What follows belongs to an exercise in optimizing a design on an open flow for small area, a short achievable clock period and few clock cycles per item; a production flow would make more cautious choices.
In this exercise RTL edits were held to simulation tests only and were not proved equivalent to the original.
Not every run is shown, and edits may drop behaviour that the tests do not exercise.

--- flow/design.v ---
`timescale 1ns / 1ps
module cheb_fa (input logic a, b, c, output logic s, co);
  assign s  = a ^ b ^ c;
  assign co = (a & b) | (a & c) | (b & c);
endmodule
module cheb_ha (input logic a, b, output logic s, co);
  assign s  = a ^ b;
  assign co = a & b;
endmodule
module cheb_bpp (input logic one, two, neg, bi, bim1, output logic p);
  assign p = ((one & bi) | (two & bim1)) ^ neg;
endmodule
module cheb_bppn (input logic one, two, neg, bi, bim1, output logic p);
  assign p = ~(((one & bi) | (two & bim1)) ^ neg);
endmodule
module cheb_mac2 (
  input  logic [3:0]  idx,
  input  logic [15:0] x,
  output logic [15:0] b
);
  logic [4:0] m2_one;
  always_comb begin
    case (idx)
      4'd0: m2_one = 5'h18;
      4'd1: m2_one = 5'h1b;
      4'd2: m2_one = 5'h14;
      4'd3: m2_one = 5'h1e;
      4'd4: m2_one = 5'ha;
      4'd5: m2_one = 5'h15;
      4'd6: m2_one = 5'h17;
      4'd7: m2_one = 5'h16;
      4'd8: m2_one = 5'he;
      4'd9: m2_one = 5'h15;
      4'd10: m2_one = 5'h14;
      4'd11: m2_one = 5'h19;
      4'd12: m2_one = 5'h1d;
      4'd13: m2_one = 5'h15;
      4'd14: m2_one = 5'h13;
      4'd15: m2_one = 5'h15;
      default: m2_one = '0;
    endcase
  end
  logic [4:0] m2_two;
  always_comb begin
    case (idx)
      4'd0: m2_two = 5'h6;
      4'd1: m2_two = 5'h4;
      4'd2: m2_two = 5'h8;
      4'd3: m2_two = 5'h1;
      4'd4: m2_two = 5'h14;
      4'd5: m2_two = 5'h2;
      4'd6: m2_two = 5'h8;
      4'd7: m2_two = 5'h9;
      4'd8: m2_two = 5'h0;
      4'd9: m2_two = 5'ha;
      4'd10: m2_two = 5'ha;
      4'd11: m2_two = 5'h4;
      4'd12: m2_two = 5'h0;
      4'd13: m2_two = 5'h2;
      4'd14: m2_two = 5'h0;
      4'd15: m2_two = 5'h2;
      default: m2_two = '0;
    endcase
  end
  logic [4:0] m2_neg;
  always_comb begin
    case (idx)
      4'd0: m2_neg = 5'h12;
      4'd1: m2_neg = 5'h1a;
      4'd2: m2_neg = 5'h14;
      4'd3: m2_neg = 5'h15;
      4'd4: m2_neg = 5'h12;
      4'd5: m2_neg = 5'h15;
      4'd6: m2_neg = 5'h1b;
      4'd7: m2_neg = 5'h17;
      4'd8: m2_neg = 5'ha;
      4'd9: m2_neg = 5'h19;
      4'd10: m2_neg = 5'h6;
      4'd11: m2_neg = 5'h19;
      4'd12: m2_neg = 5'hc;
      4'd13: m2_neg = 5'h11;
      4'd14: m2_neg = 5'h3;
      4'd15: m2_neg = 5'h12;
      default: m2_neg = '0;
    endcase
  end
  wire m2_pp0_0 = (m2_one[0] & x[0]) ^ m2_neg[0];
  wire m2_pp0_1;
  cheb_bpp u_m2_pp0_1 (.one(m2_one[0]), .two(m2_two[0]), .neg(m2_neg[0]), .bi(x[1]), .bim1(x[0]), .p(m2_pp0_1));
  wire m2_pp0_2;
  cheb_bpp u_m2_pp0_2 (.one(m2_one[0]), .two(m2_two[0]), .neg(m2_neg[0]), .bi(x[2]), .bim1(x[1]), .p(m2_pp0_2));
  wire m2_pp0_3;
  cheb_bpp u_m2_pp0_3 (.one(m2_one[0]), .two(m2_two[0]), .neg(m2_neg[0]), .bi(x[3]), .bim1(x[2]), .p(m2_pp0_3));
  wire m2_pp0_4;
  cheb_bpp u_m2_pp0_4 (.one(m2_one[0]), .two(m2_two[0]), .neg(m2_neg[0]), .bi(x[4]), .bim1(x[3]), .p(m2_pp0_4));
  wire m2_pp0_5;
  cheb_bpp u_m2_pp0_5 (.one(m2_one[0]), .two(m2_two[0]), .neg(m2_neg[0]), .bi(x[5]), .bim1(x[4]), .p(m2_pp0_5));
  wire m2_pp0_6;
  cheb_bpp u_m2_pp0_6 (.one(m2_one[0]), .two(m2_two[0]), .neg(m2_neg[0]), .bi(x[6]), .bim1(x[5]), .p(m2_pp0_6));
  wire m2_pp0_7;
  cheb_bpp u_m2_pp0_7 (.one(m2_one[0]), .two(m2_two[0]), .neg(m2_neg[0]), .bi(x[7]), .bim1(x[6]), .p(m2_pp0_7));
  wire m2_pp0_8;
  cheb_bpp u_m2_pp0_8 (.one(m2_one[0]), .two(m2_two[0]), .neg(m2_neg[0]), .bi(x[8]), .bim1(x[7]), .p(m2_pp0_8));
  wire m2_pp0_9;
  cheb_bpp u_m2_pp0_9 (.one(m2_one[0]), .two(m2_two[0]), .neg(m2_neg[0]), .bi(x[9]), .bim1(x[8]), .p(m2_pp0_9));
  wire m2_pp0_10;
  cheb_bpp u_m2_pp0_10 (.one(m2_one[0]), .two(m2_two[0]), .neg(m2_neg[0]), .bi(x[10]), .bim1(x[9]), .p(m2_pp0_10));
  wire m2_pp0_11;
  cheb_bpp u_m2_pp0_11 (.one(m2_one[0]), .two(m2_two[0]), .neg(m2_neg[0]), .bi(x[11]), .bim1(x[10]), .p(m2_pp0_11));
  wire m2_pp0_12;
  cheb_bpp u_m2_pp0_12 (.one(m2_one[0]), .two(m2_two[0]), .neg(m2_neg[0]), .bi(x[12]), .bim1(x[11]), .p(m2_pp0_12));
  wire m2_pp0_13;
  cheb_bpp u_m2_pp0_13 (.one(m2_one[0]), .two(m2_two[0]), .neg(m2_neg[0]), .bi(x[13]), .bim1(x[12]), .p(m2_pp0_13));
  wire m2_pp0_14;
  cheb_bpp u_m2_pp0_14 (.one(m2_one[0]), .two(m2_two[0]), .neg(m2_neg[0]), .bi(x[14]), .bim1(x[13]), .p(m2_pp0_14));
  wire m2_pp0_15;
  cheb_bpp u_m2_pp0_15 (.one(m2_one[0]), .two(m2_two[0]), .neg(m2_neg[0]), .bi(x[15]), .bim1(x[14]), .p(m2_pp0_15));
  wire m2_pp0_16;
  cheb_bppn u_m2_pp0_16 (.one(m2_one[0]), .two(m2_two[0]), .neg(m2_neg[0]), .bi(x[15]), .bim1(x[15]), .p(m2_pp0_16));
  wire m2_pp1_0 = (m2_one[1] & x[0]) ^ m2_neg[1];
  wire m2_pp1_1;
  cheb_bpp u_m2_pp1_1 (.one(m2_one[1]), .two(m2_two[1]), .neg(m2_neg[1]), .bi(x[1]), .bim1(x[0]), .p(m2_pp1_1));
  wire m2_pp1_2;
  cheb_bpp u_m2_pp1_2 (.one(m2_one[1]), .two(m2_two[1]), .neg(m2_neg[1]), .bi(x[2]), .bim1(x[1]), .p(m2_pp1_2));
  wire m2_pp1_3;
  cheb_bpp u_m2_pp1_3 (.one(m2_one[1]), .two(m2_two[1]), .neg(m2_neg[1]), .bi(x[3]), .bim1(x[2]), .p(m2_pp1_3));
  wire m2_pp1_4;
  cheb_bpp u_m2_pp1_4 (.one(m2_one[1]), .two(m2_two[1]), .neg(m2_neg[1]), .bi(x[4]), .bim1(x[3]), .p(m2_pp1_4));
  wire m2_pp1_5;
  cheb_bpp u_m2_pp1_5 (.one(m2_one[1]), .two(m2_two[1]), .neg(m2_neg[1]), .bi(x[5]), .bim1(x[4]), .p(m2_pp1_5));
  wire m2_pp1_6;
  cheb_bpp u_m2_pp1_6 (.one(m2_one[1]), .two(m2_two[1]), .neg(m2_neg[1]), .bi(x[6]), .bim1(x[5]), .p(m2_pp1_6));
  wire m2_pp1_7;
  cheb_bpp u_m2_pp1_7 (.one(m2_one[1]), .two(m2_two[1]), .neg(m2_neg[1]), .bi(x[7]), .bim1(x[6]), .p(m2_pp1_7));
  wire m2_pp1_8;
  cheb_bpp u_m2_pp1_8 (.one(m2_one[1]), .two(m2_two[1]), .neg(m2_neg[1]), .bi(x[8]), .bim1(x[7]), .p(m2_pp1_8));
  wire m2_pp1_9;
  cheb_bpp u_m2_pp1_9 (.one(m2_one[1]), .two(m2_two[1]), .neg(m2_neg[1]), .bi(x[9]), .bim1(x[8]), .p(m2_pp1_9));
  wire m2_pp1_10;
  cheb_bpp u_m2_pp1_10 (.one(m2_one[1]), .two(m2_two[1]), .neg(m2_neg[1]), .bi(x[10]), .bim1(x[9]), .p(m2_pp1_10));
  wire m2_pp1_11;
  cheb_bpp u_m2_pp1_11 (.one(m2_one[1]), .two(m2_two[1]), .neg(m2_neg[1]), .bi(x[11]), .bim1(x[10]), .p(m2_pp1_11));
  wire m2_pp1_12;
  cheb_bpp u_m2_pp1_12 (.one(m2_one[1]), .two(m2_two[1]), .neg(m2_neg[1]), .bi(x[12]), .bim1(x[11]), .p(m2_pp1_12));
  wire m2_pp1_13;
  cheb_bpp u_m2_pp1_13 (.one(m2_one[1]), .two(m2_two[1]), .neg(m2_neg[1]), .bi(x[13]), .bim1(x[12]), .p(m2_pp1_13));
  wire m2_pp1_14;
  cheb_bpp u_m2_pp1_14 (.one(m2_one[1]), .two(m2_two[1]), .neg(m2_neg[1]), .bi(x[14]), .bim1(x[13]), .p(m2_pp1_14));
  wire m2_pp1_15;
  cheb_bpp u_m2_pp1_15 (.one(m2_one[1]), .two(m2_two[1]), .neg(m2_neg[1]), .bi(x[15]), .bim1(x[14]), .p(m2_pp1_15));
  wire m2_pp1_16;
  cheb_bppn u_m2_pp1_16 (.one(m2_one[1]), .two(m2_two[1]), .neg(m2_neg[1]), .bi(x[15]), .bim1(x[15]), .p(m2_pp1_16));
  wire m2_pp2_0 = (m2_one[2] & x[0]) ^ m2_neg[2];
  wire m2_pp2_1;
  cheb_bpp u_m2_pp2_1 (.one(m2_one[2]), .two(m2_two[2]), .neg(m2_neg[2]), .bi(x[1]), .bim1(x[0]), .p(m2_pp2_1));
  wire m2_pp2_2;
  cheb_bpp u_m2_pp2_2 (.one(m2_one[2]), .two(m2_two[2]), .neg(m2_neg[2]), .bi(x[2]), .bim1(x[1]), .p(m2_pp2_2));
  wire m2_pp2_3;
  cheb_bpp u_m2_pp2_3 (.one(m2_one[2]), .two(m2_two[2]), .neg(m2_neg[2]), .bi(x[3]), .bim1(x[2]), .p(m2_pp2_3));
  wire m2_pp2_4;
  cheb_bpp u_m2_pp2_4 (.one(m2_one[2]), .two(m2_two[2]), .neg(m2_neg[2]), .bi(x[4]), .bim1(x[3]), .p(m2_pp2_4));
  wire m2_pp2_5;
  cheb_bpp u_m2_pp2_5 (.one(m2_one[2]), .two(m2_two[2]), .neg(m2_neg[2]), .bi(x[5]), .bim1(x[4]), .p(m2_pp2_5));
  wire m2_pp2_6;
  cheb_bpp u_m2_pp2_6 (.one(m2_one[2]), .two(m2_two[2]), .neg(m2_neg[2]), .bi(x[6]), .bim1(x[5]), .p(m2_pp2_6));
  wire m2_pp2_7;
  cheb_bpp u_m2_pp2_7 (.one(m2_one[2]), .two(m2_two[2]), .neg(m2_neg[2]), .bi(x[7]), .bim1(x[6]), .p(m2_pp2_7));
  wire m2_pp2_8;
  cheb_bpp u_m2_pp2_8 (.one(m2_one[2]), .two(m2_two[2]), .neg(m2_neg[2]), .bi(x[8]), .bim1(x[7]), .p(m2_pp2_8));
  wire m2_pp2_9;
  cheb_bpp u_m2_pp2_9 (.one(m2_one[2]), .two(m2_two[2]), .neg(m2_neg[2]), .bi(x[9]), .bim1(x[8]), .p(m2_pp2_9));
  wire m2_pp2_10;
  cheb_bpp u_m2_pp2_10 (.one(m2_one[2]), .two(m2_two[2]), .neg(m2_neg[2]), .bi(x[10]), .bim1(x[9]), .p(m2_pp2_10));
  wire m2_pp2_11;
  cheb_bpp u_m2_pp2_11 (.one(m2_one[2]), .two(m2_two[2]), .neg(m2_neg[2]), .bi(x[11]), .bim1(x[10]), .p(m2_pp2_11));
  wire m2_pp2_12;
  cheb_bpp u_m2_pp2_12 (.one(m2_one[2]), .two(m2_two[2]), .neg(m2_neg[2]), .bi(x[12]), .bim1(x[11]), .p(m2_pp2_12));
  wire m2_pp2_13;
  cheb_bpp u_m2_pp2_13 (.one(m2_one[2]), .two(m2_two[2]), .neg(m2_neg[2]), .bi(x[13]), .bim1(x[12]), .p(m2_pp2_13));
  wire m2_pp2_14;
  cheb_bpp u_m2_pp2_14 (.one(m2_one[2]), .two(m2_two[2]), .neg(m2_neg[2]), .bi(x[14]), .bim1(x[13]), .p(m2_pp2_14));
  wire m2_pp2_15;
  cheb_bpp u_m2_pp2_15 (.one(m2_one[2]), .two(m2_two[2]), .neg(m2_neg[2]), .bi(x[15]), .bim1(x[14]), .p(m2_pp2_15));
  wire m2_pp2_16;
  cheb_bppn u_m2_pp2_16 (.one(m2_one[2]), .two(m2_two[2]), .neg(m2_neg[2]), .bi(x[15]), .bim1(x[15]), .p(m2_pp2_16));
  wire m2_pp3_0 = (m2_one[3] & x[0]) ^ m2_neg[3];
  wire m2_pp3_1;
  cheb_bpp u_m2_pp3_1 (.one(m2_one[3]), .two(m2_two[3]), .neg(m2_neg[3]), .bi(x[1]), .bim1(x[0]), .p(m2_pp3_1));
  wire m2_pp3_2;
  cheb_bpp u_m2_pp3_2 (.one(m2_one[3]), .two(m2_two[3]), .neg(m2_neg[3]), .bi(x[2]), .bim1(x[1]), .p(m2_pp3_2));
  wire m2_pp3_3;
  cheb_bpp u_m2_pp3_3 (.one(m2_one[3]), .two(m2_two[3]), .neg(m2_neg[3]), .bi(x[3]), .bim1(x[2]), .p(m2_pp3_3));
  wire m2_pp3_4;
  cheb_bpp u_m2_pp3_4 (.one(m2_one[3]), .two(m2_two[3]), .neg(m2_neg[3]), .bi(x[4]), .bim1(x[3]), .p(m2_pp3_4));
  wire m2_pp3_5;
  cheb_bpp u_m2_pp3_5 (.one(m2_one[3]), .two(m2_two[3]), .neg(m2_neg[3]), .bi(x[5]), .bim1(x[4]), .p(m2_pp3_5));
  wire m2_pp3_6;
  cheb_bpp u_m2_pp3_6 (.one(m2_one[3]), .two(m2_two[3]), .neg(m2_neg[3]), .bi(x[6]), .bim1(x[5]), .p(m2_pp3_6));
  wire m2_pp3_7;
  cheb_bpp u_m2_pp3_7 (.one(m2_one[3]), .two(m2_two[3]), .neg(m2_neg[3]), .bi(x[7]), .bim1(x[6]), .p(m2_pp3_7));
  wire m2_pp3_8;
  cheb_bpp u_m2_pp3_8 (.one(m2_one[3]), .two(m2_two[3]), .neg(m2_neg[3]), .bi(x[8]), .bim1(x[7]), .p(m2_pp3_8));
  wire m2_pp3_9;
  cheb_bpp u_m2_pp3_9 (.one(m2_one[3]), .two(m2_two[3]), .neg(m2_neg[3]), .bi(x[9]), .bim1(x[8]), .p(m2_pp3_9));
  wire m2_pp3_10;
  cheb_bpp u_m2_pp3_10 (.one(m2_one[3]), .two(m2_two[3]), .neg(m2_neg[3]), .bi(x[10]), .bim1(x[9]), .p(m2_pp3_10));
  wire m2_pp3_11;
  cheb_bpp u_m2_pp3_11 (.one(m2_one[3]), .two(m2_two[3]), .neg(m2_neg[3]), .bi(x[11]), .bim1(x[10]), .p(m2_pp3_11));
  wire m2_pp3_12;
  cheb_bpp u_m2_pp3_12 (.one(m2_one[3]), .two(m2_two[3]), .neg(m2_neg[3]), .bi(x[12]), .bim1(x[11]), .p(m2_pp3_12));
  wire m2_pp3_13;
  cheb_bpp u_m2_pp3_13 (.one(m2_one[3]), .two(m2_two[3]), .neg(m2_neg[3]), .bi(x[13]), .bim1(x[12]), .p(m2_pp3_13));
  wire m2_pp3_14;
  cheb_bpp u_m2_pp3_14 (.one(m2_one[3]), .two(m2_two[3]), .neg(m2_neg[3]), .bi(x[14]), .bim1(x[13]), .p(m2_pp3_14));
  wire m2_pp3_15;
  cheb_bpp u_m2_pp3_15 (.one(m2_one[3]), .two(m2_two[3]), .neg(m2_neg[3]), .bi(x[15]), .bim1(x[14]), .p(m2_pp3_15));
  wire m2_pp3_16;
  cheb_bppn u_m2_pp3_16 (.one(m2_one[3]), .two(m2_two[3]), .neg(m2_neg[3]), .bi(x[15]), .bim1(x[15]), .p(m2_pp3_16));
  wire m2_pp4_0 = (m2_one[4] & x[0]) ^ m2_neg[4];
  wire m2_pp4_1;
  cheb_bpp u_m2_pp4_1 (.one(m2_one[4]), .two(m2_two[4]), .neg(m2_neg[4]), .bi(x[1]), .bim1(x[0]), .p(m2_pp4_1));
  wire m2_pp4_2;
  cheb_bpp u_m2_pp4_2 (.one(m2_one[4]), .two(m2_two[4]), .neg(m2_neg[4]), .bi(x[2]), .bim1(x[1]), .p(m2_pp4_2));
  wire m2_pp4_3;
  cheb_bpp u_m2_pp4_3 (.one(m2_one[4]), .two(m2_two[4]), .neg(m2_neg[4]), .bi(x[3]), .bim1(x[2]), .p(m2_pp4_3));
  wire m2_pp4_4;
  cheb_bpp u_m2_pp4_4 (.one(m2_one[4]), .two(m2_two[4]), .neg(m2_neg[4]), .bi(x[4]), .bim1(x[3]), .p(m2_pp4_4));
  wire m2_pp4_5;
  cheb_bpp u_m2_pp4_5 (.one(m2_one[4]), .two(m2_two[4]), .neg(m2_neg[4]), .bi(x[5]), .bim1(x[4]), .p(m2_pp4_5));
  wire m2_pp4_6;
  cheb_bpp u_m2_pp4_6 (.one(m2_one[4]), .two(m2_two[4]), .neg(m2_neg[4]), .bi(x[6]), .bim1(x[5]), .p(m2_pp4_6));
  wire m2_pp4_7;
  cheb_bpp u_m2_pp4_7 (.one(m2_one[4]), .two(m2_two[4]), .neg(m2_neg[4]), .bi(x[7]), .bim1(x[6]), .p(m2_pp4_7));
  wire m2_pp4_8;
  cheb_bpp u_m2_pp4_8 (.one(m2_one[4]), .two(m2_two[4]), .neg(m2_neg[4]), .bi(x[8]), .bim1(x[7]), .p(m2_pp4_8));
  wire m2_pp4_9;
  cheb_bpp u_m2_pp4_9 (.one(m2_one[4]), .two(m2_two[4]), .neg(m2_neg[4]), .bi(x[9]), .bim1(x[8]), .p(m2_pp4_9));
  wire m2_pp4_10;
  cheb_bpp u_m2_pp4_10 (.one(m2_one[4]), .two(m2_two[4]), .neg(m2_neg[4]), .bi(x[10]), .bim1(x[9]), .p(m2_pp4_10));
  wire m2_pp4_11;
  cheb_bpp u_m2_pp4_11 (.one(m2_one[4]), .two(m2_two[4]), .neg(m2_neg[4]), .bi(x[11]), .bim1(x[10]), .p(m2_pp4_11));
  wire m2_pp4_12;
  cheb_bpp u_m2_pp4_12 (.one(m2_one[4]), .two(m2_two[4]), .neg(m2_neg[4]), .bi(x[12]), .bim1(x[11]), .p(m2_pp4_12));
  wire m2_pp4_13;
  cheb_bpp u_m2_pp4_13 (.one(m2_one[4]), .two(m2_two[4]), .neg(m2_neg[4]), .bi(x[13]), .bim1(x[12]), .p(m2_pp4_13));
  wire m2_pp4_14;
  cheb_bpp u_m2_pp4_14 (.one(m2_one[4]), .two(m2_two[4]), .neg(m2_neg[4]), .bi(x[14]), .bim1(x[13]), .p(m2_pp4_14));
  wire m2_pp4_15;
  cheb_bpp u_m2_pp4_15 (.one(m2_one[4]), .two(m2_two[4]), .neg(m2_neg[4]), .bi(x[15]), .bim1(x[14]), .p(m2_pp4_15));
  wire m2_pp4_16;
  cheb_bppn u_m2_pp4_16 (.one(m2_one[4]), .two(m2_two[4]), .neg(m2_neg[4]), .bi(x[15]), .bim1(x[15]), .p(m2_pp4_16));
  logic [20:0] m2_k;
  always_comb begin
    case (idx)
      4'd0: m2_k = 21'h2c2;
      4'd1: m2_k = 21'h1ffeaa;
      4'd2: m2_k = 21'h764;
      4'd3: m2_k = 21'h25e5;
      4'd4: m2_k = 21'h1ff822;
      4'd5: m2_k = 21'h1ff5e5;
      4'd6: m2_k = 21'h1fe8ab;
      4'd7: m2_k = 21'h207;
      4'd8: m2_k = 21'h7ba;
      4'd9: m2_k = 21'h1fef09;
      4'd10: m2_k = 21'h1ff7d6;
      4'd11: m2_k = 21'h1ffbc9;
      4'd12: m2_k = 21'h57c;
      4'd13: m2_k = 21'h1ffec1;
      4'd14: m2_k = 21'h1553;
      4'd15: m2_k = 21'h1fff22;
      default: m2_k = '0;
    endcase
  end
  wire m2_w1 = ~m2_k[12];
  wire m2_w2 = m2_k[12];
  wire m2_w3 = ~m2_k[13];
  wire m2_w4 = m2_k[13];
  wire m2_w5, m2_w6;
  cheb_ha u_m2_w5 (.a(m2_k[3]), .b(m2_pp0_6), .s(m2_w5), .co(m2_w6));
  wire m2_w7, m2_w8;
  cheb_ha u_m2_w7 (.a(m2_pp0_7), .b(m2_pp1_5), .s(m2_w7), .co(m2_w8));
  wire m2_w9, m2_w10;
  cheb_fa u_m2_w9 (.a(m2_k[4]), .b(m2_pp0_8), .c(m2_pp1_6), .s(m2_w9), .co(m2_w10));
  wire m2_w11, m2_w12;
  cheb_ha u_m2_w11 (.a(m2_pp2_4), .b(m2_pp3_2), .s(m2_w11), .co(m2_w12));
  wire m2_w13, m2_w14;
  cheb_fa u_m2_w13 (.a(m2_k[5]), .b(m2_pp0_9), .c(m2_pp1_7), .s(m2_w13), .co(m2_w14));
  wire m2_w15, m2_w16;
  cheb_fa u_m2_w15 (.a(m2_pp2_5), .b(m2_pp3_3), .c(m2_pp4_1), .s(m2_w15), .co(m2_w16));
  wire m2_w17, m2_w18;
  cheb_fa u_m2_w17 (.a(m2_k[6]), .b(m2_pp0_10), .c(m2_pp1_8), .s(m2_w17), .co(m2_w18));
  wire m2_w19, m2_w20;
  cheb_fa u_m2_w19 (.a(m2_pp2_6), .b(m2_pp3_4), .c(m2_pp4_2), .s(m2_w19), .co(m2_w20));
  wire m2_w21, m2_w22;
  cheb_fa u_m2_w21 (.a(m2_k[7]), .b(m2_pp0_11), .c(m2_pp1_9), .s(m2_w21), .co(m2_w22));
  wire m2_w23, m2_w24;
  cheb_fa u_m2_w23 (.a(m2_pp2_7), .b(m2_pp3_5), .c(m2_pp4_3), .s(m2_w23), .co(m2_w24));
  wire m2_w25, m2_w26;
  cheb_fa u_m2_w25 (.a(m2_k[8]), .b(m2_pp0_12), .c(m2_pp1_10), .s(m2_w25), .co(m2_w26));
  wire m2_w27, m2_w28;
  cheb_fa u_m2_w27 (.a(m2_pp2_8), .b(m2_pp3_6), .c(m2_pp4_4), .s(m2_w27), .co(m2_w28));
  wire m2_w29, m2_w30;
  cheb_fa u_m2_w29 (.a(m2_k[9]), .b(m2_pp0_13), .c(m2_pp1_11), .s(m2_w29), .co(m2_w30));
  wire m2_w31, m2_w32;
  cheb_fa u_m2_w31 (.a(m2_pp2_9), .b(m2_pp3_7), .c(m2_pp4_5), .s(m2_w31), .co(m2_w32));
  wire m2_w33, m2_w34;
  cheb_fa u_m2_w33 (.a(m2_k[10]), .b(m2_pp0_14), .c(m2_pp1_12), .s(m2_w33), .co(m2_w34));
  wire m2_w35, m2_w36;
  cheb_fa u_m2_w35 (.a(m2_pp2_10), .b(m2_pp3_8), .c(m2_pp4_6), .s(m2_w35), .co(m2_w36));
  wire m2_w37, m2_w38;
  cheb_fa u_m2_w37 (.a(m2_k[11]), .b(m2_pp0_15), .c(m2_pp1_13), .s(m2_w37), .co(m2_w38));
  wire m2_w39, m2_w40;
  cheb_fa u_m2_w39 (.a(m2_pp2_11), .b(m2_pp3_9), .c(m2_pp4_7), .s(m2_w39), .co(m2_w40));
  wire m2_w41, m2_w42;
  cheb_fa u_m2_w41 (.a(m2_pp0_16), .b(m2_pp1_14), .c(m2_pp2_12), .s(m2_w41), .co(m2_w42));
  wire m2_w43, m2_w44;
  cheb_fa u_m2_w43 (.a(m2_pp3_10), .b(m2_pp4_8), .c(m2_w1), .s(m2_w43), .co(m2_w44));
  wire m2_w45, m2_w46;
  cheb_fa u_m2_w45 (.a(m2_w2), .b(m2_pp1_15), .c(m2_pp2_13), .s(m2_w45), .co(m2_w46));
  wire m2_w47, m2_w48;
  cheb_fa u_m2_w47 (.a(m2_pp3_11), .b(m2_pp4_9), .c(m2_w3), .s(m2_w47), .co(m2_w48));
  wire m2_w49, m2_w50;
  cheb_fa u_m2_w49 (.a(m2_k[14]), .b(m2_w4), .c(m2_pp1_16), .s(m2_w49), .co(m2_w50));
  wire m2_w51, m2_w52;
  cheb_fa u_m2_w51 (.a(m2_pp2_14), .b(m2_pp3_12), .c(m2_pp4_10), .s(m2_w51), .co(m2_w52));
  wire m2_w53 = ~(m2_k[15] ^ m2_pp2_15);
  wire m2_w54 = m2_k[15] | m2_pp2_15;
  wire m2_w55, m2_w56;
  cheb_ha u_m2_w55 (.a(m2_pp3_13), .b(m2_pp4_11), .s(m2_w55), .co(m2_w56));
  wire m2_w57, m2_w58;
  cheb_fa u_m2_w57 (.a(m2_k[16]), .b(m2_pp2_16), .c(m2_pp3_14), .s(m2_w57), .co(m2_w58));
  wire m2_w59 = ~m2_k[17];
  wire m2_w60 = m2_k[17];
  wire m2_w61, m2_w62;
  cheb_ha u_m2_w61 (.a(m2_k[2]), .b(m2_pp0_4), .s(m2_w61), .co(m2_w62));
  wire m2_w63, m2_w64;
  cheb_ha u_m2_w63 (.a(m2_pp0_5), .b(m2_pp1_3), .s(m2_w63), .co(m2_w64));
  wire m2_w65, m2_w66;
  cheb_fa u_m2_w65 (.a(m2_pp1_4), .b(m2_pp2_2), .c(m2_pp3_0), .s(m2_w65), .co(m2_w66));
  wire m2_w67, m2_w68;
  cheb_fa u_m2_w67 (.a(m2_pp2_3), .b(m2_pp3_1), .c(m2_w6), .s(m2_w67), .co(m2_w68));
  wire m2_w69, m2_w70;
  cheb_fa u_m2_w69 (.a(m2_pp4_0), .b(m2_w8), .c(m2_w11), .s(m2_w69), .co(m2_w70));
  wire m2_w71, m2_w72;
  cheb_fa u_m2_w71 (.a(m2_w12), .b(m2_w10), .c(m2_w13), .s(m2_w71), .co(m2_w72));
  wire m2_w73, m2_w74;
  cheb_fa u_m2_w73 (.a(m2_w14), .b(m2_w16), .c(m2_w17), .s(m2_w73), .co(m2_w74));
  wire m2_w75, m2_w76;
  cheb_fa u_m2_w75 (.a(m2_w18), .b(m2_w20), .c(m2_w21), .s(m2_w75), .co(m2_w76));
  wire m2_w77, m2_w78;
  cheb_fa u_m2_w77 (.a(m2_w22), .b(m2_w24), .c(m2_w25), .s(m2_w77), .co(m2_w78));
  wire m2_w79, m2_w80;
  cheb_fa u_m2_w79 (.a(m2_w26), .b(m2_w28), .c(m2_w29), .s(m2_w79), .co(m2_w80));
  wire m2_w81, m2_w82;
  cheb_fa u_m2_w81 (.a(m2_w30), .b(m2_w32), .c(m2_w33), .s(m2_w81), .co(m2_w82));
  wire m2_w83, m2_w84;
  cheb_fa u_m2_w83 (.a(m2_w34), .b(m2_w36), .c(m2_w37), .s(m2_w83), .co(m2_w84));
  wire m2_w85, m2_w86;
  cheb_fa u_m2_w85 (.a(m2_w38), .b(m2_w40), .c(m2_w41), .s(m2_w85), .co(m2_w86));
  wire m2_w87, m2_w88;
  cheb_fa u_m2_w87 (.a(m2_w42), .b(m2_w44), .c(m2_w45), .s(m2_w87), .co(m2_w88));
  wire m2_w89, m2_w90;
  cheb_fa u_m2_w89 (.a(m2_w46), .b(m2_w48), .c(m2_w49), .s(m2_w89), .co(m2_w90));
  wire m2_w91, m2_w92;
  cheb_fa u_m2_w91 (.a(m2_w55), .b(m2_w50), .c(m2_w52), .s(m2_w91), .co(m2_w92));
  wire m2_w93, m2_w94;
  cheb_fa u_m2_w93 (.a(m2_pp4_12), .b(m2_w56), .c(m2_w54), .s(m2_w93), .co(m2_w94));
  wire m2_w95, m2_w96;
  cheb_fa u_m2_w95 (.a(m2_pp3_15), .b(m2_pp4_13), .c(m2_w59), .s(m2_w95), .co(m2_w96));
  wire m2_w97, m2_w98;
  cheb_fa u_m2_w97 (.a(m2_k[18]), .b(m2_w60), .c(m2_pp3_16), .s(m2_w97), .co(m2_w98));
  wire m2_w99 = ~m2_k[19];
  wire m2_w100 = m2_k[19];
  wire m2_w101, m2_w102;
  cheb_ha u_m2_w101 (.a(m2_k[1]), .b(m2_pp0_2), .s(m2_w101), .co(m2_w102));
  wire m2_w103, m2_w104;
  cheb_ha u_m2_w103 (.a(m2_pp0_3), .b(m2_pp1_1), .s(m2_w103), .co(m2_w104));
  wire m2_w105, m2_w106;
  cheb_fa u_m2_w105 (.a(m2_pp1_2), .b(m2_pp2_0), .c(m2_w61), .s(m2_w105), .co(m2_w106));
  wire m2_w107, m2_w108;
  cheb_fa u_m2_w107 (.a(m2_pp2_1), .b(m2_w62), .c(m2_w63), .s(m2_w107), .co(m2_w108));
  wire m2_w109, m2_w110;
  cheb_fa u_m2_w109 (.a(m2_w64), .b(m2_w5), .c(m2_w65), .s(m2_w109), .co(m2_w110));
  wire m2_w111, m2_w112;
  cheb_fa u_m2_w111 (.a(m2_w7), .b(m2_w66), .c(m2_w67), .s(m2_w111), .co(m2_w112));
  wire m2_w113, m2_w114;
  cheb_fa u_m2_w113 (.a(m2_w9), .b(m2_w68), .c(m2_w69), .s(m2_w113), .co(m2_w114));
  wire m2_w115, m2_w116;
  cheb_fa u_m2_w115 (.a(m2_w15), .b(m2_w70), .c(m2_w71), .s(m2_w115), .co(m2_w116));
  wire m2_w117, m2_w118;
  cheb_fa u_m2_w117 (.a(m2_w19), .b(m2_w72), .c(m2_w73), .s(m2_w117), .co(m2_w118));
  wire m2_w119, m2_w120;
  cheb_fa u_m2_w119 (.a(m2_w23), .b(m2_w74), .c(m2_w75), .s(m2_w119), .co(m2_w120));
  wire m2_w121, m2_w122;
  cheb_fa u_m2_w121 (.a(m2_w27), .b(m2_w76), .c(m2_w77), .s(m2_w121), .co(m2_w122));
  wire m2_w123, m2_w124;
  cheb_fa u_m2_w123 (.a(m2_w31), .b(m2_w78), .c(m2_w79), .s(m2_w123), .co(m2_w124));
  wire m2_w125, m2_w126;
  cheb_fa u_m2_w125 (.a(m2_w35), .b(m2_w80), .c(m2_w81), .s(m2_w125), .co(m2_w126));
  wire m2_w127, m2_w128;
  cheb_fa u_m2_w127 (.a(m2_w39), .b(m2_w82), .c(m2_w83), .s(m2_w127), .co(m2_w128));
  wire m2_w129, m2_w130;
  cheb_fa u_m2_w129 (.a(m2_w43), .b(m2_w84), .c(m2_w85), .s(m2_w129), .co(m2_w130));
  wire m2_w131, m2_w132;
  cheb_fa u_m2_w131 (.a(m2_w47), .b(m2_w86), .c(m2_w87), .s(m2_w131), .co(m2_w132));
  wire m2_w133, m2_w134;
  cheb_fa u_m2_w133 (.a(m2_w51), .b(m2_w88), .c(m2_w89), .s(m2_w133), .co(m2_w134));
  wire m2_w135, m2_w136;
  cheb_fa u_m2_w135 (.a(m2_w53), .b(m2_w90), .c(m2_w91), .s(m2_w135), .co(m2_w136));
  wire m2_w137, m2_w138;
  cheb_fa u_m2_w137 (.a(m2_w57), .b(m2_w92), .c(m2_w93), .s(m2_w137), .co(m2_w138));
  wire m2_w139, m2_w140;
  cheb_fa u_m2_w139 (.a(m2_w58), .b(m2_w95), .c(m2_w94), .s(m2_w139), .co(m2_w140));
  wire m2_w141, m2_w142;
  cheb_fa u_m2_w141 (.a(m2_pp4_14), .b(m2_w96), .c(m2_w97), .s(m2_w141), .co(m2_w142));
  wire m2_w143, m2_w144;
  cheb_fa u_m2_w143 (.a(m2_pp4_15), .b(m2_w99), .c(m2_w98), .s(m2_w143), .co(m2_w144));
  wire m2_w145, m2_w146;
  cheb_fa u_m2_w145 (.a(m2_k[20]), .b(m2_w100), .c(m2_pp4_16), .s(m2_w145), .co(m2_w146));
  wire [24:0] m2_a = {m2_w144, m2_w142, m2_w140, m2_w138, m2_w136, m2_w134, m2_w132, m2_w130, m2_w128, m2_w126, m2_w124, m2_w122, m2_w120, m2_w118, m2_w116, m2_w114, m2_w112, m2_w110, m2_w108, m2_w106, m2_w104, m2_w102, m2_w101, m2_pp0_1, m2_k[0]};
  wire [24:0] m2_b = {m2_w145, m2_w143, m2_w141, m2_w139, m2_w137, m2_w135, m2_w133, m2_w131, m2_w129, m2_w127, m2_w125, m2_w123, m2_w121, m2_w119, m2_w117, m2_w115, m2_w113, m2_w111, m2_w109, m2_w107, m2_w105, m2_w103, m2_pp1_0, 1'b0, m2_pp0_0};
  wire [24:0] m2_g = m2_a & m2_b;
  wire [24:0] m2_p = m2_a ^ m2_b;
  wire m2_G0_1 = m2_g[1] | (m2_p[1] & m2_g[0]);
  wire m2_P0_1 = m2_p[1] & m2_p[0];
  wire m2_G0_3 = m2_g[3] | (m2_p[3] & m2_g[2]);
  wire m2_P0_3 = m2_p[3] & m2_p[2];
  wire m2_G0_5 = m2_g[5] | (m2_p[5] & m2_g[4]);
  wire m2_P0_5 = m2_p[5] & m2_p[4];
  wire m2_G0_7 = m2_g[7] | (m2_p[7] & m2_g[6]);
  wire m2_P0_7 = m2_p[7] & m2_p[6];
  wire m2_G0_9 = m2_g[9] | (m2_p[9] & m2_g[8]);
  wire m2_P0_9 = m2_p[9] & m2_p[8];
  wire m2_G0_11 = m2_g[11] | (m2_p[11] & m2_g[10]);
  wire m2_P0_11 = m2_p[11] & m2_p[10];
  wire m2_G0_13 = m2_g[13] | (m2_p[13] & m2_g[12]);
  wire m2_P0_13 = m2_p[13] & m2_p[12];
  wire m2_G0_15 = m2_g[15] | (m2_p[15] & m2_g[14]);
  wire m2_P0_15 = m2_p[15] & m2_p[14];
  wire m2_G0_17 = m2_g[17] | (m2_p[17] & m2_g[16]);
  wire m2_P0_17 = m2_p[17] & m2_p[16];
  wire m2_G0_19 = m2_g[19] | (m2_p[19] & m2_g[18]);
  wire m2_P0_19 = m2_p[19] & m2_p[18];
  wire m2_G0_21 = m2_g[21] | (m2_p[21] & m2_g[20]);
  wire m2_P0_21 = m2_p[21] & m2_p[20];
  wire m2_G0_23 = m2_g[23] | (m2_p[23] & m2_g[22]);
  wire m2_P0_23 = m2_p[23] & m2_p[22];
  wire m2_G1_2 = m2_g[2] | (m2_p[2] & m2_G0_1);
  wire m2_P1_2 = m2_p[2] & m2_P0_1;
  wire m2_G1_3 = m2_G0_3 | (m2_P0_3 & m2_G0_1);
  wire m2_P1_3 = m2_P0_3 & m2_P0_1;
  wire m2_G1_6 = m2_g[6] | (m2_p[6] & m2_G0_5);
  wire m2_P1_6 = m2_p[6] & m2_P0_5;
  wire m2_G1_7 = m2_G0_7 | (m2_P0_7 & m2_G0_5);
  wire m2_P1_7 = m2_P0_7 & m2_P0_5;
  wire m2_G1_10 = m2_g[10] | (m2_p[10] & m2_G0_9);
  wire m2_P1_10 = m2_p[10] & m2_P0_9;
  wire m2_G1_11 = m2_G0_11 | (m2_P0_11 & m2_G0_9);
  wire m2_P1_11 = m2_P0_11 & m2_P0_9;
  wire m2_G1_14 = m2_g[14] | (m2_p[14] & m2_G0_13);
  wire m2_P1_14 = m2_p[14] & m2_P0_13;
  wire m2_G1_15 = m2_G0_15 | (m2_P0_15 & m2_G0_13);
  wire m2_P1_15 = m2_P0_15 & m2_P0_13;
  wire m2_G1_18 = m2_g[18] | (m2_p[18] & m2_G0_17);
  wire m2_P1_18 = m2_p[18] & m2_P0_17;
  wire m2_G1_19 = m2_G0_19 | (m2_P0_19 & m2_G0_17);
  wire m2_P1_19 = m2_P0_19 & m2_P0_17;
  wire m2_G1_22 = m2_g[22] | (m2_p[22] & m2_G0_21);
  wire m2_P1_22 = m2_p[22] & m2_P0_21;
  wire m2_G1_23 = m2_G0_23 | (m2_P0_23 & m2_G0_21);
  wire m2_P1_23 = m2_P0_23 & m2_P0_21;
  wire m2_G2_4 = m2_g[4] | (m2_p[4] & m2_G1_3);
  wire m2_P2_4 = m2_p[4] & m2_P1_3;
  wire m2_G2_5 = m2_G0_5 | (m2_P0_5 & m2_G1_3);
  wire m2_P2_5 = m2_P0_5 & m2_P1_3;
  wire m2_G2_6 = m2_G1_6 | (m2_P1_6 & m2_G1_3);
  wire m2_P2_6 = m2_P1_6 & m2_P1_3;
  wire m2_G2_7 = m2_G1_7 | (m2_P1_7 & m2_G1_3);
  wire m2_P2_7 = m2_P1_7 & m2_P1_3;
  wire m2_G2_12 = m2_g[12] | (m2_p[12] & m2_G1_11);
  wire m2_P2_12 = m2_p[12] & m2_P1_11;
  wire m2_G2_13 = m2_G0_13 | (m2_P0_13 & m2_G1_11);
  wire m2_P2_13 = m2_P0_13 & m2_P1_11;
  wire m2_G2_14 = m2_G1_14 | (m2_P1_14 & m2_G1_11);
  wire m2_P2_14 = m2_P1_14 & m2_P1_11;
  wire m2_G2_15 = m2_G1_15 | (m2_P1_15 & m2_G1_11);
  wire m2_P2_15 = m2_P1_15 & m2_P1_11;
  wire m2_G2_20 = m2_g[20] | (m2_p[20] & m2_G1_19);
  wire m2_P2_20 = m2_p[20] & m2_P1_19;
  wire m2_G2_21 = m2_G0_21 | (m2_P0_21 & m2_G1_19);
  wire m2_P2_21 = m2_P0_21 & m2_P1_19;
  wire m2_G2_22 = m2_G1_22 | (m2_P1_22 & m2_G1_19);
  wire m2_P2_22 = m2_P1_22 & m2_P1_19;
  wire m2_G2_23 = m2_G1_23 | (m2_P1_23 & m2_G1_19);
  wire m2_P2_23 = m2_P1_23 & m2_P1_19;
  wire m2_G3_8 = m2_g[8] | (m2_p[8] & m2_G2_7);
  wire m2_P3_8 = m2_p[8] & m2_P2_7;
  wire m2_G3_9 = m2_G0_9 | (m2_P0_9 & m2_G2_7);
  wire m2_P3_9 = m2_P0_9 & m2_P2_7;
  wire m2_G3_10 = m2_G1_10 | (m2_P1_10 & m2_G2_7);
  wire m2_P3_10 = m2_P1_10 & m2_P2_7;
  wire m2_G3_11 = m2_G1_11 | (m2_P1_11 & m2_G2_7);
  wire m2_P3_11 = m2_P1_11 & m2_P2_7;
  wire m2_G3_12 = m2_G2_12 | (m2_P2_12 & m2_G2_7);
  wire m2_P3_12 = m2_P2_12 & m2_P2_7;
  wire m2_G3_13 = m2_G2_13 | (m2_P2_13 & m2_G2_7);
  wire m2_P3_13 = m2_P2_13 & m2_P2_7;
  wire m2_G3_14 = m2_G2_14 | (m2_P2_14 & m2_G2_7);
  wire m2_P3_14 = m2_P2_14 & m2_P2_7;
  wire m2_G3_15 = m2_G2_15 | (m2_P2_15 & m2_G2_7);
  wire m2_P3_15 = m2_P2_15 & m2_P2_7;
  wire m2_G3_24 = m2_g[24] | (m2_p[24] & m2_G2_23);
  wire m2_P3_24 = m2_p[24] & m2_P2_23;
  wire m2_G4_16 = m2_g[16] | (m2_p[16] & m2_G3_15);
  wire m2_P4_16 = m2_p[16] & m2_P3_15;
  wire m2_G4_17 = m2_G0_17 | (m2_P0_17 & m2_G3_15);
  wire m2_P4_17 = m2_P0_17 & m2_P3_15;
  wire m2_G4_18 = m2_G1_18 | (m2_P1_18 & m2_G3_15);
  wire m2_P4_18 = m2_P1_18 & m2_P3_15;
  wire m2_G4_19 = m2_G1_19 | (m2_P1_19 & m2_G3_15);
  wire m2_P4_19 = m2_P1_19 & m2_P3_15;
  wire m2_G4_20 = m2_G2_20 | (m2_P2_20 & m2_G3_15);
  wire m2_P4_20 = m2_P2_20 & m2_P3_15;
  wire m2_G4_21 = m2_G2_21 | (m2_P2_21 & m2_G3_15);
  wire m2_P4_21 = m2_P2_21 & m2_P3_15;
  wire m2_G4_22 = m2_G2_22 | (m2_P2_22 & m2_G3_15);
  wire m2_P4_22 = m2_P2_22 & m2_P3_15;
  wire m2_G4_23 = m2_G2_23 | (m2_P2_23 & m2_G3_15);
  wire m2_P4_23 = m2_P2_23 & m2_P3_15;
  wire m2_G4_24 = m2_G3_24 | (m2_P3_24 & m2_G3_15);
  wire m2_P4_24 = m2_P3_24 & m2_P3_15;
  wire [15:0] m2_sum = {m2_p[24] ^ m2_G4_23, m2_p[23] ^ m2_G4_22, m2_p[22] ^ m2_G4_21, m2_p[21] ^ m2_G4_20, m2_p[20] ^ m2_G4_19, m2_p[19] ^ m2_G4_18, m2_p[18] ^ m2_G4_17, m2_p[17] ^ m2_G4_16, m2_p[16] ^ m2_G3_15, m2_p[15] ^ m2_G3_14, m2_p[14] ^ m2_G3_13, m2_p[13] ^ m2_G3_12, m2_p[12] ^ m2_G3_11, m2_p[11] ^ m2_G3_10, m2_p[10] ^ m2_G3_9, m2_p[9] ^ m2_G3_8};
  assign b = m2_sum;
endmodule
module cheb_mac1 (
  input  logic [3:0]  idx,
  input  logic [15:0] x,
  input  logic [15:0] bin,
  output logic [15:0] b
);
  wire m1_one0 = x[0] ^ 1'b0;
  wire m1_two0 = (x[1] & ~x[0] & ~1'b0) | (~x[1] & x[0] & 1'b0);
  wire m1_neg0 = x[1];
  wire m1_pp0_0 = (m1_one0 & bin[0]) ^ m1_neg0;
  wire m1_pp0_1;
  cheb_bpp u_m1_pp0_1 (.one(m1_one0), .two(m1_two0), .neg(m1_neg0), .bi(bin[1]), .bim1(bin[0]), .p(m1_pp0_1));
  wire m1_pp0_2;
  cheb_bpp u_m1_pp0_2 (.one(m1_one0), .two(m1_two0), .neg(m1_neg0), .bi(bin[2]), .bim1(bin[1]), .p(m1_pp0_2));
  wire m1_pp0_3;
  cheb_bpp u_m1_pp0_3 (.one(m1_one0), .two(m1_two0), .neg(m1_neg0), .bi(bin[3]), .bim1(bin[2]), .p(m1_pp0_3));
  wire m1_pp0_4;
  cheb_bpp u_m1_pp0_4 (.one(m1_one0), .two(m1_two0), .neg(m1_neg0), .bi(bin[4]), .bim1(bin[3]), .p(m1_pp0_4));
  wire m1_pp0_5;
  cheb_bpp u_m1_pp0_5 (.one(m1_one0), .two(m1_two0), .neg(m1_neg0), .bi(bin[5]), .bim1(bin[4]), .p(m1_pp0_5));
  wire m1_pp0_6;
  cheb_bpp u_m1_pp0_6 (.one(m1_one0), .two(m1_two0), .neg(m1_neg0), .bi(bin[6]), .bim1(bin[5]), .p(m1_pp0_6));
  wire m1_pp0_7;
  cheb_bpp u_m1_pp0_7 (.one(m1_one0), .two(m1_two0), .neg(m1_neg0), .bi(bin[7]), .bim1(bin[6]), .p(m1_pp0_7));
  wire m1_pp0_8;
  cheb_bpp u_m1_pp0_8 (.one(m1_one0), .two(m1_two0), .neg(m1_neg0), .bi(bin[8]), .bim1(bin[7]), .p(m1_pp0_8));
  wire m1_pp0_9;
  cheb_bpp u_m1_pp0_9 (.one(m1_one0), .two(m1_two0), .neg(m1_neg0), .bi(bin[9]), .bim1(bin[8]), .p(m1_pp0_9));
  wire m1_pp0_10;
  cheb_bpp u_m1_pp0_10 (.one(m1_one0), .two(m1_two0), .neg(m1_neg0), .bi(bin[10]), .bim1(bin[9]), .p(m1_pp0_10));
  wire m1_pp0_11;
  cheb_bpp u_m1_pp0_11 (.one(m1_one0), .two(m1_two0), .neg(m1_neg0), .bi(bin[11]), .bim1(bin[10]), .p(m1_pp0_11));
  wire m1_pp0_12;
  cheb_bpp u_m1_pp0_12 (.one(m1_one0), .two(m1_two0), .neg(m1_neg0), .bi(bin[12]), .bim1(bin[11]), .p(m1_pp0_12));
  wire m1_pp0_13;
  cheb_bpp u_m1_pp0_13 (.one(m1_one0), .two(m1_two0), .neg(m1_neg0), .bi(bin[13]), .bim1(bin[12]), .p(m1_pp0_13));
  wire m1_pp0_14;
  cheb_bpp u_m1_pp0_14 (.one(m1_one0), .two(m1_two0), .neg(m1_neg0), .bi(bin[14]), .bim1(bin[13]), .p(m1_pp0_14));
  wire m1_pp0_15;
  cheb_bpp u_m1_pp0_15 (.one(m1_one0), .two(m1_two0), .neg(m1_neg0), .bi(bin[15]), .bim1(bin[14]), .p(m1_pp0_15));
  wire m1_pp0_16;
  cheb_bppn u_m1_pp0_16 (.one(m1_one0), .two(m1_two0), .neg(m1_neg0), .bi(bin[15]), .bim1(bin[15]), .p(m1_pp0_16));
  wire m1_one1 = x[2] ^ x[1];
  wire m1_two1 = (x[3] & ~x[2] & ~x[1]) | (~x[3] & x[2] & x[1]);
  wire m1_neg1 = x[3];
  wire m1_pp1_0 = (m1_one1 & bin[0]) ^ m1_neg1;
  wire m1_pp1_1;
  cheb_bpp u_m1_pp1_1 (.one(m1_one1), .two(m1_two1), .neg(m1_neg1), .bi(bin[1]), .bim1(bin[0]), .p(m1_pp1_1));
  wire m1_pp1_2;
  cheb_bpp u_m1_pp1_2 (.one(m1_one1), .two(m1_two1), .neg(m1_neg1), .bi(bin[2]), .bim1(bin[1]), .p(m1_pp1_2));
  wire m1_pp1_3;
  cheb_bpp u_m1_pp1_3 (.one(m1_one1), .two(m1_two1), .neg(m1_neg1), .bi(bin[3]), .bim1(bin[2]), .p(m1_pp1_3));
  wire m1_pp1_4;
  cheb_bpp u_m1_pp1_4 (.one(m1_one1), .two(m1_two1), .neg(m1_neg1), .bi(bin[4]), .bim1(bin[3]), .p(m1_pp1_4));
  wire m1_pp1_5;
  cheb_bpp u_m1_pp1_5 (.one(m1_one1), .two(m1_two1), .neg(m1_neg1), .bi(bin[5]), .bim1(bin[4]), .p(m1_pp1_5));
  wire m1_pp1_6;
  cheb_bpp u_m1_pp1_6 (.one(m1_one1), .two(m1_two1), .neg(m1_neg1), .bi(bin[6]), .bim1(bin[5]), .p(m1_pp1_6));
  wire m1_pp1_7;
  cheb_bpp u_m1_pp1_7 (.one(m1_one1), .two(m1_two1), .neg(m1_neg1), .bi(bin[7]), .bim1(bin[6]), .p(m1_pp1_7));
  wire m1_pp1_8;
  cheb_bpp u_m1_pp1_8 (.one(m1_one1), .two(m1_two1), .neg(m1_neg1), .bi(bin[8]), .bim1(bin[7]), .p(m1_pp1_8));
  wire m1_pp1_9;
  cheb_bpp u_m1_pp1_9 (.one(m1_one1), .two(m1_two1), .neg(m1_neg1), .bi(bin[9]), .bim1(bin[8]), .p(m1_pp1_9));
  wire m1_pp1_10;
  cheb_bpp u_m1_pp1_10 (.one(m1_one1), .two(m1_two1), .neg(m1_neg1), .bi(bin[10]), .bim1(bin[9]), .p(m1_pp1_10));
  wire m1_pp1_11;
  cheb_bpp u_m1_pp1_11 (.one(m1_one1), .two(m1_two1), .neg(m1_neg1), .bi(bin[11]), .bim1(bin[10]), .p(m1_pp1_11));
  wire m1_pp1_12;
  cheb_bpp u_m1_pp1_12 (.one(m1_one1), .two(m1_two1), .neg(m1_neg1), .bi(bin[12]), .bim1(bin[11]), .p(m1_pp1_12));
  wire m1_pp1_13;
  cheb_bpp u_m1_pp1_13 (.one(m1_one1), .two(m1_two1), .neg(m1_neg1), .bi(bin[13]), .bim1(bin[12]), .p(m1_pp1_13));
  wire m1_pp1_14;
  cheb_bpp u_m1_pp1_14 (.one(m1_one1), .two(m1_two1), .neg(m1_neg1), .bi(bin[14]), .bim1(bin[13]), .p(m1_pp1_14));
  wire m1_pp1_15;
  cheb_bpp u_m1_pp1_15 (.one(m1_one1), .two(m1_two1), .neg(m1_neg1), .bi(bin[15]), .bim1(bin[14]), .p(m1_pp1_15));
  wire m1_pp1_16;
  cheb_bppn u_m1_pp1_16 (.one(m1_one1), .two(m1_two1), .neg(m1_neg1), .bi(bin[15]), .bim1(bin[15]), .p(m1_pp1_16));
  wire m1_one2 = x[4] ^ x[3];
  wire m1_two2 = (x[5] & ~x[4] & ~x[3]) | (~x[5] & x[4] & x[3]);
  wire m1_neg2 = x[5];
  wire m1_pp2_0 = (m1_one2 & bin[0]) ^ m1_neg2;
  wire m1_pp2_1;
  cheb_bpp u_m1_pp2_1 (.one(m1_one2), .two(m1_two2), .neg(m1_neg2), .bi(bin[1]), .bim1(bin[0]), .p(m1_pp2_1));
  wire m1_pp2_2;
  cheb_bpp u_m1_pp2_2 (.one(m1_one2), .two(m1_two2), .neg(m1_neg2), .bi(bin[2]), .bim1(bin[1]), .p(m1_pp2_2));
  wire m1_pp2_3;
  cheb_bpp u_m1_pp2_3 (.one(m1_one2), .two(m1_two2), .neg(m1_neg2), .bi(bin[3]), .bim1(bin[2]), .p(m1_pp2_3));
  wire m1_pp2_4;
  cheb_bpp u_m1_pp2_4 (.one(m1_one2), .two(m1_two2), .neg(m1_neg2), .bi(bin[4]), .bim1(bin[3]), .p(m1_pp2_4));
  wire m1_pp2_5;
  cheb_bpp u_m1_pp2_5 (.one(m1_one2), .two(m1_two2), .neg(m1_neg2), .bi(bin[5]), .bim1(bin[4]), .p(m1_pp2_5));
  wire m1_pp2_6;
  cheb_bpp u_m1_pp2_6 (.one(m1_one2), .two(m1_two2), .neg(m1_neg2), .bi(bin[6]), .bim1(bin[5]), .p(m1_pp2_6));
  wire m1_pp2_7;
  cheb_bpp u_m1_pp2_7 (.one(m1_one2), .two(m1_two2), .neg(m1_neg2), .bi(bin[7]), .bim1(bin[6]), .p(m1_pp2_7));
  wire m1_pp2_8;
  cheb_bpp u_m1_pp2_8 (.one(m1_one2), .two(m1_two2), .neg(m1_neg2), .bi(bin[8]), .bim1(bin[7]), .p(m1_pp2_8));
  wire m1_pp2_9;
  cheb_bpp u_m1_pp2_9 (.one(m1_one2), .two(m1_two2), .neg(m1_neg2), .bi(bin[9]), .bim1(bin[8]), .p(m1_pp2_9));
  wire m1_pp2_10;
  cheb_bpp u_m1_pp2_10 (.one(m1_one2), .two(m1_two2), .neg(m1_neg2), .bi(bin[10]), .bim1(bin[9]), .p(m1_pp2_10));
  wire m1_pp2_11;
  cheb_bpp u_m1_pp2_11 (.one(m1_one2), .two(m1_two2), .neg(m1_neg2), .bi(bin[11]), .bim1(bin[10]), .p(m1_pp2_11));
  wire m1_pp2_12;
  cheb_bpp u_m1_pp2_12 (.one(m1_one2), .two(m1_two2), .neg(m1_neg2), .bi(bin[12]), .bim1(bin[11]), .p(m1_pp2_12));
  wire m1_pp2_13;
  cheb_bpp u_m1_pp2_13 (.one(m1_one2), .two(m1_two2), .neg(m1_neg2), .bi(bin[13]), .bim1(bin[12]), .p(m1_pp2_13));
  wire m1_pp2_14;
  cheb_bpp u_m1_pp2_14 (.one(m1_one2), .two(m1_two2), .neg(m1_neg2), .bi(bin[14]), .bim1(bin[13]), .p(m1_pp2_14));
  wire m1_pp2_15;
  cheb_bpp u_m1_pp2_15 (.one(m1_one2), .two(m1_two2), .neg(m1_neg2), .bi(bin[15]), .bim1(bin[14]), .p(m1_pp2_15));
  wire m1_pp2_16;
  cheb_bppn u_m1_pp2_16 (.one(m1_one2), .two(m1_two2), .neg(m1_neg2), .bi(bin[15]), .bim1(bin[15]), .p(m1_pp2_16));
  wire m1_one3 = x[6] ^ x[5];
  wire m1_two3 = (x[7] & ~x[6] & ~x[5]) | (~x[7] & x[6] & x[5]);
  wire m1_neg3 = x[7];
  wire m1_pp3_0 = (m1_one3 & bin[0]) ^ m1_neg3;
  wire m1_pp3_1;
  cheb_bpp u_m1_pp3_1 (.one(m1_one3), .two(m1_two3), .neg(m1_neg3), .bi(bin[1]), .bim1(bin[0]), .p(m1_pp3_1));
  wire m1_pp3_2;
  cheb_bpp u_m1_pp3_2 (.one(m1_one3), .two(m1_two3), .neg(m1_neg3), .bi(bin[2]), .bim1(bin[1]), .p(m1_pp3_2));
  wire m1_pp3_3;
  cheb_bpp u_m1_pp3_3 (.one(m1_one3), .two(m1_two3), .neg(m1_neg3), .bi(bin[3]), .bim1(bin[2]), .p(m1_pp3_3));
  wire m1_pp3_4;
  cheb_bpp u_m1_pp3_4 (.one(m1_one3), .two(m1_two3), .neg(m1_neg3), .bi(bin[4]), .bim1(bin[3]), .p(m1_pp3_4));
  wire m1_pp3_5;
  cheb_bpp u_m1_pp3_5 (.one(m1_one3), .two(m1_two3), .neg(m1_neg3), .bi(bin[5]), .bim1(bin[4]), .p(m1_pp3_5));
  wire m1_pp3_6;
  cheb_bpp u_m1_pp3_6 (.one(m1_one3), .two(m1_two3), .neg(m1_neg3), .bi(bin[6]), .bim1(bin[5]), .p(m1_pp3_6));
  wire m1_pp3_7;
  cheb_bpp u_m1_pp3_7 (.one(m1_one3), .two(m1_two3), .neg(m1_neg3), .bi(bin[7]), .bim1(bin[6]), .p(m1_pp3_7));
  wire m1_pp3_8;
  cheb_bpp u_m1_pp3_8 (.one(m1_one3), .two(m1_two3), .neg(m1_neg3), .bi(bin[8]), .bim1(bin[7]), .p(m1_pp3_8));
  wire m1_pp3_9;
  cheb_bpp u_m1_pp3_9 (.one(m1_one3), .two(m1_two3), .neg(m1_neg3), .bi(bin[9]), .bim1(bin[8]), .p(m1_pp3_9));
  wire m1_pp3_10;
  cheb_bpp u_m1_pp3_10 (.one(m1_one3), .two(m1_two3), .neg(m1_neg3), .bi(bin[10]), .bim1(bin[9]), .p(m1_pp3_10));
  wire m1_pp3_11;
  cheb_bpp u_m1_pp3_11 (.one(m1_one3), .two(m1_two3), .neg(m1_neg3), .bi(bin[11]), .bim1(bin[10]), .p(m1_pp3_11));
  wire m1_pp3_12;
  cheb_bpp u_m1_pp3_12 (.one(m1_one3), .two(m1_two3), .neg(m1_neg3), .bi(bin[12]), .bim1(bin[11]), .p(m1_pp3_12));
  wire m1_pp3_13;
  cheb_bpp u_m1_pp3_13 (.one(m1_one3), .two(m1_two3), .neg(m1_neg3), .bi(bin[13]), .bim1(bin[12]), .p(m1_pp3_13));
  wire m1_pp3_14;
  cheb_bpp u_m1_pp3_14 (.one(m1_one3), .two(m1_two3), .neg(m1_neg3), .bi(bin[14]), .bim1(bin[13]), .p(m1_pp3_14));
  wire m1_pp3_15;
  cheb_bpp u_m1_pp3_15 (.one(m1_one3), .two(m1_two3), .neg(m1_neg3), .bi(bin[15]), .bim1(bin[14]), .p(m1_pp3_15));
  wire m1_pp3_16;
  cheb_bppn u_m1_pp3_16 (.one(m1_one3), .two(m1_two3), .neg(m1_neg3), .bi(bin[15]), .bim1(bin[15]), .p(m1_pp3_16));
  wire m1_one4 = x[8] ^ x[7];
  wire m1_two4 = (x[9] & ~x[8] & ~x[7]) | (~x[9] & x[8] & x[7]);
  wire m1_neg4 = x[9];
  wire m1_pp4_0 = (m1_one4 & bin[0]) ^ m1_neg4;
  wire m1_pp4_1;
  cheb_bpp u_m1_pp4_1 (.one(m1_one4), .two(m1_two4), .neg(m1_neg4), .bi(bin[1]), .bim1(bin[0]), .p(m1_pp4_1));
  wire m1_pp4_2;
  cheb_bpp u_m1_pp4_2 (.one(m1_one4), .two(m1_two4), .neg(m1_neg4), .bi(bin[2]), .bim1(bin[1]), .p(m1_pp4_2));
  wire m1_pp4_3;
  cheb_bpp u_m1_pp4_3 (.one(m1_one4), .two(m1_two4), .neg(m1_neg4), .bi(bin[3]), .bim1(bin[2]), .p(m1_pp4_3));
  wire m1_pp4_4;
  cheb_bpp u_m1_pp4_4 (.one(m1_one4), .two(m1_two4), .neg(m1_neg4), .bi(bin[4]), .bim1(bin[3]), .p(m1_pp4_4));
  wire m1_pp4_5;
  cheb_bpp u_m1_pp4_5 (.one(m1_one4), .two(m1_two4), .neg(m1_neg4), .bi(bin[5]), .bim1(bin[4]), .p(m1_pp4_5));
  wire m1_pp4_6;
  cheb_bpp u_m1_pp4_6 (.one(m1_one4), .two(m1_two4), .neg(m1_neg4), .bi(bin[6]), .bim1(bin[5]), .p(m1_pp4_6));
  wire m1_pp4_7;
  cheb_bpp u_m1_pp4_7 (.one(m1_one4), .two(m1_two4), .neg(m1_neg4), .bi(bin[7]), .bim1(bin[6]), .p(m1_pp4_7));
  wire m1_pp4_8;
  cheb_bpp u_m1_pp4_8 (.one(m1_one4), .two(m1_two4), .neg(m1_neg4), .bi(bin[8]), .bim1(bin[7]), .p(m1_pp4_8));
  wire m1_pp4_9;
  cheb_bpp u_m1_pp4_9 (.one(m1_one4), .two(m1_two4), .neg(m1_neg4), .bi(bin[9]), .bim1(bin[8]), .p(m1_pp4_9));
  wire m1_pp4_10;
  cheb_bpp u_m1_pp4_10 (.one(m1_one4), .two(m1_two4), .neg(m1_neg4), .bi(bin[10]), .bim1(bin[9]), .p(m1_pp4_10));
  wire m1_pp4_11;
  cheb_bpp u_m1_pp4_11 (.one(m1_one4), .two(m1_two4), .neg(m1_neg4), .bi(bin[11]), .bim1(bin[10]), .p(m1_pp4_11));
  wire m1_pp4_12;
  cheb_bpp u_m1_pp4_12 (.one(m1_one4), .two(m1_two4), .neg(m1_neg4), .bi(bin[12]), .bim1(bin[11]), .p(m1_pp4_12));
  wire m1_pp4_13;
  cheb_bpp u_m1_pp4_13 (.one(m1_one4), .two(m1_two4), .neg(m1_neg4), .bi(bin[13]), .bim1(bin[12]), .p(m1_pp4_13));
  wire m1_pp4_14;
  cheb_bpp u_m1_pp4_14 (.one(m1_one4), .two(m1_two4), .neg(m1_neg4), .bi(bin[14]), .bim1(bin[13]), .p(m1_pp4_14));
  wire m1_pp4_15;
  cheb_bpp u_m1_pp4_15 (.one(m1_one4), .two(m1_two4), .neg(m1_neg4), .bi(bin[15]), .bim1(bin[14]), .p(m1_pp4_15));
  wire m1_pp4_16;
  cheb_bppn u_m1_pp4_16 (.one(m1_one4), .two(m1_two4), .neg(m1_neg4), .bi(bin[15]), .bim1(bin[15]), .p(m1_pp4_16));
  wire m1_one5 = x[10] ^ x[9];
  wire m1_two5 = (x[11] & ~x[10] & ~x[9]) | (~x[11] & x[10] & x[9]);
  wire m1_neg5 = x[11];
  wire m1_pp5_0 = (m1_one5 & bin[0]) ^ m1_neg5;
  wire m1_pp5_1;
  cheb_bpp u_m1_pp5_1 (.one(m1_one5), .two(m1_two5), .neg(m1_neg5), .bi(bin[1]), .bim1(bin[0]), .p(m1_pp5_1));
  wire m1_pp5_2;
  cheb_bpp u_m1_pp5_2 (.one(m1_one5), .two(m1_two5), .neg(m1_neg5), .bi(bin[2]), .bim1(bin[1]), .p(m1_pp5_2));
  wire m1_pp5_3;
  cheb_bpp u_m1_pp5_3 (.one(m1_one5), .two(m1_two5), .neg(m1_neg5), .bi(bin[3]), .bim1(bin[2]), .p(m1_pp5_3));
  wire m1_pp5_4;
  cheb_bpp u_m1_pp5_4 (.one(m1_one5), .two(m1_two5), .neg(m1_neg5), .bi(bin[4]), .bim1(bin[3]), .p(m1_pp5_4));
  wire m1_pp5_5;
  cheb_bpp u_m1_pp5_5 (.one(m1_one5), .two(m1_two5), .neg(m1_neg5), .bi(bin[5]), .bim1(bin[4]), .p(m1_pp5_5));
  wire m1_pp5_6;
  cheb_bpp u_m1_pp5_6 (.one(m1_one5), .two(m1_two5), .neg(m1_neg5), .bi(bin[6]), .bim1(bin[5]), .p(m1_pp5_6));
  wire m1_pp5_7;
  cheb_bpp u_m1_pp5_7 (.one(m1_one5), .two(m1_two5), .neg(m1_neg5), .bi(bin[7]), .bim1(bin[6]), .p(m1_pp5_7));
  wire m1_pp5_8;
  cheb_bpp u_m1_pp5_8 (.one(m1_one5), .two(m1_two5), .neg(m1_neg5), .bi(bin[8]), .bim1(bin[7]), .p(m1_pp5_8));
  wire m1_pp5_9;
  cheb_bpp u_m1_pp5_9 (.one(m1_one5), .two(m1_two5), .neg(m1_neg5), .bi(bin[9]), .bim1(bin[8]), .p(m1_pp5_9));
  wire m1_pp5_10;
  cheb_bpp u_m1_pp5_10 (.one(m1_one5), .two(m1_two5), .neg(m1_neg5), .bi(bin[10]), .bim1(bin[9]), .p(m1_pp5_10));
  wire m1_pp5_11;
  cheb_bpp u_m1_pp5_11 (.one(m1_one5), .two(m1_two5), .neg(m1_neg5), .bi(bin[11]), .bim1(bin[10]), .p(m1_pp5_11));
  wire m1_pp5_12;
  cheb_bpp u_m1_pp5_12 (.one(m1_one5), .two(m1_two5), .neg(m1_neg5), .bi(bin[12]), .bim1(bin[11]), .p(m1_pp5_12));
  wire m1_pp5_13;
  cheb_bpp u_m1_pp5_13 (.one(m1_one5), .two(m1_two5), .neg(m1_neg5), .bi(bin[13]), .bim1(bin[12]), .p(m1_pp5_13));
  wire m1_pp5_14;
  cheb_bpp u_m1_pp5_14 (.one(m1_one5), .two(m1_two5), .neg(m1_neg5), .bi(bin[14]), .bim1(bin[13]), .p(m1_pp5_14));
  wire m1_one6 = x[12] ^ x[11];
  wire m1_two6 = (x[13] & ~x[12] & ~x[11]) | (~x[13] & x[12] & x[11]);
  wire m1_neg6 = x[13];
  wire m1_pp6_0 = (m1_one6 & bin[0]) ^ m1_neg6;
  wire m1_pp6_1;
  cheb_bpp u_m1_pp6_1 (.one(m1_one6), .two(m1_two6), .neg(m1_neg6), .bi(bin[1]), .bim1(bin[0]), .p(m1_pp6_1));
  wire m1_pp6_2;
  cheb_bpp u_m1_pp6_2 (.one(m1_one6), .two(m1_two6), .neg(m1_neg6), .bi(bin[2]), .bim1(bin[1]), .p(m1_pp6_2));
  wire m1_pp6_3;
  cheb_bpp u_m1_pp6_3 (.one(m1_one6), .two(m1_two6), .neg(m1_neg6), .bi(bin[3]), .bim1(bin[2]), .p(m1_pp6_3));
  wire m1_pp6_4;
  cheb_bpp u_m1_pp6_4 (.one(m1_one6), .two(m1_two6), .neg(m1_neg6), .bi(bin[4]), .bim1(bin[3]), .p(m1_pp6_4));
  wire m1_pp6_5;
  cheb_bpp u_m1_pp6_5 (.one(m1_one6), .two(m1_two6), .neg(m1_neg6), .bi(bin[5]), .bim1(bin[4]), .p(m1_pp6_5));
  wire m1_pp6_6;
  cheb_bpp u_m1_pp6_6 (.one(m1_one6), .two(m1_two6), .neg(m1_neg6), .bi(bin[6]), .bim1(bin[5]), .p(m1_pp6_6));
  wire m1_pp6_7;
  cheb_bpp u_m1_pp6_7 (.one(m1_one6), .two(m1_two6), .neg(m1_neg6), .bi(bin[7]), .bim1(bin[6]), .p(m1_pp6_7));
  wire m1_pp6_8;
  cheb_bpp u_m1_pp6_8 (.one(m1_one6), .two(m1_two6), .neg(m1_neg6), .bi(bin[8]), .bim1(bin[7]), .p(m1_pp6_8));
  wire m1_pp6_9;
  cheb_bpp u_m1_pp6_9 (.one(m1_one6), .two(m1_two6), .neg(m1_neg6), .bi(bin[9]), .bim1(bin[8]), .p(m1_pp6_9));
  wire m1_pp6_10;
  cheb_bpp u_m1_pp6_10 (.one(m1_one6), .two(m1_two6), .neg(m1_neg6), .bi(bin[10]), .bim1(bin[9]), .p(m1_pp6_10));
  wire m1_pp6_11;
  cheb_bpp u_m1_pp6_11 (.one(m1_one6), .two(m1_two6), .neg(m1_neg6), .bi(bin[11]), .bim1(bin[10]), .p(m1_pp6_11));
  wire m1_pp6_12;
  cheb_bpp u_m1_pp6_12 (.one(m1_one6), .two(m1_two6), .neg(m1_neg6), .bi(bin[12]), .bim1(bin[11]), .p(m1_pp6_12));
  wire m1_one7 = x[14] ^ x[13];
  wire m1_two7 = (x[15] & ~x[14] & ~x[13]) | (~x[15] & x[14] & x[13]);
  wire m1_neg7 = x[15];
  wire m1_pp7_0 = (m1_one7 & bin[0]) ^ m1_neg7;
  wire m1_pp7_1;
  cheb_bpp u_m1_pp7_1 (.one(m1_one7), .two(m1_two7), .neg(m1_neg7), .bi(bin[1]), .bim1(bin[0]), .p(m1_pp7_1));
  wire m1_pp7_2;
  cheb_bpp u_m1_pp7_2 (.one(m1_one7), .two(m1_two7), .neg(m1_neg7), .bi(bin[2]), .bim1(bin[1]), .p(m1_pp7_2));
  wire m1_pp7_3;
  cheb_bpp u_m1_pp7_3 (.one(m1_one7), .two(m1_two7), .neg(m1_neg7), .bi(bin[3]), .bim1(bin[2]), .p(m1_pp7_3));
  wire m1_pp7_4;
  cheb_bpp u_m1_pp7_4 (.one(m1_one7), .two(m1_two7), .neg(m1_neg7), .bi(bin[4]), .bim1(bin[3]), .p(m1_pp7_4));
  wire m1_pp7_5;
  cheb_bpp u_m1_pp7_5 (.one(m1_one7), .two(m1_two7), .neg(m1_neg7), .bi(bin[5]), .bim1(bin[4]), .p(m1_pp7_5));
  wire m1_pp7_6;
  cheb_bpp u_m1_pp7_6 (.one(m1_one7), .two(m1_two7), .neg(m1_neg7), .bi(bin[6]), .bim1(bin[5]), .p(m1_pp7_6));
  wire m1_pp7_7;
  cheb_bpp u_m1_pp7_7 (.one(m1_one7), .two(m1_two7), .neg(m1_neg7), .bi(bin[7]), .bim1(bin[6]), .p(m1_pp7_7));
  wire m1_pp7_8;
  cheb_bpp u_m1_pp7_8 (.one(m1_one7), .two(m1_two7), .neg(m1_neg7), .bi(bin[8]), .bim1(bin[7]), .p(m1_pp7_8));
  wire m1_pp7_9;
  cheb_bpp u_m1_pp7_9 (.one(m1_one7), .two(m1_two7), .neg(m1_neg7), .bi(bin[9]), .bim1(bin[8]), .p(m1_pp7_9));
  wire m1_pp7_10;
  cheb_bpp u_m1_pp7_10 (.one(m1_one7), .two(m1_two7), .neg(m1_neg7), .bi(bin[10]), .bim1(bin[9]), .p(m1_pp7_10));
  wire [4:0] m1_sel = {x[15], idx};
  logic [15:0] m1_k;
  always_comb begin
    case (m1_sel)
      5'd0: m1_k = 16'h12c;
      5'd1: m1_k = 16'h16f;
      5'd2: m1_k = 16'h11d;
      5'd3: m1_k = 16'h6d;
      5'd4: m1_k = 16'h21e;
      5'd5: m1_k = 16'h1aa;
      5'd6: m1_k = 16'h1e8;
      5'd7: m1_k = 16'hee;
      5'd8: m1_k = 16'h97;
      5'd9: m1_k = 16'h1f0;
      5'd10: m1_k = 16'hfe2c;
      5'd11: m1_k = 16'h1d0;
      5'd12: m1_k = 16'hff30;
      5'd13: m1_k = 16'h1bd;
      5'd14: m1_k = 16'hfef7;
      5'd15: m1_k = 16'h208;
      5'd16: m1_k = 16'h14c;
      5'd17: m1_k = 16'h18f;
      5'd18: m1_k = 16'h13d;
      5'd19: m1_k = 16'h8d;
      5'd20: m1_k = 16'h23e;
      5'd21: m1_k = 16'h1ca;
      5'd22: m1_k = 16'h208;
      5'd23: m1_k = 16'h10e;
      5'd24: m1_k = 16'hb7;
      5'd25: m1_k = 16'h210;
      5'd26: m1_k = 16'hfe4c;
      5'd27: m1_k = 16'h1f0;
      5'd28: m1_k = 16'hff50;
      5'd29: m1_k = 16'h1dd;
      5'd30: m1_k = 16'hff17;
      5'd31: m1_k = 16'h228;
      default: m1_k = '0;
    endcase
  end
  wire m1_w1 = ~m1_k[7];
  wire m1_w2 = m1_k[7];
  wire m1_w3 = ~m1_k[8];
  wire m1_w4 = m1_k[8];
  wire m1_w5 = ~m1_neg4;
  wire m1_w6 = m1_neg4;
  wire m1_w7, m1_w8;
  cheb_ha u_m1_w7 (.a(m1_k[0]), .b(m1_pp0_9), .s(m1_w7), .co(m1_w8));
  wire m1_w9, m1_w10;
  cheb_fa u_m1_w9 (.a(m1_k[1]), .b(m1_neg5), .c(m1_pp0_10), .s(m1_w9), .co(m1_w10));
  wire m1_w11, m1_w12;
  cheb_ha u_m1_w11 (.a(m1_pp1_8), .b(m1_pp2_6), .s(m1_w11), .co(m1_w12));
  wire m1_w13, m1_w14;
  cheb_fa u_m1_w13 (.a(m1_k[2]), .b(m1_pp0_11), .c(m1_pp1_9), .s(m1_w13), .co(m1_w14));
  wire m1_w15, m1_w16;
  cheb_ha u_m1_w15 (.a(m1_pp2_7), .b(m1_pp3_5), .s(m1_w15), .co(m1_w16));
  wire m1_w17, m1_w18;
  cheb_fa u_m1_w17 (.a(m1_k[3]), .b(m1_neg6), .c(m1_pp0_12), .s(m1_w17), .co(m1_w18));
  wire m1_w19, m1_w20;
  cheb_fa u_m1_w19 (.a(m1_pp1_10), .b(m1_pp2_8), .c(m1_pp3_6), .s(m1_w19), .co(m1_w20));
  wire m1_w21, m1_w22;
  cheb_ha u_m1_w21 (.a(m1_pp4_4), .b(m1_pp5_2), .s(m1_w21), .co(m1_w22));
  wire m1_w23, m1_w24;
  cheb_fa u_m1_w23 (.a(m1_k[4]), .b(m1_pp0_13), .c(m1_pp1_11), .s(m1_w23), .co(m1_w24));
  wire m1_w25, m1_w26;
  cheb_fa u_m1_w25 (.a(m1_pp2_9), .b(m1_pp3_7), .c(m1_pp4_5), .s(m1_w25), .co(m1_w26));
  wire m1_w27, m1_w28;
  cheb_ha u_m1_w27 (.a(m1_pp5_3), .b(m1_pp6_1), .s(m1_w27), .co(m1_w28));
  wire m1_w29, m1_w30;
  cheb_fa u_m1_w29 (.a(m1_k[5]), .b(m1_pp0_14), .c(m1_pp1_12), .s(m1_w29), .co(m1_w30));
  wire m1_w31, m1_w32;
  cheb_fa u_m1_w31 (.a(m1_pp2_10), .b(m1_pp3_8), .c(m1_pp4_6), .s(m1_w31), .co(m1_w32));
  wire m1_w33, m1_w34;
  cheb_fa u_m1_w33 (.a(m1_pp5_4), .b(m1_pp6_2), .c(m1_pp7_0), .s(m1_w33), .co(m1_w34));
  wire m1_w35, m1_w36;
  cheb_fa u_m1_w35 (.a(m1_k[6]), .b(m1_pp0_15), .c(m1_pp1_13), .s(m1_w35), .co(m1_w36));
  wire m1_w37, m1_w38;
  cheb_fa u_m1_w37 (.a(m1_pp2_11), .b(m1_pp3_9), .c(m1_pp4_7), .s(m1_w37), .co(m1_w38));
  wire m1_w39, m1_w40;
  cheb_fa u_m1_w39 (.a(m1_pp5_5), .b(m1_pp6_3), .c(m1_pp7_1), .s(m1_w39), .co(m1_w40));
  wire m1_w41, m1_w42;
  cheb_fa u_m1_w41 (.a(m1_pp0_16), .b(m1_pp1_14), .c(m1_pp2_12), .s(m1_w41), .co(m1_w42));
  wire m1_w43, m1_w44;
  cheb_fa u_m1_w43 (.a(m1_pp3_10), .b(m1_pp4_8), .c(m1_pp5_6), .s(m1_w43), .co(m1_w44));
  wire m1_w45, m1_w46;
  cheb_fa u_m1_w45 (.a(m1_pp6_4), .b(m1_pp7_2), .c(m1_w1), .s(m1_w45), .co(m1_w46));
  wire m1_w47, m1_w48;
  cheb_fa u_m1_w47 (.a(m1_w2), .b(m1_pp1_15), .c(m1_pp2_13), .s(m1_w47), .co(m1_w48));
  wire m1_w49, m1_w50;
  cheb_fa u_m1_w49 (.a(m1_pp3_11), .b(m1_pp4_9), .c(m1_pp5_7), .s(m1_w49), .co(m1_w50));
  wire m1_w51, m1_w52;
  cheb_fa u_m1_w51 (.a(m1_pp6_5), .b(m1_pp7_3), .c(m1_w3), .s(m1_w51), .co(m1_w52));
  wire m1_w53, m1_w54;
  cheb_fa u_m1_w53 (.a(m1_k[9]), .b(m1_w4), .c(m1_pp1_16), .s(m1_w53), .co(m1_w54));
  wire m1_w55, m1_w56;
  cheb_fa u_m1_w55 (.a(m1_pp2_14), .b(m1_pp3_12), .c(m1_pp4_10), .s(m1_w55), .co(m1_w56));
  wire m1_w57, m1_w58;
  cheb_fa u_m1_w57 (.a(m1_pp5_8), .b(m1_pp6_6), .c(m1_pp7_4), .s(m1_w57), .co(m1_w58));
  wire m1_w59 = ~(m1_k[10] ^ m1_pp2_15);
  wire m1_w60 = m1_k[10] | m1_pp2_15;
  wire m1_w61, m1_w62;
  cheb_fa u_m1_w61 (.a(m1_pp3_13), .b(m1_pp4_11), .c(m1_pp5_9), .s(m1_w61), .co(m1_w62));
  wire m1_w63, m1_w64;
  cheb_ha u_m1_w63 (.a(m1_pp6_7), .b(m1_pp7_5), .s(m1_w63), .co(m1_w64));
  wire m1_w65, m1_w66;
  cheb_fa u_m1_w65 (.a(m1_k[11]), .b(m1_pp2_16), .c(m1_pp3_14), .s(m1_w65), .co(m1_w66));
  wire m1_w67, m1_w68;
  cheb_fa u_m1_w67 (.a(m1_pp4_12), .b(m1_pp5_10), .c(m1_pp6_8), .s(m1_w67), .co(m1_w68));
  wire m1_w69 = ~(m1_k[12] ^ m1_pp3_15);
  wire m1_w70 = m1_k[12] | m1_pp3_15;
  wire m1_w71, m1_w72;
  cheb_ha u_m1_w71 (.a(m1_pp4_13), .b(m1_pp5_11), .s(m1_w71), .co(m1_w72));
  wire m1_w73, m1_w74;
  cheb_fa u_m1_w73 (.a(m1_k[13]), .b(m1_pp3_16), .c(m1_pp4_14), .s(m1_w73), .co(m1_w74));
  wire m1_w75 = ~m1_k[14];
  wire m1_w76 = m1_k[14];
  wire m1_w77, m1_w78;
  cheb_ha u_m1_w77 (.a(m1_neg3), .b(m1_pp0_6), .s(m1_w77), .co(m1_w78));
  wire m1_w79, m1_w80;
  cheb_ha u_m1_w79 (.a(m1_pp0_7), .b(m1_pp1_5), .s(m1_w79), .co(m1_w80));
  wire m1_w81, m1_w82;
  cheb_fa u_m1_w81 (.a(m1_pp0_8), .b(m1_pp1_6), .c(m1_pp2_4), .s(m1_w81), .co(m1_w82));
  wire m1_w83, m1_w84;
  cheb_ha u_m1_w83 (.a(m1_pp3_2), .b(m1_pp4_0), .s(m1_w83), .co(m1_w84));
  wire m1_w85, m1_w86;
  cheb_fa u_m1_w85 (.a(m1_pp1_7), .b(m1_pp2_5), .c(m1_pp3_3), .s(m1_w85), .co(m1_w86));
  wire m1_w87, m1_w88;
  cheb_fa u_m1_w87 (.a(m1_pp4_1), .b(m1_w6), .c(m1_w7), .s(m1_w87), .co(m1_w88));
  wire m1_w89, m1_w90;
  cheb_fa u_m1_w89 (.a(m1_pp3_4), .b(m1_pp4_2), .c(m1_pp5_0), .s(m1_w89), .co(m1_w90));
  wire m1_w91, m1_w92;
  cheb_fa u_m1_w91 (.a(m1_w8), .b(m1_w11), .c(m1_w9), .s(m1_w91), .co(m1_w92));
  wire m1_w93, m1_w94;
  cheb_fa u_m1_w93 (.a(m1_pp4_3), .b(m1_pp5_1), .c(m1_w12), .s(m1_w93), .co(m1_w94));
  wire m1_w95, m1_w96;
  cheb_fa u_m1_w95 (.a(m1_w15), .b(m1_w10), .c(m1_w13), .s(m1_w95), .co(m1_w96));
  wire m1_w97, m1_w98;
  cheb_fa u_m1_w97 (.a(m1_pp6_0), .b(m1_w16), .c(m1_w21), .s(m1_w97), .co(m1_w98));
  wire m1_w99, m1_w100;
  cheb_fa u_m1_w99 (.a(m1_w14), .b(m1_w17), .c(m1_w19), .s(m1_w99), .co(m1_w100));
  wire m1_w101, m1_w102;
  cheb_fa u_m1_w101 (.a(m1_w22), .b(m1_w27), .c(m1_w18), .s(m1_w101), .co(m1_w102));
  wire m1_w103, m1_w104;
  cheb_fa u_m1_w103 (.a(m1_w20), .b(m1_w23), .c(m1_w25), .s(m1_w103), .co(m1_w104));
  wire m1_w105, m1_w106;
  cheb_fa u_m1_w105 (.a(m1_w28), .b(m1_w24), .c(m1_w26), .s(m1_w105), .co(m1_w106));
  wire m1_w107, m1_w108;
  cheb_fa u_m1_w107 (.a(m1_w29), .b(m1_w31), .c(m1_w33), .s(m1_w107), .co(m1_w108));
  wire m1_w109, m1_w110;
  cheb_fa u_m1_w109 (.a(m1_w30), .b(m1_w32), .c(m1_w34), .s(m1_w109), .co(m1_w110));
  wire m1_w111, m1_w112;
  cheb_fa u_m1_w111 (.a(m1_w35), .b(m1_w37), .c(m1_w39), .s(m1_w111), .co(m1_w112));
  wire m1_w113, m1_w114;
  cheb_fa u_m1_w113 (.a(m1_w36), .b(m1_w38), .c(m1_w40), .s(m1_w113), .co(m1_w114));
  wire m1_w115, m1_w116;
  cheb_fa u_m1_w115 (.a(m1_w41), .b(m1_w43), .c(m1_w45), .s(m1_w115), .co(m1_w116));
  wire m1_w117, m1_w118;
  cheb_fa u_m1_w117 (.a(m1_w42), .b(m1_w44), .c(m1_w46), .s(m1_w117), .co(m1_w118));
  wire m1_w119, m1_w120;
  cheb_fa u_m1_w119 (.a(m1_w47), .b(m1_w49), .c(m1_w51), .s(m1_w119), .co(m1_w120));
  wire m1_w121, m1_w122;
  cheb_fa u_m1_w121 (.a(m1_w48), .b(m1_w50), .c(m1_w52), .s(m1_w121), .co(m1_w122));
  wire m1_w123, m1_w124;
  cheb_fa u_m1_w123 (.a(m1_w53), .b(m1_w55), .c(m1_w57), .s(m1_w123), .co(m1_w124));
  wire m1_w125, m1_w126;
  cheb_fa u_m1_w125 (.a(m1_w63), .b(m1_w54), .c(m1_w56), .s(m1_w125), .co(m1_w126));
  wire m1_w127, m1_w128;
  cheb_fa u_m1_w127 (.a(m1_w58), .b(m1_w59), .c(m1_w61), .s(m1_w127), .co(m1_w128));
  wire m1_w129, m1_w130;
  cheb_fa u_m1_w129 (.a(m1_pp7_6), .b(m1_w64), .c(m1_w60), .s(m1_w129), .co(m1_w130));
  wire m1_w131, m1_w132;
  cheb_fa u_m1_w131 (.a(m1_w62), .b(m1_w65), .c(m1_w67), .s(m1_w131), .co(m1_w132));
  wire m1_w133, m1_w134;
  cheb_fa u_m1_w133 (.a(m1_pp6_9), .b(m1_pp7_7), .c(m1_w71), .s(m1_w133), .co(m1_w134));
  wire m1_w135, m1_w136;
  cheb_fa u_m1_w135 (.a(m1_w66), .b(m1_w68), .c(m1_w69), .s(m1_w135), .co(m1_w136));
  wire m1_w137, m1_w138;
  cheb_fa u_m1_w137 (.a(m1_pp5_12), .b(m1_pp6_10), .c(m1_pp7_8), .s(m1_w137), .co(m1_w138));
  wire m1_w139, m1_w140;
  cheb_fa u_m1_w139 (.a(m1_w72), .b(m1_w70), .c(m1_w73), .s(m1_w139), .co(m1_w140));
  wire m1_w141, m1_w142;
  cheb_fa u_m1_w141 (.a(m1_pp4_15), .b(m1_pp5_13), .c(m1_pp6_11), .s(m1_w141), .co(m1_w142));
  wire m1_w143, m1_w144;
  cheb_fa u_m1_w143 (.a(m1_pp7_9), .b(m1_w75), .c(m1_w74), .s(m1_w143), .co(m1_w144));
  wire m1_w145, m1_w146;
  cheb_fa u_m1_w145 (.a(m1_k[15]), .b(m1_w76), .c(m1_pp4_16), .s(m1_w145), .co(m1_w146));
  wire m1_w147, m1_w148;
  cheb_fa u_m1_w147 (.a(m1_pp5_14), .b(m1_pp6_12), .c(m1_pp7_10), .s(m1_w147), .co(m1_w148));
  wire m1_w149, m1_w150;
  cheb_ha u_m1_w149 (.a(m1_neg2), .b(m1_pp0_4), .s(m1_w149), .co(m1_w150));
  wire m1_w151, m1_w152;
  cheb_ha u_m1_w151 (.a(m1_pp0_5), .b(m1_pp1_3), .s(m1_w151), .co(m1_w152));
  wire m1_w153, m1_w154;
  cheb_fa u_m1_w153 (.a(m1_pp1_4), .b(m1_pp2_2), .c(m1_pp3_0), .s(m1_w153), .co(m1_w154));
  wire m1_w155, m1_w156;
  cheb_fa u_m1_w155 (.a(m1_pp2_3), .b(m1_pp3_1), .c(m1_w78), .s(m1_w155), .co(m1_w156));
  wire m1_w157, m1_w158;
  cheb_fa u_m1_w157 (.a(m1_w5), .b(m1_w80), .c(m1_w83), .s(m1_w157), .co(m1_w158));
  wire m1_w159, m1_w160;
  cheb_fa u_m1_w159 (.a(m1_w84), .b(m1_w82), .c(m1_w85), .s(m1_w159), .co(m1_w160));
  wire m1_w161, m1_w162;
  cheb_fa u_m1_w161 (.a(m1_w86), .b(m1_w89), .c(m1_w88), .s(m1_w161), .co(m1_w162));
  wire m1_w163, m1_w164;
  cheb_fa u_m1_w163 (.a(m1_w90), .b(m1_w93), .c(m1_w92), .s(m1_w163), .co(m1_w164));
  wire m1_w165, m1_w166;
  cheb_fa u_m1_w165 (.a(m1_w94), .b(m1_w97), .c(m1_w96), .s(m1_w165), .co(m1_w166));
  wire m1_w167, m1_w168;
  cheb_fa u_m1_w167 (.a(m1_w98), .b(m1_w100), .c(m1_w101), .s(m1_w167), .co(m1_w168));
  wire m1_w169, m1_w170;
  cheb_fa u_m1_w169 (.a(m1_w102), .b(m1_w104), .c(m1_w105), .s(m1_w169), .co(m1_w170));
  wire m1_w171, m1_w172;
  cheb_fa u_m1_w171 (.a(m1_w106), .b(m1_w108), .c(m1_w109), .s(m1_w171), .co(m1_w172));
  wire m1_w173, m1_w174;
  cheb_fa u_m1_w173 (.a(m1_w110), .b(m1_w112), .c(m1_w113), .s(m1_w173), .co(m1_w174));
  wire m1_w175, m1_w176;
  cheb_fa u_m1_w175 (.a(m1_w114), .b(m1_w116), .c(m1_w117), .s(m1_w175), .co(m1_w176));
  wire m1_w177, m1_w178;
  cheb_fa u_m1_w177 (.a(m1_w118), .b(m1_w120), .c(m1_w121), .s(m1_w177), .co(m1_w178));
  wire m1_w179, m1_w180;
  cheb_fa u_m1_w179 (.a(m1_w122), .b(m1_w124), .c(m1_w125), .s(m1_w179), .co(m1_w180));
  wire m1_w181, m1_w182;
  cheb_fa u_m1_w181 (.a(m1_w126), .b(m1_w128), .c(m1_w129), .s(m1_w181), .co(m1_w182));
  wire m1_w183, m1_w184;
  cheb_fa u_m1_w183 (.a(m1_w133), .b(m1_w130), .c(m1_w132), .s(m1_w183), .co(m1_w184));
  wire m1_w185, m1_w186;
  cheb_fa u_m1_w185 (.a(m1_w137), .b(m1_w134), .c(m1_w136), .s(m1_w185), .co(m1_w186));
  wire m1_w187, m1_w188;
  cheb_fa u_m1_w187 (.a(m1_w138), .b(m1_w141), .c(m1_w140), .s(m1_w187), .co(m1_w188));
  wire m1_w189, m1_w190;
  cheb_fa u_m1_w189 (.a(m1_w142), .b(m1_w145), .c(m1_w147), .s(m1_w189), .co(m1_w190));
  wire m1_w191, m1_w192;
  cheb_ha u_m1_w191 (.a(m1_neg1), .b(m1_pp0_2), .s(m1_w191), .co(m1_w192));
  wire m1_w193, m1_w194;
  cheb_ha u_m1_w193 (.a(m1_pp0_3), .b(m1_pp1_1), .s(m1_w193), .co(m1_w194));
  wire m1_w195, m1_w196;
  cheb_fa u_m1_w195 (.a(m1_pp1_2), .b(m1_pp2_0), .c(m1_w149), .s(m1_w195), .co(m1_w196));
  wire m1_w197, m1_w198;
  cheb_fa u_m1_w197 (.a(m1_pp2_1), .b(m1_w150), .c(m1_w151), .s(m1_w197), .co(m1_w198));
  wire m1_w199, m1_w200;
  cheb_fa u_m1_w199 (.a(m1_w152), .b(m1_w77), .c(m1_w153), .s(m1_w199), .co(m1_w200));
  wire m1_w201, m1_w202;
  cheb_fa u_m1_w201 (.a(m1_w79), .b(m1_w154), .c(m1_w155), .s(m1_w201), .co(m1_w202));
  wire m1_w203, m1_w204;
  cheb_fa u_m1_w203 (.a(m1_w81), .b(m1_w156), .c(m1_w157), .s(m1_w203), .co(m1_w204));
  wire m1_w205, m1_w206;
  cheb_fa u_m1_w205 (.a(m1_w158), .b(m1_w87), .c(m1_w159), .s(m1_w205), .co(m1_w206));
  wire m1_w207, m1_w208;
  cheb_fa u_m1_w207 (.a(m1_w160), .b(m1_w91), .c(m1_w161), .s(m1_w207), .co(m1_w208));
  wire m1_w209, m1_w210;
  cheb_fa u_m1_w209 (.a(m1_w95), .b(m1_w162), .c(m1_w163), .s(m1_w209), .co(m1_w210));
  wire m1_w211, m1_w212;
  cheb_fa u_m1_w211 (.a(m1_w99), .b(m1_w164), .c(m1_w165), .s(m1_w211), .co(m1_w212));
  wire m1_w213, m1_w214;
  cheb_fa u_m1_w213 (.a(m1_w103), .b(m1_w166), .c(m1_w167), .s(m1_w213), .co(m1_w214));
  wire m1_w215, m1_w216;
  cheb_fa u_m1_w215 (.a(m1_w107), .b(m1_w168), .c(m1_w169), .s(m1_w215), .co(m1_w216));
  wire m1_w217, m1_w218;
  cheb_fa u_m1_w217 (.a(m1_w111), .b(m1_w170), .c(m1_w171), .s(m1_w217), .co(m1_w218));
  wire m1_w219, m1_w220;
  cheb_fa u_m1_w219 (.a(m1_w115), .b(m1_w172), .c(m1_w173), .s(m1_w219), .co(m1_w220));
  wire m1_w221, m1_w222;
  cheb_fa u_m1_w221 (.a(m1_w119), .b(m1_w174), .c(m1_w175), .s(m1_w221), .co(m1_w222));
  wire m1_w223, m1_w224;
  cheb_fa u_m1_w223 (.a(m1_w123), .b(m1_w176), .c(m1_w177), .s(m1_w223), .co(m1_w224));
  wire m1_w225, m1_w226;
  cheb_fa u_m1_w225 (.a(m1_w127), .b(m1_w178), .c(m1_w179), .s(m1_w225), .co(m1_w226));
  wire m1_w227, m1_w228;
  cheb_fa u_m1_w227 (.a(m1_w131), .b(m1_w180), .c(m1_w181), .s(m1_w227), .co(m1_w228));
  wire m1_w229, m1_w230;
  cheb_fa u_m1_w229 (.a(m1_w135), .b(m1_w182), .c(m1_w183), .s(m1_w229), .co(m1_w230));
  wire m1_w231, m1_w232;
  cheb_fa u_m1_w231 (.a(m1_w139), .b(m1_w184), .c(m1_w185), .s(m1_w231), .co(m1_w232));
  wire m1_w233, m1_w234;
  cheb_fa u_m1_w233 (.a(m1_w143), .b(m1_w186), .c(m1_w187), .s(m1_w233), .co(m1_w234));
  wire m1_w235, m1_w236;
  cheb_fa u_m1_w235 (.a(m1_w144), .b(m1_w189), .c(m1_w188), .s(m1_w235), .co(m1_w236));
  wire [24:0] m1_a = {m1_w234, m1_w232, m1_w230, m1_w228, m1_w226, m1_w224, m1_w222, m1_w220, m1_w218, m1_w216, m1_w214, m1_w212, m1_w210, m1_w208, m1_w206, m1_w204, m1_w202, m1_w200, m1_w198, m1_w196, m1_w194, m1_w192, m1_w191, m1_pp0_1, m1_neg0};
  wire [24:0] m1_b = {m1_w235, m1_w233, m1_w231, m1_w229, m1_w227, m1_w225, m1_w223, m1_w221, m1_w219, m1_w217, m1_w215, m1_w213, m1_w211, m1_w209, m1_w207, m1_w205, m1_w203, m1_w201, m1_w199, m1_w197, m1_w195, m1_w193, m1_pp1_0, 1'b0, m1_pp0_0};
  wire [24:0] m1_g = m1_a & m1_b;
  wire [24:0] m1_p = m1_a ^ m1_b;
  wire m1_G0_1 = m1_g[1] | (m1_p[1] & m1_g[0]);
  wire m1_P0_1 = m1_p[1] & m1_p[0];
  wire m1_G0_3 = m1_g[3] | (m1_p[3] & m1_g[2]);
  wire m1_P0_3 = m1_p[3] & m1_p[2];
  wire m1_G0_5 = m1_g[5] | (m1_p[5] & m1_g[4]);
  wire m1_P0_5 = m1_p[5] & m1_p[4];
  wire m1_G0_7 = m1_g[7] | (m1_p[7] & m1_g[6]);
  wire m1_P0_7 = m1_p[7] & m1_p[6];
  wire m1_G0_9 = m1_g[9] | (m1_p[9] & m1_g[8]);
  wire m1_P0_9 = m1_p[9] & m1_p[8];
  wire m1_G0_11 = m1_g[11] | (m1_p[11] & m1_g[10]);
  wire m1_P0_11 = m1_p[11] & m1_p[10];
  wire m1_G0_13 = m1_g[13] | (m1_p[13] & m1_g[12]);
  wire m1_P0_13 = m1_p[13] & m1_p[12];
  wire m1_G0_15 = m1_g[15] | (m1_p[15] & m1_g[14]);
  wire m1_P0_15 = m1_p[15] & m1_p[14];
  wire m1_G0_17 = m1_g[17] | (m1_p[17] & m1_g[16]);
  wire m1_P0_17 = m1_p[17] & m1_p[16];
  wire m1_G0_19 = m1_g[19] | (m1_p[19] & m1_g[18]);
  wire m1_P0_19 = m1_p[19] & m1_p[18];
  wire m1_G0_21 = m1_g[21] | (m1_p[21] & m1_g[20]);
  wire m1_P0_21 = m1_p[21] & m1_p[20];
  wire m1_G0_23 = m1_g[23] | (m1_p[23] & m1_g[22]);
  wire m1_P0_23 = m1_p[23] & m1_p[22];
  wire m1_G1_2 = m1_g[2] | (m1_p[2] & m1_G0_1);
  wire m1_P1_2 = m1_p[2] & m1_P0_1;
  wire m1_G1_3 = m1_G0_3 | (m1_P0_3 & m1_G0_1);
  wire m1_P1_3 = m1_P0_3 & m1_P0_1;
  wire m1_G1_6 = m1_g[6] | (m1_p[6] & m1_G0_5);
  wire m1_P1_6 = m1_p[6] & m1_P0_5;
  wire m1_G1_7 = m1_G0_7 | (m1_P0_7 & m1_G0_5);
  wire m1_P1_7 = m1_P0_7 & m1_P0_5;
  wire m1_G1_10 = m1_g[10] | (m1_p[10] & m1_G0_9);
  wire m1_P1_10 = m1_p[10] & m1_P0_9;
  wire m1_G1_11 = m1_G0_11 | (m1_P0_11 & m1_G0_9);
  wire m1_P1_11 = m1_P0_11 & m1_P0_9;
  wire m1_G1_14 = m1_g[14] | (m1_p[14] & m1_G0_13);
  wire m1_P1_14 = m1_p[14] & m1_P0_13;
  wire m1_G1_15 = m1_G0_15 | (m1_P0_15 & m1_G0_13);
  wire m1_P1_15 = m1_P0_15 & m1_P0_13;
  wire m1_G1_18 = m1_g[18] | (m1_p[18] & m1_G0_17);
  wire m1_P1_18 = m1_p[18] & m1_P0_17;
  wire m1_G1_19 = m1_G0_19 | (m1_P0_19 & m1_G0_17);
  wire m1_P1_19 = m1_P0_19 & m1_P0_17;
  wire m1_G1_22 = m1_g[22] | (m1_p[22] & m1_G0_21);
  wire m1_P1_22 = m1_p[22] & m1_P0_21;
  wire m1_G1_23 = m1_G0_23 | (m1_P0_23 & m1_G0_21);
  wire m1_P1_23 = m1_P0_23 & m1_P0_21;
  wire m1_G2_4 = m1_g[4] | (m1_p[4] & m1_G1_3);
  wire m1_P2_4 = m1_p[4] & m1_P1_3;
  wire m1_G2_5 = m1_G0_5 | (m1_P0_5 & m1_G1_3);
  wire m1_P2_5 = m1_P0_5 & m1_P1_3;
  wire m1_G2_6 = m1_G1_6 | (m1_P1_6 & m1_G1_3);
  wire m1_P2_6 = m1_P1_6 & m1_P1_3;
  wire m1_G2_7 = m1_G1_7 | (m1_P1_7 & m1_G1_3);
  wire m1_P2_7 = m1_P1_7 & m1_P1_3;
  wire m1_G2_12 = m1_g[12] | (m1_p[12] & m1_G1_11);
  wire m1_P2_12 = m1_p[12] & m1_P1_11;
  wire m1_G2_13 = m1_G0_13 | (m1_P0_13 & m1_G1_11);
  wire m1_P2_13 = m1_P0_13 & m1_P1_11;
  wire m1_G2_14 = m1_G1_14 | (m1_P1_14 & m1_G1_11);
  wire m1_P2_14 = m1_P1_14 & m1_P1_11;
  wire m1_G2_15 = m1_G1_15 | (m1_P1_15 & m1_G1_11);
  wire m1_P2_15 = m1_P1_15 & m1_P1_11;
  wire m1_G2_20 = m1_g[20] | (m1_p[20] & m1_G1_19);
  wire m1_P2_20 = m1_p[20] & m1_P1_19;
  wire m1_G2_21 = m1_G0_21 | (m1_P0_21 & m1_G1_19);
  wire m1_P2_21 = m1_P0_21 & m1_P1_19;
  wire m1_G2_22 = m1_G1_22 | (m1_P1_22 & m1_G1_19);
  wire m1_P2_22 = m1_P1_22 & m1_P1_19;
  wire m1_G2_23 = m1_G1_23 | (m1_P1_23 & m1_G1_19);
  wire m1_P2_23 = m1_P1_23 & m1_P1_19;
  wire m1_G3_8 = m1_g[8] | (m1_p[8] & m1_G2_7);
  wire m1_P3_8 = m1_p[8] & m1_P2_7;
  wire m1_G3_9 = m1_G0_9 | (m1_P0_9 & m1_G2_7);
  wire m1_P3_9 = m1_P0_9 & m1_P2_7;
  wire m1_G3_10 = m1_G1_10 | (m1_P1_10 & m1_G2_7);
  wire m1_P3_10 = m1_P1_10 & m1_P2_7;
  wire m1_G3_11 = m1_G1_11 | (m1_P1_11 & m1_G2_7);
  wire m1_P3_11 = m1_P1_11 & m1_P2_7;
  wire m1_G3_12 = m1_G2_12 | (m1_P2_12 & m1_G2_7);
  wire m1_P3_12 = m1_P2_12 & m1_P2_7;
  wire m1_G3_13 = m1_G2_13 | (m1_P2_13 & m1_G2_7);
  wire m1_P3_13 = m1_P2_13 & m1_P2_7;
  wire m1_G3_14 = m1_G2_14 | (m1_P2_14 & m1_G2_7);
  wire m1_P3_14 = m1_P2_14 & m1_P2_7;
  wire m1_G3_15 = m1_G2_15 | (m1_P2_15 & m1_G2_7);
  wire m1_P3_15 = m1_P2_15 & m1_P2_7;
  wire m1_G3_24 = m1_g[24] | (m1_p[24] & m1_G2_23);
  wire m1_P3_24 = m1_p[24] & m1_P2_23;
  wire m1_G4_16 = m1_g[16] | (m1_p[16] & m1_G3_15);
  wire m1_P4_16 = m1_p[16] & m1_P3_15;
  wire m1_G4_17 = m1_G0_17 | (m1_P0_17 & m1_G3_15);
  wire m1_P4_17 = m1_P0_17 & m1_P3_15;
  wire m1_G4_18 = m1_G1_18 | (m1_P1_18 & m1_G3_15);
  wire m1_P4_18 = m1_P1_18 & m1_P3_15;
  wire m1_G4_19 = m1_G1_19 | (m1_P1_19 & m1_G3_15);
  wire m1_P4_19 = m1_P1_19 & m1_P3_15;
  wire m1_G4_20 = m1_G2_20 | (m1_P2_20 & m1_G3_15);
  wire m1_P4_20 = m1_P2_20 & m1_P3_15;
  wire m1_G4_21 = m1_G2_21 | (m1_P2_21 & m1_G3_15);
  wire m1_P4_21 = m1_P2_21 & m1_P3_15;
  wire m1_G4_22 = m1_G2_22 | (m1_P2_22 & m1_G3_15);
  wire m1_P4_22 = m1_P2_22 & m1_P3_15;
  wire m1_G4_23 = m1_G2_23 | (m1_P2_23 & m1_G3_15);
  wire m1_P4_23 = m1_P2_23 & m1_P3_15;
  wire m1_G4_24 = m1_G3_24 | (m1_P3_24 & m1_G3_15);
  wire m1_P4_24 = m1_P3_24 & m1_P3_15;
  wire [15:0] m1_sum = {m1_p[24] ^ m1_G4_23, m1_p[23] ^ m1_G4_22, m1_p[22] ^ m1_G4_21, m1_p[21] ^ m1_G4_20, m1_p[20] ^ m1_G4_19, m1_p[19] ^ m1_G4_18, m1_p[18] ^ m1_G4_17, m1_p[17] ^ m1_G4_16, m1_p[16] ^ m1_G3_15, m1_p[15] ^ m1_G3_14, m1_p[14] ^ m1_G3_13, m1_p[13] ^ m1_G3_12, m1_p[12] ^ m1_G3_11, m1_p[11] ^ m1_G3_10, m1_p[10] ^ m1_G3_9, m1_p[9] ^ m1_G3_8};
  assign b = m1_sum;
endmodule
module cheb_mac0 (
  input  logic [15:0] x,
  input  logic [15:0] bin,
  input  logic [15:0] d,
  output logic [15:0] y
);
  wire m0_one0 = x[0] ^ 1'b0;
  wire m0_two0 = (x[1] & ~x[0] & ~1'b0) | (~x[1] & x[0] & 1'b0);
  wire m0_neg0 = x[1];
  wire m0_pp0_0 = (m0_one0 & bin[0]) ^ m0_neg0;
  wire m0_pp0_1;
  cheb_bpp u_m0_pp0_1 (.one(m0_one0), .two(m0_two0), .neg(m0_neg0), .bi(bin[1]), .bim1(bin[0]), .p(m0_pp0_1));
  wire m0_pp0_2;
  cheb_bpp u_m0_pp0_2 (.one(m0_one0), .two(m0_two0), .neg(m0_neg0), .bi(bin[2]), .bim1(bin[1]), .p(m0_pp0_2));
  wire m0_pp0_3;
  cheb_bpp u_m0_pp0_3 (.one(m0_one0), .two(m0_two0), .neg(m0_neg0), .bi(bin[3]), .bim1(bin[2]), .p(m0_pp0_3));
  wire m0_pp0_4;
  cheb_bpp u_m0_pp0_4 (.one(m0_one0), .two(m0_two0), .neg(m0_neg0), .bi(bin[4]), .bim1(bin[3]), .p(m0_pp0_4));
  wire m0_pp0_5;
  cheb_bpp u_m0_pp0_5 (.one(m0_one0), .two(m0_two0), .neg(m0_neg0), .bi(bin[5]), .bim1(bin[4]), .p(m0_pp0_5));
  wire m0_pp0_6;
  cheb_bpp u_m0_pp0_6 (.one(m0_one0), .two(m0_two0), .neg(m0_neg0), .bi(bin[6]), .bim1(bin[5]), .p(m0_pp0_6));
  wire m0_pp0_7;
  cheb_bpp u_m0_pp0_7 (.one(m0_one0), .two(m0_two0), .neg(m0_neg0), .bi(bin[7]), .bim1(bin[6]), .p(m0_pp0_7));
  wire m0_pp0_8;
  cheb_bpp u_m0_pp0_8 (.one(m0_one0), .two(m0_two0), .neg(m0_neg0), .bi(bin[8]), .bim1(bin[7]), .p(m0_pp0_8));
  wire m0_pp0_9;
  cheb_bpp u_m0_pp0_9 (.one(m0_one0), .two(m0_two0), .neg(m0_neg0), .bi(bin[9]), .bim1(bin[8]), .p(m0_pp0_9));
  wire m0_pp0_10;
  cheb_bpp u_m0_pp0_10 (.one(m0_one0), .two(m0_two0), .neg(m0_neg0), .bi(bin[10]), .bim1(bin[9]), .p(m0_pp0_10));
  wire m0_pp0_11;
  cheb_bpp u_m0_pp0_11 (.one(m0_one0), .two(m0_two0), .neg(m0_neg0), .bi(bin[11]), .bim1(bin[10]), .p(m0_pp0_11));
  wire m0_pp0_12;
  cheb_bpp u_m0_pp0_12 (.one(m0_one0), .two(m0_two0), .neg(m0_neg0), .bi(bin[12]), .bim1(bin[11]), .p(m0_pp0_12));
  wire m0_pp0_13;
  cheb_bpp u_m0_pp0_13 (.one(m0_one0), .two(m0_two0), .neg(m0_neg0), .bi(bin[13]), .bim1(bin[12]), .p(m0_pp0_13));
  wire m0_pp0_14;
  cheb_bpp u_m0_pp0_14 (.one(m0_one0), .two(m0_two0), .neg(m0_neg0), .bi(bin[14]), .bim1(bin[13]), .p(m0_pp0_14));
  wire m0_pp0_15;
  cheb_bpp u_m0_pp0_15 (.one(m0_one0), .two(m0_two0), .neg(m0_neg0), .bi(bin[15]), .bim1(bin[14]), .p(m0_pp0_15));
  wire m0_pp0_16;
  cheb_bppn u_m0_pp0_16 (.one(m0_one0), .two(m0_two0), .neg(m0_neg0), .bi(bin[15]), .bim1(bin[15]), .p(m0_pp0_16));
  wire m0_one1 = x[2] ^ x[1];
  wire m0_two1 = (x[3] & ~x[2] & ~x[1]) | (~x[3] & x[2] & x[1]);
  wire m0_neg1 = x[3];
  wire m0_pp1_0 = (m0_one1 & bin[0]) ^ m0_neg1;
  wire m0_pp1_1;
  cheb_bpp u_m0_pp1_1 (.one(m0_one1), .two(m0_two1), .neg(m0_neg1), .bi(bin[1]), .bim1(bin[0]), .p(m0_pp1_1));
  wire m0_pp1_2;
  cheb_bpp u_m0_pp1_2 (.one(m0_one1), .two(m0_two1), .neg(m0_neg1), .bi(bin[2]), .bim1(bin[1]), .p(m0_pp1_2));
  wire m0_pp1_3;
  cheb_bpp u_m0_pp1_3 (.one(m0_one1), .two(m0_two1), .neg(m0_neg1), .bi(bin[3]), .bim1(bin[2]), .p(m0_pp1_3));
  wire m0_pp1_4;
  cheb_bpp u_m0_pp1_4 (.one(m0_one1), .two(m0_two1), .neg(m0_neg1), .bi(bin[4]), .bim1(bin[3]), .p(m0_pp1_4));
  wire m0_pp1_5;
  cheb_bpp u_m0_pp1_5 (.one(m0_one1), .two(m0_two1), .neg(m0_neg1), .bi(bin[5]), .bim1(bin[4]), .p(m0_pp1_5));
  wire m0_pp1_6;
  cheb_bpp u_m0_pp1_6 (.one(m0_one1), .two(m0_two1), .neg(m0_neg1), .bi(bin[6]), .bim1(bin[5]), .p(m0_pp1_6));
  wire m0_pp1_7;
  cheb_bpp u_m0_pp1_7 (.one(m0_one1), .two(m0_two1), .neg(m0_neg1), .bi(bin[7]), .bim1(bin[6]), .p(m0_pp1_7));
  wire m0_pp1_8;
  cheb_bpp u_m0_pp1_8 (.one(m0_one1), .two(m0_two1), .neg(m0_neg1), .bi(bin[8]), .bim1(bin[7]), .p(m0_pp1_8));
  wire m0_pp1_9;
  cheb_bpp u_m0_pp1_9 (.one(m0_one1), .two(m0_two1), .neg(m0_neg1), .bi(bin[9]), .bim1(bin[8]), .p(m0_pp1_9));
  wire m0_pp1_10;
  cheb_bpp u_m0_pp1_10 (.one(m0_one1), .two(m0_two1), .neg(m0_neg1), .bi(bin[10]), .bim1(bin[9]), .p(m0_pp1_10));
  wire m0_pp1_11;
  cheb_bpp u_m0_pp1_11 (.one(m0_one1), .two(m0_two1), .neg(m0_neg1), .bi(bin[11]), .bim1(bin[10]), .p(m0_pp1_11));
  wire m0_pp1_12;
  cheb_bpp u_m0_pp1_12 (.one(m0_one1), .two(m0_two1), .neg(m0_neg1), .bi(bin[12]), .bim1(bin[11]), .p(m0_pp1_12));
  wire m0_pp1_13;
  cheb_bpp u_m0_pp1_13 (.one(m0_one1), .two(m0_two1), .neg(m0_neg1), .bi(bin[13]), .bim1(bin[12]), .p(m0_pp1_13));
  wire m0_pp1_14;
  cheb_bpp u_m0_pp1_14 (.one(m0_one1), .two(m0_two1), .neg(m0_neg1), .bi(bin[14]), .bim1(bin[13]), .p(m0_pp1_14));
  wire m0_pp1_15;
  cheb_bpp u_m0_pp1_15 (.one(m0_one1), .two(m0_two1), .neg(m0_neg1), .bi(bin[15]), .bim1(bin[14]), .p(m0_pp1_15));
  wire m0_pp1_16;
  cheb_bppn u_m0_pp1_16 (.one(m0_one1), .two(m0_two1), .neg(m0_neg1), .bi(bin[15]), .bim1(bin[15]), .p(m0_pp1_16));
  wire m0_one2 = x[4] ^ x[3];
  wire m0_two2 = (x[5] & ~x[4] & ~x[3]) | (~x[5] & x[4] & x[3]);
  wire m0_neg2 = x[5];
  wire m0_pp2_0 = (m0_one2 & bin[0]) ^ m0_neg2;
  wire m0_pp2_1;
  cheb_bpp u_m0_pp2_1 (.one(m0_one2), .two(m0_two2), .neg(m0_neg2), .bi(bin[1]), .bim1(bin[0]), .p(m0_pp2_1));
  wire m0_pp2_2;
  cheb_bpp u_m0_pp2_2 (.one(m0_one2), .two(m0_two2), .neg(m0_neg2), .bi(bin[2]), .bim1(bin[1]), .p(m0_pp2_2));
  wire m0_pp2_3;
  cheb_bpp u_m0_pp2_3 (.one(m0_one2), .two(m0_two2), .neg(m0_neg2), .bi(bin[3]), .bim1(bin[2]), .p(m0_pp2_3));
  wire m0_pp2_4;
  cheb_bpp u_m0_pp2_4 (.one(m0_one2), .two(m0_two2), .neg(m0_neg2), .bi(bin[4]), .bim1(bin[3]), .p(m0_pp2_4));
  wire m0_pp2_5;
  cheb_bpp u_m0_pp2_5 (.one(m0_one2), .two(m0_two2), .neg(m0_neg2), .bi(bin[5]), .bim1(bin[4]), .p(m0_pp2_5));
  wire m0_pp2_6;
  cheb_bpp u_m0_pp2_6 (.one(m0_one2), .two(m0_two2), .neg(m0_neg2), .bi(bin[6]), .bim1(bin[5]), .p(m0_pp2_6));
  wire m0_pp2_7;
  cheb_bpp u_m0_pp2_7 (.one(m0_one2), .two(m0_two2), .neg(m0_neg2), .bi(bin[7]), .bim1(bin[6]), .p(m0_pp2_7));
  wire m0_pp2_8;
  cheb_bpp u_m0_pp2_8 (.one(m0_one2), .two(m0_two2), .neg(m0_neg2), .bi(bin[8]), .bim1(bin[7]), .p(m0_pp2_8));
  wire m0_pp2_9;
  cheb_bpp u_m0_pp2_9 (.one(m0_one2), .two(m0_two2), .neg(m0_neg2), .bi(bin[9]), .bim1(bin[8]), .p(m0_pp2_9));
  wire m0_pp2_10;
  cheb_bpp u_m0_pp2_10 (.one(m0_one2), .two(m0_two2), .neg(m0_neg2), .bi(bin[10]), .bim1(bin[9]), .p(m0_pp2_10));
  wire m0_pp2_11;
  cheb_bpp u_m0_pp2_11 (.one(m0_one2), .two(m0_two2), .neg(m0_neg2), .bi(bin[11]), .bim1(bin[10]), .p(m0_pp2_11));
  wire m0_pp2_12;
  cheb_bpp u_m0_pp2_12 (.one(m0_one2), .two(m0_two2), .neg(m0_neg2), .bi(bin[12]), .bim1(bin[11]), .p(m0_pp2_12));
  wire m0_pp2_13;
  cheb_bpp u_m0_pp2_13 (.one(m0_one2), .two(m0_two2), .neg(m0_neg2), .bi(bin[13]), .bim1(bin[12]), .p(m0_pp2_13));
  wire m0_pp2_14;
  cheb_bpp u_m0_pp2_14 (.one(m0_one2), .two(m0_two2), .neg(m0_neg2), .bi(bin[14]), .bim1(bin[13]), .p(m0_pp2_14));
  wire m0_pp2_15;
  cheb_bpp u_m0_pp2_15 (.one(m0_one2), .two(m0_two2), .neg(m0_neg2), .bi(bin[15]), .bim1(bin[14]), .p(m0_pp2_15));
  wire m0_pp2_16;
  cheb_bppn u_m0_pp2_16 (.one(m0_one2), .two(m0_two2), .neg(m0_neg2), .bi(bin[15]), .bim1(bin[15]), .p(m0_pp2_16));
  wire m0_one3 = x[6] ^ x[5];
  wire m0_two3 = (x[7] & ~x[6] & ~x[5]) | (~x[7] & x[6] & x[5]);
  wire m0_neg3 = x[7];
  wire m0_pp3_0 = (m0_one3 & bin[0]) ^ m0_neg3;
  wire m0_pp3_1;
  cheb_bpp u_m0_pp3_1 (.one(m0_one3), .two(m0_two3), .neg(m0_neg3), .bi(bin[1]), .bim1(bin[0]), .p(m0_pp3_1));
  wire m0_pp3_2;
  cheb_bpp u_m0_pp3_2 (.one(m0_one3), .two(m0_two3), .neg(m0_neg3), .bi(bin[2]), .bim1(bin[1]), .p(m0_pp3_2));
  wire m0_pp3_3;
  cheb_bpp u_m0_pp3_3 (.one(m0_one3), .two(m0_two3), .neg(m0_neg3), .bi(bin[3]), .bim1(bin[2]), .p(m0_pp3_3));
  wire m0_pp3_4;
  cheb_bpp u_m0_pp3_4 (.one(m0_one3), .two(m0_two3), .neg(m0_neg3), .bi(bin[4]), .bim1(bin[3]), .p(m0_pp3_4));
  wire m0_pp3_5;
  cheb_bpp u_m0_pp3_5 (.one(m0_one3), .two(m0_two3), .neg(m0_neg3), .bi(bin[5]), .bim1(bin[4]), .p(m0_pp3_5));
  wire m0_pp3_6;
  cheb_bpp u_m0_pp3_6 (.one(m0_one3), .two(m0_two3), .neg(m0_neg3), .bi(bin[6]), .bim1(bin[5]), .p(m0_pp3_6));
  wire m0_pp3_7;
  cheb_bpp u_m0_pp3_7 (.one(m0_one3), .two(m0_two3), .neg(m0_neg3), .bi(bin[7]), .bim1(bin[6]), .p(m0_pp3_7));
  wire m0_pp3_8;
  cheb_bpp u_m0_pp3_8 (.one(m0_one3), .two(m0_two3), .neg(m0_neg3), .bi(bin[8]), .bim1(bin[7]), .p(m0_pp3_8));
  wire m0_pp3_9;
  cheb_bpp u_m0_pp3_9 (.one(m0_one3), .two(m0_two3), .neg(m0_neg3), .bi(bin[9]), .bim1(bin[8]), .p(m0_pp3_9));
  wire m0_pp3_10;
  cheb_bpp u_m0_pp3_10 (.one(m0_one3), .two(m0_two3), .neg(m0_neg3), .bi(bin[10]), .bim1(bin[9]), .p(m0_pp3_10));
  wire m0_pp3_11;
  cheb_bpp u_m0_pp3_11 (.one(m0_one3), .two(m0_two3), .neg(m0_neg3), .bi(bin[11]), .bim1(bin[10]), .p(m0_pp3_11));
  wire m0_pp3_12;
  cheb_bpp u_m0_pp3_12 (.one(m0_one3), .two(m0_two3), .neg(m0_neg3), .bi(bin[12]), .bim1(bin[11]), .p(m0_pp3_12));
  wire m0_pp3_13;
  cheb_bpp u_m0_pp3_13 (.one(m0_one3), .two(m0_two3), .neg(m0_neg3), .bi(bin[13]), .bim1(bin[12]), .p(m0_pp3_13));
  wire m0_pp3_14;
  cheb_bpp u_m0_pp3_14 (.one(m0_one3), .two(m0_two3), .neg(m0_neg3), .bi(bin[14]), .bim1(bin[13]), .p(m0_pp3_14));
  wire m0_pp3_15;
  cheb_bpp u_m0_pp3_15 (.one(m0_one3), .two(m0_two3), .neg(m0_neg3), .bi(bin[15]), .bim1(bin[14]), .p(m0_pp3_15));
  wire m0_pp3_16;
  cheb_bppn u_m0_pp3_16 (.one(m0_one3), .two(m0_two3), .neg(m0_neg3), .bi(bin[15]), .bim1(bin[15]), .p(m0_pp3_16));
  wire m0_one4 = x[8] ^ x[7];
  wire m0_two4 = (x[9] & ~x[8] & ~x[7]) | (~x[9] & x[8] & x[7]);
  wire m0_neg4 = x[9];
  wire m0_pp4_0 = (m0_one4 & bin[0]) ^ m0_neg4;
  wire m0_pp4_1;
  cheb_bpp u_m0_pp4_1 (.one(m0_one4), .two(m0_two4), .neg(m0_neg4), .bi(bin[1]), .bim1(bin[0]), .p(m0_pp4_1));
  wire m0_pp4_2;
  cheb_bpp u_m0_pp4_2 (.one(m0_one4), .two(m0_two4), .neg(m0_neg4), .bi(bin[2]), .bim1(bin[1]), .p(m0_pp4_2));
  wire m0_pp4_3;
  cheb_bpp u_m0_pp4_3 (.one(m0_one4), .two(m0_two4), .neg(m0_neg4), .bi(bin[3]), .bim1(bin[2]), .p(m0_pp4_3));
  wire m0_pp4_4;
  cheb_bpp u_m0_pp4_4 (.one(m0_one4), .two(m0_two4), .neg(m0_neg4), .bi(bin[4]), .bim1(bin[3]), .p(m0_pp4_4));
  wire m0_pp4_5;
  cheb_bpp u_m0_pp4_5 (.one(m0_one4), .two(m0_two4), .neg(m0_neg4), .bi(bin[5]), .bim1(bin[4]), .p(m0_pp4_5));
  wire m0_pp4_6;
  cheb_bpp u_m0_pp4_6 (.one(m0_one4), .two(m0_two4), .neg(m0_neg4), .bi(bin[6]), .bim1(bin[5]), .p(m0_pp4_6));
  wire m0_pp4_7;
  cheb_bpp u_m0_pp4_7 (.one(m0_one4), .two(m0_two4), .neg(m0_neg4), .bi(bin[7]), .bim1(bin[6]), .p(m0_pp4_7));
  wire m0_pp4_8;
  cheb_bpp u_m0_pp4_8 (.one(m0_one4), .two(m0_two4), .neg(m0_neg4), .bi(bin[8]), .bim1(bin[7]), .p(m0_pp4_8));
  wire m0_pp4_9;
  cheb_bpp u_m0_pp4_9 (.one(m0_one4), .two(m0_two4), .neg(m0_neg4), .bi(bin[9]), .bim1(bin[8]), .p(m0_pp4_9));
  wire m0_pp4_10;
  cheb_bpp u_m0_pp4_10 (.one(m0_one4), .two(m0_two4), .neg(m0_neg4), .bi(bin[10]), .bim1(bin[9]), .p(m0_pp4_10));
  wire m0_pp4_11;
  cheb_bpp u_m0_pp4_11 (.one(m0_one4), .two(m0_two4), .neg(m0_neg4), .bi(bin[11]), .bim1(bin[10]), .p(m0_pp4_11));
  wire m0_pp4_12;
  cheb_bpp u_m0_pp4_12 (.one(m0_one4), .two(m0_two4), .neg(m0_neg4), .bi(bin[12]), .bim1(bin[11]), .p(m0_pp4_12));
  wire m0_pp4_13;
  cheb_bpp u_m0_pp4_13 (.one(m0_one4), .two(m0_two4), .neg(m0_neg4), .bi(bin[13]), .bim1(bin[12]), .p(m0_pp4_13));
  wire m0_pp4_14;
  cheb_bpp u_m0_pp4_14 (.one(m0_one4), .two(m0_two4), .neg(m0_neg4), .bi(bin[14]), .bim1(bin[13]), .p(m0_pp4_14));
  wire m0_pp4_15;
  cheb_bpp u_m0_pp4_15 (.one(m0_one4), .two(m0_two4), .neg(m0_neg4), .bi(bin[15]), .bim1(bin[14]), .p(m0_pp4_15));
  wire m0_pp4_16;
  cheb_bppn u_m0_pp4_16 (.one(m0_one4), .two(m0_two4), .neg(m0_neg4), .bi(bin[15]), .bim1(bin[15]), .p(m0_pp4_16));
  wire m0_one5 = x[10] ^ x[9];
  wire m0_two5 = (x[11] & ~x[10] & ~x[9]) | (~x[11] & x[10] & x[9]);
  wire m0_neg5 = x[11];
  wire m0_pp5_0 = (m0_one5 & bin[0]) ^ m0_neg5;
  wire m0_pp5_1;
  cheb_bpp u_m0_pp5_1 (.one(m0_one5), .two(m0_two5), .neg(m0_neg5), .bi(bin[1]), .bim1(bin[0]), .p(m0_pp5_1));
  wire m0_pp5_2;
  cheb_bpp u_m0_pp5_2 (.one(m0_one5), .two(m0_two5), .neg(m0_neg5), .bi(bin[2]), .bim1(bin[1]), .p(m0_pp5_2));
  wire m0_pp5_3;
  cheb_bpp u_m0_pp5_3 (.one(m0_one5), .two(m0_two5), .neg(m0_neg5), .bi(bin[3]), .bim1(bin[2]), .p(m0_pp5_3));
  wire m0_pp5_4;
  cheb_bpp u_m0_pp5_4 (.one(m0_one5), .two(m0_two5), .neg(m0_neg5), .bi(bin[4]), .bim1(bin[3]), .p(m0_pp5_4));
  wire m0_pp5_5;
  cheb_bpp u_m0_pp5_5 (.one(m0_one5), .two(m0_two5), .neg(m0_neg5), .bi(bin[5]), .bim1(bin[4]), .p(m0_pp5_5));
  wire m0_pp5_6;
  cheb_bpp u_m0_pp5_6 (.one(m0_one5), .two(m0_two5), .neg(m0_neg5), .bi(bin[6]), .bim1(bin[5]), .p(m0_pp5_6));
  wire m0_pp5_7;
  cheb_bpp u_m0_pp5_7 (.one(m0_one5), .two(m0_two5), .neg(m0_neg5), .bi(bin[7]), .bim1(bin[6]), .p(m0_pp5_7));
  wire m0_pp5_8;
  cheb_bpp u_m0_pp5_8 (.one(m0_one5), .two(m0_two5), .neg(m0_neg5), .bi(bin[8]), .bim1(bin[7]), .p(m0_pp5_8));
  wire m0_pp5_9;
  cheb_bpp u_m0_pp5_9 (.one(m0_one5), .two(m0_two5), .neg(m0_neg5), .bi(bin[9]), .bim1(bin[8]), .p(m0_pp5_9));
  wire m0_pp5_10;
  cheb_bpp u_m0_pp5_10 (.one(m0_one5), .two(m0_two5), .neg(m0_neg5), .bi(bin[10]), .bim1(bin[9]), .p(m0_pp5_10));
  wire m0_pp5_11;
  cheb_bpp u_m0_pp5_11 (.one(m0_one5), .two(m0_two5), .neg(m0_neg5), .bi(bin[11]), .bim1(bin[10]), .p(m0_pp5_11));
  wire m0_pp5_12;
  cheb_bpp u_m0_pp5_12 (.one(m0_one5), .two(m0_two5), .neg(m0_neg5), .bi(bin[12]), .bim1(bin[11]), .p(m0_pp5_12));
  wire m0_pp5_13;
  cheb_bpp u_m0_pp5_13 (.one(m0_one5), .two(m0_two5), .neg(m0_neg5), .bi(bin[13]), .bim1(bin[12]), .p(m0_pp5_13));
  wire m0_pp5_14;
  cheb_bpp u_m0_pp5_14 (.one(m0_one5), .two(m0_two5), .neg(m0_neg5), .bi(bin[14]), .bim1(bin[13]), .p(m0_pp5_14));
  wire m0_pp5_15;
  cheb_bpp u_m0_pp5_15 (.one(m0_one5), .two(m0_two5), .neg(m0_neg5), .bi(bin[15]), .bim1(bin[14]), .p(m0_pp5_15));
  wire m0_one6 = x[12] ^ x[11];
  wire m0_two6 = (x[13] & ~x[12] & ~x[11]) | (~x[13] & x[12] & x[11]);
  wire m0_neg6 = x[13];
  wire m0_pp6_0 = (m0_one6 & bin[0]) ^ m0_neg6;
  wire m0_pp6_1;
  cheb_bpp u_m0_pp6_1 (.one(m0_one6), .two(m0_two6), .neg(m0_neg6), .bi(bin[1]), .bim1(bin[0]), .p(m0_pp6_1));
  wire m0_pp6_2;
  cheb_bpp u_m0_pp6_2 (.one(m0_one6), .two(m0_two6), .neg(m0_neg6), .bi(bin[2]), .bim1(bin[1]), .p(m0_pp6_2));
  wire m0_pp6_3;
  cheb_bpp u_m0_pp6_3 (.one(m0_one6), .two(m0_two6), .neg(m0_neg6), .bi(bin[3]), .bim1(bin[2]), .p(m0_pp6_3));
  wire m0_pp6_4;
  cheb_bpp u_m0_pp6_4 (.one(m0_one6), .two(m0_two6), .neg(m0_neg6), .bi(bin[4]), .bim1(bin[3]), .p(m0_pp6_4));
  wire m0_pp6_5;
  cheb_bpp u_m0_pp6_5 (.one(m0_one6), .two(m0_two6), .neg(m0_neg6), .bi(bin[5]), .bim1(bin[4]), .p(m0_pp6_5));
  wire m0_pp6_6;
  cheb_bpp u_m0_pp6_6 (.one(m0_one6), .two(m0_two6), .neg(m0_neg6), .bi(bin[6]), .bim1(bin[5]), .p(m0_pp6_6));
  wire m0_pp6_7;
  cheb_bpp u_m0_pp6_7 (.one(m0_one6), .two(m0_two6), .neg(m0_neg6), .bi(bin[7]), .bim1(bin[6]), .p(m0_pp6_7));
  wire m0_pp6_8;
  cheb_bpp u_m0_pp6_8 (.one(m0_one6), .two(m0_two6), .neg(m0_neg6), .bi(bin[8]), .bim1(bin[7]), .p(m0_pp6_8));
  wire m0_pp6_9;
  cheb_bpp u_m0_pp6_9 (.one(m0_one6), .two(m0_two6), .neg(m0_neg6), .bi(bin[9]), .bim1(bin[8]), .p(m0_pp6_9));
  wire m0_pp6_10;
  cheb_bpp u_m0_pp6_10 (.one(m0_one6), .two(m0_two6), .neg(m0_neg6), .bi(bin[10]), .bim1(bin[9]), .p(m0_pp6_10));
  wire m0_pp6_11;
  cheb_bpp u_m0_pp6_11 (.one(m0_one6), .two(m0_two6), .neg(m0_neg6), .bi(bin[11]), .bim1(bin[10]), .p(m0_pp6_11));
  wire m0_pp6_12;
  cheb_bpp u_m0_pp6_12 (.one(m0_one6), .two(m0_two6), .neg(m0_neg6), .bi(bin[12]), .bim1(bin[11]), .p(m0_pp6_12));
  wire m0_pp6_13;
  cheb_bpp u_m0_pp6_13 (.one(m0_one6), .two(m0_two6), .neg(m0_neg6), .bi(bin[13]), .bim1(bin[12]), .p(m0_pp6_13));
  wire m0_one7 = x[14] ^ x[13];
  wire m0_two7 = (x[15] & ~x[14] & ~x[13]) | (~x[15] & x[14] & x[13]);
  wire m0_neg7 = x[15];
  wire m0_pp7_0 = (m0_one7 & bin[0]) ^ m0_neg7;
  wire m0_pp7_1;
  cheb_bpp u_m0_pp7_1 (.one(m0_one7), .two(m0_two7), .neg(m0_neg7), .bi(bin[1]), .bim1(bin[0]), .p(m0_pp7_1));
  wire m0_pp7_2;
  cheb_bpp u_m0_pp7_2 (.one(m0_one7), .two(m0_two7), .neg(m0_neg7), .bi(bin[2]), .bim1(bin[1]), .p(m0_pp7_2));
  wire m0_pp7_3;
  cheb_bpp u_m0_pp7_3 (.one(m0_one7), .two(m0_two7), .neg(m0_neg7), .bi(bin[3]), .bim1(bin[2]), .p(m0_pp7_3));
  wire m0_pp7_4;
  cheb_bpp u_m0_pp7_4 (.one(m0_one7), .two(m0_two7), .neg(m0_neg7), .bi(bin[4]), .bim1(bin[3]), .p(m0_pp7_4));
  wire m0_pp7_5;
  cheb_bpp u_m0_pp7_5 (.one(m0_one7), .two(m0_two7), .neg(m0_neg7), .bi(bin[5]), .bim1(bin[4]), .p(m0_pp7_5));
  wire m0_pp7_6;
  cheb_bpp u_m0_pp7_6 (.one(m0_one7), .two(m0_two7), .neg(m0_neg7), .bi(bin[6]), .bim1(bin[5]), .p(m0_pp7_6));
  wire m0_pp7_7;
  cheb_bpp u_m0_pp7_7 (.one(m0_one7), .two(m0_two7), .neg(m0_neg7), .bi(bin[7]), .bim1(bin[6]), .p(m0_pp7_7));
  wire m0_pp7_8;
  cheb_bpp u_m0_pp7_8 (.one(m0_one7), .two(m0_two7), .neg(m0_neg7), .bi(bin[8]), .bim1(bin[7]), .p(m0_pp7_8));
  wire m0_pp7_9;
  cheb_bpp u_m0_pp7_9 (.one(m0_one7), .two(m0_two7), .neg(m0_neg7), .bi(bin[9]), .bim1(bin[8]), .p(m0_pp7_9));
  wire m0_pp7_10;
  cheb_bpp u_m0_pp7_10 (.one(m0_one7), .two(m0_two7), .neg(m0_neg7), .bi(bin[10]), .bim1(bin[9]), .p(m0_pp7_10));
  wire m0_pp7_11;
  cheb_bpp u_m0_pp7_11 (.one(m0_one7), .two(m0_two7), .neg(m0_neg7), .bi(bin[11]), .bim1(bin[10]), .p(m0_pp7_11));
  wire m0_w1, m0_w2;
  cheb_fa u_m0_w1 (.a(d[0]), .b(m0_neg5), .c(m0_pp0_10), .s(m0_w1), .co(m0_w2));
  wire m0_w3, m0_w4;
  cheb_fa u_m0_w3 (.a(d[1]), .b(m0_pp0_11), .c(m0_pp1_9), .s(m0_w3), .co(m0_w4));
  wire m0_w5, m0_w6;
  cheb_fa u_m0_w5 (.a(d[2]), .b(m0_neg6), .c(m0_pp0_12), .s(m0_w5), .co(m0_w6));
  wire m0_w7, m0_w8;
  cheb_fa u_m0_w7 (.a(m0_pp1_10), .b(m0_pp2_8), .c(m0_pp3_6), .s(m0_w7), .co(m0_w8));
  wire m0_w9, m0_w10;
  cheb_fa u_m0_w9 (.a(d[3]), .b(m0_pp0_13), .c(m0_pp1_11), .s(m0_w9), .co(m0_w10));
  wire m0_w11, m0_w12;
  cheb_fa u_m0_w11 (.a(m0_pp2_9), .b(m0_pp3_7), .c(m0_pp4_5), .s(m0_w11), .co(m0_w12));
  wire m0_w13, m0_w14;
  cheb_fa u_m0_w13 (.a(d[4]), .b(m0_pp0_14), .c(m0_pp1_12), .s(m0_w13), .co(m0_w14));
  wire m0_w15, m0_w16;
  cheb_fa u_m0_w15 (.a(m0_pp2_10), .b(m0_pp3_8), .c(m0_pp4_6), .s(m0_w15), .co(m0_w16));
  wire m0_w17, m0_w18;
  cheb_ha u_m0_w17 (.a(m0_pp5_4), .b(m0_pp6_2), .s(m0_w17), .co(m0_w18));
  wire m0_w19, m0_w20;
  cheb_fa u_m0_w19 (.a(d[5]), .b(m0_pp0_15), .c(m0_pp1_13), .s(m0_w19), .co(m0_w20));
  wire m0_w21, m0_w22;
  cheb_fa u_m0_w21 (.a(m0_pp2_11), .b(m0_pp3_9), .c(m0_pp4_7), .s(m0_w21), .co(m0_w22));
  wire m0_w23, m0_w24;
  cheb_fa u_m0_w23 (.a(m0_pp5_5), .b(m0_pp6_3), .c(m0_pp7_1), .s(m0_w23), .co(m0_w24));
  wire m0_w25, m0_w26;
  cheb_fa u_m0_w25 (.a(d[6]), .b(m0_pp0_16), .c(m0_pp1_14), .s(m0_w25), .co(m0_w26));
  wire m0_w27, m0_w28;
  cheb_fa u_m0_w27 (.a(m0_pp2_12), .b(m0_pp3_10), .c(m0_pp4_8), .s(m0_w27), .co(m0_w28));
  wire m0_w29, m0_w30;
  cheb_fa u_m0_w29 (.a(m0_pp5_6), .b(m0_pp6_4), .c(m0_pp7_2), .s(m0_w29), .co(m0_w30));
  wire m0_w31, m0_w32;
  cheb_fa u_m0_w31 (.a(d[7]), .b(m0_pp1_15), .c(m0_pp2_13), .s(m0_w31), .co(m0_w32));
  wire m0_w33, m0_w34;
  cheb_fa u_m0_w33 (.a(m0_pp3_11), .b(m0_pp4_9), .c(m0_pp5_7), .s(m0_w33), .co(m0_w34));
  wire m0_w35, m0_w36;
  cheb_ha u_m0_w35 (.a(m0_pp6_5), .b(m0_pp7_3), .s(m0_w35), .co(m0_w36));
  wire m0_w37, m0_w38;
  cheb_fa u_m0_w37 (.a(d[8]), .b(m0_pp1_16), .c(m0_pp2_14), .s(m0_w37), .co(m0_w38));
  wire m0_w39, m0_w40;
  cheb_fa u_m0_w39 (.a(m0_pp3_12), .b(m0_pp4_10), .c(m0_pp5_8), .s(m0_w39), .co(m0_w40));
  wire m0_w41, m0_w42;
  cheb_ha u_m0_w41 (.a(m0_pp6_6), .b(m0_pp7_4), .s(m0_w41), .co(m0_w42));
  wire m0_w43, m0_w44;
  cheb_fa u_m0_w43 (.a(d[9]), .b(m0_pp2_15), .c(m0_pp3_13), .s(m0_w43), .co(m0_w44));
  wire m0_w45, m0_w46;
  cheb_fa u_m0_w45 (.a(m0_pp4_11), .b(m0_pp5_9), .c(m0_pp6_7), .s(m0_w45), .co(m0_w46));
  wire m0_w47, m0_w48;
  cheb_fa u_m0_w47 (.a(d[10]), .b(m0_pp2_16), .c(m0_pp3_14), .s(m0_w47), .co(m0_w48));
  wire m0_w49, m0_w50;
  cheb_ha u_m0_w49 (.a(m0_pp4_12), .b(m0_pp5_10), .s(m0_w49), .co(m0_w50));
  wire m0_w51, m0_w52;
  cheb_fa u_m0_w51 (.a(d[11]), .b(m0_pp3_15), .c(m0_pp4_13), .s(m0_w51), .co(m0_w52));
  wire m0_w53, m0_w54;
  cheb_ha u_m0_w53 (.a(d[12]), .b(m0_pp3_16), .s(m0_w53), .co(m0_w54));
  wire m0_w55, m0_w56;
  cheb_ha u_m0_w55 (.a(m0_neg3), .b(m0_pp0_6), .s(m0_w55), .co(m0_w56));
  wire m0_w57, m0_w58;
  cheb_ha u_m0_w57 (.a(m0_pp0_7), .b(m0_pp1_5), .s(m0_w57), .co(m0_w58));
  wire m0_w59, m0_w60;
  cheb_fa u_m0_w59 (.a(m0_neg4), .b(m0_pp0_8), .c(m0_pp1_6), .s(m0_w59), .co(m0_w60));
  wire m0_w61, m0_w62;
  cheb_ha u_m0_w61 (.a(m0_pp2_4), .b(m0_pp3_2), .s(m0_w61), .co(m0_w62));
  wire m0_w63 = ~(m0_pp0_9 ^ m0_pp1_7);
  wire m0_w64 = m0_pp0_9 | m0_pp1_7;
  wire m0_w65, m0_w66;
  cheb_fa u_m0_w65 (.a(m0_pp2_5), .b(m0_pp3_3), .c(m0_pp4_1), .s(m0_w65), .co(m0_w66));
  wire m0_w67, m0_w68;
  cheb_fa u_m0_w67 (.a(m0_pp1_8), .b(m0_pp2_6), .c(m0_pp3_4), .s(m0_w67), .co(m0_w68));
  wire m0_w69, m0_w70;
  cheb_fa u_m0_w69 (.a(m0_pp4_2), .b(m0_pp5_0), .c(m0_w1), .s(m0_w69), .co(m0_w70));
  wire m0_w71, m0_w72;
  cheb_fa u_m0_w71 (.a(m0_pp2_7), .b(m0_pp3_5), .c(m0_pp4_3), .s(m0_w71), .co(m0_w72));
  wire m0_w73, m0_w74;
  cheb_fa u_m0_w73 (.a(m0_pp5_1), .b(m0_w2), .c(m0_w3), .s(m0_w73), .co(m0_w74));
  wire m0_w75, m0_w76;
  cheb_fa u_m0_w75 (.a(m0_pp4_4), .b(m0_pp5_2), .c(m0_pp6_0), .s(m0_w75), .co(m0_w76));
  wire m0_w77, m0_w78;
  cheb_fa u_m0_w77 (.a(m0_w4), .b(m0_w5), .c(m0_w7), .s(m0_w77), .co(m0_w78));
  wire m0_w79, m0_w80;
  cheb_fa u_m0_w79 (.a(m0_pp5_3), .b(m0_pp6_1), .c(m0_w6), .s(m0_w79), .co(m0_w80));
  wire m0_w81, m0_w82;
  cheb_fa u_m0_w81 (.a(m0_w8), .b(m0_w9), .c(m0_w11), .s(m0_w81), .co(m0_w82));
  wire m0_w83, m0_w84;
  cheb_fa u_m0_w83 (.a(m0_pp7_0), .b(m0_w17), .c(m0_w10), .s(m0_w83), .co(m0_w84));
  wire m0_w85, m0_w86;
  cheb_fa u_m0_w85 (.a(m0_w12), .b(m0_w13), .c(m0_w15), .s(m0_w85), .co(m0_w86));
  wire m0_w87, m0_w88;
  cheb_fa u_m0_w87 (.a(m0_w18), .b(m0_w14), .c(m0_w16), .s(m0_w87), .co(m0_w88));
  wire m0_w89, m0_w90;
  cheb_fa u_m0_w89 (.a(m0_w19), .b(m0_w21), .c(m0_w23), .s(m0_w89), .co(m0_w90));
  wire m0_w91, m0_w92;
  cheb_fa u_m0_w91 (.a(m0_w20), .b(m0_w22), .c(m0_w24), .s(m0_w91), .co(m0_w92));
  wire m0_w93, m0_w94;
  cheb_fa u_m0_w93 (.a(m0_w25), .b(m0_w27), .c(m0_w29), .s(m0_w93), .co(m0_w94));
  wire m0_w95, m0_w96;
  cheb_fa u_m0_w95 (.a(m0_w35), .b(m0_w26), .c(m0_w28), .s(m0_w95), .co(m0_w96));
  wire m0_w97, m0_w98;
  cheb_fa u_m0_w97 (.a(m0_w30), .b(m0_w31), .c(m0_w33), .s(m0_w97), .co(m0_w98));
  wire m0_w99, m0_w100;
  cheb_fa u_m0_w99 (.a(m0_w36), .b(m0_w41), .c(m0_w32), .s(m0_w99), .co(m0_w100));
  wire m0_w101, m0_w102;
  cheb_fa u_m0_w101 (.a(m0_w34), .b(m0_w37), .c(m0_w39), .s(m0_w101), .co(m0_w102));
  wire m0_w103, m0_w104;
  cheb_fa u_m0_w103 (.a(m0_pp7_5), .b(m0_w42), .c(m0_w38), .s(m0_w103), .co(m0_w104));
  wire m0_w105, m0_w106;
  cheb_fa u_m0_w105 (.a(m0_w40), .b(m0_w43), .c(m0_w45), .s(m0_w105), .co(m0_w106));
  wire m0_w107, m0_w108;
  cheb_fa u_m0_w107 (.a(m0_pp6_8), .b(m0_pp7_6), .c(m0_w49), .s(m0_w107), .co(m0_w108));
  wire m0_w109, m0_w110;
  cheb_fa u_m0_w109 (.a(m0_w44), .b(m0_w46), .c(m0_w47), .s(m0_w109), .co(m0_w110));
  wire m0_w111, m0_w112;
  cheb_fa u_m0_w111 (.a(m0_pp5_11), .b(m0_pp6_9), .c(m0_pp7_7), .s(m0_w111), .co(m0_w112));
  wire m0_w113, m0_w114;
  cheb_fa u_m0_w113 (.a(m0_w50), .b(m0_w48), .c(m0_w51), .s(m0_w113), .co(m0_w114));
  wire m0_w115, m0_w116;
  cheb_fa u_m0_w115 (.a(m0_pp4_14), .b(m0_pp5_12), .c(m0_pp6_10), .s(m0_w115), .co(m0_w116));
  wire m0_w117, m0_w118;
  cheb_fa u_m0_w117 (.a(m0_pp7_8), .b(m0_w53), .c(m0_w52), .s(m0_w117), .co(m0_w118));
  wire m0_w119, m0_w120;
  cheb_fa u_m0_w119 (.a(d[13]), .b(m0_pp4_15), .c(m0_pp5_13), .s(m0_w119), .co(m0_w120));
  wire m0_w121, m0_w122;
  cheb_fa u_m0_w121 (.a(m0_pp6_11), .b(m0_pp7_9), .c(m0_w54), .s(m0_w121), .co(m0_w122));
  wire m0_w123, m0_w124;
  cheb_fa u_m0_w123 (.a(d[14]), .b(m0_pp4_16), .c(m0_pp5_14), .s(m0_w123), .co(m0_w124));
  wire m0_w125, m0_w126;
  cheb_ha u_m0_w125 (.a(m0_pp6_12), .b(m0_pp7_10), .s(m0_w125), .co(m0_w126));
  wire m0_w127, m0_w128;
  cheb_fa u_m0_w127 (.a(d[15]), .b(m0_pp5_15), .c(m0_pp6_13), .s(m0_w127), .co(m0_w128));
  wire m0_w129, m0_w130;
  cheb_ha u_m0_w129 (.a(m0_neg2), .b(m0_pp0_4), .s(m0_w129), .co(m0_w130));
  wire m0_w131, m0_w132;
  cheb_ha u_m0_w131 (.a(m0_pp0_5), .b(m0_pp1_3), .s(m0_w131), .co(m0_w132));
  wire m0_w133, m0_w134;
  cheb_fa u_m0_w133 (.a(m0_pp1_4), .b(m0_pp2_2), .c(m0_pp3_0), .s(m0_w133), .co(m0_w134));
  wire m0_w135, m0_w136;
  cheb_fa u_m0_w135 (.a(m0_pp2_3), .b(m0_pp3_1), .c(m0_w56), .s(m0_w135), .co(m0_w136));
  wire m0_w137, m0_w138;
  cheb_fa u_m0_w137 (.a(m0_pp4_0), .b(m0_w58), .c(m0_w61), .s(m0_w137), .co(m0_w138));
  wire m0_w139, m0_w140;
  cheb_fa u_m0_w139 (.a(m0_w62), .b(m0_w60), .c(m0_w63), .s(m0_w139), .co(m0_w140));
  wire m0_w141, m0_w142;
  cheb_fa u_m0_w141 (.a(m0_w64), .b(m0_w66), .c(m0_w67), .s(m0_w141), .co(m0_w142));
  wire m0_w143, m0_w144;
  cheb_fa u_m0_w143 (.a(m0_w68), .b(m0_w71), .c(m0_w70), .s(m0_w143), .co(m0_w144));
  wire m0_w145, m0_w146;
  cheb_fa u_m0_w145 (.a(m0_w72), .b(m0_w75), .c(m0_w74), .s(m0_w145), .co(m0_w146));
  wire m0_w147, m0_w148;
  cheb_fa u_m0_w147 (.a(m0_w76), .b(m0_w78), .c(m0_w79), .s(m0_w147), .co(m0_w148));
  wire m0_w149, m0_w150;
  cheb_fa u_m0_w149 (.a(m0_w80), .b(m0_w82), .c(m0_w83), .s(m0_w149), .co(m0_w150));
  wire m0_w151, m0_w152;
  cheb_fa u_m0_w151 (.a(m0_w84), .b(m0_w86), .c(m0_w87), .s(m0_w151), .co(m0_w152));
  wire m0_w153, m0_w154;
  cheb_fa u_m0_w153 (.a(m0_w88), .b(m0_w90), .c(m0_w91), .s(m0_w153), .co(m0_w154));
  wire m0_w155, m0_w156;
  cheb_fa u_m0_w155 (.a(m0_w92), .b(m0_w94), .c(m0_w95), .s(m0_w155), .co(m0_w156));
  wire m0_w157, m0_w158;
  cheb_fa u_m0_w157 (.a(m0_w96), .b(m0_w98), .c(m0_w99), .s(m0_w157), .co(m0_w158));
  wire m0_w159, m0_w160;
  cheb_fa u_m0_w159 (.a(m0_w100), .b(m0_w102), .c(m0_w103), .s(m0_w159), .co(m0_w160));
  wire m0_w161, m0_w162;
  cheb_fa u_m0_w161 (.a(m0_w107), .b(m0_w104), .c(m0_w106), .s(m0_w161), .co(m0_w162));
  wire m0_w163, m0_w164;
  cheb_fa u_m0_w163 (.a(m0_w111), .b(m0_w108), .c(m0_w110), .s(m0_w163), .co(m0_w164));
  wire m0_w165, m0_w166;
  cheb_fa u_m0_w165 (.a(m0_w112), .b(m0_w115), .c(m0_w114), .s(m0_w165), .co(m0_w166));
  wire m0_w167, m0_w168;
  cheb_fa u_m0_w167 (.a(m0_w116), .b(m0_w119), .c(m0_w121), .s(m0_w167), .co(m0_w168));
  wire m0_w169, m0_w170;
  cheb_fa u_m0_w169 (.a(m0_w125), .b(m0_w120), .c(m0_w123), .s(m0_w169), .co(m0_w170));
  wire m0_w171, m0_w172;
  cheb_fa u_m0_w171 (.a(m0_pp7_11), .b(m0_w126), .c(m0_w124), .s(m0_w171), .co(m0_w172));
  wire m0_w173, m0_w174;
  cheb_ha u_m0_w173 (.a(m0_neg1), .b(m0_pp0_2), .s(m0_w173), .co(m0_w174));
  wire m0_w175, m0_w176;
  cheb_ha u_m0_w175 (.a(m0_pp0_3), .b(m0_pp1_1), .s(m0_w175), .co(m0_w176));
  wire m0_w177, m0_w178;
  cheb_fa u_m0_w177 (.a(m0_pp1_2), .b(m0_pp2_0), .c(m0_w129), .s(m0_w177), .co(m0_w178));
  wire m0_w179, m0_w180;
  cheb_fa u_m0_w179 (.a(m0_pp2_1), .b(m0_w130), .c(m0_w131), .s(m0_w179), .co(m0_w180));
  wire m0_w181, m0_w182;
  cheb_fa u_m0_w181 (.a(m0_w132), .b(m0_w55), .c(m0_w133), .s(m0_w181), .co(m0_w182));
  wire m0_w183, m0_w184;
  cheb_fa u_m0_w183 (.a(m0_w57), .b(m0_w134), .c(m0_w135), .s(m0_w183), .co(m0_w184));
  wire m0_w185, m0_w186;
  cheb_fa u_m0_w185 (.a(m0_w59), .b(m0_w136), .c(m0_w137), .s(m0_w185), .co(m0_w186));
  wire m0_w187, m0_w188;
  cheb_fa u_m0_w187 (.a(m0_w65), .b(m0_w138), .c(m0_w139), .s(m0_w187), .co(m0_w188));
  wire m0_w189, m0_w190;
  cheb_fa u_m0_w189 (.a(m0_w140), .b(m0_w141), .c(m0_w69), .s(m0_w189), .co(m0_w190));
  wire m0_w191, m0_w192;
  cheb_fa u_m0_w191 (.a(m0_w142), .b(m0_w73), .c(m0_w143), .s(m0_w191), .co(m0_w192));
  wire m0_w193, m0_w194;
  cheb_fa u_m0_w193 (.a(m0_w77), .b(m0_w144), .c(m0_w145), .s(m0_w193), .co(m0_w194));
  wire m0_w195, m0_w196;
  cheb_fa u_m0_w195 (.a(m0_w81), .b(m0_w146), .c(m0_w147), .s(m0_w195), .co(m0_w196));
  wire m0_w197, m0_w198;
  cheb_fa u_m0_w197 (.a(m0_w85), .b(m0_w148), .c(m0_w149), .s(m0_w197), .co(m0_w198));
  wire m0_w199, m0_w200;
  cheb_fa u_m0_w199 (.a(m0_w89), .b(m0_w150), .c(m0_w151), .s(m0_w199), .co(m0_w200));
  wire m0_w201, m0_w202;
  cheb_fa u_m0_w201 (.a(m0_w93), .b(m0_w152), .c(m0_w153), .s(m0_w201), .co(m0_w202));
  wire m0_w203, m0_w204;
  cheb_fa u_m0_w203 (.a(m0_w97), .b(m0_w154), .c(m0_w155), .s(m0_w203), .co(m0_w204));
  wire m0_w205, m0_w206;
  cheb_fa u_m0_w205 (.a(m0_w101), .b(m0_w156), .c(m0_w157), .s(m0_w205), .co(m0_w206));
  wire m0_w207, m0_w208;
  cheb_fa u_m0_w207 (.a(m0_w105), .b(m0_w158), .c(m0_w159), .s(m0_w207), .co(m0_w208));
  wire m0_w209, m0_w210;
  cheb_fa u_m0_w209 (.a(m0_w109), .b(m0_w160), .c(m0_w161), .s(m0_w209), .co(m0_w210));
  wire m0_w211, m0_w212;
  cheb_fa u_m0_w211 (.a(m0_w113), .b(m0_w162), .c(m0_w163), .s(m0_w211), .co(m0_w212));
  wire m0_w213, m0_w214;
  cheb_fa u_m0_w213 (.a(m0_w117), .b(m0_w164), .c(m0_w165), .s(m0_w213), .co(m0_w214));
  wire m0_w215, m0_w216;
  cheb_fa u_m0_w215 (.a(m0_w118), .b(m0_w167), .c(m0_w166), .s(m0_w215), .co(m0_w216));
  wire m0_w217, m0_w218;
  cheb_fa u_m0_w217 (.a(m0_w122), .b(m0_w169), .c(m0_w168), .s(m0_w217), .co(m0_w218));
  wire m0_w219, m0_w220;
  cheb_fa u_m0_w219 (.a(m0_w127), .b(m0_w170), .c(m0_w171), .s(m0_w219), .co(m0_w220));
  wire [25:0] m0_a = {m0_w218, m0_w216, m0_w214, m0_w212, m0_w210, m0_w208, m0_w206, m0_w204, m0_w202, m0_w200, m0_w198, m0_w196, m0_w194, m0_w192, m0_w190, m0_w188, m0_w186, m0_w184, m0_w182, m0_w180, m0_w178, m0_w176, m0_w174, m0_w173, m0_pp0_1, m0_neg0};
  wire [25:0] m0_b = {m0_w219, m0_w217, m0_w215, m0_w213, m0_w211, m0_w209, m0_w207, m0_w205, m0_w203, m0_w201, m0_w199, m0_w197, m0_w195, m0_w193, m0_w191, m0_w189, m0_w187, m0_w185, m0_w183, m0_w181, m0_w179, m0_w177, m0_w175, m0_pp1_0, 1'b0, m0_pp0_0};
  wire [25:0] m0_g = m0_a & m0_b;
  wire [25:0] m0_p = m0_a ^ m0_b;
  wire m0_G0_1 = m0_g[1] | (m0_p[1] & m0_g[0]);
  wire m0_P0_1 = m0_p[1] & m0_p[0];
  wire m0_G0_3 = m0_g[3] | (m0_p[3] & m0_g[2]);
  wire m0_P0_3 = m0_p[3] & m0_p[2];
  wire m0_G0_5 = m0_g[5] | (m0_p[5] & m0_g[4]);
  wire m0_P0_5 = m0_p[5] & m0_p[4];
  wire m0_G0_7 = m0_g[7] | (m0_p[7] & m0_g[6]);
  wire m0_P0_7 = m0_p[7] & m0_p[6];
  wire m0_G0_9 = m0_g[9] | (m0_p[9] & m0_g[8]);
  wire m0_P0_9 = m0_p[9] & m0_p[8];
  wire m0_G0_11 = m0_g[11] | (m0_p[11] & m0_g[10]);
  wire m0_P0_11 = m0_p[11] & m0_p[10];
  wire m0_G0_13 = m0_g[13] | (m0_p[13] & m0_g[12]);
  wire m0_P0_13 = m0_p[13] & m0_p[12];
  wire m0_G0_15 = m0_g[15] | (m0_p[15] & m0_g[14]);
  wire m0_P0_15 = m0_p[15] & m0_p[14];
  wire m0_G0_17 = m0_g[17] | (m0_p[17] & m0_g[16]);
  wire m0_P0_17 = m0_p[17] & m0_p[16];
  wire m0_G0_19 = m0_g[19] | (m0_p[19] & m0_g[18]);
  wire m0_P0_19 = m0_p[19] & m0_p[18];
  wire m0_G0_21 = m0_g[21] | (m0_p[21] & m0_g[20]);
  wire m0_P0_21 = m0_p[21] & m0_p[20];
  wire m0_G0_23 = m0_g[23] | (m0_p[23] & m0_g[22]);
  wire m0_P0_23 = m0_p[23] & m0_p[22];
  wire m0_G0_25 = m0_g[25] | (m0_p[25] & m0_g[24]);
  wire m0_P0_25 = m0_p[25] & m0_p[24];
  wire m0_G1_2 = m0_g[2] | (m0_p[2] & m0_G0_1);
  wire m0_P1_2 = m0_p[2] & m0_P0_1;
  wire m0_G1_3 = m0_G0_3 | (m0_P0_3 & m0_G0_1);
  wire m0_P1_3 = m0_P0_3 & m0_P0_1;
  wire m0_G1_6 = m0_g[6] | (m0_p[6] & m0_G0_5);
  wire m0_P1_6 = m0_p[6] & m0_P0_5;
  wire m0_G1_7 = m0_G0_7 | (m0_P0_7 & m0_G0_5);
  wire m0_P1_7 = m0_P0_7 & m0_P0_5;
  wire m0_G1_10 = m0_g[10] | (m0_p[10] & m0_G0_9);
  wire m0_P1_10 = m0_p[10] & m0_P0_9;
  wire m0_G1_11 = m0_G0_11 | (m0_P0_11 & m0_G0_9);
  wire m0_P1_11 = m0_P0_11 & m0_P0_9;
  wire m0_G1_14 = m0_g[14] | (m0_p[14] & m0_G0_13);
  wire m0_P1_14 = m0_p[14] & m0_P0_13;
  wire m0_G1_15 = m0_G0_15 | (m0_P0_15 & m0_G0_13);
  wire m0_P1_15 = m0_P0_15 & m0_P0_13;
  wire m0_G1_18 = m0_g[18] | (m0_p[18] & m0_G0_17);
  wire m0_P1_18 = m0_p[18] & m0_P0_17;
  wire m0_G1_19 = m0_G0_19 | (m0_P0_19 & m0_G0_17);
  wire m0_P1_19 = m0_P0_19 & m0_P0_17;
  wire m0_G1_22 = m0_g[22] | (m0_p[22] & m0_G0_21);
  wire m0_P1_22 = m0_p[22] & m0_P0_21;
  wire m0_G1_23 = m0_G0_23 | (m0_P0_23 & m0_G0_21);
  wire m0_P1_23 = m0_P0_23 & m0_P0_21;
  wire m0_G2_4 = m0_g[4] | (m0_p[4] & m0_G1_3);
  wire m0_P2_4 = m0_p[4] & m0_P1_3;
  wire m0_G2_5 = m0_G0_5 | (m0_P0_5 & m0_G1_3);
  wire m0_P2_5 = m0_P0_5 & m0_P1_3;
  wire m0_G2_6 = m0_G1_6 | (m0_P1_6 & m0_G1_3);
  wire m0_P2_6 = m0_P1_6 & m0_P1_3;
  wire m0_G2_7 = m0_G1_7 | (m0_P1_7 & m0_G1_3);
  wire m0_P2_7 = m0_P1_7 & m0_P1_3;
  wire m0_G2_12 = m0_g[12] | (m0_p[12] & m0_G1_11);
  wire m0_P2_12 = m0_p[12] & m0_P1_11;
  wire m0_G2_13 = m0_G0_13 | (m0_P0_13 & m0_G1_11);
  wire m0_P2_13 = m0_P0_13 & m0_P1_11;
  wire m0_G2_14 = m0_G1_14 | (m0_P1_14 & m0_G1_11);
  wire m0_P2_14 = m0_P1_14 & m0_P1_11;
  wire m0_G2_15 = m0_G1_15 | (m0_P1_15 & m0_G1_11);
  wire m0_P2_15 = m0_P1_15 & m0_P1_11;
  wire m0_G2_20 = m0_g[20] | (m0_p[20] & m0_G1_19);
  wire m0_P2_20 = m0_p[20] & m0_P1_19;
  wire m0_G2_21 = m0_G0_21 | (m0_P0_21 & m0_G1_19);
  wire m0_P2_21 = m0_P0_21 & m0_P1_19;
  wire m0_G2_22 = m0_G1_22 | (m0_P1_22 & m0_G1_19);
  wire m0_P2_22 = m0_P1_22 & m0_P1_19;
  wire m0_G2_23 = m0_G1_23 | (m0_P1_23 & m0_G1_19);
  wire m0_P2_23 = m0_P1_23 & m0_P1_19;
  wire m0_G3_8 = m0_g[8] | (m0_p[8] & m0_G2_7);
  wire m0_P3_8 = m0_p[8] & m0_P2_7;
  wire m0_G3_9 = m0_G0_9 | (m0_P0_9 & m0_G2_7);
  wire m0_P3_9 = m0_P0_9 & m0_P2_7;
  wire m0_G3_10 = m0_G1_10 | (m0_P1_10 & m0_G2_7);
  wire m0_P3_10 = m0_P1_10 & m0_P2_7;
  wire m0_G3_11 = m0_G1_11 | (m0_P1_11 & m0_G2_7);
  wire m0_P3_11 = m0_P1_11 & m0_P2_7;
  wire m0_G3_12 = m0_G2_12 | (m0_P2_12 & m0_G2_7);
  wire m0_P3_12 = m0_P2_12 & m0_P2_7;
  wire m0_G3_13 = m0_G2_13 | (m0_P2_13 & m0_G2_7);
  wire m0_P3_13 = m0_P2_13 & m0_P2_7;
  wire m0_G3_14 = m0_G2_14 | (m0_P2_14 & m0_G2_7);
  wire m0_P3_14 = m0_P2_14 & m0_P2_7;
  wire m0_G3_15 = m0_G2_15 | (m0_P2_15 & m0_G2_7);
  wire m0_P3_15 = m0_P2_15 & m0_P2_7;
  wire m0_G3_24 = m0_g[24] | (m0_p[24] & m0_G2_23);
  wire m0_P3_24 = m0_p[24] & m0_P2_23;
  wire m0_G3_25 = m0_G0_25 | (m0_P0_25 & m0_G2_23);
  wire m0_P3_25 = m0_P0_25 & m0_P2_23;
  wire m0_G4_16 = m0_g[16] | (m0_p[16] & m0_G3_15);
  wire m0_P4_16 = m0_p[16] & m0_P3_15;
  wire m0_G4_17 = m0_G0_17 | (m0_P0_17 & m0_G3_15);
  wire m0_P4_17 = m0_P0_17 & m0_P3_15;
  wire m0_G4_18 = m0_G1_18 | (m0_P1_18 & m0_G3_15);
  wire m0_P4_18 = m0_P1_18 & m0_P3_15;
  wire m0_G4_19 = m0_G1_19 | (m0_P1_19 & m0_G3_15);
  wire m0_P4_19 = m0_P1_19 & m0_P3_15;
  wire m0_G4_20 = m0_G2_20 | (m0_P2_20 & m0_G3_15);
  wire m0_P4_20 = m0_P2_20 & m0_P3_15;
  wire m0_G4_21 = m0_G2_21 | (m0_P2_21 & m0_G3_15);
  wire m0_P4_21 = m0_P2_21 & m0_P3_15;
  wire m0_G4_22 = m0_G2_22 | (m0_P2_22 & m0_G3_15);
  wire m0_P4_22 = m0_P2_22 & m0_P3_15;
  wire m0_G4_23 = m0_G2_23 | (m0_P2_23 & m0_G3_15);
  wire m0_P4_23 = m0_P2_23 & m0_P3_15;
  wire m0_G4_24 = m0_G3_24 | (m0_P3_24 & m0_G3_15);
  wire m0_P4_24 = m0_P3_24 & m0_P3_15;
  wire m0_G4_25 = m0_G3_25 | (m0_P3_25 & m0_G3_15);
  wire m0_P4_25 = m0_P3_25 & m0_P3_15;
  wire [15:0] m0_sum = {m0_p[25] ^ m0_G4_24, m0_p[24] ^ m0_G4_23, m0_p[23] ^ m0_G4_22, m0_p[22] ^ m0_G4_21, m0_p[21] ^ m0_G4_20, m0_p[20] ^ m0_G4_19, m0_p[19] ^ m0_G4_18, m0_p[18] ^ m0_G4_17, m0_p[17] ^ m0_G4_16, m0_p[16] ^ m0_G3_15, m0_p[15] ^ m0_G3_14, m0_p[14] ^ m0_G3_13, m0_p[13] ^ m0_G3_12, m0_p[12] ^ m0_G3_11, m0_p[11] ^ m0_G3_10, m0_p[10] ^ m0_G3_9};
  assign y = m0_sum;
endmodule
module cheb_dsub (
  input  logic [3:0]  idx,
  input  logic        x15,
  input  logic [15:0] b2,
  output logic [15:0] d
);
  logic [15:0] k;
  always_comb begin
    case ({x15, idx})
      5'd0: k = 16'haa96;
      5'd1: k = 16'haaa0;
      5'd2: k = 16'haaa7;
      5'd3: k = 16'haa8c;
      5'd4: k = 16'haaa1;
      5'd5: k = 16'haab8;
      5'd6: k = 16'haa9b;
      5'd7: k = 16'haaa7;
      5'd8: k = 16'haa8e;
      5'd9: k = 16'haa83;
      5'd10: k = 16'haaa1;
      5'd11: k = 16'haa9e;
      5'd12: k = 16'haa91;
      5'd13: k = 16'haa97;
      5'd14: k = 16'haa91;
      5'd15: k = 16'haaae;
      5'd16: k = 16'haaa6;
      5'd17: k = 16'haab0;
      5'd18: k = 16'haab7;
      5'd19: k = 16'haa9c;
      5'd20: k = 16'haab1;
      5'd21: k = 16'haac8;
      5'd22: k = 16'haaab;
      5'd23: k = 16'haab7;
      5'd24: k = 16'haa9e;
      5'd25: k = 16'haa93;
      5'd26: k = 16'haab1;
      5'd27: k = 16'haaae;
      5'd28: k = 16'haaa1;
      5'd29: k = 16'haaa7;
      5'd30: k = 16'haaa1;
      5'd31: k = 16'haabe;
      default: k = '0;
    endcase
  end
  wire [15:0] nb = ~b2;
  wire [15:0] ad_g0 = k & nb;
  wire [15:0] ad_p0 = k ^ nb;
  wire ad_gc = ad_g0[0] | (ad_p0[0] & 1'b1);
  wire ad_G1 = ad_g0[1] | (ad_p0[1] & ad_gc);
  wire ad_P1 = ad_p0[1] & ad_p0[0];
  wire ad_G2 = ad_g0[3] | (ad_p0[3] & ad_g0[2]);
  wire ad_P2 = ad_p0[3] & ad_p0[2];
  wire ad_G3 = ad_g0[5] | (ad_p0[5] & ad_g0[4]);
  wire ad_P3 = ad_p0[5] & ad_p0[4];
  wire ad_G4 = ad_g0[7] | (ad_p0[7] & ad_g0[6]);
  wire ad_P4 = ad_p0[7] & ad_p0[6];
  wire ad_G5 = ad_g0[9] | (ad_p0[9] & ad_g0[8]);
  wire ad_P5 = ad_p0[9] & ad_p0[8];
  wire ad_G6 = ad_g0[11] | (ad_p0[11] & ad_g0[10]);
  wire ad_P6 = ad_p0[11] & ad_p0[10];
  wire ad_G7 = ad_g0[13] | (ad_p0[13] & ad_g0[12]);
  wire ad_P7 = ad_p0[13] & ad_p0[12];
  wire ad_G8 = ad_g0[15] | (ad_p0[15] & ad_g0[14]);
  wire ad_P8 = ad_p0[15] & ad_p0[14];
  wire ad_G9 = ad_G2 | (ad_P2 & ad_G1);
  wire ad_P9 = ad_P2 & ad_P1;
  wire ad_G10 = ad_G4 | (ad_P4 & ad_G3);
  wire ad_P10 = ad_P4 & ad_P3;
  wire ad_G11 = ad_G6 | (ad_P6 & ad_G5);
  wire ad_P11 = ad_P6 & ad_P5;
  wire ad_G12 = ad_G8 | (ad_P8 & ad_G7);
  wire ad_P12 = ad_P8 & ad_P7;
  wire ad_G13 = ad_G10 | (ad_P10 & ad_G9);
  wire ad_P13 = ad_P10 & ad_P9;
  wire ad_G14 = ad_G12 | (ad_P12 & ad_G11);
  wire ad_P14 = ad_P12 & ad_P11;
  wire ad_G15 = ad_G14 | (ad_P14 & ad_G13);
  wire ad_P15 = ad_P14 & ad_P13;
  wire ad_G16 = ad_G11 | (ad_P11 & ad_G13);
  wire ad_P16 = ad_P11 & ad_P13;
  wire ad_G17 = ad_G3 | (ad_P3 & ad_G9);
  wire ad_P17 = ad_P3 & ad_P9;
  wire ad_G18 = ad_G5 | (ad_P5 & ad_G13);
  wire ad_P18 = ad_P5 & ad_P13;
  wire ad_G19 = ad_G7 | (ad_P7 & ad_G16);
  wire ad_P19 = ad_P7 & ad_P16;
  wire ad_G20 = ad_g0[2] | (ad_p0[2] & ad_G1);
  wire ad_P20 = ad_p0[2] & ad_P1;
  wire ad_G21 = ad_g0[4] | (ad_p0[4] & ad_G9);
  wire ad_P21 = ad_p0[4] & ad_P9;
  wire ad_G22 = ad_g0[6] | (ad_p0[6] & ad_G17);
  wire ad_P22 = ad_p0[6] & ad_P17;
  wire ad_G23 = ad_g0[8] | (ad_p0[8] & ad_G13);
  wire ad_P23 = ad_p0[8] & ad_P13;
  wire ad_G24 = ad_g0[10] | (ad_p0[10] & ad_G18);
  wire ad_P24 = ad_p0[10] & ad_P18;
  wire ad_G25 = ad_g0[12] | (ad_p0[12] & ad_G16);
  wire ad_P25 = ad_p0[12] & ad_P16;
  wire ad_G26 = ad_g0[14] | (ad_p0[14] & ad_G19);
  wire ad_P26 = ad_p0[14] & ad_P19;
  wire [15:0] ad_s = {ad_p0[15] ^ ad_G26, ad_p0[14] ^ ad_G19, ad_p0[13] ^ ad_G25, ad_p0[12] ^ ad_G16, ad_p0[11] ^ ad_G24, ad_p0[10] ^ ad_G18, ad_p0[9] ^ ad_G23, ad_p0[8] ^ ad_G13, ad_p0[7] ^ ad_G22, ad_p0[6] ^ ad_G17, ad_p0[5] ^ ad_G21, ad_p0[4] ^ ad_G9, ad_p0[3] ^ ad_G20, ad_p0[2] ^ ad_G1, ad_p0[1] ^ ad_gc, ad_p0[0] ^ 1'b1};
  assign d = ad_s;
endmodule
module cheb_accadd (
  input  logic        first,
  input  logic [21:0] acc,
  input  logic [15:0] y,
  output logic [21:0] s
);
  wire [21:0] a = first ? 22'd0 : acc;
  wire [21:0] b = {{6{y[15]}}, y};
  wire [21:0] aa_g0 = a & b;
  wire [21:0] aa_p0 = a ^ b;
  wire aa_G1 = aa_g0[1] | (aa_p0[1] & aa_g0[0]);
  wire aa_P1 = aa_p0[1] & aa_p0[0];
  wire aa_G2 = aa_g0[3] | (aa_p0[3] & aa_g0[2]);
  wire aa_P2 = aa_p0[3] & aa_p0[2];
  wire aa_G3 = aa_g0[5] | (aa_p0[5] & aa_g0[4]);
  wire aa_P3 = aa_p0[5] & aa_p0[4];
  wire aa_G4 = aa_g0[7] | (aa_p0[7] & aa_g0[6]);
  wire aa_P4 = aa_p0[7] & aa_p0[6];
  wire aa_G5 = aa_g0[9] | (aa_p0[9] & aa_g0[8]);
  wire aa_P5 = aa_p0[9] & aa_p0[8];
  wire aa_G6 = aa_g0[11] | (aa_p0[11] & aa_g0[10]);
  wire aa_P6 = aa_p0[11] & aa_p0[10];
  wire aa_G7 = aa_g0[13] | (aa_p0[13] & aa_g0[12]);
  wire aa_P7 = aa_p0[13] & aa_p0[12];
  wire aa_G8 = aa_g0[15] | (aa_p0[15] & aa_g0[14]);
  wire aa_P8 = aa_p0[15] & aa_p0[14];
  wire aa_G9 = aa_g0[17] | (aa_p0[17] & aa_g0[16]);
  wire aa_P9 = aa_p0[17] & aa_p0[16];
  wire aa_G10 = aa_g0[19] | (aa_p0[19] & aa_g0[18]);
  wire aa_P10 = aa_p0[19] & aa_p0[18];
  wire aa_G11 = aa_g0[21] | (aa_p0[21] & aa_g0[20]);
  wire aa_P11 = aa_p0[21] & aa_p0[20];
  wire aa_G12 = aa_G2 | (aa_P2 & aa_G1);
  wire aa_P12 = aa_P2 & aa_P1;
  wire aa_G13 = aa_G4 | (aa_P4 & aa_G3);
  wire aa_P13 = aa_P4 & aa_P3;
  wire aa_G14 = aa_G6 | (aa_P6 & aa_G5);
  wire aa_P14 = aa_P6 & aa_P5;
  wire aa_G15 = aa_G8 | (aa_P8 & aa_G7);
  wire aa_P15 = aa_P8 & aa_P7;
  wire aa_G16 = aa_G10 | (aa_P10 & aa_G9);
  wire aa_P16 = aa_P10 & aa_P9;
  wire aa_G17 = aa_G13 | (aa_P13 & aa_G12);
  wire aa_P17 = aa_P13 & aa_P12;
  wire aa_G18 = aa_G15 | (aa_P15 & aa_G14);
  wire aa_P18 = aa_P15 & aa_P14;
  wire aa_G19 = aa_G18 | (aa_P18 & aa_G17);
  wire aa_P19 = aa_P18 & aa_P17;
  wire aa_G20 = aa_G14 | (aa_P14 & aa_G17);
  wire aa_P20 = aa_P14 & aa_P17;
  wire aa_G21 = aa_G16 | (aa_P16 & aa_G19);
  wire aa_P21 = aa_P16 & aa_P19;
  wire aa_G22 = aa_G3 | (aa_P3 & aa_G12);
  wire aa_P22 = aa_P3 & aa_P12;
  wire aa_G23 = aa_G5 | (aa_P5 & aa_G17);
  wire aa_P23 = aa_P5 & aa_P17;
  wire aa_G24 = aa_G7 | (aa_P7 & aa_G20);
  wire aa_P24 = aa_P7 & aa_P20;
  wire aa_G25 = aa_G9 | (aa_P9 & aa_G19);
  wire aa_P25 = aa_P9 & aa_P19;
  wire aa_G26 = aa_G11 | (aa_P11 & aa_G21);
  wire aa_P26 = aa_P11 & aa_P21;
  wire aa_G27 = aa_g0[2] | (aa_p0[2] & aa_G1);
  wire aa_P27 = aa_p0[2] & aa_P1;
  wire aa_G28 = aa_g0[4] | (aa_p0[4] & aa_G12);
  wire aa_P28 = aa_p0[4] & aa_P12;
  wire aa_G29 = aa_g0[6] | (aa_p0[6] & aa_G22);
  wire aa_P29 = aa_p0[6] & aa_P22;
  wire aa_G30 = aa_g0[8] | (aa_p0[8] & aa_G17);
  wire aa_P30 = aa_p0[8] & aa_P17;
  wire aa_G31 = aa_g0[10] | (aa_p0[10] & aa_G23);
  wire aa_P31 = aa_p0[10] & aa_P23;
  wire aa_G32 = aa_g0[12] | (aa_p0[12] & aa_G20);
  wire aa_P32 = aa_p0[12] & aa_P20;
  wire aa_G33 = aa_g0[14] | (aa_p0[14] & aa_G24);
  wire aa_P33 = aa_p0[14] & aa_P24;
  wire aa_G34 = aa_g0[16] | (aa_p0[16] & aa_G19);
  wire aa_P34 = aa_p0[16] & aa_P19;
  wire aa_G35 = aa_g0[18] | (aa_p0[18] & aa_G25);
  wire aa_P35 = aa_p0[18] & aa_P25;
  wire aa_G36 = aa_g0[20] | (aa_p0[20] & aa_G21);
  wire aa_P36 = aa_p0[20] & aa_P21;
  wire [21:0] aa_s = {aa_p0[21] ^ aa_G36, aa_p0[20] ^ aa_G21, aa_p0[19] ^ aa_G35, aa_p0[18] ^ aa_G25, aa_p0[17] ^ aa_G34, aa_p0[16] ^ aa_G19, aa_p0[15] ^ aa_G33, aa_p0[14] ^ aa_G24, aa_p0[13] ^ aa_G32, aa_p0[12] ^ aa_G20, aa_p0[11] ^ aa_G31, aa_p0[10] ^ aa_G23, aa_p0[9] ^ aa_G30, aa_p0[8] ^ aa_G17, aa_p0[7] ^ aa_G29, aa_p0[6] ^ aa_G22, aa_p0[5] ^ aa_G28, aa_p0[4] ^ aa_G12, aa_p0[3] ^ aa_G27, aa_p0[2] ^ aa_G1, aa_p0[1] ^ aa_g0[0], aa_p0[0] ^ 1'b0};
  assign s = aa_s;
endmodule
`timescale 1ns / 1ps
module layer #(
    parameter integer WIDTH     = 16,
    parameter integer ACC_WIDTH = 22
)(
    input  logic              clk,
    input  logic              rst_n,
    input  logic              start,
    input  logic signed [WIDTH-1:0] x_in,
    output logic              ready,
    output logic              debug_bit,
    output logic signed [WIDTH-1:0]     y_out,
    output logic signed [ACC_WIDTH-1:0] acc_out
);
    logic        active;
    logic [3:0]  cnt;
    always_ff @(posedge clk or negedge rst_n) begin
        if (!rst_n) begin
            active <= 1'b0;
            cnt    <= 4'd0;
        end else if (start) begin
            active <= 1'b1;
            cnt    <= 4'd1;
        end else if (active) begin
            cnt <= cnt + 4'd1;
            if (cnt == 4'd15) active <= 1'b0;
        end
    end
    logic v0, va, vb, vc;
    always_ff @(posedge clk or negedge rst_n) begin
        if (!rst_n) begin
            v0 <= 1'b0; va <= 1'b0; vb <= 1'b0; vc <= 1'b0;
        end else begin
            v0 <= start | active;
            va <= v0;
            vb <= va;
            vc <= vb;
        end
    end
    logic [3:0]  i0, ia, ib;
    logic        first_c, last_c;
    logic [15:0] x0, xa, xb;
    logic [15:0] b2a, db, b1b, yc;
    logic [15:0] b2_n, b1_n, d_n, y_n;
    always_ff @(posedge clk) begin
        x0  <= x_in;
        i0  <= start ? 4'd0 : cnt;
        xa  <= x0;
        ia  <= i0;
        b2a <= b2_n;
        xb  <= xa;
        ib  <= ia;
        db  <= d_n;
        b1b <= b1_n;
        yc      <= y_n;
        first_c <= (ib == 4'd0);
        last_c  <= (ib == 4'd15);
    end
    cheb_mac2 u_m2 (.idx(i0), .x(x0), .b(b2_n));
    cheb_mac1 u_m1 (.idx(ia), .x(xa), .bin(b2a), .b(b1_n));
    cheb_dsub u_ds (.idx(ia), .x15(xa[15]), .b2(b2a), .d(d_n));
    cheb_mac0 u_m0 (.x(xb), .bin(b1b), .d(db), .y(y_n));
    logic signed [ACC_WIDTH-1:0] acc, acc_n;
    logic                        dbg;
    cheb_accadd u_acc (.first(first_c), .acc(acc), .y(yc), .s(acc_n));
    always_ff @(posedge clk) begin
        acc <= acc_n;
        dbg <= sat_parity(acc_n);
    end
    always_ff @(posedge clk or negedge rst_n) begin
        if (!rst_n) ready <= 1'b0;
        else        ready <= vc & last_c;
    end
    function automatic logic [WIDTH-1:0] requant(input logic [ACC_WIDTH-1:0] a);
        if (!a[21] && a[20:10] != '0)
            requant = 16'h7fff;
        else if (a[21] && (a[20:10] != '1 || a[9:0] == '0))
            requant = 16'h8001;
        else
            requant = {a[10:0], 5'b0};
    endfunction
    function automatic logic sat_parity(input logic [ACC_WIDTH-1:0] a);
        sat_parity = ^a ^ ^requant(a);
    endfunction
    assign acc_out   = acc;
    assign y_out     = requant(acc);
    assign debug_bit = dbg;
endmodule
--- flow/run.sh ---
#!/bin/bash
# synth_recipe.tcl (not shown) runs the flow's synth.tcl, then flattens the netlist and writes it again
# the make line also repeats each setting of config.mk as NAME=value (left out here)
make -C /OpenROAD-flow-scripts/flow DESIGN_CONFIG=/design/flow/config.mk WORK_HOME=/design/flow/orfs CLKGATE_MAP_FILE= SYNTH_SCRIPT=/design/flow/synth_recipe.tcl finish
--- flow/config.mk ---
export PLATFORM = sky130hd
export DESIGN_NAME = layer
export DESIGN_NICKNAME = layer
export VERILOG_FILES = /design/flow/design.v
export SDC_FILE = /design/flow/constraint.sdc
export NUM_CORES = 4
export LEC_CHECK = 0
export ABC_CLOCK_PERIOD_IN_PS = 4000
export CAP_MARGIN = 20
export CORE_MARGIN = 2
export CORE_UTILIZATION = 40
export SETUP_SLACK_MARGIN = 5
export SLEW_MARGIN = 20
export SYNTH_HIERARCHICAL = 1
export SYNTH_MINIMUM_KEEP_SIZE = 0
--- flow/constraint.sdc ---
create_clock -name core_clock -period 10.0 [get_ports {clk}]
set_input_delay 2.0000 -clock core_clock [delete_from_list [all_inputs] [get_ports {clk}]]
set_output_delay 2.0000 -clock core_clock [all_outputs]
set_load 0.01 [all_outputs]
==> run_1/class_map.png <==
Bar = 50 microns. Fill, decap, tap and diode cells in gray.
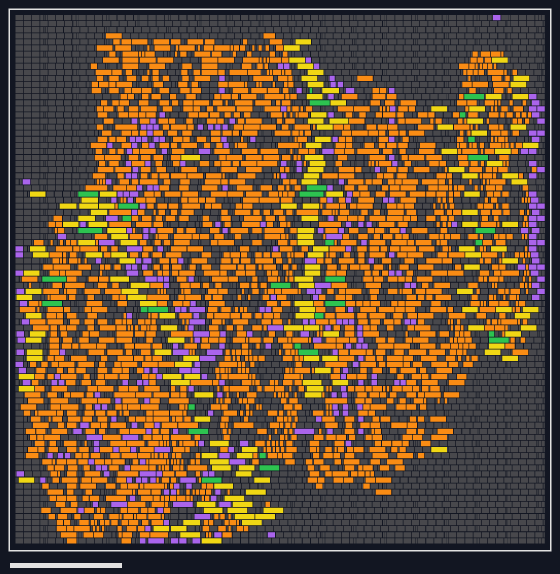
| class | color | cells |
|---|---|---|
| remaining buffers and delay cells | purple | 327 |
| registers | yellow | 159 |
| remaining logic cells | orange | 1864 |
| clock drivers and dummy loads | green | 32 |

==> run_1/util_map.png <==
The die is cut into 24 by 24 equal tiles; black is low, pale yellow is high, 0 to 100% covered.
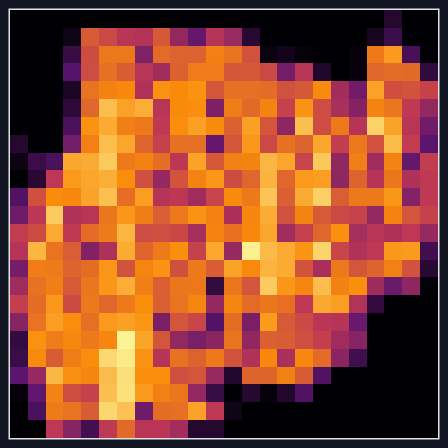
nearly empty tiles: 20%
emptiest ninth of the die: south-east
fullest tile: 97%

==> run summary, run 1 <==
The initial antenna violation count is 0, and the worst path setup slack after routing is 4980 ps. The cell family contributing the most delay on the critical path was adder cells. The tools report the post-synthesis instance total as 2054. The cell count of the worst reg-to-reg path was 14. The endpoint of the worst hold path was va$_DFF_PN0_. After detailed placement, the total cell area comes to 0.0247 sq mm. The minimum clock period is 5020 ps. The number of clock buffers added by TritonCTS is 17. The detailed router put a total of 26800 microns of wire on met1. Setup total negative slack on the finished layout was measured at 0 ps. The placeable core region was 0.0561 sq mm; the worst path required time was 10370 ps. The adder-cell share of the synthesized area works out to 33.6%. The global-route usage over all layers came out at 22.9%. For the via count, the log shows 17400.

The first detailed-routing pass took 5 iterations. The routability-driven placement congestion ratio is 0.868. Signal routing reaches up to met4. Global routing consumed, on the met1 layer, 27.5% of the routing resources. The share of the clock period used by the worst path after layout is 50.2%, and the total overflow reported by the global router is 0. The number of nets in the synthesized netlist is 2516. STA classifies the critical path endpoint as a flip-flop. For the total number of placement rows, the log shows 87. The run gives 0 as the max-slew violation total from the final report. Measured along the x axis, the die boundary spans 241 microns. The total DRC errors in the routed layout is 0. For the antenna diode count, the log shows 0. The highest cell delay on the worst timing path is 660 ps. In this run the worst hold path is classified as reg2reg. For the final design area excluding fillers, the log shows 0.0283 sq mm. The terminus of the critical flop-to-flop path was b2a[7]$_DFF_P_. The mux cell area share after synthesis is 0.777%. In this run the register-to-register setup slack is 4980 ps. The run finished with no timing, DRC or antenna violations.

For this block, the routed nets add up to 65300 microns of wire. The final layout contains 2831 nets. The routed design uses 2940 microns of met3 wire.

The post-route core utilization is 50.4%. The run gives 490 ps as the clock latency on the worst-skew pair. The run gives 2861 as the count of placed standard cells including taps. The most frequently used flop master after synthesis is sky130_fd_sc_hd__dfxtp_1.

The DRC marker count from the first detailed-route iteration came out at 847.
Testbench counts for the RTL of run 1, summed over its fixed seeds: cycles 7,688, items 384.
==> run_1/port_trees.png <==
Bar = 50 microns.
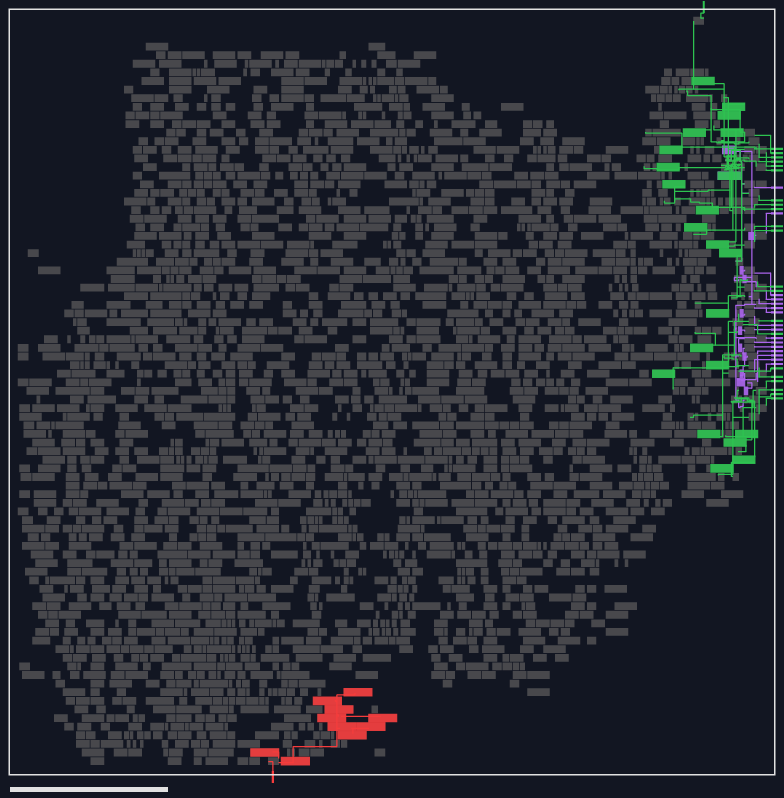
| port | color | direction | edge | end cells | buffers | wire |
|---|---|---|---|---|---|---|
| `y_out` | purple | output | east | 13 | 16 | 315 microns |
| `rst_n` | red | input | south | 10 | 1 | 77.3 microns |
| `acc_out` | green | output | 21 east, 1 north | 22 | 22 | 997 microns |

run 1: registers in the layout (all words and copies together) (netlist names), 16 cells and up:
name / cells
xb: 16
acc: 22
b2a: 16
xa: 16
x0: 16
yc: 16
b1b: 16
db: 16
run 1: layout by cell type, fill, tap and decap left out, types with 9 or more instances in the layout:
cell type	synthesis	routed
sky130_fd_sc_hd__dfxtp_1	149	102
sky130_fd_sc_hd__nand4_1	13	13
sky130_fd_sc_hd__nand2_1	97	90
sky130_fd_sc_hd__clkdlybuf4s50_1	0	58
sky130_fd_sc_hd__nor2b_1	37	33
sky130_fd_sc_hd__o21ai_4	0	19
sky130_fd_sc_hd__dfxtp_4	0	23
sky130_fd_sc_hd__buf_4	5	227
sky130_fd_sc_hd__buf_12	0	20
sky130_fd_sc_hd__nand2b_1	16	16
sky130_fd_sc_hd__a22oi_2	315	315
sky130_fd_sc_hd__xor2_4	0	13
sky130_fd_sc_hd__dfrtp_1	10	10
sky130_fd_sc_hd__fa_2	0	20
sky130_fd_sc_hd__nand3_1	19	19
sky130_fd_sc_hd__ha_4	0	15
sky130_fd_sc_hd__clkbuf_16	0	19
sky130_fd_sc_hd__ha_1	171	151
sky130_fd_sc_hd__nor2_1	80	76
sky130_fd_sc_hd__xor2_1	62	47
sky130_fd_sc_hd__buf_6	3	11
sky130_fd_sc_hd__dfxtp_2	0	24
sky130_fd_sc_hd__inv_1	101	94
sky130_fd_sc_hd__nor3_1	11	11
sky130_fd_sc_hd__xnor2_1	374	360
sky130_fd_sc_hd__a21o_1	14	13
sky130_fd_sc_hd__a21oi_1	65	53
sky130_fd_sc_hd__xnor2_2	0	14
sky130_fd_sc_hd__o211ai_1	9	9
sky130_fd_sc_hd__o21ai_0	52	32
sky130_fd_sc_hd__a21oi_2	4	13
sky130_fd_sc_hd__fa_1	272	252
run 1: cell type report:
cell class	instances	area [sq um]	share of cell area (%)
clock buffers	18	429	1.52
clock inverters	14	191	0.677
inverters	104	410	1.45
multi-input cells	1760	20000	70.6
flip-flops and latches	159	3350	11.8
well taps	756	946	3.35
repair buffers	327	2990	10.6
run 1: modules after synthesis, one instance, submodules excluded:
module	times used	area [sq um]
cheb_accadd	1	1000
cheb_bpp	300	21.3
cheb_bppn	15	21.3
cheb_dsub	1	830
cheb_fa	254	20.0
cheb_ha	35	12.5
cheb_mac0	1	1150
cheb_mac1	1	1670
cheb_mac2	1	1580
layer	1	4080
## Run 2: what changed since run 1
--- a/flow/config.mk
+++ b/flow/config.mk
@@ -5,7 +5,6 @@
 export SDC_FILE = /design/flow/constraint.sdc
 export NUM_CORES = 4
 export LEC_CHECK = 0
-export ABC_CLOCK_PERIOD_IN_PS = 4000
 export CAP_MARGIN = 20
 export CORE_MARGIN = 2
 export CORE_UTILIZATION = 40
==> run_2/congestion_map.png <==
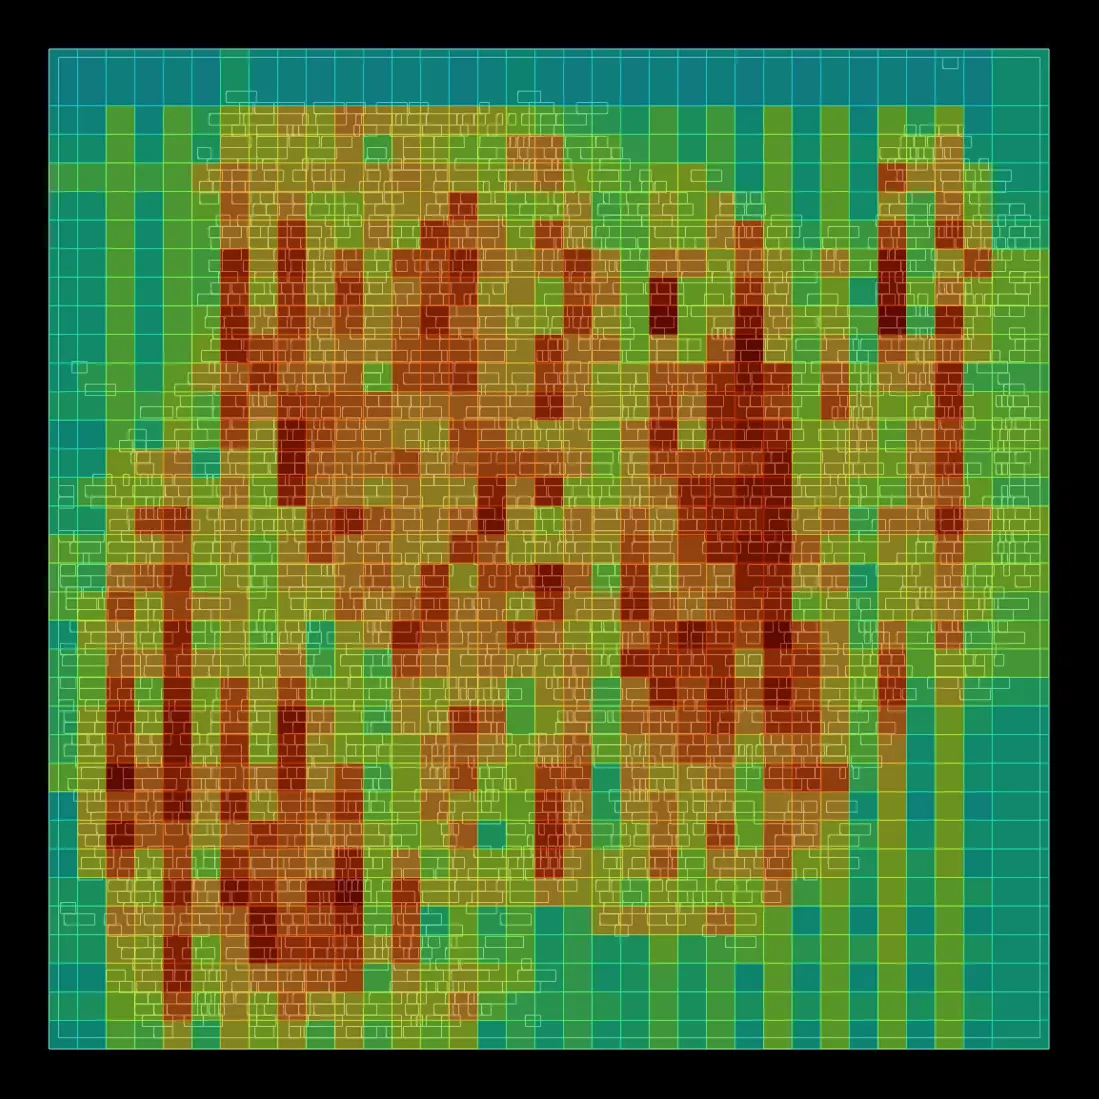
fraction of the core area covered by cells at the end of the flow: 50.4%
grt met2 use: 40.8%
detailed-route wire length per cell: 20.8 microns
GRT met1 Usage: 27.5%

==> run_2/clock_wires.png <==
Bar = 50 microns.
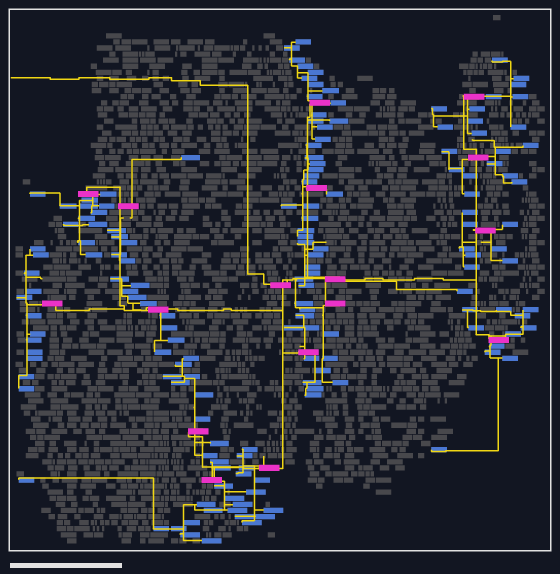
[clock-net drivers] magenta | count: 17
[clock wires] yellow | length: 2420 microns
[flip-flops] blue | count: 159
flops lie: all over the die
routed clock nets: 18

==> run 2 against run 1 <==
Sequential cell count stayed put. Routed wire length stayed put. Sequential share of layout area stayed put. Non-clock buffer count stayed put. Critical endpoint unchanged. Largest cell class unchanged. Highest routed layer unchanged.
==> run summary, run 2 <==
The clock latency on the worst-skew pair came out at 490 ps (about the same). The minimum clock period works out to 5020 ps (unchanged). The run gives 0 (unchanged) as the antenna diode count. The logs give 22.9% (unchanged) for the global-route usage over all layers and 26800 microns (unchanged) for the routed length on met1.

Register containing the most flip-flops in the final layout: acc. For the placeable core region, the log shows 0.0561 sq mm (unchanged). Signal routing reaches up to met4.

The logs give 17 (unchanged) for the clock buffer count from CTS and 0 ps (unchanged) for the accumulated negative setup slack. Cell count of the worst reg-to-reg path: 14 (unchanged). The flow ran to the end and the layout has no timing, DRC or antenna violations. The run gives 0.868 (unchanged) as the routability-driven placement congestion ratio.

The number of flip-flops in the largest register was 22 (unchanged); the max-slew violation total from the final report was 0 (unchanged). The tools report the final wirelength as 65300 microns (unchanged). The total overflow reported by the global router is 0 (unchanged). The post-synthesis instance total was 2054 (unchanged). The tools report the synthesized net count as 2516 (unchanged).

In the layout the commonest cells are sky130_fd_sc_hd__xnor2_1, sky130_fd_sc_hd__a22oi_2, sky130_fd_sc_hd__fa_1. The number of detailed-routing iterations run before antenna repair is 5 (unchanged), and the mux cell area share after synthesis is 0.777% (unchanged). The total DRC errors in the routed layout was 0 (unchanged); the wire length on met3 was 2940 microns (unchanged).

The total number of placement rows is 87 (unchanged), and the final design area excluding fillers is 0.0283 sq mm (unchanged).
[run 2: worst min path at each step]
stage | endpoint | slack (ps) | from
2_1_floorplan | va$_DFF_PN0_ | 330 | v0$_DFF_PN0_
3_3_place_gp | vb$_DFF_PN0_ | 340 | va$_DFF_PN0_
3_5_place_dp | va$_DFF_PN0_ | 340 | v0$_DFF_PN0_
4_1_cts | va$_DFF_PN0_ | 360 | v0$_DFF_PN0_
5_1_grt | vb$_DFF_PN0_ | 370 | va$_DFF_PN0_
6_report | va$_DFF_PN0_ | 360 | v0$_DFF_PN0_
[run 2: logic make-up after synthesis]
| family | count (synthesis) |
|---|---|
| AOI/OAI and AO/OA | 553 |
| adders and majority gates | 443 |
| xor gates and xnor gates | 437 |
| and+or+nand+nor | 313 |
| DFF | 159 |
| buffers and inverters | 136 |
| muxes | 13 |
[run 2: repair_timing]
action / 4_1_cts / 5_1_grt
gates cloned: 1 / 2
resized for setup: 77 / 98
endpoints found under the setup margin: 33 / 24
pin swaps: 44 / 44
setup buffers: 172 / 70
[run 2: area by class of cell]
type	instances	area (sq um)	share of cell area [%]
Multi-Input combinational cell	1760	20000	70.6
Sequential cell	159	3350	11.8
Timing Repair Buffer	327	2990	10.6
Tap cell	756	946	3.35
Clock buffer	18	429	1.52
Inverter	104	410	1.45
Clock inverter	14	191	0.677
[run 2: critical path, cell delays in order, from the launching register on]
cell and delay, ps:
sky130_fd_sc_hd__dfxtp_4 450, sky130_fd_sc_hd__inv_6 70, sky130_fd_sc_hd__ha_4 280, sky130_fd_sc_hd__mux4_2 660, sky130_fd_sc_hd__xnor2_2 220, sky130_fd_sc_hd__fa_1 480
sky130_fd_sc_hd__fa_1 540, sky130_fd_sc_hd__fa_1 470, sky130_fd_sc_hd__ha_4 330, sky130_fd_sc_hd__nand2_4 60, sky130_fd_sc_hd__o21ai_4 200, sky130_fd_sc_hd__a311oi_4 60
sky130_fd_sc_hd__o41a_4 500, sky130_fd_sc_hd__fa_2 540, sky130_fd_sc_hd__inv_2 30
## Run 3: what changed since run 2
==> flow/flow/run.sh (new file) <==
#!/bin/bash
# The standard layout (standard.sh), in two parts:
#  1. the standard synthesis;
#  3. the rest of the standard flow, with timing repair aimed at a setup
#     slack margin of 5.7 ns. The SDC, clock period and I/O constraints are
#     unchanged.
set -euo pipefail
bash standard.sh synth > synth.log 2>&1
R=orfs/results/sky130hd/layer/base
openroad -no_init -exit flow/downsize.tcl > downsize.log 2>&1
bash standard.sh SETUP_SLACK_MARGIN=5.7 finish > standard.log 2>&1
==> flow/flow/downsize.tcl (new file) <==
set odb orfs/results/sky130hd/layer/base/1_synth.odb
read_db $odb
set db [ord::get_db]
set block [ord::get_db_block]
set to [$db findMaster sky130_fd_sc_hd__a22oi_1]
set n 0
foreach inst [$block getInsts] {
  if {[[$inst getMaster] getName] eq "sky130_fd_sc_hd__a22oi_2"} {
    $inst swapMaster $to
    incr n
  }
}
puts "downsized $n a22oi_2 to a22oi_1"
write_db $odb
==> flow/standard.sh (new file) <==
#!/bin/bash
# synth_recipe.tcl (not shown) runs the flow's synth.tcl, then flattens the netlist and writes it again
# the make line also repeats each setting of config.mk as NAME=value (left out here)
make -C /OpenROAD-flow-scripts/flow DESIGN_CONFIG=/design/flow/config.mk WORK_HOME=/design/flow/orfs CLKGATE_MAP_FILE= SYNTH_SCRIPT=/design/flow/synth_recipe.tcl "${@:-finish}"
--- a/flow/config.mk
+++ b/flow/config.mk
@@ -8,7 +8,7 @@
 export CAP_MARGIN = 20
 export CORE_MARGIN = 2
 export CORE_UTILIZATION = 40
-export SETUP_SLACK_MARGIN = 5
+export CTS_BUF_LIST = sky130_fd_sc_hd__clkbuf_4 sky130_fd_sc_hd__clkbuf_8
 export SLEW_MARGIN = 20
 export SYNTH_HIERARCHICAL = 1
 export SYNTH_MINIMUM_KEEP_SIZE = 0
removed: flow/run.sh
==> run_3/util_map.png <==
The die is cut into 23 by 23 equal tiles; black is low, pale yellow is high, 0 to 100% covered.
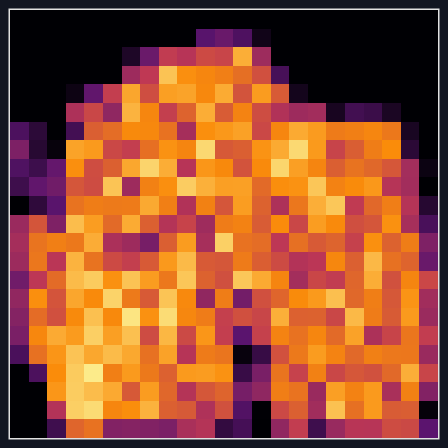
nearly empty tiles: 19%
emptiest ninth of the die: north-east
densest ninth of the die: center
mean over tiles: 49%

==> run_3/class_map.png <==
Bar = 50 microns. Fill, decap, tap and diode cells in gray.
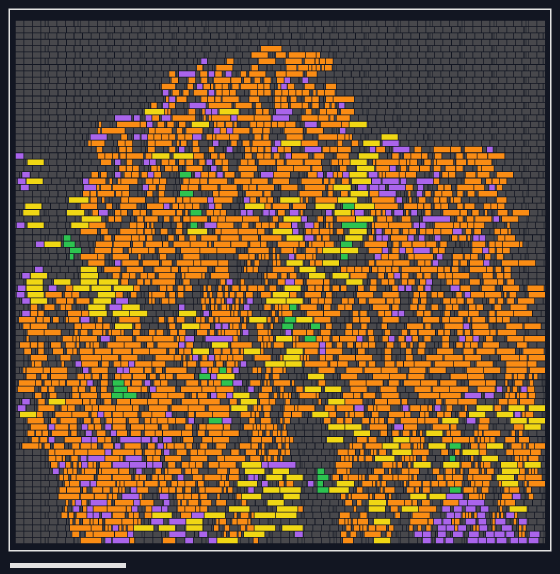
| class | color | cells |
|---|---|---|
| remaining buffers and delay cells | purple | 307 |
| clock drivers and dummy loads | green | 32 |
| registers | yellow | 159 |
| remaining logic cells | orange | 1865 |

==> run_3/congestion_map.png <==
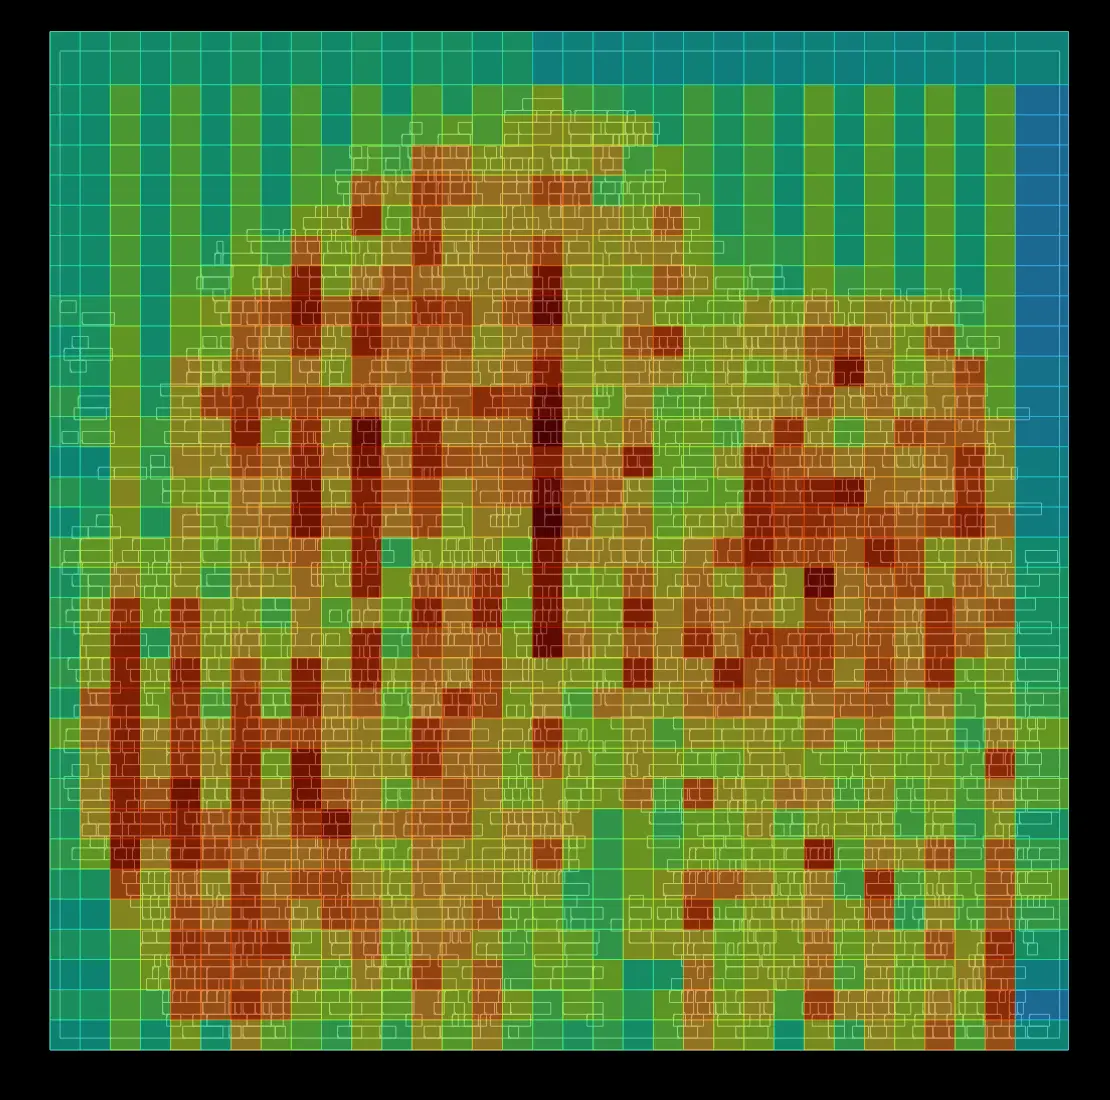
GRT met1 Usage: 30.4%
detailed-route wire length per cell: 20.9 microns
fraction of met3 tracks used by global routing: 3.63%

==> run 3 against run 2 <==
Die area fell by 6.9%. Routed wire length fell by 2.4%. Highest routed layer unchanged. Critical path depth rose by 1. Critical endpoint is now b1b[15]$_DFF_P_. Core utilization rose by 2.6 points. Still clean on timing, DRC and antenna. Via count rose by 0.18%.
==> run summary, run 3 <==
The total overflow reported by the global router was 0 (unchanged). In the routed layout, each cell is associated on average with a via count of 5.73. Leaving out fill and tap cells, the most frequent cell in the layout is sky130_fd_sc_hd__xnor2_1. The tools report the post-route core utilization as 53.1% (+2.6 points). The placeable core region is 0.0516 sq mm (-7.9%), and the final design area excluding fillers is 0.0274 sq mm (-3.1%). The clock latency on the worst-skew pair was 520 ps (+30 ps). The tools report the number of detailed-routing iterations run before antenna repair as 6 (+1).

The count of synthesis-stage warnings from yosys is 10, and the minimum clock period is 4980 ps (-44.7 ps). The run gives 23.3% (+0.37 points) as the global-route usage over all layers. Across the routed clock network, the largest skew measured is 24.9 ps. Compared with the post-synthesis result, the final layout area differs by 30.6%. Across the run, the number of max-cap violations was 0. The run gives 2516 (unchanged) as the synthesized net count.

TritonCTS built the clock tree. Accumulated negative setup slack: 0 ps (unchanged). The total number of placement rows is 83 (-4.6%).

Clock root buffer: sky130_fd_sc_hd__clkbuf_8. The logs give 2054 (unchanged) for the post-synthesis instance total and 2812 for the layout net count. Setup violations remaining at the end of the flow were counted as 0. The total DRC errors in the routed layout is 0 (unchanged).

The count of port buffers added during placement is 58. For this design the top-level I/O count stands at 59. The max-slew violation total from the final report came out at 0 (unchanged).

The die is 233 microns wide. Data arrival time of the worst path: 5390 ps. Clock-pin slew was measured on the worst setup and hold paths at 110 ps. The flow ran to the end and the layout has no timing, DRC or antenna violations. Once detailed placement completed, the half-perimeter wirelength came to 42800 microns. Startpoint type of the worst setup path: a flip-flop. At the worst endpoint, the required time is 10410 ps.

The run gives 0 as the number of hold violations in the final report. The logs give 0.898 (+3.4%) for the routability-driven placement congestion ratio and 2 for the initial antenna violation count. The register containing the most flip-flops in the final layout is acc. The logs give 63700 microns (-2.4%) for the final wirelength and 4 for the total number of H-tree levels. In the layout the commonest cells are sky130_fd_sc_hd__xnor2_1, sky130_fd_sc_hd__a22oi_1, sky130_fd_sc_hd__fa_1. Across all hold checks on the routed design, the worst slack comes to 359 ps. STA classifies the critical path endpoint as a flip-flop. The clock buffer count from CTS is 17 (unchanged). The run gives 40.6% as the initial cell density of the core.

The number of flip-flops in the largest register came out at 22 (unchanged). The longest clock path from root to sink contains 2 buffers. Dividing the final minimum period by the clock period gives 49.8%. The share of final-layout standard cells stronger than drive strength 1 was 28.5%.
==> run 3: final cells by class <==
type / instances / area (sq um) / area share (%)
repair buffers: 307 / 3070 / 11.2
flip-flops and latches: 159 / 3380 / 12.4
clock buffers: 18 / 241 / 0.882
clock inverters: 14 / 171 / 0.626
diodes: 1 / 2.50 / 0.00914
inverters: 104 / 410 / 1.50
multi-input cells: 1761 / 19300 / 70.3
well taps: 680 / 851 / 3.11
==> run 3: metal layers <==
| metal | share of wire, % | global-route usage [%] |
|---|---|---|
| met1 | 42 | 30.4 |
| met2 | 49 | 38.8 |
| met3 | 5.5 | 3.63 |
| met4 | 3.0 | 8.46 |
| met5 | 0 | 0 |
==> run 3: worst max-delay path, cell delays in order, from the launching register on <==
cell and delay (ps):
sky130_fd_sc_hd__dfxtp_4 380, sky130_fd_sc_hd__buf_4 160, sky130_fd_sc_hd__ha_2 210, sky130_fd_sc_hd__mux4_2 510, sky130_fd_sc_hd__xnor2_2 170, sky130_fd_sc_hd__fa_2 360
sky130_fd_sc_hd__fa_1 570, sky130_fd_sc_hd__fa_1 460, sky130_fd_sc_hd__fa_1 570, sky130_fd_sc_hd__ha_4 220, sky130_fd_sc_hd__and4_4 200, sky130_fd_sc_hd__a221oi_4 290
sky130_fd_sc_hd__a2bb2oi_2 270, sky130_fd_sc_hd__nand2_4 100, sky130_fd_sc_hd__o21a_4 230, sky130_fd_sc_hd__o211a_1 200
==> run 3: final timing paths <==
check,startpoint,endpoint,slack [ps],cells past startpoint
setup / recovery,ia[1]$_DFF_P_,b1b[15]$_DFF_P_,5020,15
hold / removal,v0$_DFF_PN0_,va$_DFF_PN0_,360,0
setup reg to reg,ia[1]$_DFF_P_,b1b[15]$_DFF_P_,5020,15
hold reg to reg,v0$_DFF_PN0_,va$_DFF_PN0_,360,0
max in group asynchronous,rst_n,cnt[2]$_DFFE_PN0P_,7900,1
min in group asynchronous,rst_n,cnt[1]$_DFFE_PN0P_,1790,1
==> run 3: timing repair <==
action                                  4_1_cts  5_1_grt
pin swaps                                   103      138
endpoints found under the setup margin       60       56
gates cloned                                  6        0
resized for setup                           172      175
setup buffers                               187       49
## Run 4: what changed since run 3
==> flow/flow/run.sh (replaced) <==
#!/bin/bash
# The standard layout (standard.sh), in three parts:
#  1. the standard synthesis;
#  3. the rest of the standard flow, with timing repair aimed at a setup
#     slack margin of 5.8 ns and free to resize cells across footprints, so
#     that it sizes up again the cells on critical paths. The SDC, clock
#     period and I/O constraints are unchanged.
set -euo pipefail
bash standard.sh synth > synth.log 2>&1
openroad -no_init -exit flow/downsize.tcl > downsize.log 2>&1
bash standard.sh SETUP_SLACK_MARGIN=5.8 MATCH_CELL_FOOTPRINT=0 finish > standard.log 2>&1
==> run_4/port_trees.png <==
Bar = 50 microns.
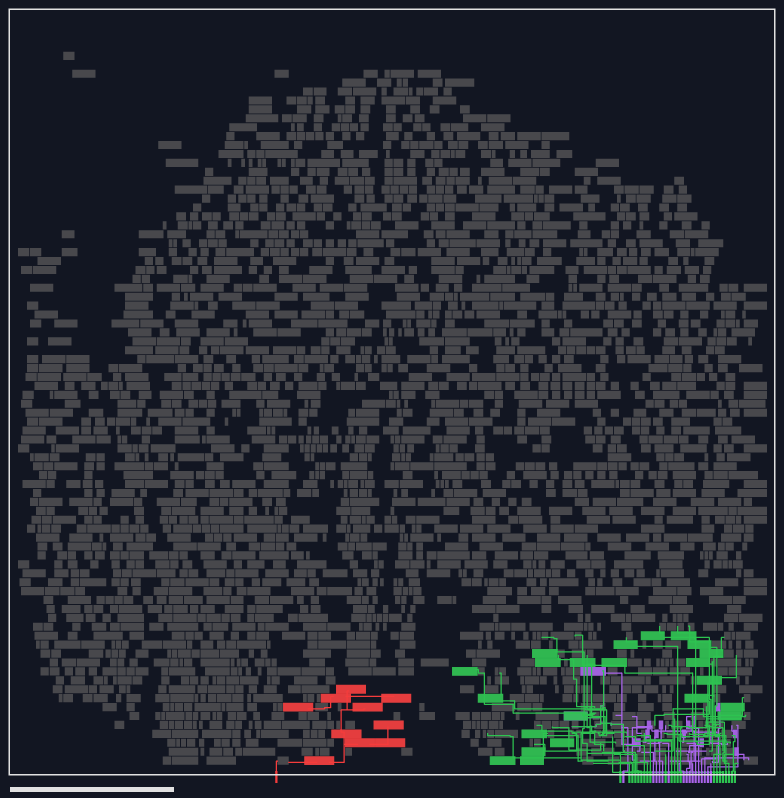
| port | color | direction | edge | end cells | buffers | wire |
|---|---|---|---|---|---|---|
| `acc_out` | green | output | south | 22 | 22 | 1350 microns |
| `rst_n` | red | input | south | 10 | 1 | 89.6 microns |
| `y_out` | purple | output | south | 13 | 17 | 401 microns |

==> run_4/congestion_map.png <==
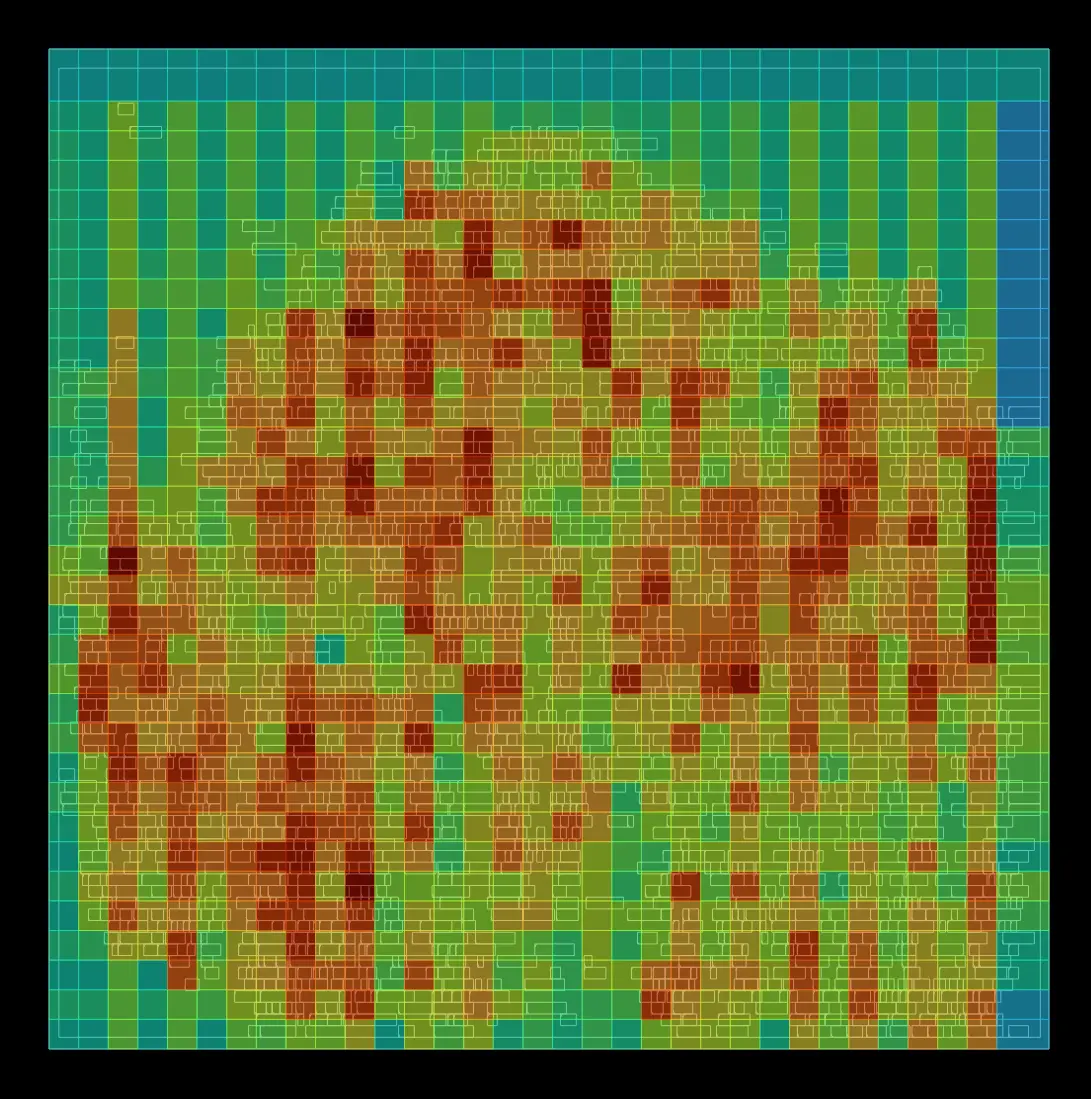
grt met2 use: 39.2%
fraction of the core area covered by cells at the end of the flow: 52.1%

==> run_4/clock_wires.png <==
Bar = 50 microns.
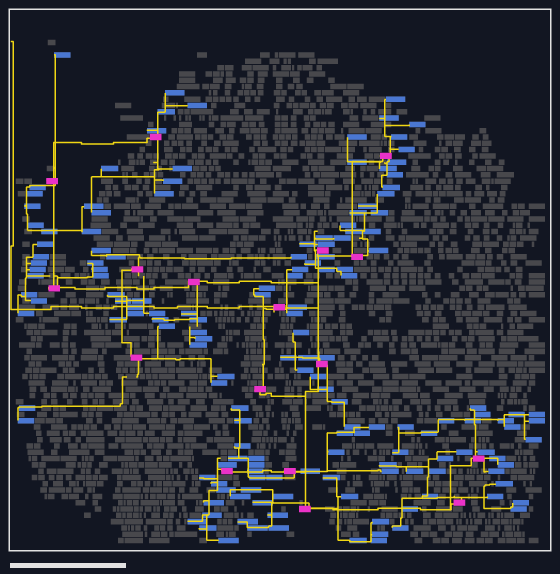
worst skew pair latency: 550 ps
clock tree skew after final layout: 26.5 ps

==> run 4 against run 3 <==
Still clean on timing, DRC and antenna. Highest routed layer unchanged. Critical path type unchanged. Register-to-register slack got worse by 20 ps. Hold slack barely moved. Area after synthesis did not move. Non-clock buffer count fell by 6. Die area did not move. Core utilization fell by 0.94 points.
==> run summary, run 4 <==
The flow ran to the end and the layout has no timing, DRC or antenna violations. For the post-synthesis instance total, the log shows 2054 (unchanged). The initial antenna violation count is 2 (unchanged). For the count of synthesis-stage warnings from yosys, the log shows 10 (unchanged). The via density per instance works out to 5.74 (+0.26%). The total number of H-tree levels came out at 4 (unchanged).

The highest cell delay on the worst timing path was 570 ps (about the same). The max-slew violation total from the final report is 0 (unchanged), and the synthesized net count is 2516 (unchanged). For the data arrival time of the worst path, the log shows 5430 ps (+40 ps). The number of flip-flops in the largest register was 22 (unchanged); the routed length per placed instance was 20.8 microns (-0.42%). The clock buffer count from CTS was 17 (unchanged). The buffer and inverter count on the worst path is 2 (+1). STA classifies the critical path endpoint as a flip-flop.

The cell family contributing the most delay on the critical path is adder cells. The mapped netlist covers 0.0210 sq mm. Worst path required time: 10430 ps (+20 ps).

TritonCTS built the clock tree. Cell occurring most often along the worst timing path: sky130_fd_sc_hd__fa_1.

The top cell types in the final layout, fill and taps aside, are sky130_fd_sc_hd__xnor2_1, sky130_fd_sc_hd__a22oi_1, sky130_fd_sc_hd__fa_1. Among all stages on the critical path, the largest delay is contributed by sky130_fd_sc_hd__fa_1. The max-capacitance violation count is 0 (unchanged).

The logs give 0 (unchanged) for the count of final setup violators and 0 ps (unchanged) for the accumulated negative setup slack. The tools report the total DRC errors in the routed layout as 0 (unchanged). Leaving out fill and tap cells, the most frequent cell in the layout is sky130_fd_sc_hd__xnor2_1. Startpoint type of the worst setup path: a flip-flop. The signal on the critical path passes through inv_2 > ha_4 > inv_2 > mux4_2 > xnor2_4 > fa_2 > fa_1 > fa_1 > fa_1 > ha_4 > and4_4 > a221oi_4 > a2bb2oi_2 > nand2_2 > o21a_4 > o211a_1.

The share of the clock period used by the worst path after layout is 50.0% (+0.23 points), and the number of buffers between clock root and the deepest sink is 2 (unchanged). Register containing the most flip-flops in the final layout: acc. The global-route usage over all layers was 23.3% (+0.075 points); the growth of design area from synthesis to finish was 28.3%.

The layout net count was 2804 (-0.28%). The total overflow reported by the global router was 0 (unchanged); the number of hold violations in the final report was 0 (unchanged). Routability-driven placement congestion ratio: 0.881 (-1.9%).

The run gives 59 (unchanged) as the number of top-level pins. The share of final-layout standard cells stronger than drive strength 1 is 26.2% (-2.2 points). The first global-routing pass estimated 98100 microns of wire. Total number of placement rows: 83 (unchanged).

The tools report the placed wire-length estimate as 42400 microns (-1.1%). The minimum clock period came out at 5000 ps (+23.1 ps). Number of detailed-routing iterations run before antenna repair: 6 (unchanged). The tools report the initial cell density of the core as 40.6% (unchanged). CTS placed an instance of sky130_fd_sc_hd__clkbuf_8 at the clock tree root.
run 4: routing by layer:
| metal | up-vias | track usage (%) | routed length [microns] |
|---|---|---|---|
| met3 | 123 | 4.39 | 3920 |
| met1 | 8813 | 29.5 | 26400 |
| li1 | 7901 | - | - |
| met5 | - | 0 | 0 |
| met2 | 607 | 39.2 | 30800 |
| met4 | 0 | 9.26 | 2190 |
run 4: what timing repair did:
| item | 4_1_cts | 5_1_grt |
|---|---|---|
| cloned | 1 | 0 |
| pin swaps | 123 | 73 |
| endpoints found under the setup margin | 63 | 48 |
| gates resized for setup | 191 | 99 |
| buffers inserted | 191 | 41 |
run 4: area by class of cell:
type / count / area (sq um)
clock inverter: 14 / 145
sequential: 159 / 3380
fill: 4551 / 24700
clock buffer: 18 / 248
tap: 680 / 851
antenna: 2 / 5.00
multi-input combinational: 1759 / 19000
timing repair buffer: 301 / 2900
inverter: 104 / 410
run 4: final timing paths:
kind | startpoint | to | slack [ps] | cells past startpoint
worst max-delay path | ia[0]$_DFF_P_ | b1b[15]$_DFF_P_ | 5000 | 16
worst min-delay path | va$_DFF_PN0_ | vb$_DFF_PN0_ | 360 | 0
worst max register to register | ia[0]$_DFF_P_ | b1b[15]$_DFF_P_ | 5000 | 16
worst min register to register | va$_DFF_PN0_ | vb$_DFF_PN0_ | 360 | 0
max in group asynchronous | rst_n | cnt[1]$_DFFE_PN0P_ | 7900 | 1
min in group asynchronous | rst_n | cnt[0]$_DFFE_PN0P_ | 1770 | 1
run 4: per-stage QoR:
stage | cell area [sq um] | hold WS (ps) | setup WS [ps]
global route | 26900 | 376 | 4900
finish | 26900 | 359 | 5000
detailed placement | 23100 | 338 | 4250
floorplan | 21800 | 331 | 5100
global placement | 23100 | 335 | 4430
CTS | 26000 | 363 | 5040
## Run 5: large edit since run 4, in outline
flow/design.v: 2087 -> 1866 lines; modules unchanged: 5
  cheb_mac2: edited, 519 -> 368 lines
  cheb_mac1: edited, 660 -> 571 lines
  cheb_mac0: edited, 617 -> 524 lines
  cheb_accadd: edited, 85 -> 86 lines
  cheb_cpa16: new, 75 lines
  layer: edited, 87 -> 123 lines
==> module cheb_accadd as of run 5 <==
module cheb_accadd (
  input  logic        first,
  input  logic        valid,
  input  logic [21:0] acc,
  input  logic [15:0] y,
  output logic [21:0] s
);
  wire [21:0] a = first ? 22'd0 : acc;
  wire [21:0] b = valid ? {{6{y[15]}}, y} : 22'd0;
  wire [21:0] aa_g0 = a & b;
  wire [21:0] aa_p0 = a ^ b;
  wire aa_G1 = aa_g0[1] | (aa_p0[1] & aa_g0[0]);
  wire aa_P1 = aa_p0[1] & aa_p0[0];
  wire aa_G2 = aa_g0[3] | (aa_p0[3] & aa_g0[2]);
  wire aa_P2 = aa_p0[3] & aa_p0[2];
  wire aa_G3 = aa_g0[5] | (aa_p0[5] & aa_g0[4]);
  wire aa_P3 = aa_p0[5] & aa_p0[4];
  wire aa_G4 = aa_g0[7] | (aa_p0[7] & aa_g0[6]);
  wire aa_P4 = aa_p0[7] & aa_p0[6];
  wire aa_G5 = aa_g0[9] | (aa_p0[9] & aa_g0[8]);
  wire aa_P5 = aa_p0[9] & aa_p0[8];
  wire aa_G6 = aa_g0[11] | (aa_p0[11] & aa_g0[10]);
  wire aa_P6 = aa_p0[11] & aa_p0[10];
  wire aa_G7 = aa_g0[13] | (aa_p0[13] & aa_g0[12]);
  wire aa_P7 = aa_p0[13] & aa_p0[12];
  wire aa_G8 = aa_g0[15] | (aa_p0[15] & aa_g0[14]);
  wire aa_P8 = aa_p0[15] & aa_p0[14];
  wire aa_G9 = aa_g0[17] | (aa_p0[17] & aa_g0[16]);
  wire aa_P9 = aa_p0[17] & aa_p0[16];
  wire aa_G10 = aa_g0[19] | (aa_p0[19] & aa_g0[18]);
  wire aa_P10 = aa_p0[19] & aa_p0[18];
  wire aa_G11 = aa_g0[21] | (aa_p0[21] & aa_g0[20]);
  wire aa_P11 = aa_p0[21] & aa_p0[20];
  wire aa_G12 = aa_G2 | (aa_P2 & aa_G1);
  wire aa_P12 = aa_P2 & aa_P1;
  wire aa_G13 = aa_G4 | (aa_P4 & aa_G3);
  wire aa_P13 = aa_P4 & aa_P3;
  wire aa_G14 = aa_G6 | (aa_P6 & aa_G5);
  wire aa_P14 = aa_P6 & aa_P5;
  wire aa_G15 = aa_G8 | (aa_P8 & aa_G7);
  wire aa_P15 = aa_P8 & aa_P7;
  wire aa_G16 = aa_G10 | (aa_P10 & aa_G9);
  wire aa_P16 = aa_P10 & aa_P9;
  wire aa_G17 = aa_G13 | (aa_P13 & aa_G12);
  wire aa_P17 = aa_P13 & aa_P12;
  wire aa_G18 = aa_G15 | (aa_P15 & aa_G14);
  wire aa_P18 = aa_P15 & aa_P14;
  wire aa_G19 = aa_G18 | (aa_P18 & aa_G17);
  wire aa_P19 = aa_P18 & aa_P17;
  wire aa_G20 = aa_G14 | (aa_P14 & aa_G17);
  wire aa_P20 = aa_P14 & aa_P17;
  wire aa_G21 = aa_G16 | (aa_P16 & aa_G19);
  wire aa_P21 = aa_P16 & aa_P19;
  wire aa_G22 = aa_G3 | (aa_P3 & aa_G12);
  wire aa_P22 = aa_P3 & aa_P12;
  wire aa_G23 = aa_G5 | (aa_P5 & aa_G17);
  wire aa_P23 = aa_P5 & aa_P17;
  wire aa_G24 = aa_G7 | (aa_P7 & aa_G20);
  wire aa_P24 = aa_P7 & aa_P20;
  wire aa_G25 = aa_G9 | (aa_P9 & aa_G19);
  wire aa_P25 = aa_P9 & aa_P19;
  wire aa_G26 = aa_G11 | (aa_P11 & aa_G21);
  wire aa_P26 = aa_P11 & aa_P21;
  wire aa_G27 = aa_g0[2] | (aa_p0[2] & aa_G1);
  wire aa_P27 = aa_p0[2] & aa_P1;
  wire aa_G28 = aa_g0[4] | (aa_p0[4] & aa_G12);
  wire aa_P28 = aa_p0[4] & aa_P12;
  wire aa_G29 = aa_g0[6] | (aa_p0[6] & aa_G22);
  wire aa_P29 = aa_p0[6] & aa_P22;
  wire aa_G30 = aa_g0[8] | (aa_p0[8] & aa_G17);
  wire aa_P30 = aa_p0[8] & aa_P17;
  wire aa_G31 = aa_g0[10] | (aa_p0[10] & aa_G23);
  wire aa_P31 = aa_p0[10] & aa_P23;
  wire aa_G32 = aa_g0[12] | (aa_p0[12] & aa_G20);
  wire aa_P32 = aa_p0[12] & aa_P20;
  wire aa_G33 = aa_g0[14] | (aa_p0[14] & aa_G24);
  wire aa_P33 = aa_p0[14] & aa_P24;
  wire aa_G34 = aa_g0[16] | (aa_p0[16] & aa_G19);
  wire aa_P34 = aa_p0[16] & aa_P19;
  wire aa_G35 = aa_g0[18] | (aa_p0[18] & aa_G25);
  wire aa_P35 = aa_p0[18] & aa_P25;
  wire aa_G36 = aa_g0[20] | (aa_p0[20] & aa_G21);
  wire aa_P36 = aa_p0[20] & aa_P21;
  wire [21:0] aa_s = {aa_p0[21] ^ aa_G36, aa_p0[20] ^ aa_G21, aa_p0[19] ^ aa_G35, aa_p0[18] ^ aa_G25, aa_p0[17] ^ aa_G34, aa_p0[16] ^ aa_G19, aa_p0[15] ^ aa_G33, aa_p0[14] ^ aa_G24, aa_p0[13] ^ aa_G32, aa_p0[12] ^ aa_G20, aa_p0[11] ^ aa_G31, aa_p0[10] ^ aa_G23, aa_p0[9] ^ aa_G30, aa_p0[8] ^ aa_G17, aa_p0[7] ^ aa_G29, aa_p0[6] ^ aa_G22, aa_p0[5] ^ aa_G28, aa_p0[4] ^ aa_G12, aa_p0[3] ^ aa_G27, aa_p0[2] ^ aa_G1, aa_p0[1] ^ aa_g0[0], aa_p0[0] ^ 1'b0};
  assign s = aa_s;
endmodule
==> module layer as of run 5 <==
module layer #(
    parameter integer WIDTH     = 16,
    parameter integer ACC_WIDTH = 22
)(
    input  logic              clk,
    input  logic              rst_n,
    input  logic              start,
    input  logic signed [WIDTH-1:0] x_in,
    output logic              ready,
    output logic              debug_bit,
    output logic signed [WIDTH-1:0]     y_out,
    output logic signed [ACC_WIDTH-1:0] acc_out
);
    logic        active;
    logic [3:0]  cnt;
    always_ff @(posedge clk or negedge rst_n) begin
        if (!rst_n) begin
            active <= 1'b0;
            cnt    <= 4'd0;
        end else if (start) begin
            active <= 1'b1;
            cnt    <= 4'd1;
        end else if (active) begin
            cnt <= cnt + 4'd1;
            if (cnt == 4'd15) active <= 1'b0;
        end
    end
    logic v0, v1, v2, v3, v4, v5, fst6, lst6, lst7;
    always_ff @(posedge clk or negedge rst_n) begin
        if (!rst_n) begin
            v0 <= 1'b0; v1 <= 1'b0; v2 <= 1'b0; v3 <= 1'b0;
            v4 <= 1'b0; v5 <= 1'b0;
            fst6 <= 1'b0; lst6 <= 1'b0; lst7 <= 1'b0; ready <= 1'b0;
        end else begin
            v0 <= start | active;
            v1 <= v0;
            v2 <= v1;
            v3 <= v2;
            v4 <= v3;
            v5 <= v4;
            fst6 <= v4 && i4 == 4'd0;
            lst6 <= v4 && i4 == 4'd15;
            lst7  <= lst6;
            ready <= lst7;
        end
    end
    wire [3:0] idx_n = start ? 4'd0 : cnt;
  logic [14:0] dig_n;
  always_comb begin
    case (idx_n)
      4'd0: dig_n = 15'h48d8;
      4'd1: dig_n = 15'h689b;
      4'd2: dig_n = 15'h5114;
      4'd3: dig_n = 15'h543e;
      4'd4: dig_n = 15'h4a8a;
      4'd5: dig_n = 15'h5455;
      4'd6: dig_n = 15'h6d17;
      4'd7: dig_n = 15'h5d36;
      4'd8: dig_n = 15'h280e;
      4'd9: dig_n = 15'h6555;
      4'd10: dig_n = 15'h1954;
      4'd11: dig_n = 15'h6499;
      4'd12: dig_n = 15'h301d;
      4'd13: dig_n = 15'h4455;
      4'd14: dig_n = 15'hc13;
      4'd15: dig_n = 15'h4855;
      default: dig_n = '0;
    endcase
  end
    logic [3:0]  i0, i1, i2, i3, i4;
    logic [14:0] dig0;
    logic [15:0] x0, x1, x2, x3, x4;
    logic [15:0] a2, b2s, a1, b1s, a0, b0s;      
    logic        c2, c1, c0;
    logic [15:0] b2, b2d, b1, d;
    logic [15:0] a2_n, b2s_n, a1_n, b1s_n, a0_n, b0s_n;
    logic        c2_n, c1_n, c0_n;
    logic [15:0] b2_n, b1_n, d_n, y_n;
    always_ff @(posedge clk) begin
        x0   <= x_in;
        i0   <= idx_n;
        dig0 <= dig_n;
        x1 <= x0;  i1 <= i0;
        a2 <= a2_n; b2s <= b2s_n; c2 <= c2_n;
        x2 <= x1;  i2 <= i1;
        b2 <= b2_n;
        x3 <= x2;  i3 <= i2;
        a1 <= a1_n; b1s <= b1s_n; c1 <= c1_n;
        b2d <= b2;
        x4 <= x3;  i4 <= i3;
        b1 <= b1_n;
        d  <= d_n;
        a0 <= a0_n; b0s <= b0s_n; c0 <= c0_n;
    end
    cheb_mac2  u_m2  (.idx(i0), .dig(dig0), .x(x0), .ca(a2_n), .cb(b2s_n), .cc(c2_n));
    cheb_cpa16 u_p2  (.a(a2), .b(b2s), .c(c2), .s(b2_n));
    cheb_mac1  u_m1  (.idx(i2), .x(x2), .bin(b2), .ca(a1_n), .cb(b1s_n), .cc(c1_n));
    cheb_cpa16 u_p1  (.a(a1), .b(b1s), .c(c1), .s(b1_n));
    cheb_dsub  u_ds  (.idx(i3), .x15(x3[15]), .b2(b2d), .d(d_n));
    cheb_mac0  u_m0  (.x(x4), .bin(b1), .d(d), .ca(a0_n), .cb(b0s_n), .cc(c0_n));
    cheb_cpa16 u_p0  (.a(a0), .b(b0s), .c(c0), .s(y_n));
    logic signed [ACC_WIDTH-1:0] acc, acc_n;
    cheb_accadd u_acc (.first(fst6), .valid(v5), .acc(acc), .y(y_n), .s(acc_n));
    always_ff @(posedge clk)
        acc <= acc_n;
    function automatic logic [WIDTH-1:0] requant(input logic [ACC_WIDTH-1:0] a);
        if (!a[21] && a[20:10] != '0)
            requant = 16'h7fff;
        else if (a[21] && (a[20:10] != '1 || a[9:0] == '0))
            requant = 16'h8001;
        else
            requant = {a[10:0], 5'b0};
    endfunction
    logic [WIDTH-1:0] yq;
    logic             dbg;
    always_ff @(posedge clk) begin
        yq  <= requant(acc);
        dbg <= ^acc ^ ^requant(acc);
    end
    assign acc_out   = acc;
    assign y_out     = yq;
    assign debug_bit = dbg;
endmodule
==> module cheb_cpa16 as of run 5 <==
module cheb_cpa16 (
  input  logic [15:0] a,
  input  logic [15:0] b,
  input  logic        c,
  output logic [15:0] s
);
  wire [15:0] g = a & b;
  wire [15:0] p = a ^ b;
  wire g0c = g[0] | (p[0] & c);
  wire G0_1 = g[1] | (p[1] & g0c);
  wire P0_1 = p[1] & p[0];
  wire G0_3 = g[3] | (p[3] & g[2]);
  wire P0_3 = p[3] & p[2];
  wire G0_5 = g[5] | (p[5] & g[4]);
  wire P0_5 = p[5] & p[4];
  wire G0_7 = g[7] | (p[7] & g[6]);
  wire P0_7 = p[7] & p[6];
  wire G0_9 = g[9] | (p[9] & g[8]);
  wire P0_9 = p[9] & p[8];
  wire G0_11 = g[11] | (p[11] & g[10]);
  wire P0_11 = p[11] & p[10];
  wire G0_13 = g[13] | (p[13] & g[12]);
  wire P0_13 = p[13] & p[12];
  wire G0_15 = g[15] | (p[15] & g[14]);
  wire P0_15 = p[15] & p[14];
  wire G1_2 = g[2] | (p[2] & G0_1);
  wire P1_2 = p[2] & P0_1;
  wire G1_3 = G0_3 | (P0_3 & G0_1);
  wire P1_3 = P0_3 & P0_1;
  wire G1_6 = g[6] | (p[6] & G0_5);
  wire P1_6 = p[6] & P0_5;
  wire G1_7 = G0_7 | (P0_7 & G0_5);
  wire P1_7 = P0_7 & P0_5;
  wire G1_10 = g[10] | (p[10] & G0_9);
  wire P1_10 = p[10] & P0_9;
  wire G1_11 = G0_11 | (P0_11 & G0_9);
  wire P1_11 = P0_11 & P0_9;
  wire G1_14 = g[14] | (p[14] & G0_13);
  wire P1_14 = p[14] & P0_13;
  wire G1_15 = G0_15 | (P0_15 & G0_13);
  wire P1_15 = P0_15 & P0_13;
  wire G2_4 = g[4] | (p[4] & G1_3);
  wire P2_4 = p[4] & P1_3;
  wire G2_5 = G0_5 | (P0_5 & G1_3);
  wire P2_5 = P0_5 & P1_3;
  wire G2_6 = G1_6 | (P1_6 & G1_3);
  wire P2_6 = P1_6 & P1_3;
  wire G2_7 = G1_7 | (P1_7 & G1_3);
  wire P2_7 = P1_7 & P1_3;
  wire G2_12 = g[12] | (p[12] & G1_11);
  wire P2_12 = p[12] & P1_11;
  wire G2_13 = G0_13 | (P0_13 & G1_11);
  wire P2_13 = P0_13 & P1_11;
  wire G2_14 = G1_14 | (P1_14 & G1_11);
  wire P2_14 = P1_14 & P1_11;
  wire G2_15 = G1_15 | (P1_15 & G1_11);
  wire P2_15 = P1_15 & P1_11;
  wire G3_8 = g[8] | (p[8] & G2_7);
  wire P3_8 = p[8] & P2_7;
  wire G3_9 = G0_9 | (P0_9 & G2_7);
  wire P3_9 = P0_9 & P2_7;
  wire G3_10 = G1_10 | (P1_10 & G2_7);
  wire P3_10 = P1_10 & P2_7;
  wire G3_11 = G1_11 | (P1_11 & G2_7);
  wire P3_11 = P1_11 & P2_7;
  wire G3_12 = G2_12 | (P2_12 & G2_7);
  wire P3_12 = P2_12 & P2_7;
  wire G3_13 = G2_13 | (P2_13 & G2_7);
  wire P3_13 = P2_13 & P2_7;
  wire G3_14 = G2_14 | (P2_14 & G2_7);
  wire P3_14 = P2_14 & P2_7;
  wire G3_15 = G2_15 | (P2_15 & G2_7);
  wire P3_15 = P2_15 & P2_7;
  assign s = {p[15] ^ G3_14, p[14] ^ G3_13, p[13] ^ G3_12, p[12] ^ G3_11, p[11] ^ G3_10, p[10] ^ G3_9, p[9] ^ G3_8, p[8] ^ G2_7, p[7] ^ G2_6, p[6] ^ G2_5, p[5] ^ G2_4, p[4] ^ G1_3, p[3] ^ G1_2, p[2] ^ G0_1, p[1] ^ g0c, p[0] ^ c};
endmodule
==> flow/flow/run.sh (replaced) <==
#!/bin/bash
# The standard layout (standard.sh: ORFS synthesis to final layout),
# with timing repair aimed at a setup slack margin of 6.6 ns, i.e. paths of
# at most 3.4 ns; the SDC, clock period and I/O constraints are unchanged.
set -euo pipefail
bash standard.sh SETUP_SLACK_MARGIN=6.6 finish > standard.log 2>&1
--- a/flow/config.mk
+++ b/flow/config.mk
@@ -9,5 +9,4 @@
 export CORE_MARGIN = 2
 export CORE_UTILIZATION = 40
-export CTS_BUF_LIST = sky130_fd_sc_hd__clkbuf_4 sky130_fd_sc_hd__clkbuf_8
 export SLEW_MARGIN = 20
 export SYNTH_HIERARCHICAL = 1
removed: flow/flow/downsize.tcl
==> run_5/clock_wires.png <==
Bar = 100 microns.
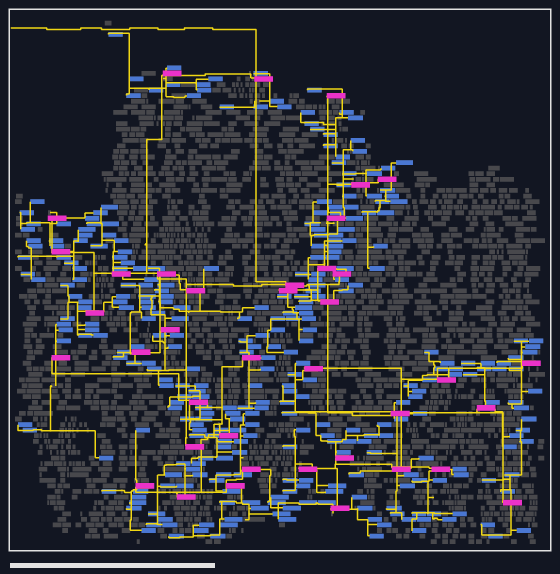
[flip-flops] blue | count: 329
[clock wires] yellow | length: 4680 microns
[clock-net drivers] magenta | count: 39
routed clock nets: 40

==> run_5/util_map.png <==
The die is cut into 26 by 26 equal tiles; black is low, pale yellow is high, 0 to 100% covered.
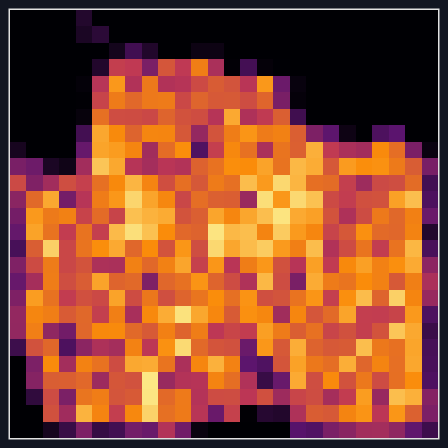
tiles over 75% full: 17%
densest ninth of the die: center
mean over tiles: 46%

==> run_5/port_trees.png <==
Bar = 100 microns.
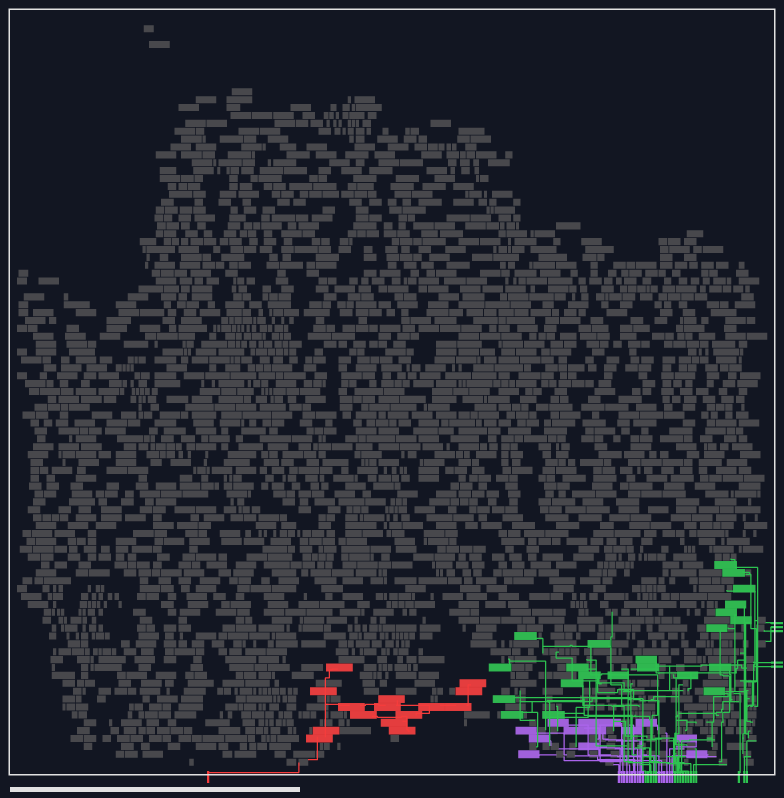
number of buffer cells added on primary ports: 58
I/O pins: 59

==> run 5 against run 4 <==
Still clean on timing, DRC and antenna. Critical path depth increased by 1. Sequential cell count is 170 higher. Register-to-register slack better by 1100 ps. Maximum frequency rose by 27%.
==> run summary, run 5 <==
Total number of placement rows: 95 (+14%). The setup slack after placement came out at 5730 ps (+1490 ps). The met2 demand-to-capacity share in global routing came out at 35.9% (-3.3 points).

The routed length on met1 was 31100 microns (+18%). The run gives 0 (unchanged) as the max-capacitance violation count. The tools report the routability-driven placement congestion ratio as 0.863 (-2.1%). Traced cell by cell, the critical path runs through inv_2 > fa_2 > fa_2 > nor2b_4 > buf_4 > o21a_1 > nor2_1 > fa_2 > inv_2 > and2_4 > ha_4 > o211ai_4 > o211ai_4 > buf_4 > a41oi_4 > o21ai_2 > fa_2. The busiest metal layer after global routing was met2.

The run gives 0 (unchanged) as the number of hold violations in the final report. The top cell types in the final layout, fill and taps aside, are sky130_fd_sc_hd__xnor2_1, sky130_fd_sc_hd__a22oi_2, sky130_fd_sc_hd__dfxtp_1. The run finished with no timing, DRC or antenna violations.

The initial cell density of the core was 40.2% (-0.37 points); the minimum clock period was 3940 ps (-1060 ps). The most frequent standard cell in the layout excluding fill and tap cells was sky130_fd_sc_hd__xnor2_1. The growth of design area from synthesis to finish is 21.6%.

The post-synthesis instance total was 2345 (+14%). The highest cell delay on the worst timing path is 600 ps (+30 ps). The tools report the area of the mapped netlist as 0.0269 sq mm (+28%). The cell area after placement was 0.0287 sq mm (+24%). The count of synthesis-stage warnings from yosys is 10 (unchanged), and the number of buffers inserted to repair setup after CTS is 143 (-25%).

The number of flip-flops in the largest register was 22 (unchanged); the clock latency on the worst-skew pair was 570 ps (+20 ps). In this run the clock root is driven by a sky130_fd_sc_hd__clkbuf_16. The routed length per placed instance came out at 20.8 microns (-0.42%).

The buffer and inverter count on the worst path is 4 (+2), and the met3 usage in global routing is 2.78% (-1.6 points). The run gives 1 (-1) as the initial antenna violation count. The run gives 0 (unchanged) as the max-slew violation total from the final report. The antenna diode count came out at 0 (-2). TritonCTS built the clock tree. The data arrival time of the worst path is 4390 ps (-1040 ps), and the smallest hold slack is 320 ps (-39.5 ps). The number of detailed-routing iterations run before antenna repair came out at 5 (-1). The run gives 2820 microns (-28%) as the wire length on met3. The number of inserted filler cells in the final layout was 5832 (+28%). Met1 track utilization from global routing: 26.5% (-3.1 points).

The kind of capture point of the worst setup path is a flip-flop. The tools report the global-route usage over all layers as 20.5% (-2.8 points). The run gives 113000 microns (+16%) as the wire length of the first global-routing pass.

Number of gates given a new drive strength after cts: 144 (-25%). The routed wire length on met2 was 35500 microns (+15%); the post-route core utilization was 48.9% (-3.2 points). The worst path required time was 10440 ps (about the same); the via density per instance was 5.37 (-6.6%). The run gives 48300 microns (+14%) as the placed wire-length estimate.

The worst path setup slack after routing was 6060 ps (+1060 ps). The layout net count was 3012 (+7.4%); the count of final setup violators was 0 (unchanged). The tools report the accumulated negative setup slack as 0 ps (unchanged). The number of buffers between clock root and the deepest sink was 3 (+1). The total overflow reported by the global router is 0 (unchanged).
Testbench counts for the RTL of run 5, summed over its fixed seeds: cycles 8,840, items 384.
==> run 5: cell families (layout without fill, tap and decap cells) <==
group | after synthesis | in the layout | synth area share [%]
simple gates | 299 | 299 | 5.47
xor+xnor | 421 | 421 | 13.7
compound gates | 558 | 558 | 20.8
flops | 329 | 329 | 24.7
fa+ha+maj | 457 | 457 | 29.1
mux | 18 | 18 | 0.841
buf+inv | 263 | 484 | 5.25
==> run 5: layout make-up <==
cell class,count,area (sq um),share of cell area (%)
Tap cell,873,1090,3.33
Timing Repair Buffer,278,2760,8.43
Multi-Input combinational cell,1753,20200,61.7
Inverter,135,515,1.57
Sequential cell,329,6840,20.9
Clock inverter,16,213,0.649
Clock buffer,55,1130,3.44
==> run 5: worst reg2reg max path: stages (launching register included) <==
cell and delay, ps:
sky130_fd_sc_hd__dfxtp_2 320, sky130_fd_sc_hd__inv_2 40, sky130_fd_sc_hd__fa_2 380, sky130_fd_sc_hd__fa_2 380, sky130_fd_sc_hd__nor2b_4 160, sky130_fd_sc_hd__buf_4 120
sky130_fd_sc_hd__o21a_1 120, sky130_fd_sc_hd__nor2_1 50, sky130_fd_sc_hd__fa_2 600, sky130_fd_sc_hd__inv_2 50, sky130_fd_sc_hd__and2_4 160, sky130_fd_sc_hd__ha_4 260
sky130_fd_sc_hd__o211ai_4 80, sky130_fd_sc_hd__o211ai_4 220, sky130_fd_sc_hd__buf_4 160, sky130_fd_sc_hd__a41oi_4 130, sky130_fd_sc_hd__o21ai_2 170, sky130_fd_sc_hd__fa_2 440
==> run 5: final timing paths <==
path                                     start         endpoint  slack, ps  cells after the start
worst min register to register  x1[11]$_DFF_P_   x2[11]$_DFF_P_        320                      0
max in group asynchronous                rst_n     v1$_DFF_PN0_       7710                      1
worst max register to register      c0$_DFF_P_  acc[14]$_DFF_P_       6060                     17
worst max-delay path                c0$_DFF_P_  acc[14]$_DFF_P_       6060                     17
min in group asynchronous                rst_n   lst6$_DFF_PN0_       1850                      1
worst min-delay path            x1[11]$_DFF_P_   x2[11]$_DFF_P_        320                      0
## Run 6: what changed since run 5
==> flow/run.sh (new file) <==
#!/bin/bash
# synth_recipe.tcl (not shown) runs the flow's synth.tcl, then flattens the netlist and writes it again
# the make line also repeats each setting of config.mk as NAME=value (left out here)
make -C /OpenROAD-flow-scripts/flow DESIGN_CONFIG=/design/flow/config.mk WORK_HOME=/design/flow/orfs CLKGATE_MAP_FILE= SYNTH_SCRIPT=/design/flow/synth_recipe.tcl finish
--- a/flow/config.mk
+++ b/flow/config.mk
@@ -8,6 +8,7 @@
 export CAP_MARGIN = 20
 export CORE_MARGIN = 2
 export CORE_UTILIZATION = 40
+export SETUP_SLACK_MARGIN = 5
 export SLEW_MARGIN = 20
 export SYNTH_HIERARCHICAL = 1
 export SYNTH_MINIMUM_KEEP_SIZE = 0
removed: flow/flow/run.sh
removed: flow/standard.sh
==> run_6/class_map.png <==
Bar = 100 microns. Fill, decap, tap and diode cells in gray.
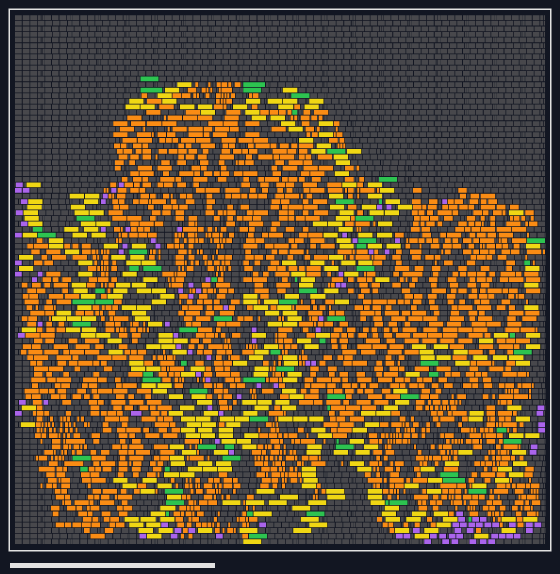
| class | color | cells |
|---|---|---|
| remaining buffers and delay cells | purple | 111 |
| registers | yellow | 329 |
| remaining logic cells | orange | 1888 |
| clock drivers and dummy loads | green | 71 |

==> run_6/clock_wires.png <==
Bar = 100 microns.
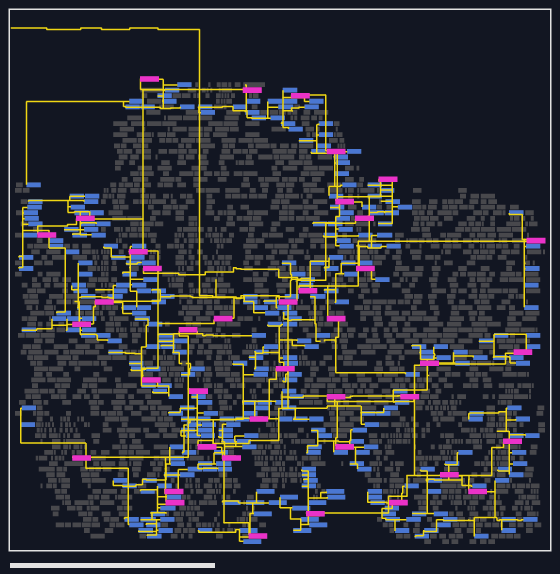
[clock wires] yellow | length: 4890 microns
[flip-flops] blue | count: 329
[clock-net drivers] magenta | count: 40
routed clock nets: 41

==> run_6/port_trees.png <==
Bar = 100 microns.
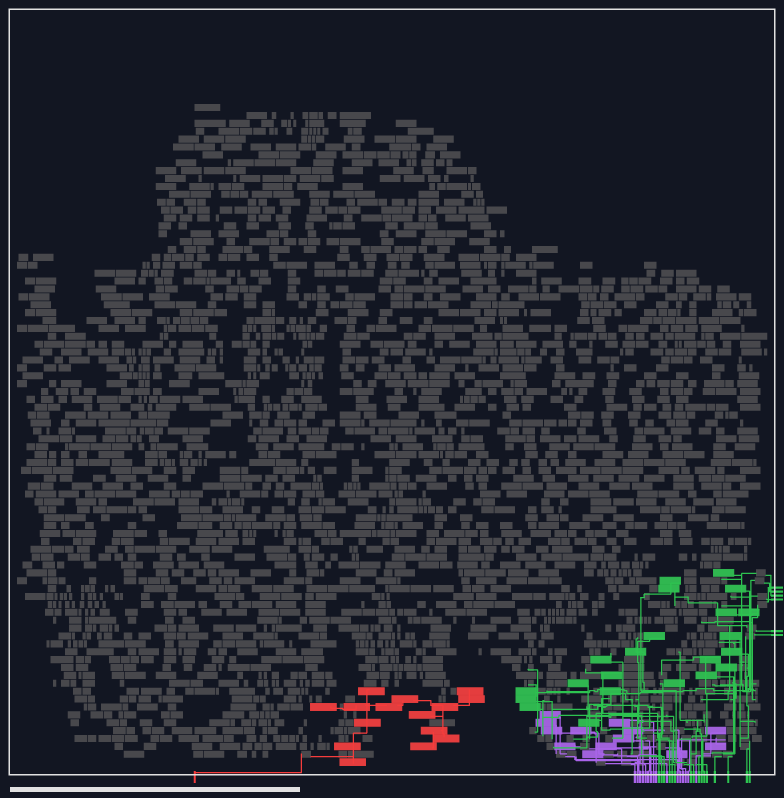
| port | color | direction | edge | end cells | buffers | wire |
|---|---|---|---|---|---|---|
| `acc_out` | green | output | 16 south, 6 east | 22 | 22 | 1620 microns |
| `rst_n` | red | input | south | 15 | 1 | 156 microns |
| `y_out` | purple | output | south | 13 | 16 | 435 microns |

==> run 6 against run 5 <==
Routed wire length is 8.7% lower. Count of clock-buffer cells in the layout is 3 lower. Worst setup slack worse by 720 ps. Critical path depth is 1 higher. Still clean on timing, DRC and antenna. Maximum frequency is 15% lower. Design area is 9.5% lower. Area after synthesis stayed put.
==> run summary, run 6 <==
The area growth from synthesis to layout is 10.0%. The flow ran to the end and the layout has no timing, DRC or antenna violations.

For the area of the mapped netlist, the log shows 0.0269 sq mm (unchanged). The number of top-level pins is 59 (unchanged), and the buffer and inverter count on the worst path is 3 (-1). The tools report the max-slew violation total from the final report as 0 (unchanged). The antenna diode count came out at 0 (unchanged). The total number of placement rows is 95 (unchanged), and the number of buffers between clock root and the deepest sink is 3 (unchanged). The total overflow reported by the global router came out at 0 (unchanged).

The number of flip-flops in the largest register was 22 (unchanged); the post-synthesis instance total was 2345 (unchanged). The cell count of the worst reg-to-reg path is 18 (+1). The minimum clock period works out to 4660 ps (+718 ps).

For the data arrival time of the worst path, the log shows 5110 ps (+720 ps). The critical path goes through inv_1 > fa_1 > fa_1 > nor2b_1 > o2111ai_1 > a21oi_2 > o21ai_0 > a2111oi_1 > a211oi_1 > nand2_1 > inv_1 > ha_1 > nand4_1 > inv_1 > a221oi_2 > a31oi_1 > fa_1 > xor2_1. The tools report the routability-driven placement congestion ratio as 0.875 (+1.4%). The max-capacitance violation count was 0 (unchanged); the via density per instance was 5.33 (-0.75%). The count of final setup violators is 0 (unchanged), and the layout net count is 2846 (-5.5%).

The highest cell delay on the worst timing path was 460 ps (-140 ps); the clock latency on the worst-skew pair was 570 ps (about the same). Initial cell density of the core: 40.2% (unchanged). In this run the clock root is driven by a sky130_fd_sc_hd__clkbuf_16.
==> run 6: cell counts after synthesis <==
No cell type changed its count.
==> run 6: final timing paths <==
check	slack, ps	startpoint	endpoint
setup / recovery	5340	a0[0]$_DFF_P_	acc[19]$_DFF_P_
hold / removal	320	x3[13]$_DFF_P_	x4[13]$_DFF_P_
setup reg to reg	5340	a0[0]$_DFF_P_	acc[19]$_DFF_P_
hold reg to reg	320	x3[13]$_DFF_P_	x4[13]$_DFF_P_
max in group asynchronous	7710	rst_n	ready$_DFF_PN0_
min in group asynchronous	1860	rst_n	cnt[3]$_DFFE_PN0P_
==> run 6: Yosys stat by module, one instance, submodules excluded <==
module	area, sq um	copies in the design	flops+latches	cells inside
layer	7880	1	329	502
cheb_mac1	1200	1	0	182
cheb_accadd	1130	1	0	137
cheb_mac2	948	1	0	132
cheb_dsub	832	1	0	112
cheb_mac0	708	1	0	100
cheb_cpa16	672	3	0	87
cheb_bpp	21.3	300	0	2
cheb_bppn	21.3	15	0	2
cheb_fa	20.0	254	0	1
cheb_ha	12.5	35	0	1
==> run 6: cell type report <==
class	instances	share of cell area, %
Multi-Input combinational cell	1753	64.0
Clock buffer	52	3.90
Timing Repair Buffer	111	3.33
Sequential cell	329	22.5
Clock inverter	19	0.853
Inverter	135	1.71
Tap cell	873	3.69
==> run 6: cells by family (layout without fill, tap and decap cells) <==
family / Yosys count / in the layout / share of synthesized area [%]
AO/OA/AOI/OAI: 558 / 558 / 20.8
buffers and inverters: 263 / 317 / 5.25
multiplexers: 18 / 18 / 0.841
flip-flops: 329 / 329 / 24.7
AND/OR/NAND/NOR: 299 / 299 / 5.47
XOR/XNOR: 421 / 421 / 13.7
adder cells (fa/ha/maj): 457 / 457 / 29.1
==> run 6: routing by layer <==
metal,vias to the layer above,global-route usage (%),part of all wire (%)
met5,-,0,0
met4,0,7.40,3.6
met2,364,31.4,48
met3,133,3.04,4.3
li1,8103,-,-
met1,8828,24.8,45
==> run 6: repair_timing <==
item	in CTS	in global routing
buffers inserted	0	0
resized for setup	0	1
endpoints found under the setup margin	0	2
## Run 7: what changed since run 6
--- a/flow/design.v
+++ b/flow/design.v
@@ -1581,89 +1581,143 @@
 endmodule
 module cheb_accadd (
   input  logic        first,
-  input  logic        valid,
   input  logic [21:0] acc,
-  input  logic [15:0] y,
+  input  logic [15:0] a,
+  input  logic [15:0] b,
+  input  logic        c,
   output logic [21:0] s
 );
-  wire [21:0] a = first ? 22'd0 : acc;
-  wire [21:0] b = valid ? {{6{y[15]}}, y} : 22'd0;
-  wire [21:0] aa_g0 = a & b;
-  wire [21:0] aa_p0 = a ^ b;
-  wire aa_G1 = aa_g0[1] | (aa_p0[1] & aa_g0[0]);
-  wire aa_P1 = aa_p0[1] & aa_p0[0];
-  wire aa_G2 = aa_g0[3] | (aa_p0[3] & aa_g0[2]);
-  wire aa_P2 = aa_p0[3] & aa_p0[2];
-  wire aa_G3 = aa_g0[5] | (aa_p0[5] & aa_g0[4]);
-  wire aa_P3 = aa_p0[5] & aa_p0[4];
-  wire aa_G4 = aa_g0[7] | (aa_p0[7] & aa_g0[6]);
-  wire aa_P4 = aa_p0[7] & aa_p0[6];
-  wire aa_G5 = aa_g0[9] | (aa_p0[9] & aa_g0[8]);
-  wire aa_P5 = aa_p0[9] & aa_p0[8];
-  wire aa_G6 = aa_g0[11] | (aa_p0[11] & aa_g0[10]);
-  wire aa_P6 = aa_p0[11] & aa_p0[10];
-  wire aa_G7 = aa_g0[13] | (aa_p0[13] & aa_g0[12]);
-  wire aa_P7 = aa_p0[13] & aa_p0[12];
-  wire aa_G8 = aa_g0[15] | (aa_p0[15] & aa_g0[14]);
-  wire aa_P8 = aa_p0[15] & aa_p0[14];
-  wire aa_G9 = aa_g0[17] | (aa_p0[17] & aa_g0[16]);
-  wire aa_P9 = aa_p0[17] & aa_p0[16];
-  wire aa_G10 = aa_g0[19] | (aa_p0[19] & aa_g0[18]);
-  wire aa_P10 = aa_p0[19] & aa_p0[18];
-  wire aa_G11 = aa_g0[21] | (aa_p0[21] & aa_g0[20]);
-  wire aa_P11 = aa_p0[21] & aa_p0[20];
-  wire aa_G12 = aa_G2 | (aa_P2 & aa_G1);
-  wire aa_P12 = aa_P2 & aa_P1;
-  wire aa_G13 = aa_G4 | (aa_P4 & aa_G3);
-  wire aa_P13 = aa_P4 & aa_P3;
-  wire aa_G14 = aa_G6 | (aa_P6 & aa_G5);
-  wire aa_P14 = aa_P6 & aa_P5;
-  wire aa_G15 = aa_G8 | (aa_P8 & aa_G7);
-  wire aa_P15 = aa_P8 & aa_P7;
-  wire aa_G16 = aa_G10 | (aa_P10 & aa_G9);
-  wire aa_P16 = aa_P10 & aa_P9;
-  wire aa_G17 = aa_G13 | (aa_P13 & aa_G12);
-  wire aa_P17 = aa_P13 & aa_P12;
-  wire aa_G18 = aa_G15 | (aa_P15 & aa_G14);
-  wire aa_P18 = aa_P15 & aa_P14;
-  wire aa_G19 = aa_G18 | (aa_P18 & aa_G17);
-  wire aa_P19 = aa_P18 & aa_P17;
-  wire aa_G20 = aa_G14 | (aa_P14 & aa_G17);
-  wire aa_P20 = aa_P14 & aa_P17;
-  wire aa_G21 = aa_G16 | (aa_P16 & aa_G19);
-  wire aa_P21 = aa_P16 & aa_P19;
-  wire aa_G22 = aa_G3 | (aa_P3 & aa_G12);
-  wire aa_P22 = aa_P3 & aa_P12;
-  wire aa_G23 = aa_G5 | (aa_P5 & aa_G17);
-  wire aa_P23 = aa_P5 & aa_P17;
-  wire aa_G24 = aa_G7 | (aa_P7 & aa_G20);
-  wire aa_P24 = aa_P7 & aa_P20;
-  wire aa_G25 = aa_G9 | (aa_P9 & aa_G19);
-  wire aa_P25 = aa_P9 & aa_P19;
-  wire aa_G26 = aa_G11 | (aa_P11 & aa_G21);
-  wire aa_P26 = aa_P11 & aa_P21;
-  wire aa_G27 = aa_g0[2] | (aa_p0[2] & aa_G1);
-  wire aa_P27 = aa_p0[2] & aa_P1;
-  wire aa_G28 = aa_g0[4] | (aa_p0[4] & aa_G12);
-  wire aa_P28 = aa_p0[4] & aa_P12;
-  wire aa_G29 = aa_g0[6] | (aa_p0[6] & aa_G22);
-  wire aa_P29 = aa_p0[6] & aa_P22;
-  wire aa_G30 = aa_g0[8] | (aa_p0[8] & aa_G17);
-  wire aa_P30 = aa_p0[8] & aa_P17;
-  wire aa_G31 = aa_g0[10] | (aa_p0[10] & aa_G23);
-  wire aa_P31 = aa_p0[10] & aa_P23;
-  wire aa_G32 = aa_g0[12] | (aa_p0[12] & aa_G20);
-  wire aa_P32 = aa_p0[12] & aa_P20;
-  wire aa_G33 = aa_g0[14] | (aa_p0[14] & aa_G24);
-  wire aa_P33 = aa_p0[14] & aa_P24;
-  wire aa_G34 = aa_g0[16] | (aa_p0[16] & aa_G19);
-  wire aa_P34 = aa_p0[16] & aa_P19;
-  wire aa_G35 = aa_g0[18] | (aa_p0[18] & aa_G25);
-  wire aa_P35 = aa_p0[18] & aa_P25;
-  wire aa_G36 = aa_g0[20] | (aa_p0[20] & aa_G21);
-  wire aa_P36 = aa_p0[20] & aa_P21;
-  wire [21:0] aa_s = {aa_p0[21] ^ aa_G36, aa_p0[20] ^ aa_G21, aa_p0[19] ^ aa_G35, aa_p0[18] ^ aa_G25, aa_p0[17] ^ aa_G34, aa_p0[16] ^ aa_G19, aa_p0[15] ^ aa_G33, aa_p0[14] ^ aa_G24, aa_p0[13] ^ aa_G32, aa_p0[12] ^ aa_G20, aa_p0[11] ^ aa_G31, aa_p0[10] ^ aa_G23, aa_p0[9] ^ aa_G30, aa_p0[8] ^ aa_G17, aa_p0[7] ^ aa_G29, aa_p0[6] ^ aa_G22, aa_p0[5] ^ aa_G28, aa_p0[4] ^ aa_G12, aa_p0[3] ^ aa_G27, aa_p0[2] ^ aa_G1, aa_p0[1] ^ aa_g0[0], aa_p0[0] ^ 1'b0};
-  assign s = aa_s;
+  wire [21:0] ax = first ? 22'd0 : acc;
+  wire [15:0] ag = a;
+  wire [15:0] bg = b;
+  wire cg = c;
+  wire [16:0] cr;
+  wire [15:0] sm;
+  assign cr[0] = cg;
+  cheb_fa u_f0 (.a(ax[0]), .b(ag[0]), .c(bg[0]), .s(sm[0]), .co(cr[1]));
+  cheb_fa u_f1 (.a(ax[1]), .b(ag[1]), .c(bg[1]), .s(sm[1]), .co(cr[2]));
+  cheb_fa u_f2 (.a(ax[2]), .b(ag[2]), .c(bg[2]), .s(sm[2]), .co(cr[3]));
+  cheb_fa u_f3 (.a(ax[3]), .b(ag[3]), .c(bg[3]), .s(sm[3]), .co(cr[4]));
+  cheb_fa u_f4 (.a(ax[4]), .b(ag[4]), .c(bg[4]), .s(sm[4]), .co(cr[5]));
+  cheb_fa u_f5 (.a(ax[5]), .b(ag[5]), .c(bg[5]), .s(sm[5]), .co(cr[6]));
+  cheb_fa u_f6 (.a(ax[6]), .b(ag[6]), .c(bg[6]), .s(sm[6]), .co(cr[7]));
+  cheb_fa u_f7 (.a(ax[7]), .b(ag[7]), .c(bg[7]), .s(sm[7]), .co(cr[8]));
+  cheb_fa u_f8 (.a(ax[8]), .b(ag[8]), .c(bg[8]), .s(sm[8]), .co(cr[9]));
+  cheb_fa u_f9 (.a(ax[9]), .b(ag[9]), .c(bg[9]), .s(sm[9]), .co(cr[10]));
+  cheb_fa u_f10 (.a(ax[10]), .b(ag[10]), .c(bg[10]), .s(sm[10]), .co(cr[11]));
+  cheb_fa u_f11 (.a(ax[11]), .b(ag[11]), .c(bg[11]), .s(sm[11]), .co(cr[12]));
+  cheb_fa u_f12 (.a(ax[12]), .b(ag[12]), .c(bg[12]), .s(sm[12]), .co(cr[13]));
+  cheb_fa u_f13 (.a(ax[13]), .b(ag[13]), .c(bg[13]), .s(sm[13]), .co(cr[14]));
+  cheb_fa u_f14 (.a(ax[14]), .b(ag[14]), .c(bg[14]), .s(sm[14]), .co(cr[15]));
+  cheb_fa u_f15 (.a(ax[15]), .b(ag[15]), .c(bg[15]), .s(sm[15]), .co(cr[16]));
+  wire [16:0] ra = {1'b0, sm};
+  wire [16:0] g = ra & cr;
+  wire [16:0] p = ra ^ cr;
+  wire G0_1 = g[1] | (p[1] & g[0]);
+  wire P0_1 = p[1] & p[0];
+  wire G0_3 = g[3] | (p[3] & g[2]);
+  wire P0_3 = p[3] & p[2];
+  wire G0_5 = g[5] | (p[5] & g[4]);
+  wire P0_5 = p[5] & p[4];
+  wire G0_7 = g[7] | (p[7] & g[6]);
+  wire P0_7 = p[7] & p[6];
+  wire G0_9 = g[9] | (p[9] & g[8]);
+  wire P0_9 = p[9] & p[8];
+  wire G0_11 = g[11] | (p[11] & g[10]);
+  wire P0_11 = p[11] & p[10];
+  wire G0_13 = g[13] | (p[13] & g[12]);
+  wire P0_13 = p[13] & p[12];
+  wire G0_15 = g[15] | (p[15] & g[14]);
+  wire P0_15 = p[15] & p[14];
+  wire G1_2 = g[2] | (p[2] & G0_1);
+  wire P1_2 = p[2] & P0_1;
+  wire G1_3 = G0_3 | (P0_3 & G0_1);
+  wire P1_3 = P0_3 & P0_1;
+  wire G1_6 = g[6] | (p[6] & G0_5);
+  wire P1_6 = p[6] & P0_5;
+  wire G1_7 = G0_7 | (P0_7 & G0_5);
+  wire P1_7 = P0_7 & P0_5;
+  wire G1_10 = g[10] | (p[10] & G0_9);
+  wire P1_10 = p[10] & P0_9;
+  wire G1_11 = G0_11 | (P0_11 & G0_9);
+  wire P1_11 = P0_11 & P0_9;
+  wire G1_14 = g[14] | (p[14] & G0_13);
+  wire P1_14 = p[14] & P0_13;
+  wire G1_15 = G0_15 | (P0_15 & G0_13);
+  wire P1_15 = P0_15 & P0_13;
+  wire G2_4 = g[4] | (p[4] & G1_3);
+  wire P2_4 = p[4] & P1_3;
+  wire G2_5 = G0_5 | (P0_5 & G1_3);
+  wire P2_5 = P0_5 & P1_3;
+  wire G2_6 = G1_6 | (P1_6 & G1_3);
+  wire P2_6 = P1_6 & P1_3;
+  wire G2_7 = G1_7 | (P1_7 & G1_3);
+  wire P2_7 = P1_7 & P1_3;
+  wire G2_12 = g[12] | (p[12] & G1_11);
+  wire P2_12 = p[12] & P1_11;
+  wire G2_13 = G0_13 | (P0_13 & G1_11);
+  wire P2_13 = P0_13 & P1_11;
+  wire G2_14 = G1_14 | (P1_14 & G1_11);
+  wire P2_14 = P1_14 & P1_11;
+  wire G2_15 = G1_15 | (P1_15 & G1_11);
+  wire P2_15 = P1_15 & P1_11;
+  wire G3_8 = g[8] | (p[8] & G2_7);
+  wire P3_8 = p[8] & P2_7;
+  wire G3_9 = G0_9 | (P0_9 & G2_7);
+  wire P3_9 = P0_9 & P2_7;
+  wire G3_10 = G1_10 | (P1_10 & G2_7);
+  wire P3_10 = P1_10 & P2_7;
+  wire G3_11 = G1_11 | (P1_11 & G2_7);
+  wire P3_11 = P1_11 & P2_7;
+  wire G3_12 = G2_12 | (P2_12 & G2_7);
+  wire P3_12 = P2_12 & P2_7;
+  wire G3_13 = G2_13 | (P2_13 & G2_7);
+  wire P3_13 = P2_13 & P2_7;
+  wire G3_14 = G2_14 | (P2_14 & G2_7);
+  wire P3_14 = P2_14 & P2_7;
+  wire G3_15 = G2_15 | (P2_15 & G2_7);
+  wire P3_15 = P2_15 & P2_7;
+  wire G4_16 = g[16] | (p[16] & G3_15);
+  wire P4_16 = p[16] & P3_15;
+  wire [16:0] lo = {p[16] ^ G3_15, p[15] ^ G3_14, p[14] ^ G3_13, p[13] ^ G3_12, p[12] ^ G3_11, p[11] ^ G3_10, p[10] ^ G3_9, p[9] ^ G3_8, p[8] ^ G2_7, p[7] ^ G2_6, p[6] ^ G2_5, p[5] ^ G2_4, p[4] ^ G1_3, p[3] ^ G1_2, p[2] ^ G0_1, p[1] ^ g[0], p[0]};
+  wire [15:0] tg = ag & bg;
+  wire [15:0] tp = ag ^ bg;
+  wire tg0c = tg[0] | (tp[0] & cg);
+  wire TG1_2 = tg[2] | (tp[2] & tg[1]);
+  wire TP1_2 = tp[2] & tp[1];
+  wire TG0_2 = TG1_2 | (TP1_2 & tg0c);
+  wire TP0_2 = TP1_2 & tp[0];
+  wire TG3_4 = tg[4] | (tp[4] & tg[3]);
+  wire TP3_4 = tp[4] & tp[3];
+  wire TG5_6 = tg[6] | (tp[6] & tg[5]);
+  wire TP5_6 = tp[6] & tp[5];
+  wire TG3_6 = TG5_6 | (TP5_6 & TG3_4);
+  wire TP3_6 = TP5_6 & TP3_4;
+  wire TG0_6 = TG3_6 | (TP3_6 & TG0_2);
+  wire TP0_6 = TP3_6 & TP0_2;
+  wire TG7_8 = tg[8] | (tp[8] & tg[7]);
+  wire TP7_8 = tp[8] & tp[7];
+  wire TG9_10 = tg[10] | (tp[10] & tg[9]);
+  wire TP9_10 = tp[10] & tp[9];
+  wire TG7_10 = TG9_10 | (TP9_10 & TG7_8);
+  wire TP7_10 = TP9_10 & TP7_8;
+  wire TG11_12 = tg[12] | (tp[12] & tg[11]);
+  wire TP11_12 = tp[12] & tp[11];
+  wire TG13_14 = tg[14] | (tp[14] & tg[13]);
+  wire TP13_14 = tp[14] & tp[13];
+  wire TG11_14 = TG13_14 | (TP13_14 & TG11_12);
+  wire TP11_14 = TP13_14 & TP11_12;
+  wire TG7_14 = TG11_14 | (TP11_14 & TG7_10);
+  wire TP7_14 = TP11_14 & TP7_10;
+  wire TG0_14 = TG7_14 | (TP7_14 & TG0_6);
+  wire TP0_14 = TP7_14 & TP0_6;
+  wire t16 = tg[15] | (tp[15] & TG0_14);
+  wire y15 = tp[15] ^ TG0_14;
+  wire co = lo[16] ^ t16;
+  wire [5:0] hp = ax[21:16] + 6'd1;
+  wire [5:0] hm = ax[21:16] - 6'd1;
+  wire [5:0] hi = (co & ~y15) ? hp : (~co & y15) ? hm : ax[21:16];
+  assign s = {hi, lo[15:0]};
 endmodule
 module cheb_cpa16 (
   input  logic [15:0] a,
@@ -1810,15 +1864,15 @@
       default: dig_n = '0;
     endcase
   end
-    logic [3:0]  i0, i1, i2, i3, i4;
     logic [14:0] dig0;
+    logic [3:0]  i0, i1, i2, i3, i4;
     logic [15:0] x0, x1, x2, x3, x4;
     logic [15:0] a2, b2s, a1, b1s, a0, b0s;      
     logic        c2, c1, c0;
     logic [15:0] b2, b2d, b1, d;
     logic [15:0] a2_n, b2s_n, a1_n, b1s_n, a0_n, b0s_n;
     logic        c2_n, c1_n, c0_n;
-    logic [15:0] b2_n, b1_n, d_n, y_n;
+    logic [15:0] b2_n, b1_n, d_n;
     always_ff @(posedge clk) begin
         x0   <= x_in;
         i0   <= idx_n;
@@ -1841,9 +1895,8 @@
     cheb_cpa16 u_p1  (.a(a1), .b(b1s), .c(c1), .s(b1_n));
     cheb_dsub  u_ds  (.idx(i3), .x15(x3[15]), .b2(b2d), .d(d_n));
     cheb_mac0  u_m0  (.x(x4), .bin(b1), .d(d), .ca(a0_n), .cb(b0s_n), .cc(c0_n));
-    cheb_cpa16 u_p0  (.a(a0), .b(b0s), .c(c0), .s(y_n));
     logic signed [ACC_WIDTH-1:0] acc, acc_n;
-    cheb_accadd u_acc (.first(fst6), .valid(v5), .acc(acc), .y(y_n), .s(acc_n));
+    cheb_accadd u_acc (.first(fst6), .acc(acc), .a(a0), .b(b0s), .c(c0), .s(acc_n));
     always_ff @(posedge clk)
         acc <= acc_n;
     function automatic logic [WIDTH-1:0] requant(input logic [ACC_WIDTH-1:0] a);
@@ -1854,13 +1907,15 @@
         else
             requant = {a[10:0], 5'b0};
     endfunction
-    logic [WIDTH-1:0] yq;
-    logic             dbg;
+    logic [ACC_WIDTH-1:0] acc_q;
+    logic [WIDTH-1:0]     yq;
+    logic                 dbg;
     always_ff @(posedge clk) begin
-        yq  <= requant(acc);
-        dbg <= ^acc ^ ^requant(acc);
+        acc_q <= acc;
+        yq    <= requant(acc);
+        dbg   <= ^acc ^ ^requant(acc);
     end
-    assign acc_out   = acc;
+    assign acc_out   = acc_q;
     assign y_out     = yq;
     assign debug_bit = dbg;
 endmodule
==> flow/flow/run.sh (new file) <==
#!/bin/bash
# The standard layout (standard.sh), in three parts:
#  1. the standard synthesis;
#  3. the rest of the standard flow, with timing repair aimed at a setup
#     slack margin of 6.9 ns and free to resize cells across footprints, so
#     that it sizes up again the cells on critical paths. The SDC, clock
#     period and I/O constraints are unchanged.
set -euo pipefail
bash standard.sh synth > synth.log 2>&1
openroad -no_init -exit flow/downsize.tcl > downsize.log 2>&1
bash standard.sh SETUP_SLACK_MARGIN=6.9 MATCH_CELL_FOOTPRINT=0 finish > standard.log 2>&1
==> flow/flow/downsize.tcl (new file) <==
set odb orfs/results/sky130hd/layer/base/1_synth.odb
read_db $odb
set db [ord::get_db]
set block [ord::get_db_block]
set to [$db findMaster sky130_fd_sc_hd__a22oi_1]
set n 0
foreach inst [$block getInsts] {
  if {[[$inst getMaster] getName] eq "sky130_fd_sc_hd__a22oi_2"} {
    $inst swapMaster $to
    incr n
  }
}
puts "downsized $n a22oi_2 to a22oi_1"
write_db $odb
==> flow/standard.sh (new file) <==
#!/bin/bash
# synth_recipe.tcl (not shown) runs the flow's synth.tcl, then flattens the netlist and writes it again
# the make line also repeats each setting of config.mk as NAME=value (left out here)
make -C /OpenROAD-flow-scripts/flow DESIGN_CONFIG=/design/flow/config.mk WORK_HOME=/design/flow/orfs CLKGATE_MAP_FILE= SYNTH_SCRIPT=/design/flow/synth_recipe.tcl "${@:-finish}"
--- a/flow/config.mk
+++ b/flow/config.mk
@@ -8,7 +8,7 @@
 export CAP_MARGIN = 20
 export CORE_MARGIN = 2
 export CORE_UTILIZATION = 40
-export SETUP_SLACK_MARGIN = 5
+export CTS_BUF_LIST = sky130_fd_sc_hd__clkbuf_4 sky130_fd_sc_hd__clkbuf_8
 export SLEW_MARGIN = 20
 export SYNTH_HIERARCHICAL = 1
 export SYNTH_MINIMUM_KEEP_SIZE = 0
removed: flow/run.sh
==> run_7/congestion_map.png <==
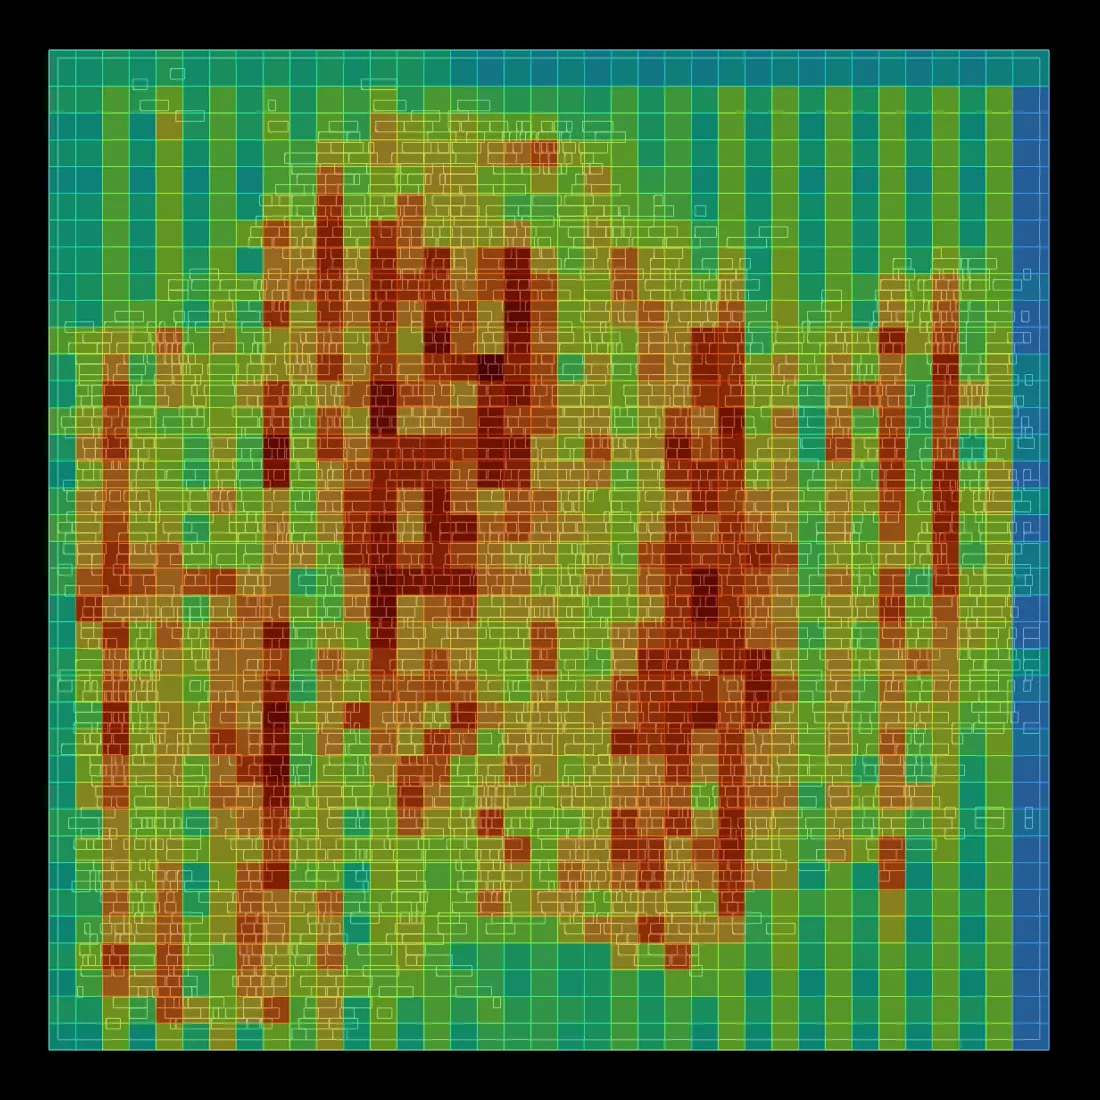
GRT met1 Usage: 23.7%
total track usage: 20.2%
grt met2 use: 36.2%

==> run_7/util_map.png <==
The die is cut into 26 by 26 equal tiles; black is low, pale yellow is high, 0 to 100% covered.
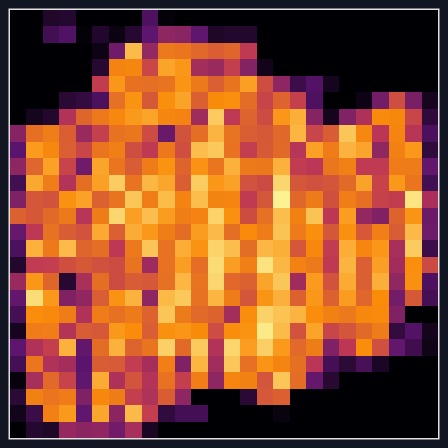
tiles over 75% full: 21%
emptiest ninth of the die: north-east
nearly empty tiles: 21%
mean over tiles: 47%

==> run_7/class_map.png <==
Bar = 100 microns. Fill, decap, tap and diode cells in gray.
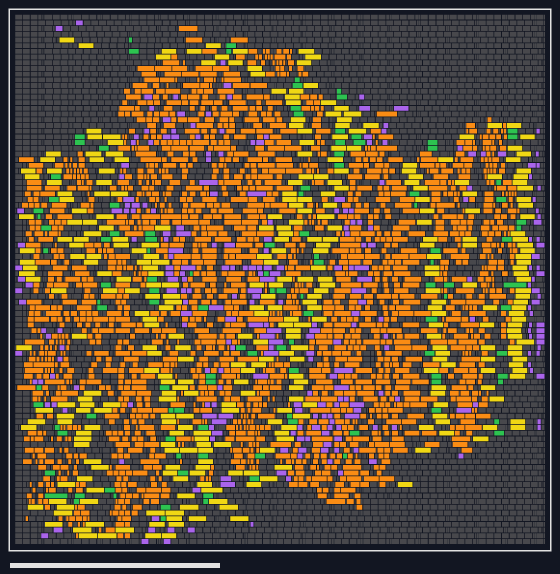
| class | color | cells |
|---|---|---|
| remaining buffers and delay cells | purple | 265 |
| registers | yellow | 350 |
| remaining logic cells | orange | 1864 |
| clock drivers and dummy loads | green | 114 |

==> run 7 against run 6 <==
Register-to-register slack improved by 1200 ps. Critical endpoint is now b0s[9]$_DFF_P_. Non-clock buffer count rose by 154. Critical path depth fell by 8. Sequential cell count rose by 21. Routed wire length rose by 4.2%. Count of clock-buffer cells in the layout rose by 42. Critical path type unchanged. Still clean on timing, DRC and antenna. Global-route usage rose by 1.2 points. Highest routed layer unchanged. Die area fell by 4.3%. Sequential share of layout area rose by 0.27 points.
==> run summary, run 7 <==
The run finished with no timing, DRC or antenna violations. The tools report the total overflow reported by the global router as 0 (unchanged). After global routing, the most crowded layer is met2. The layout net count came out at 3023 (+6.2%). The highest cell delay on the worst timing path works out to 560 ps (+100 ps).

The count of final setup violators came out at 0 (unchanged). The number of buffers inserted to repair setup after CTS was 169 (+169). The routability-driven placement congestion ratio was 0.860 (-1.6%). The topmost layer with routed signal wires was met4. The total number of placement rows was 93 (-2.1%); the initial cell density of the core was 40.2% (about the same). From synthesis to final layout, the design area changed by 24.5%.

The critical path goes through or2b_1 > o22ai_4 > buf_6 > buf_12 > a22oi_2 > xor2_2 > fa_2 > fa_2 > fa_2 > fa_2. The max-slew violation total from the final report was 0 (unchanged); the number of gates given a new drive strength after cts was 425 (+425). The routed length on met1 is 26900 microns (-7.2%). The area of the mapped netlist is 0.0258 sq mm (-4.4%).

The via density per instance was 5.44 (+2.1%); the max-capacitance violation count was 0 (unchanged).
Testbench counts for the RTL of run 7, summed over its fixed seeds: cycles 8,840, items 384.
[run 7: changes by cell type in the layout (fill, tap and decap cells not counted), sizes merged, moves of 6 or more]
cell,previous run,this run
buf,53,242
clkbuf,52,99
clkdlybuf4s50,58,17
dfxtp,314,336
inv,136,114
and2,23,5
a21o,14,20
nand3,15,21
[run 7: metrics by stage]
stage	hold slack (ps)	cell area (sq um)
2_1_floorplan	309	26300
3_3_place_gp	310	27000
3_5_place_dp	312	27000
4_1_cts	320	31000
5_1_grt	325	32100
6_report	315	32100
[run 7: layout make-up]
| class | count | area [sq um] |
|---|---|---|
| timing repair buffer | 265 | 2640 |
| tap | 855 | 1070 |
| clock inverter | 20 | 194 |
| sequential | 350 | 7310 |
| fill | 5634 | 31900 |
| clock buffer | 94 | 1190 |
| inverter | 114 | 444 |
| multi-input combinational | 1750 | 19200 |
| antenna | 1 | 2.50 |
[run 7: worst paths after layout]
path,cells after the start,to,start,slack [ps]
min,0,x4[3]$_DFF_P_,x3[3]$_DFF_P_,310
max,10,b0s[9]$_DFF_P_,x4[3]$_DFF_P_,6590
max reg2reg,10,b0s[9]$_DFF_P_,x4[3]$_DFF_P_,6590
max in group asynchronous,1,fst6$_DFF_PN0_,rst_n,7810
min reg2reg,0,x4[3]$_DFF_P_,x3[3]$_DFF_P_,310
min in group asynchronous,1,active$_DFF_PN0_,rst_n,1710

==> afterwards: timing with drivers on the ports <==
How much do the figures lean on ideal ports? The routed layouts below were timed once more, with nothing changed but the port constraints. Step 1 assumes that a clkbuf_16 drives the clock port and a buf_2 every other input. Step 2 moves the port delays by t, midway between the first and last clock arrival at a register: inputs arrive t later, outputs are due t later. That takes back most of the time a late clock gives input paths. a / b / c = ideal / step 1 / step 2; a / b = the first two.
run | t, ns | setup WS [ns] | latest minus earliest clock arrival (ns)
run 1 | 0.535 | 4.978 / 4.978 / 4.978 | 0.024 / 0.024
run 2 | 0.535 | 4.978 / 4.978 / 4.978 | 0.024 / 0.024
run 3 | 0.563 | 5.022 / 5.022 / 5.022 | 0.026 / 0.026
run 4 | 0.591 | 4.999 / 4.999 / 4.999 | 0.027 / 0.026
run 5 | 0.607 | 6.055 / 6.055 / 6.055 | 0.040 / 0.040
run 6 | 0.617 | 5.337 / 5.337 / 5.337 | 0.024 / 0.024
run 7 | 0.728 | 6.587 / 6.587 / 6.308 | 0.042 / 0.042
After both steps setup and hold are still met in every run listed. The setup slack of run 7, which loses most, moves by 0.000 ns with the drivers and by -0.279 ns with both steps.
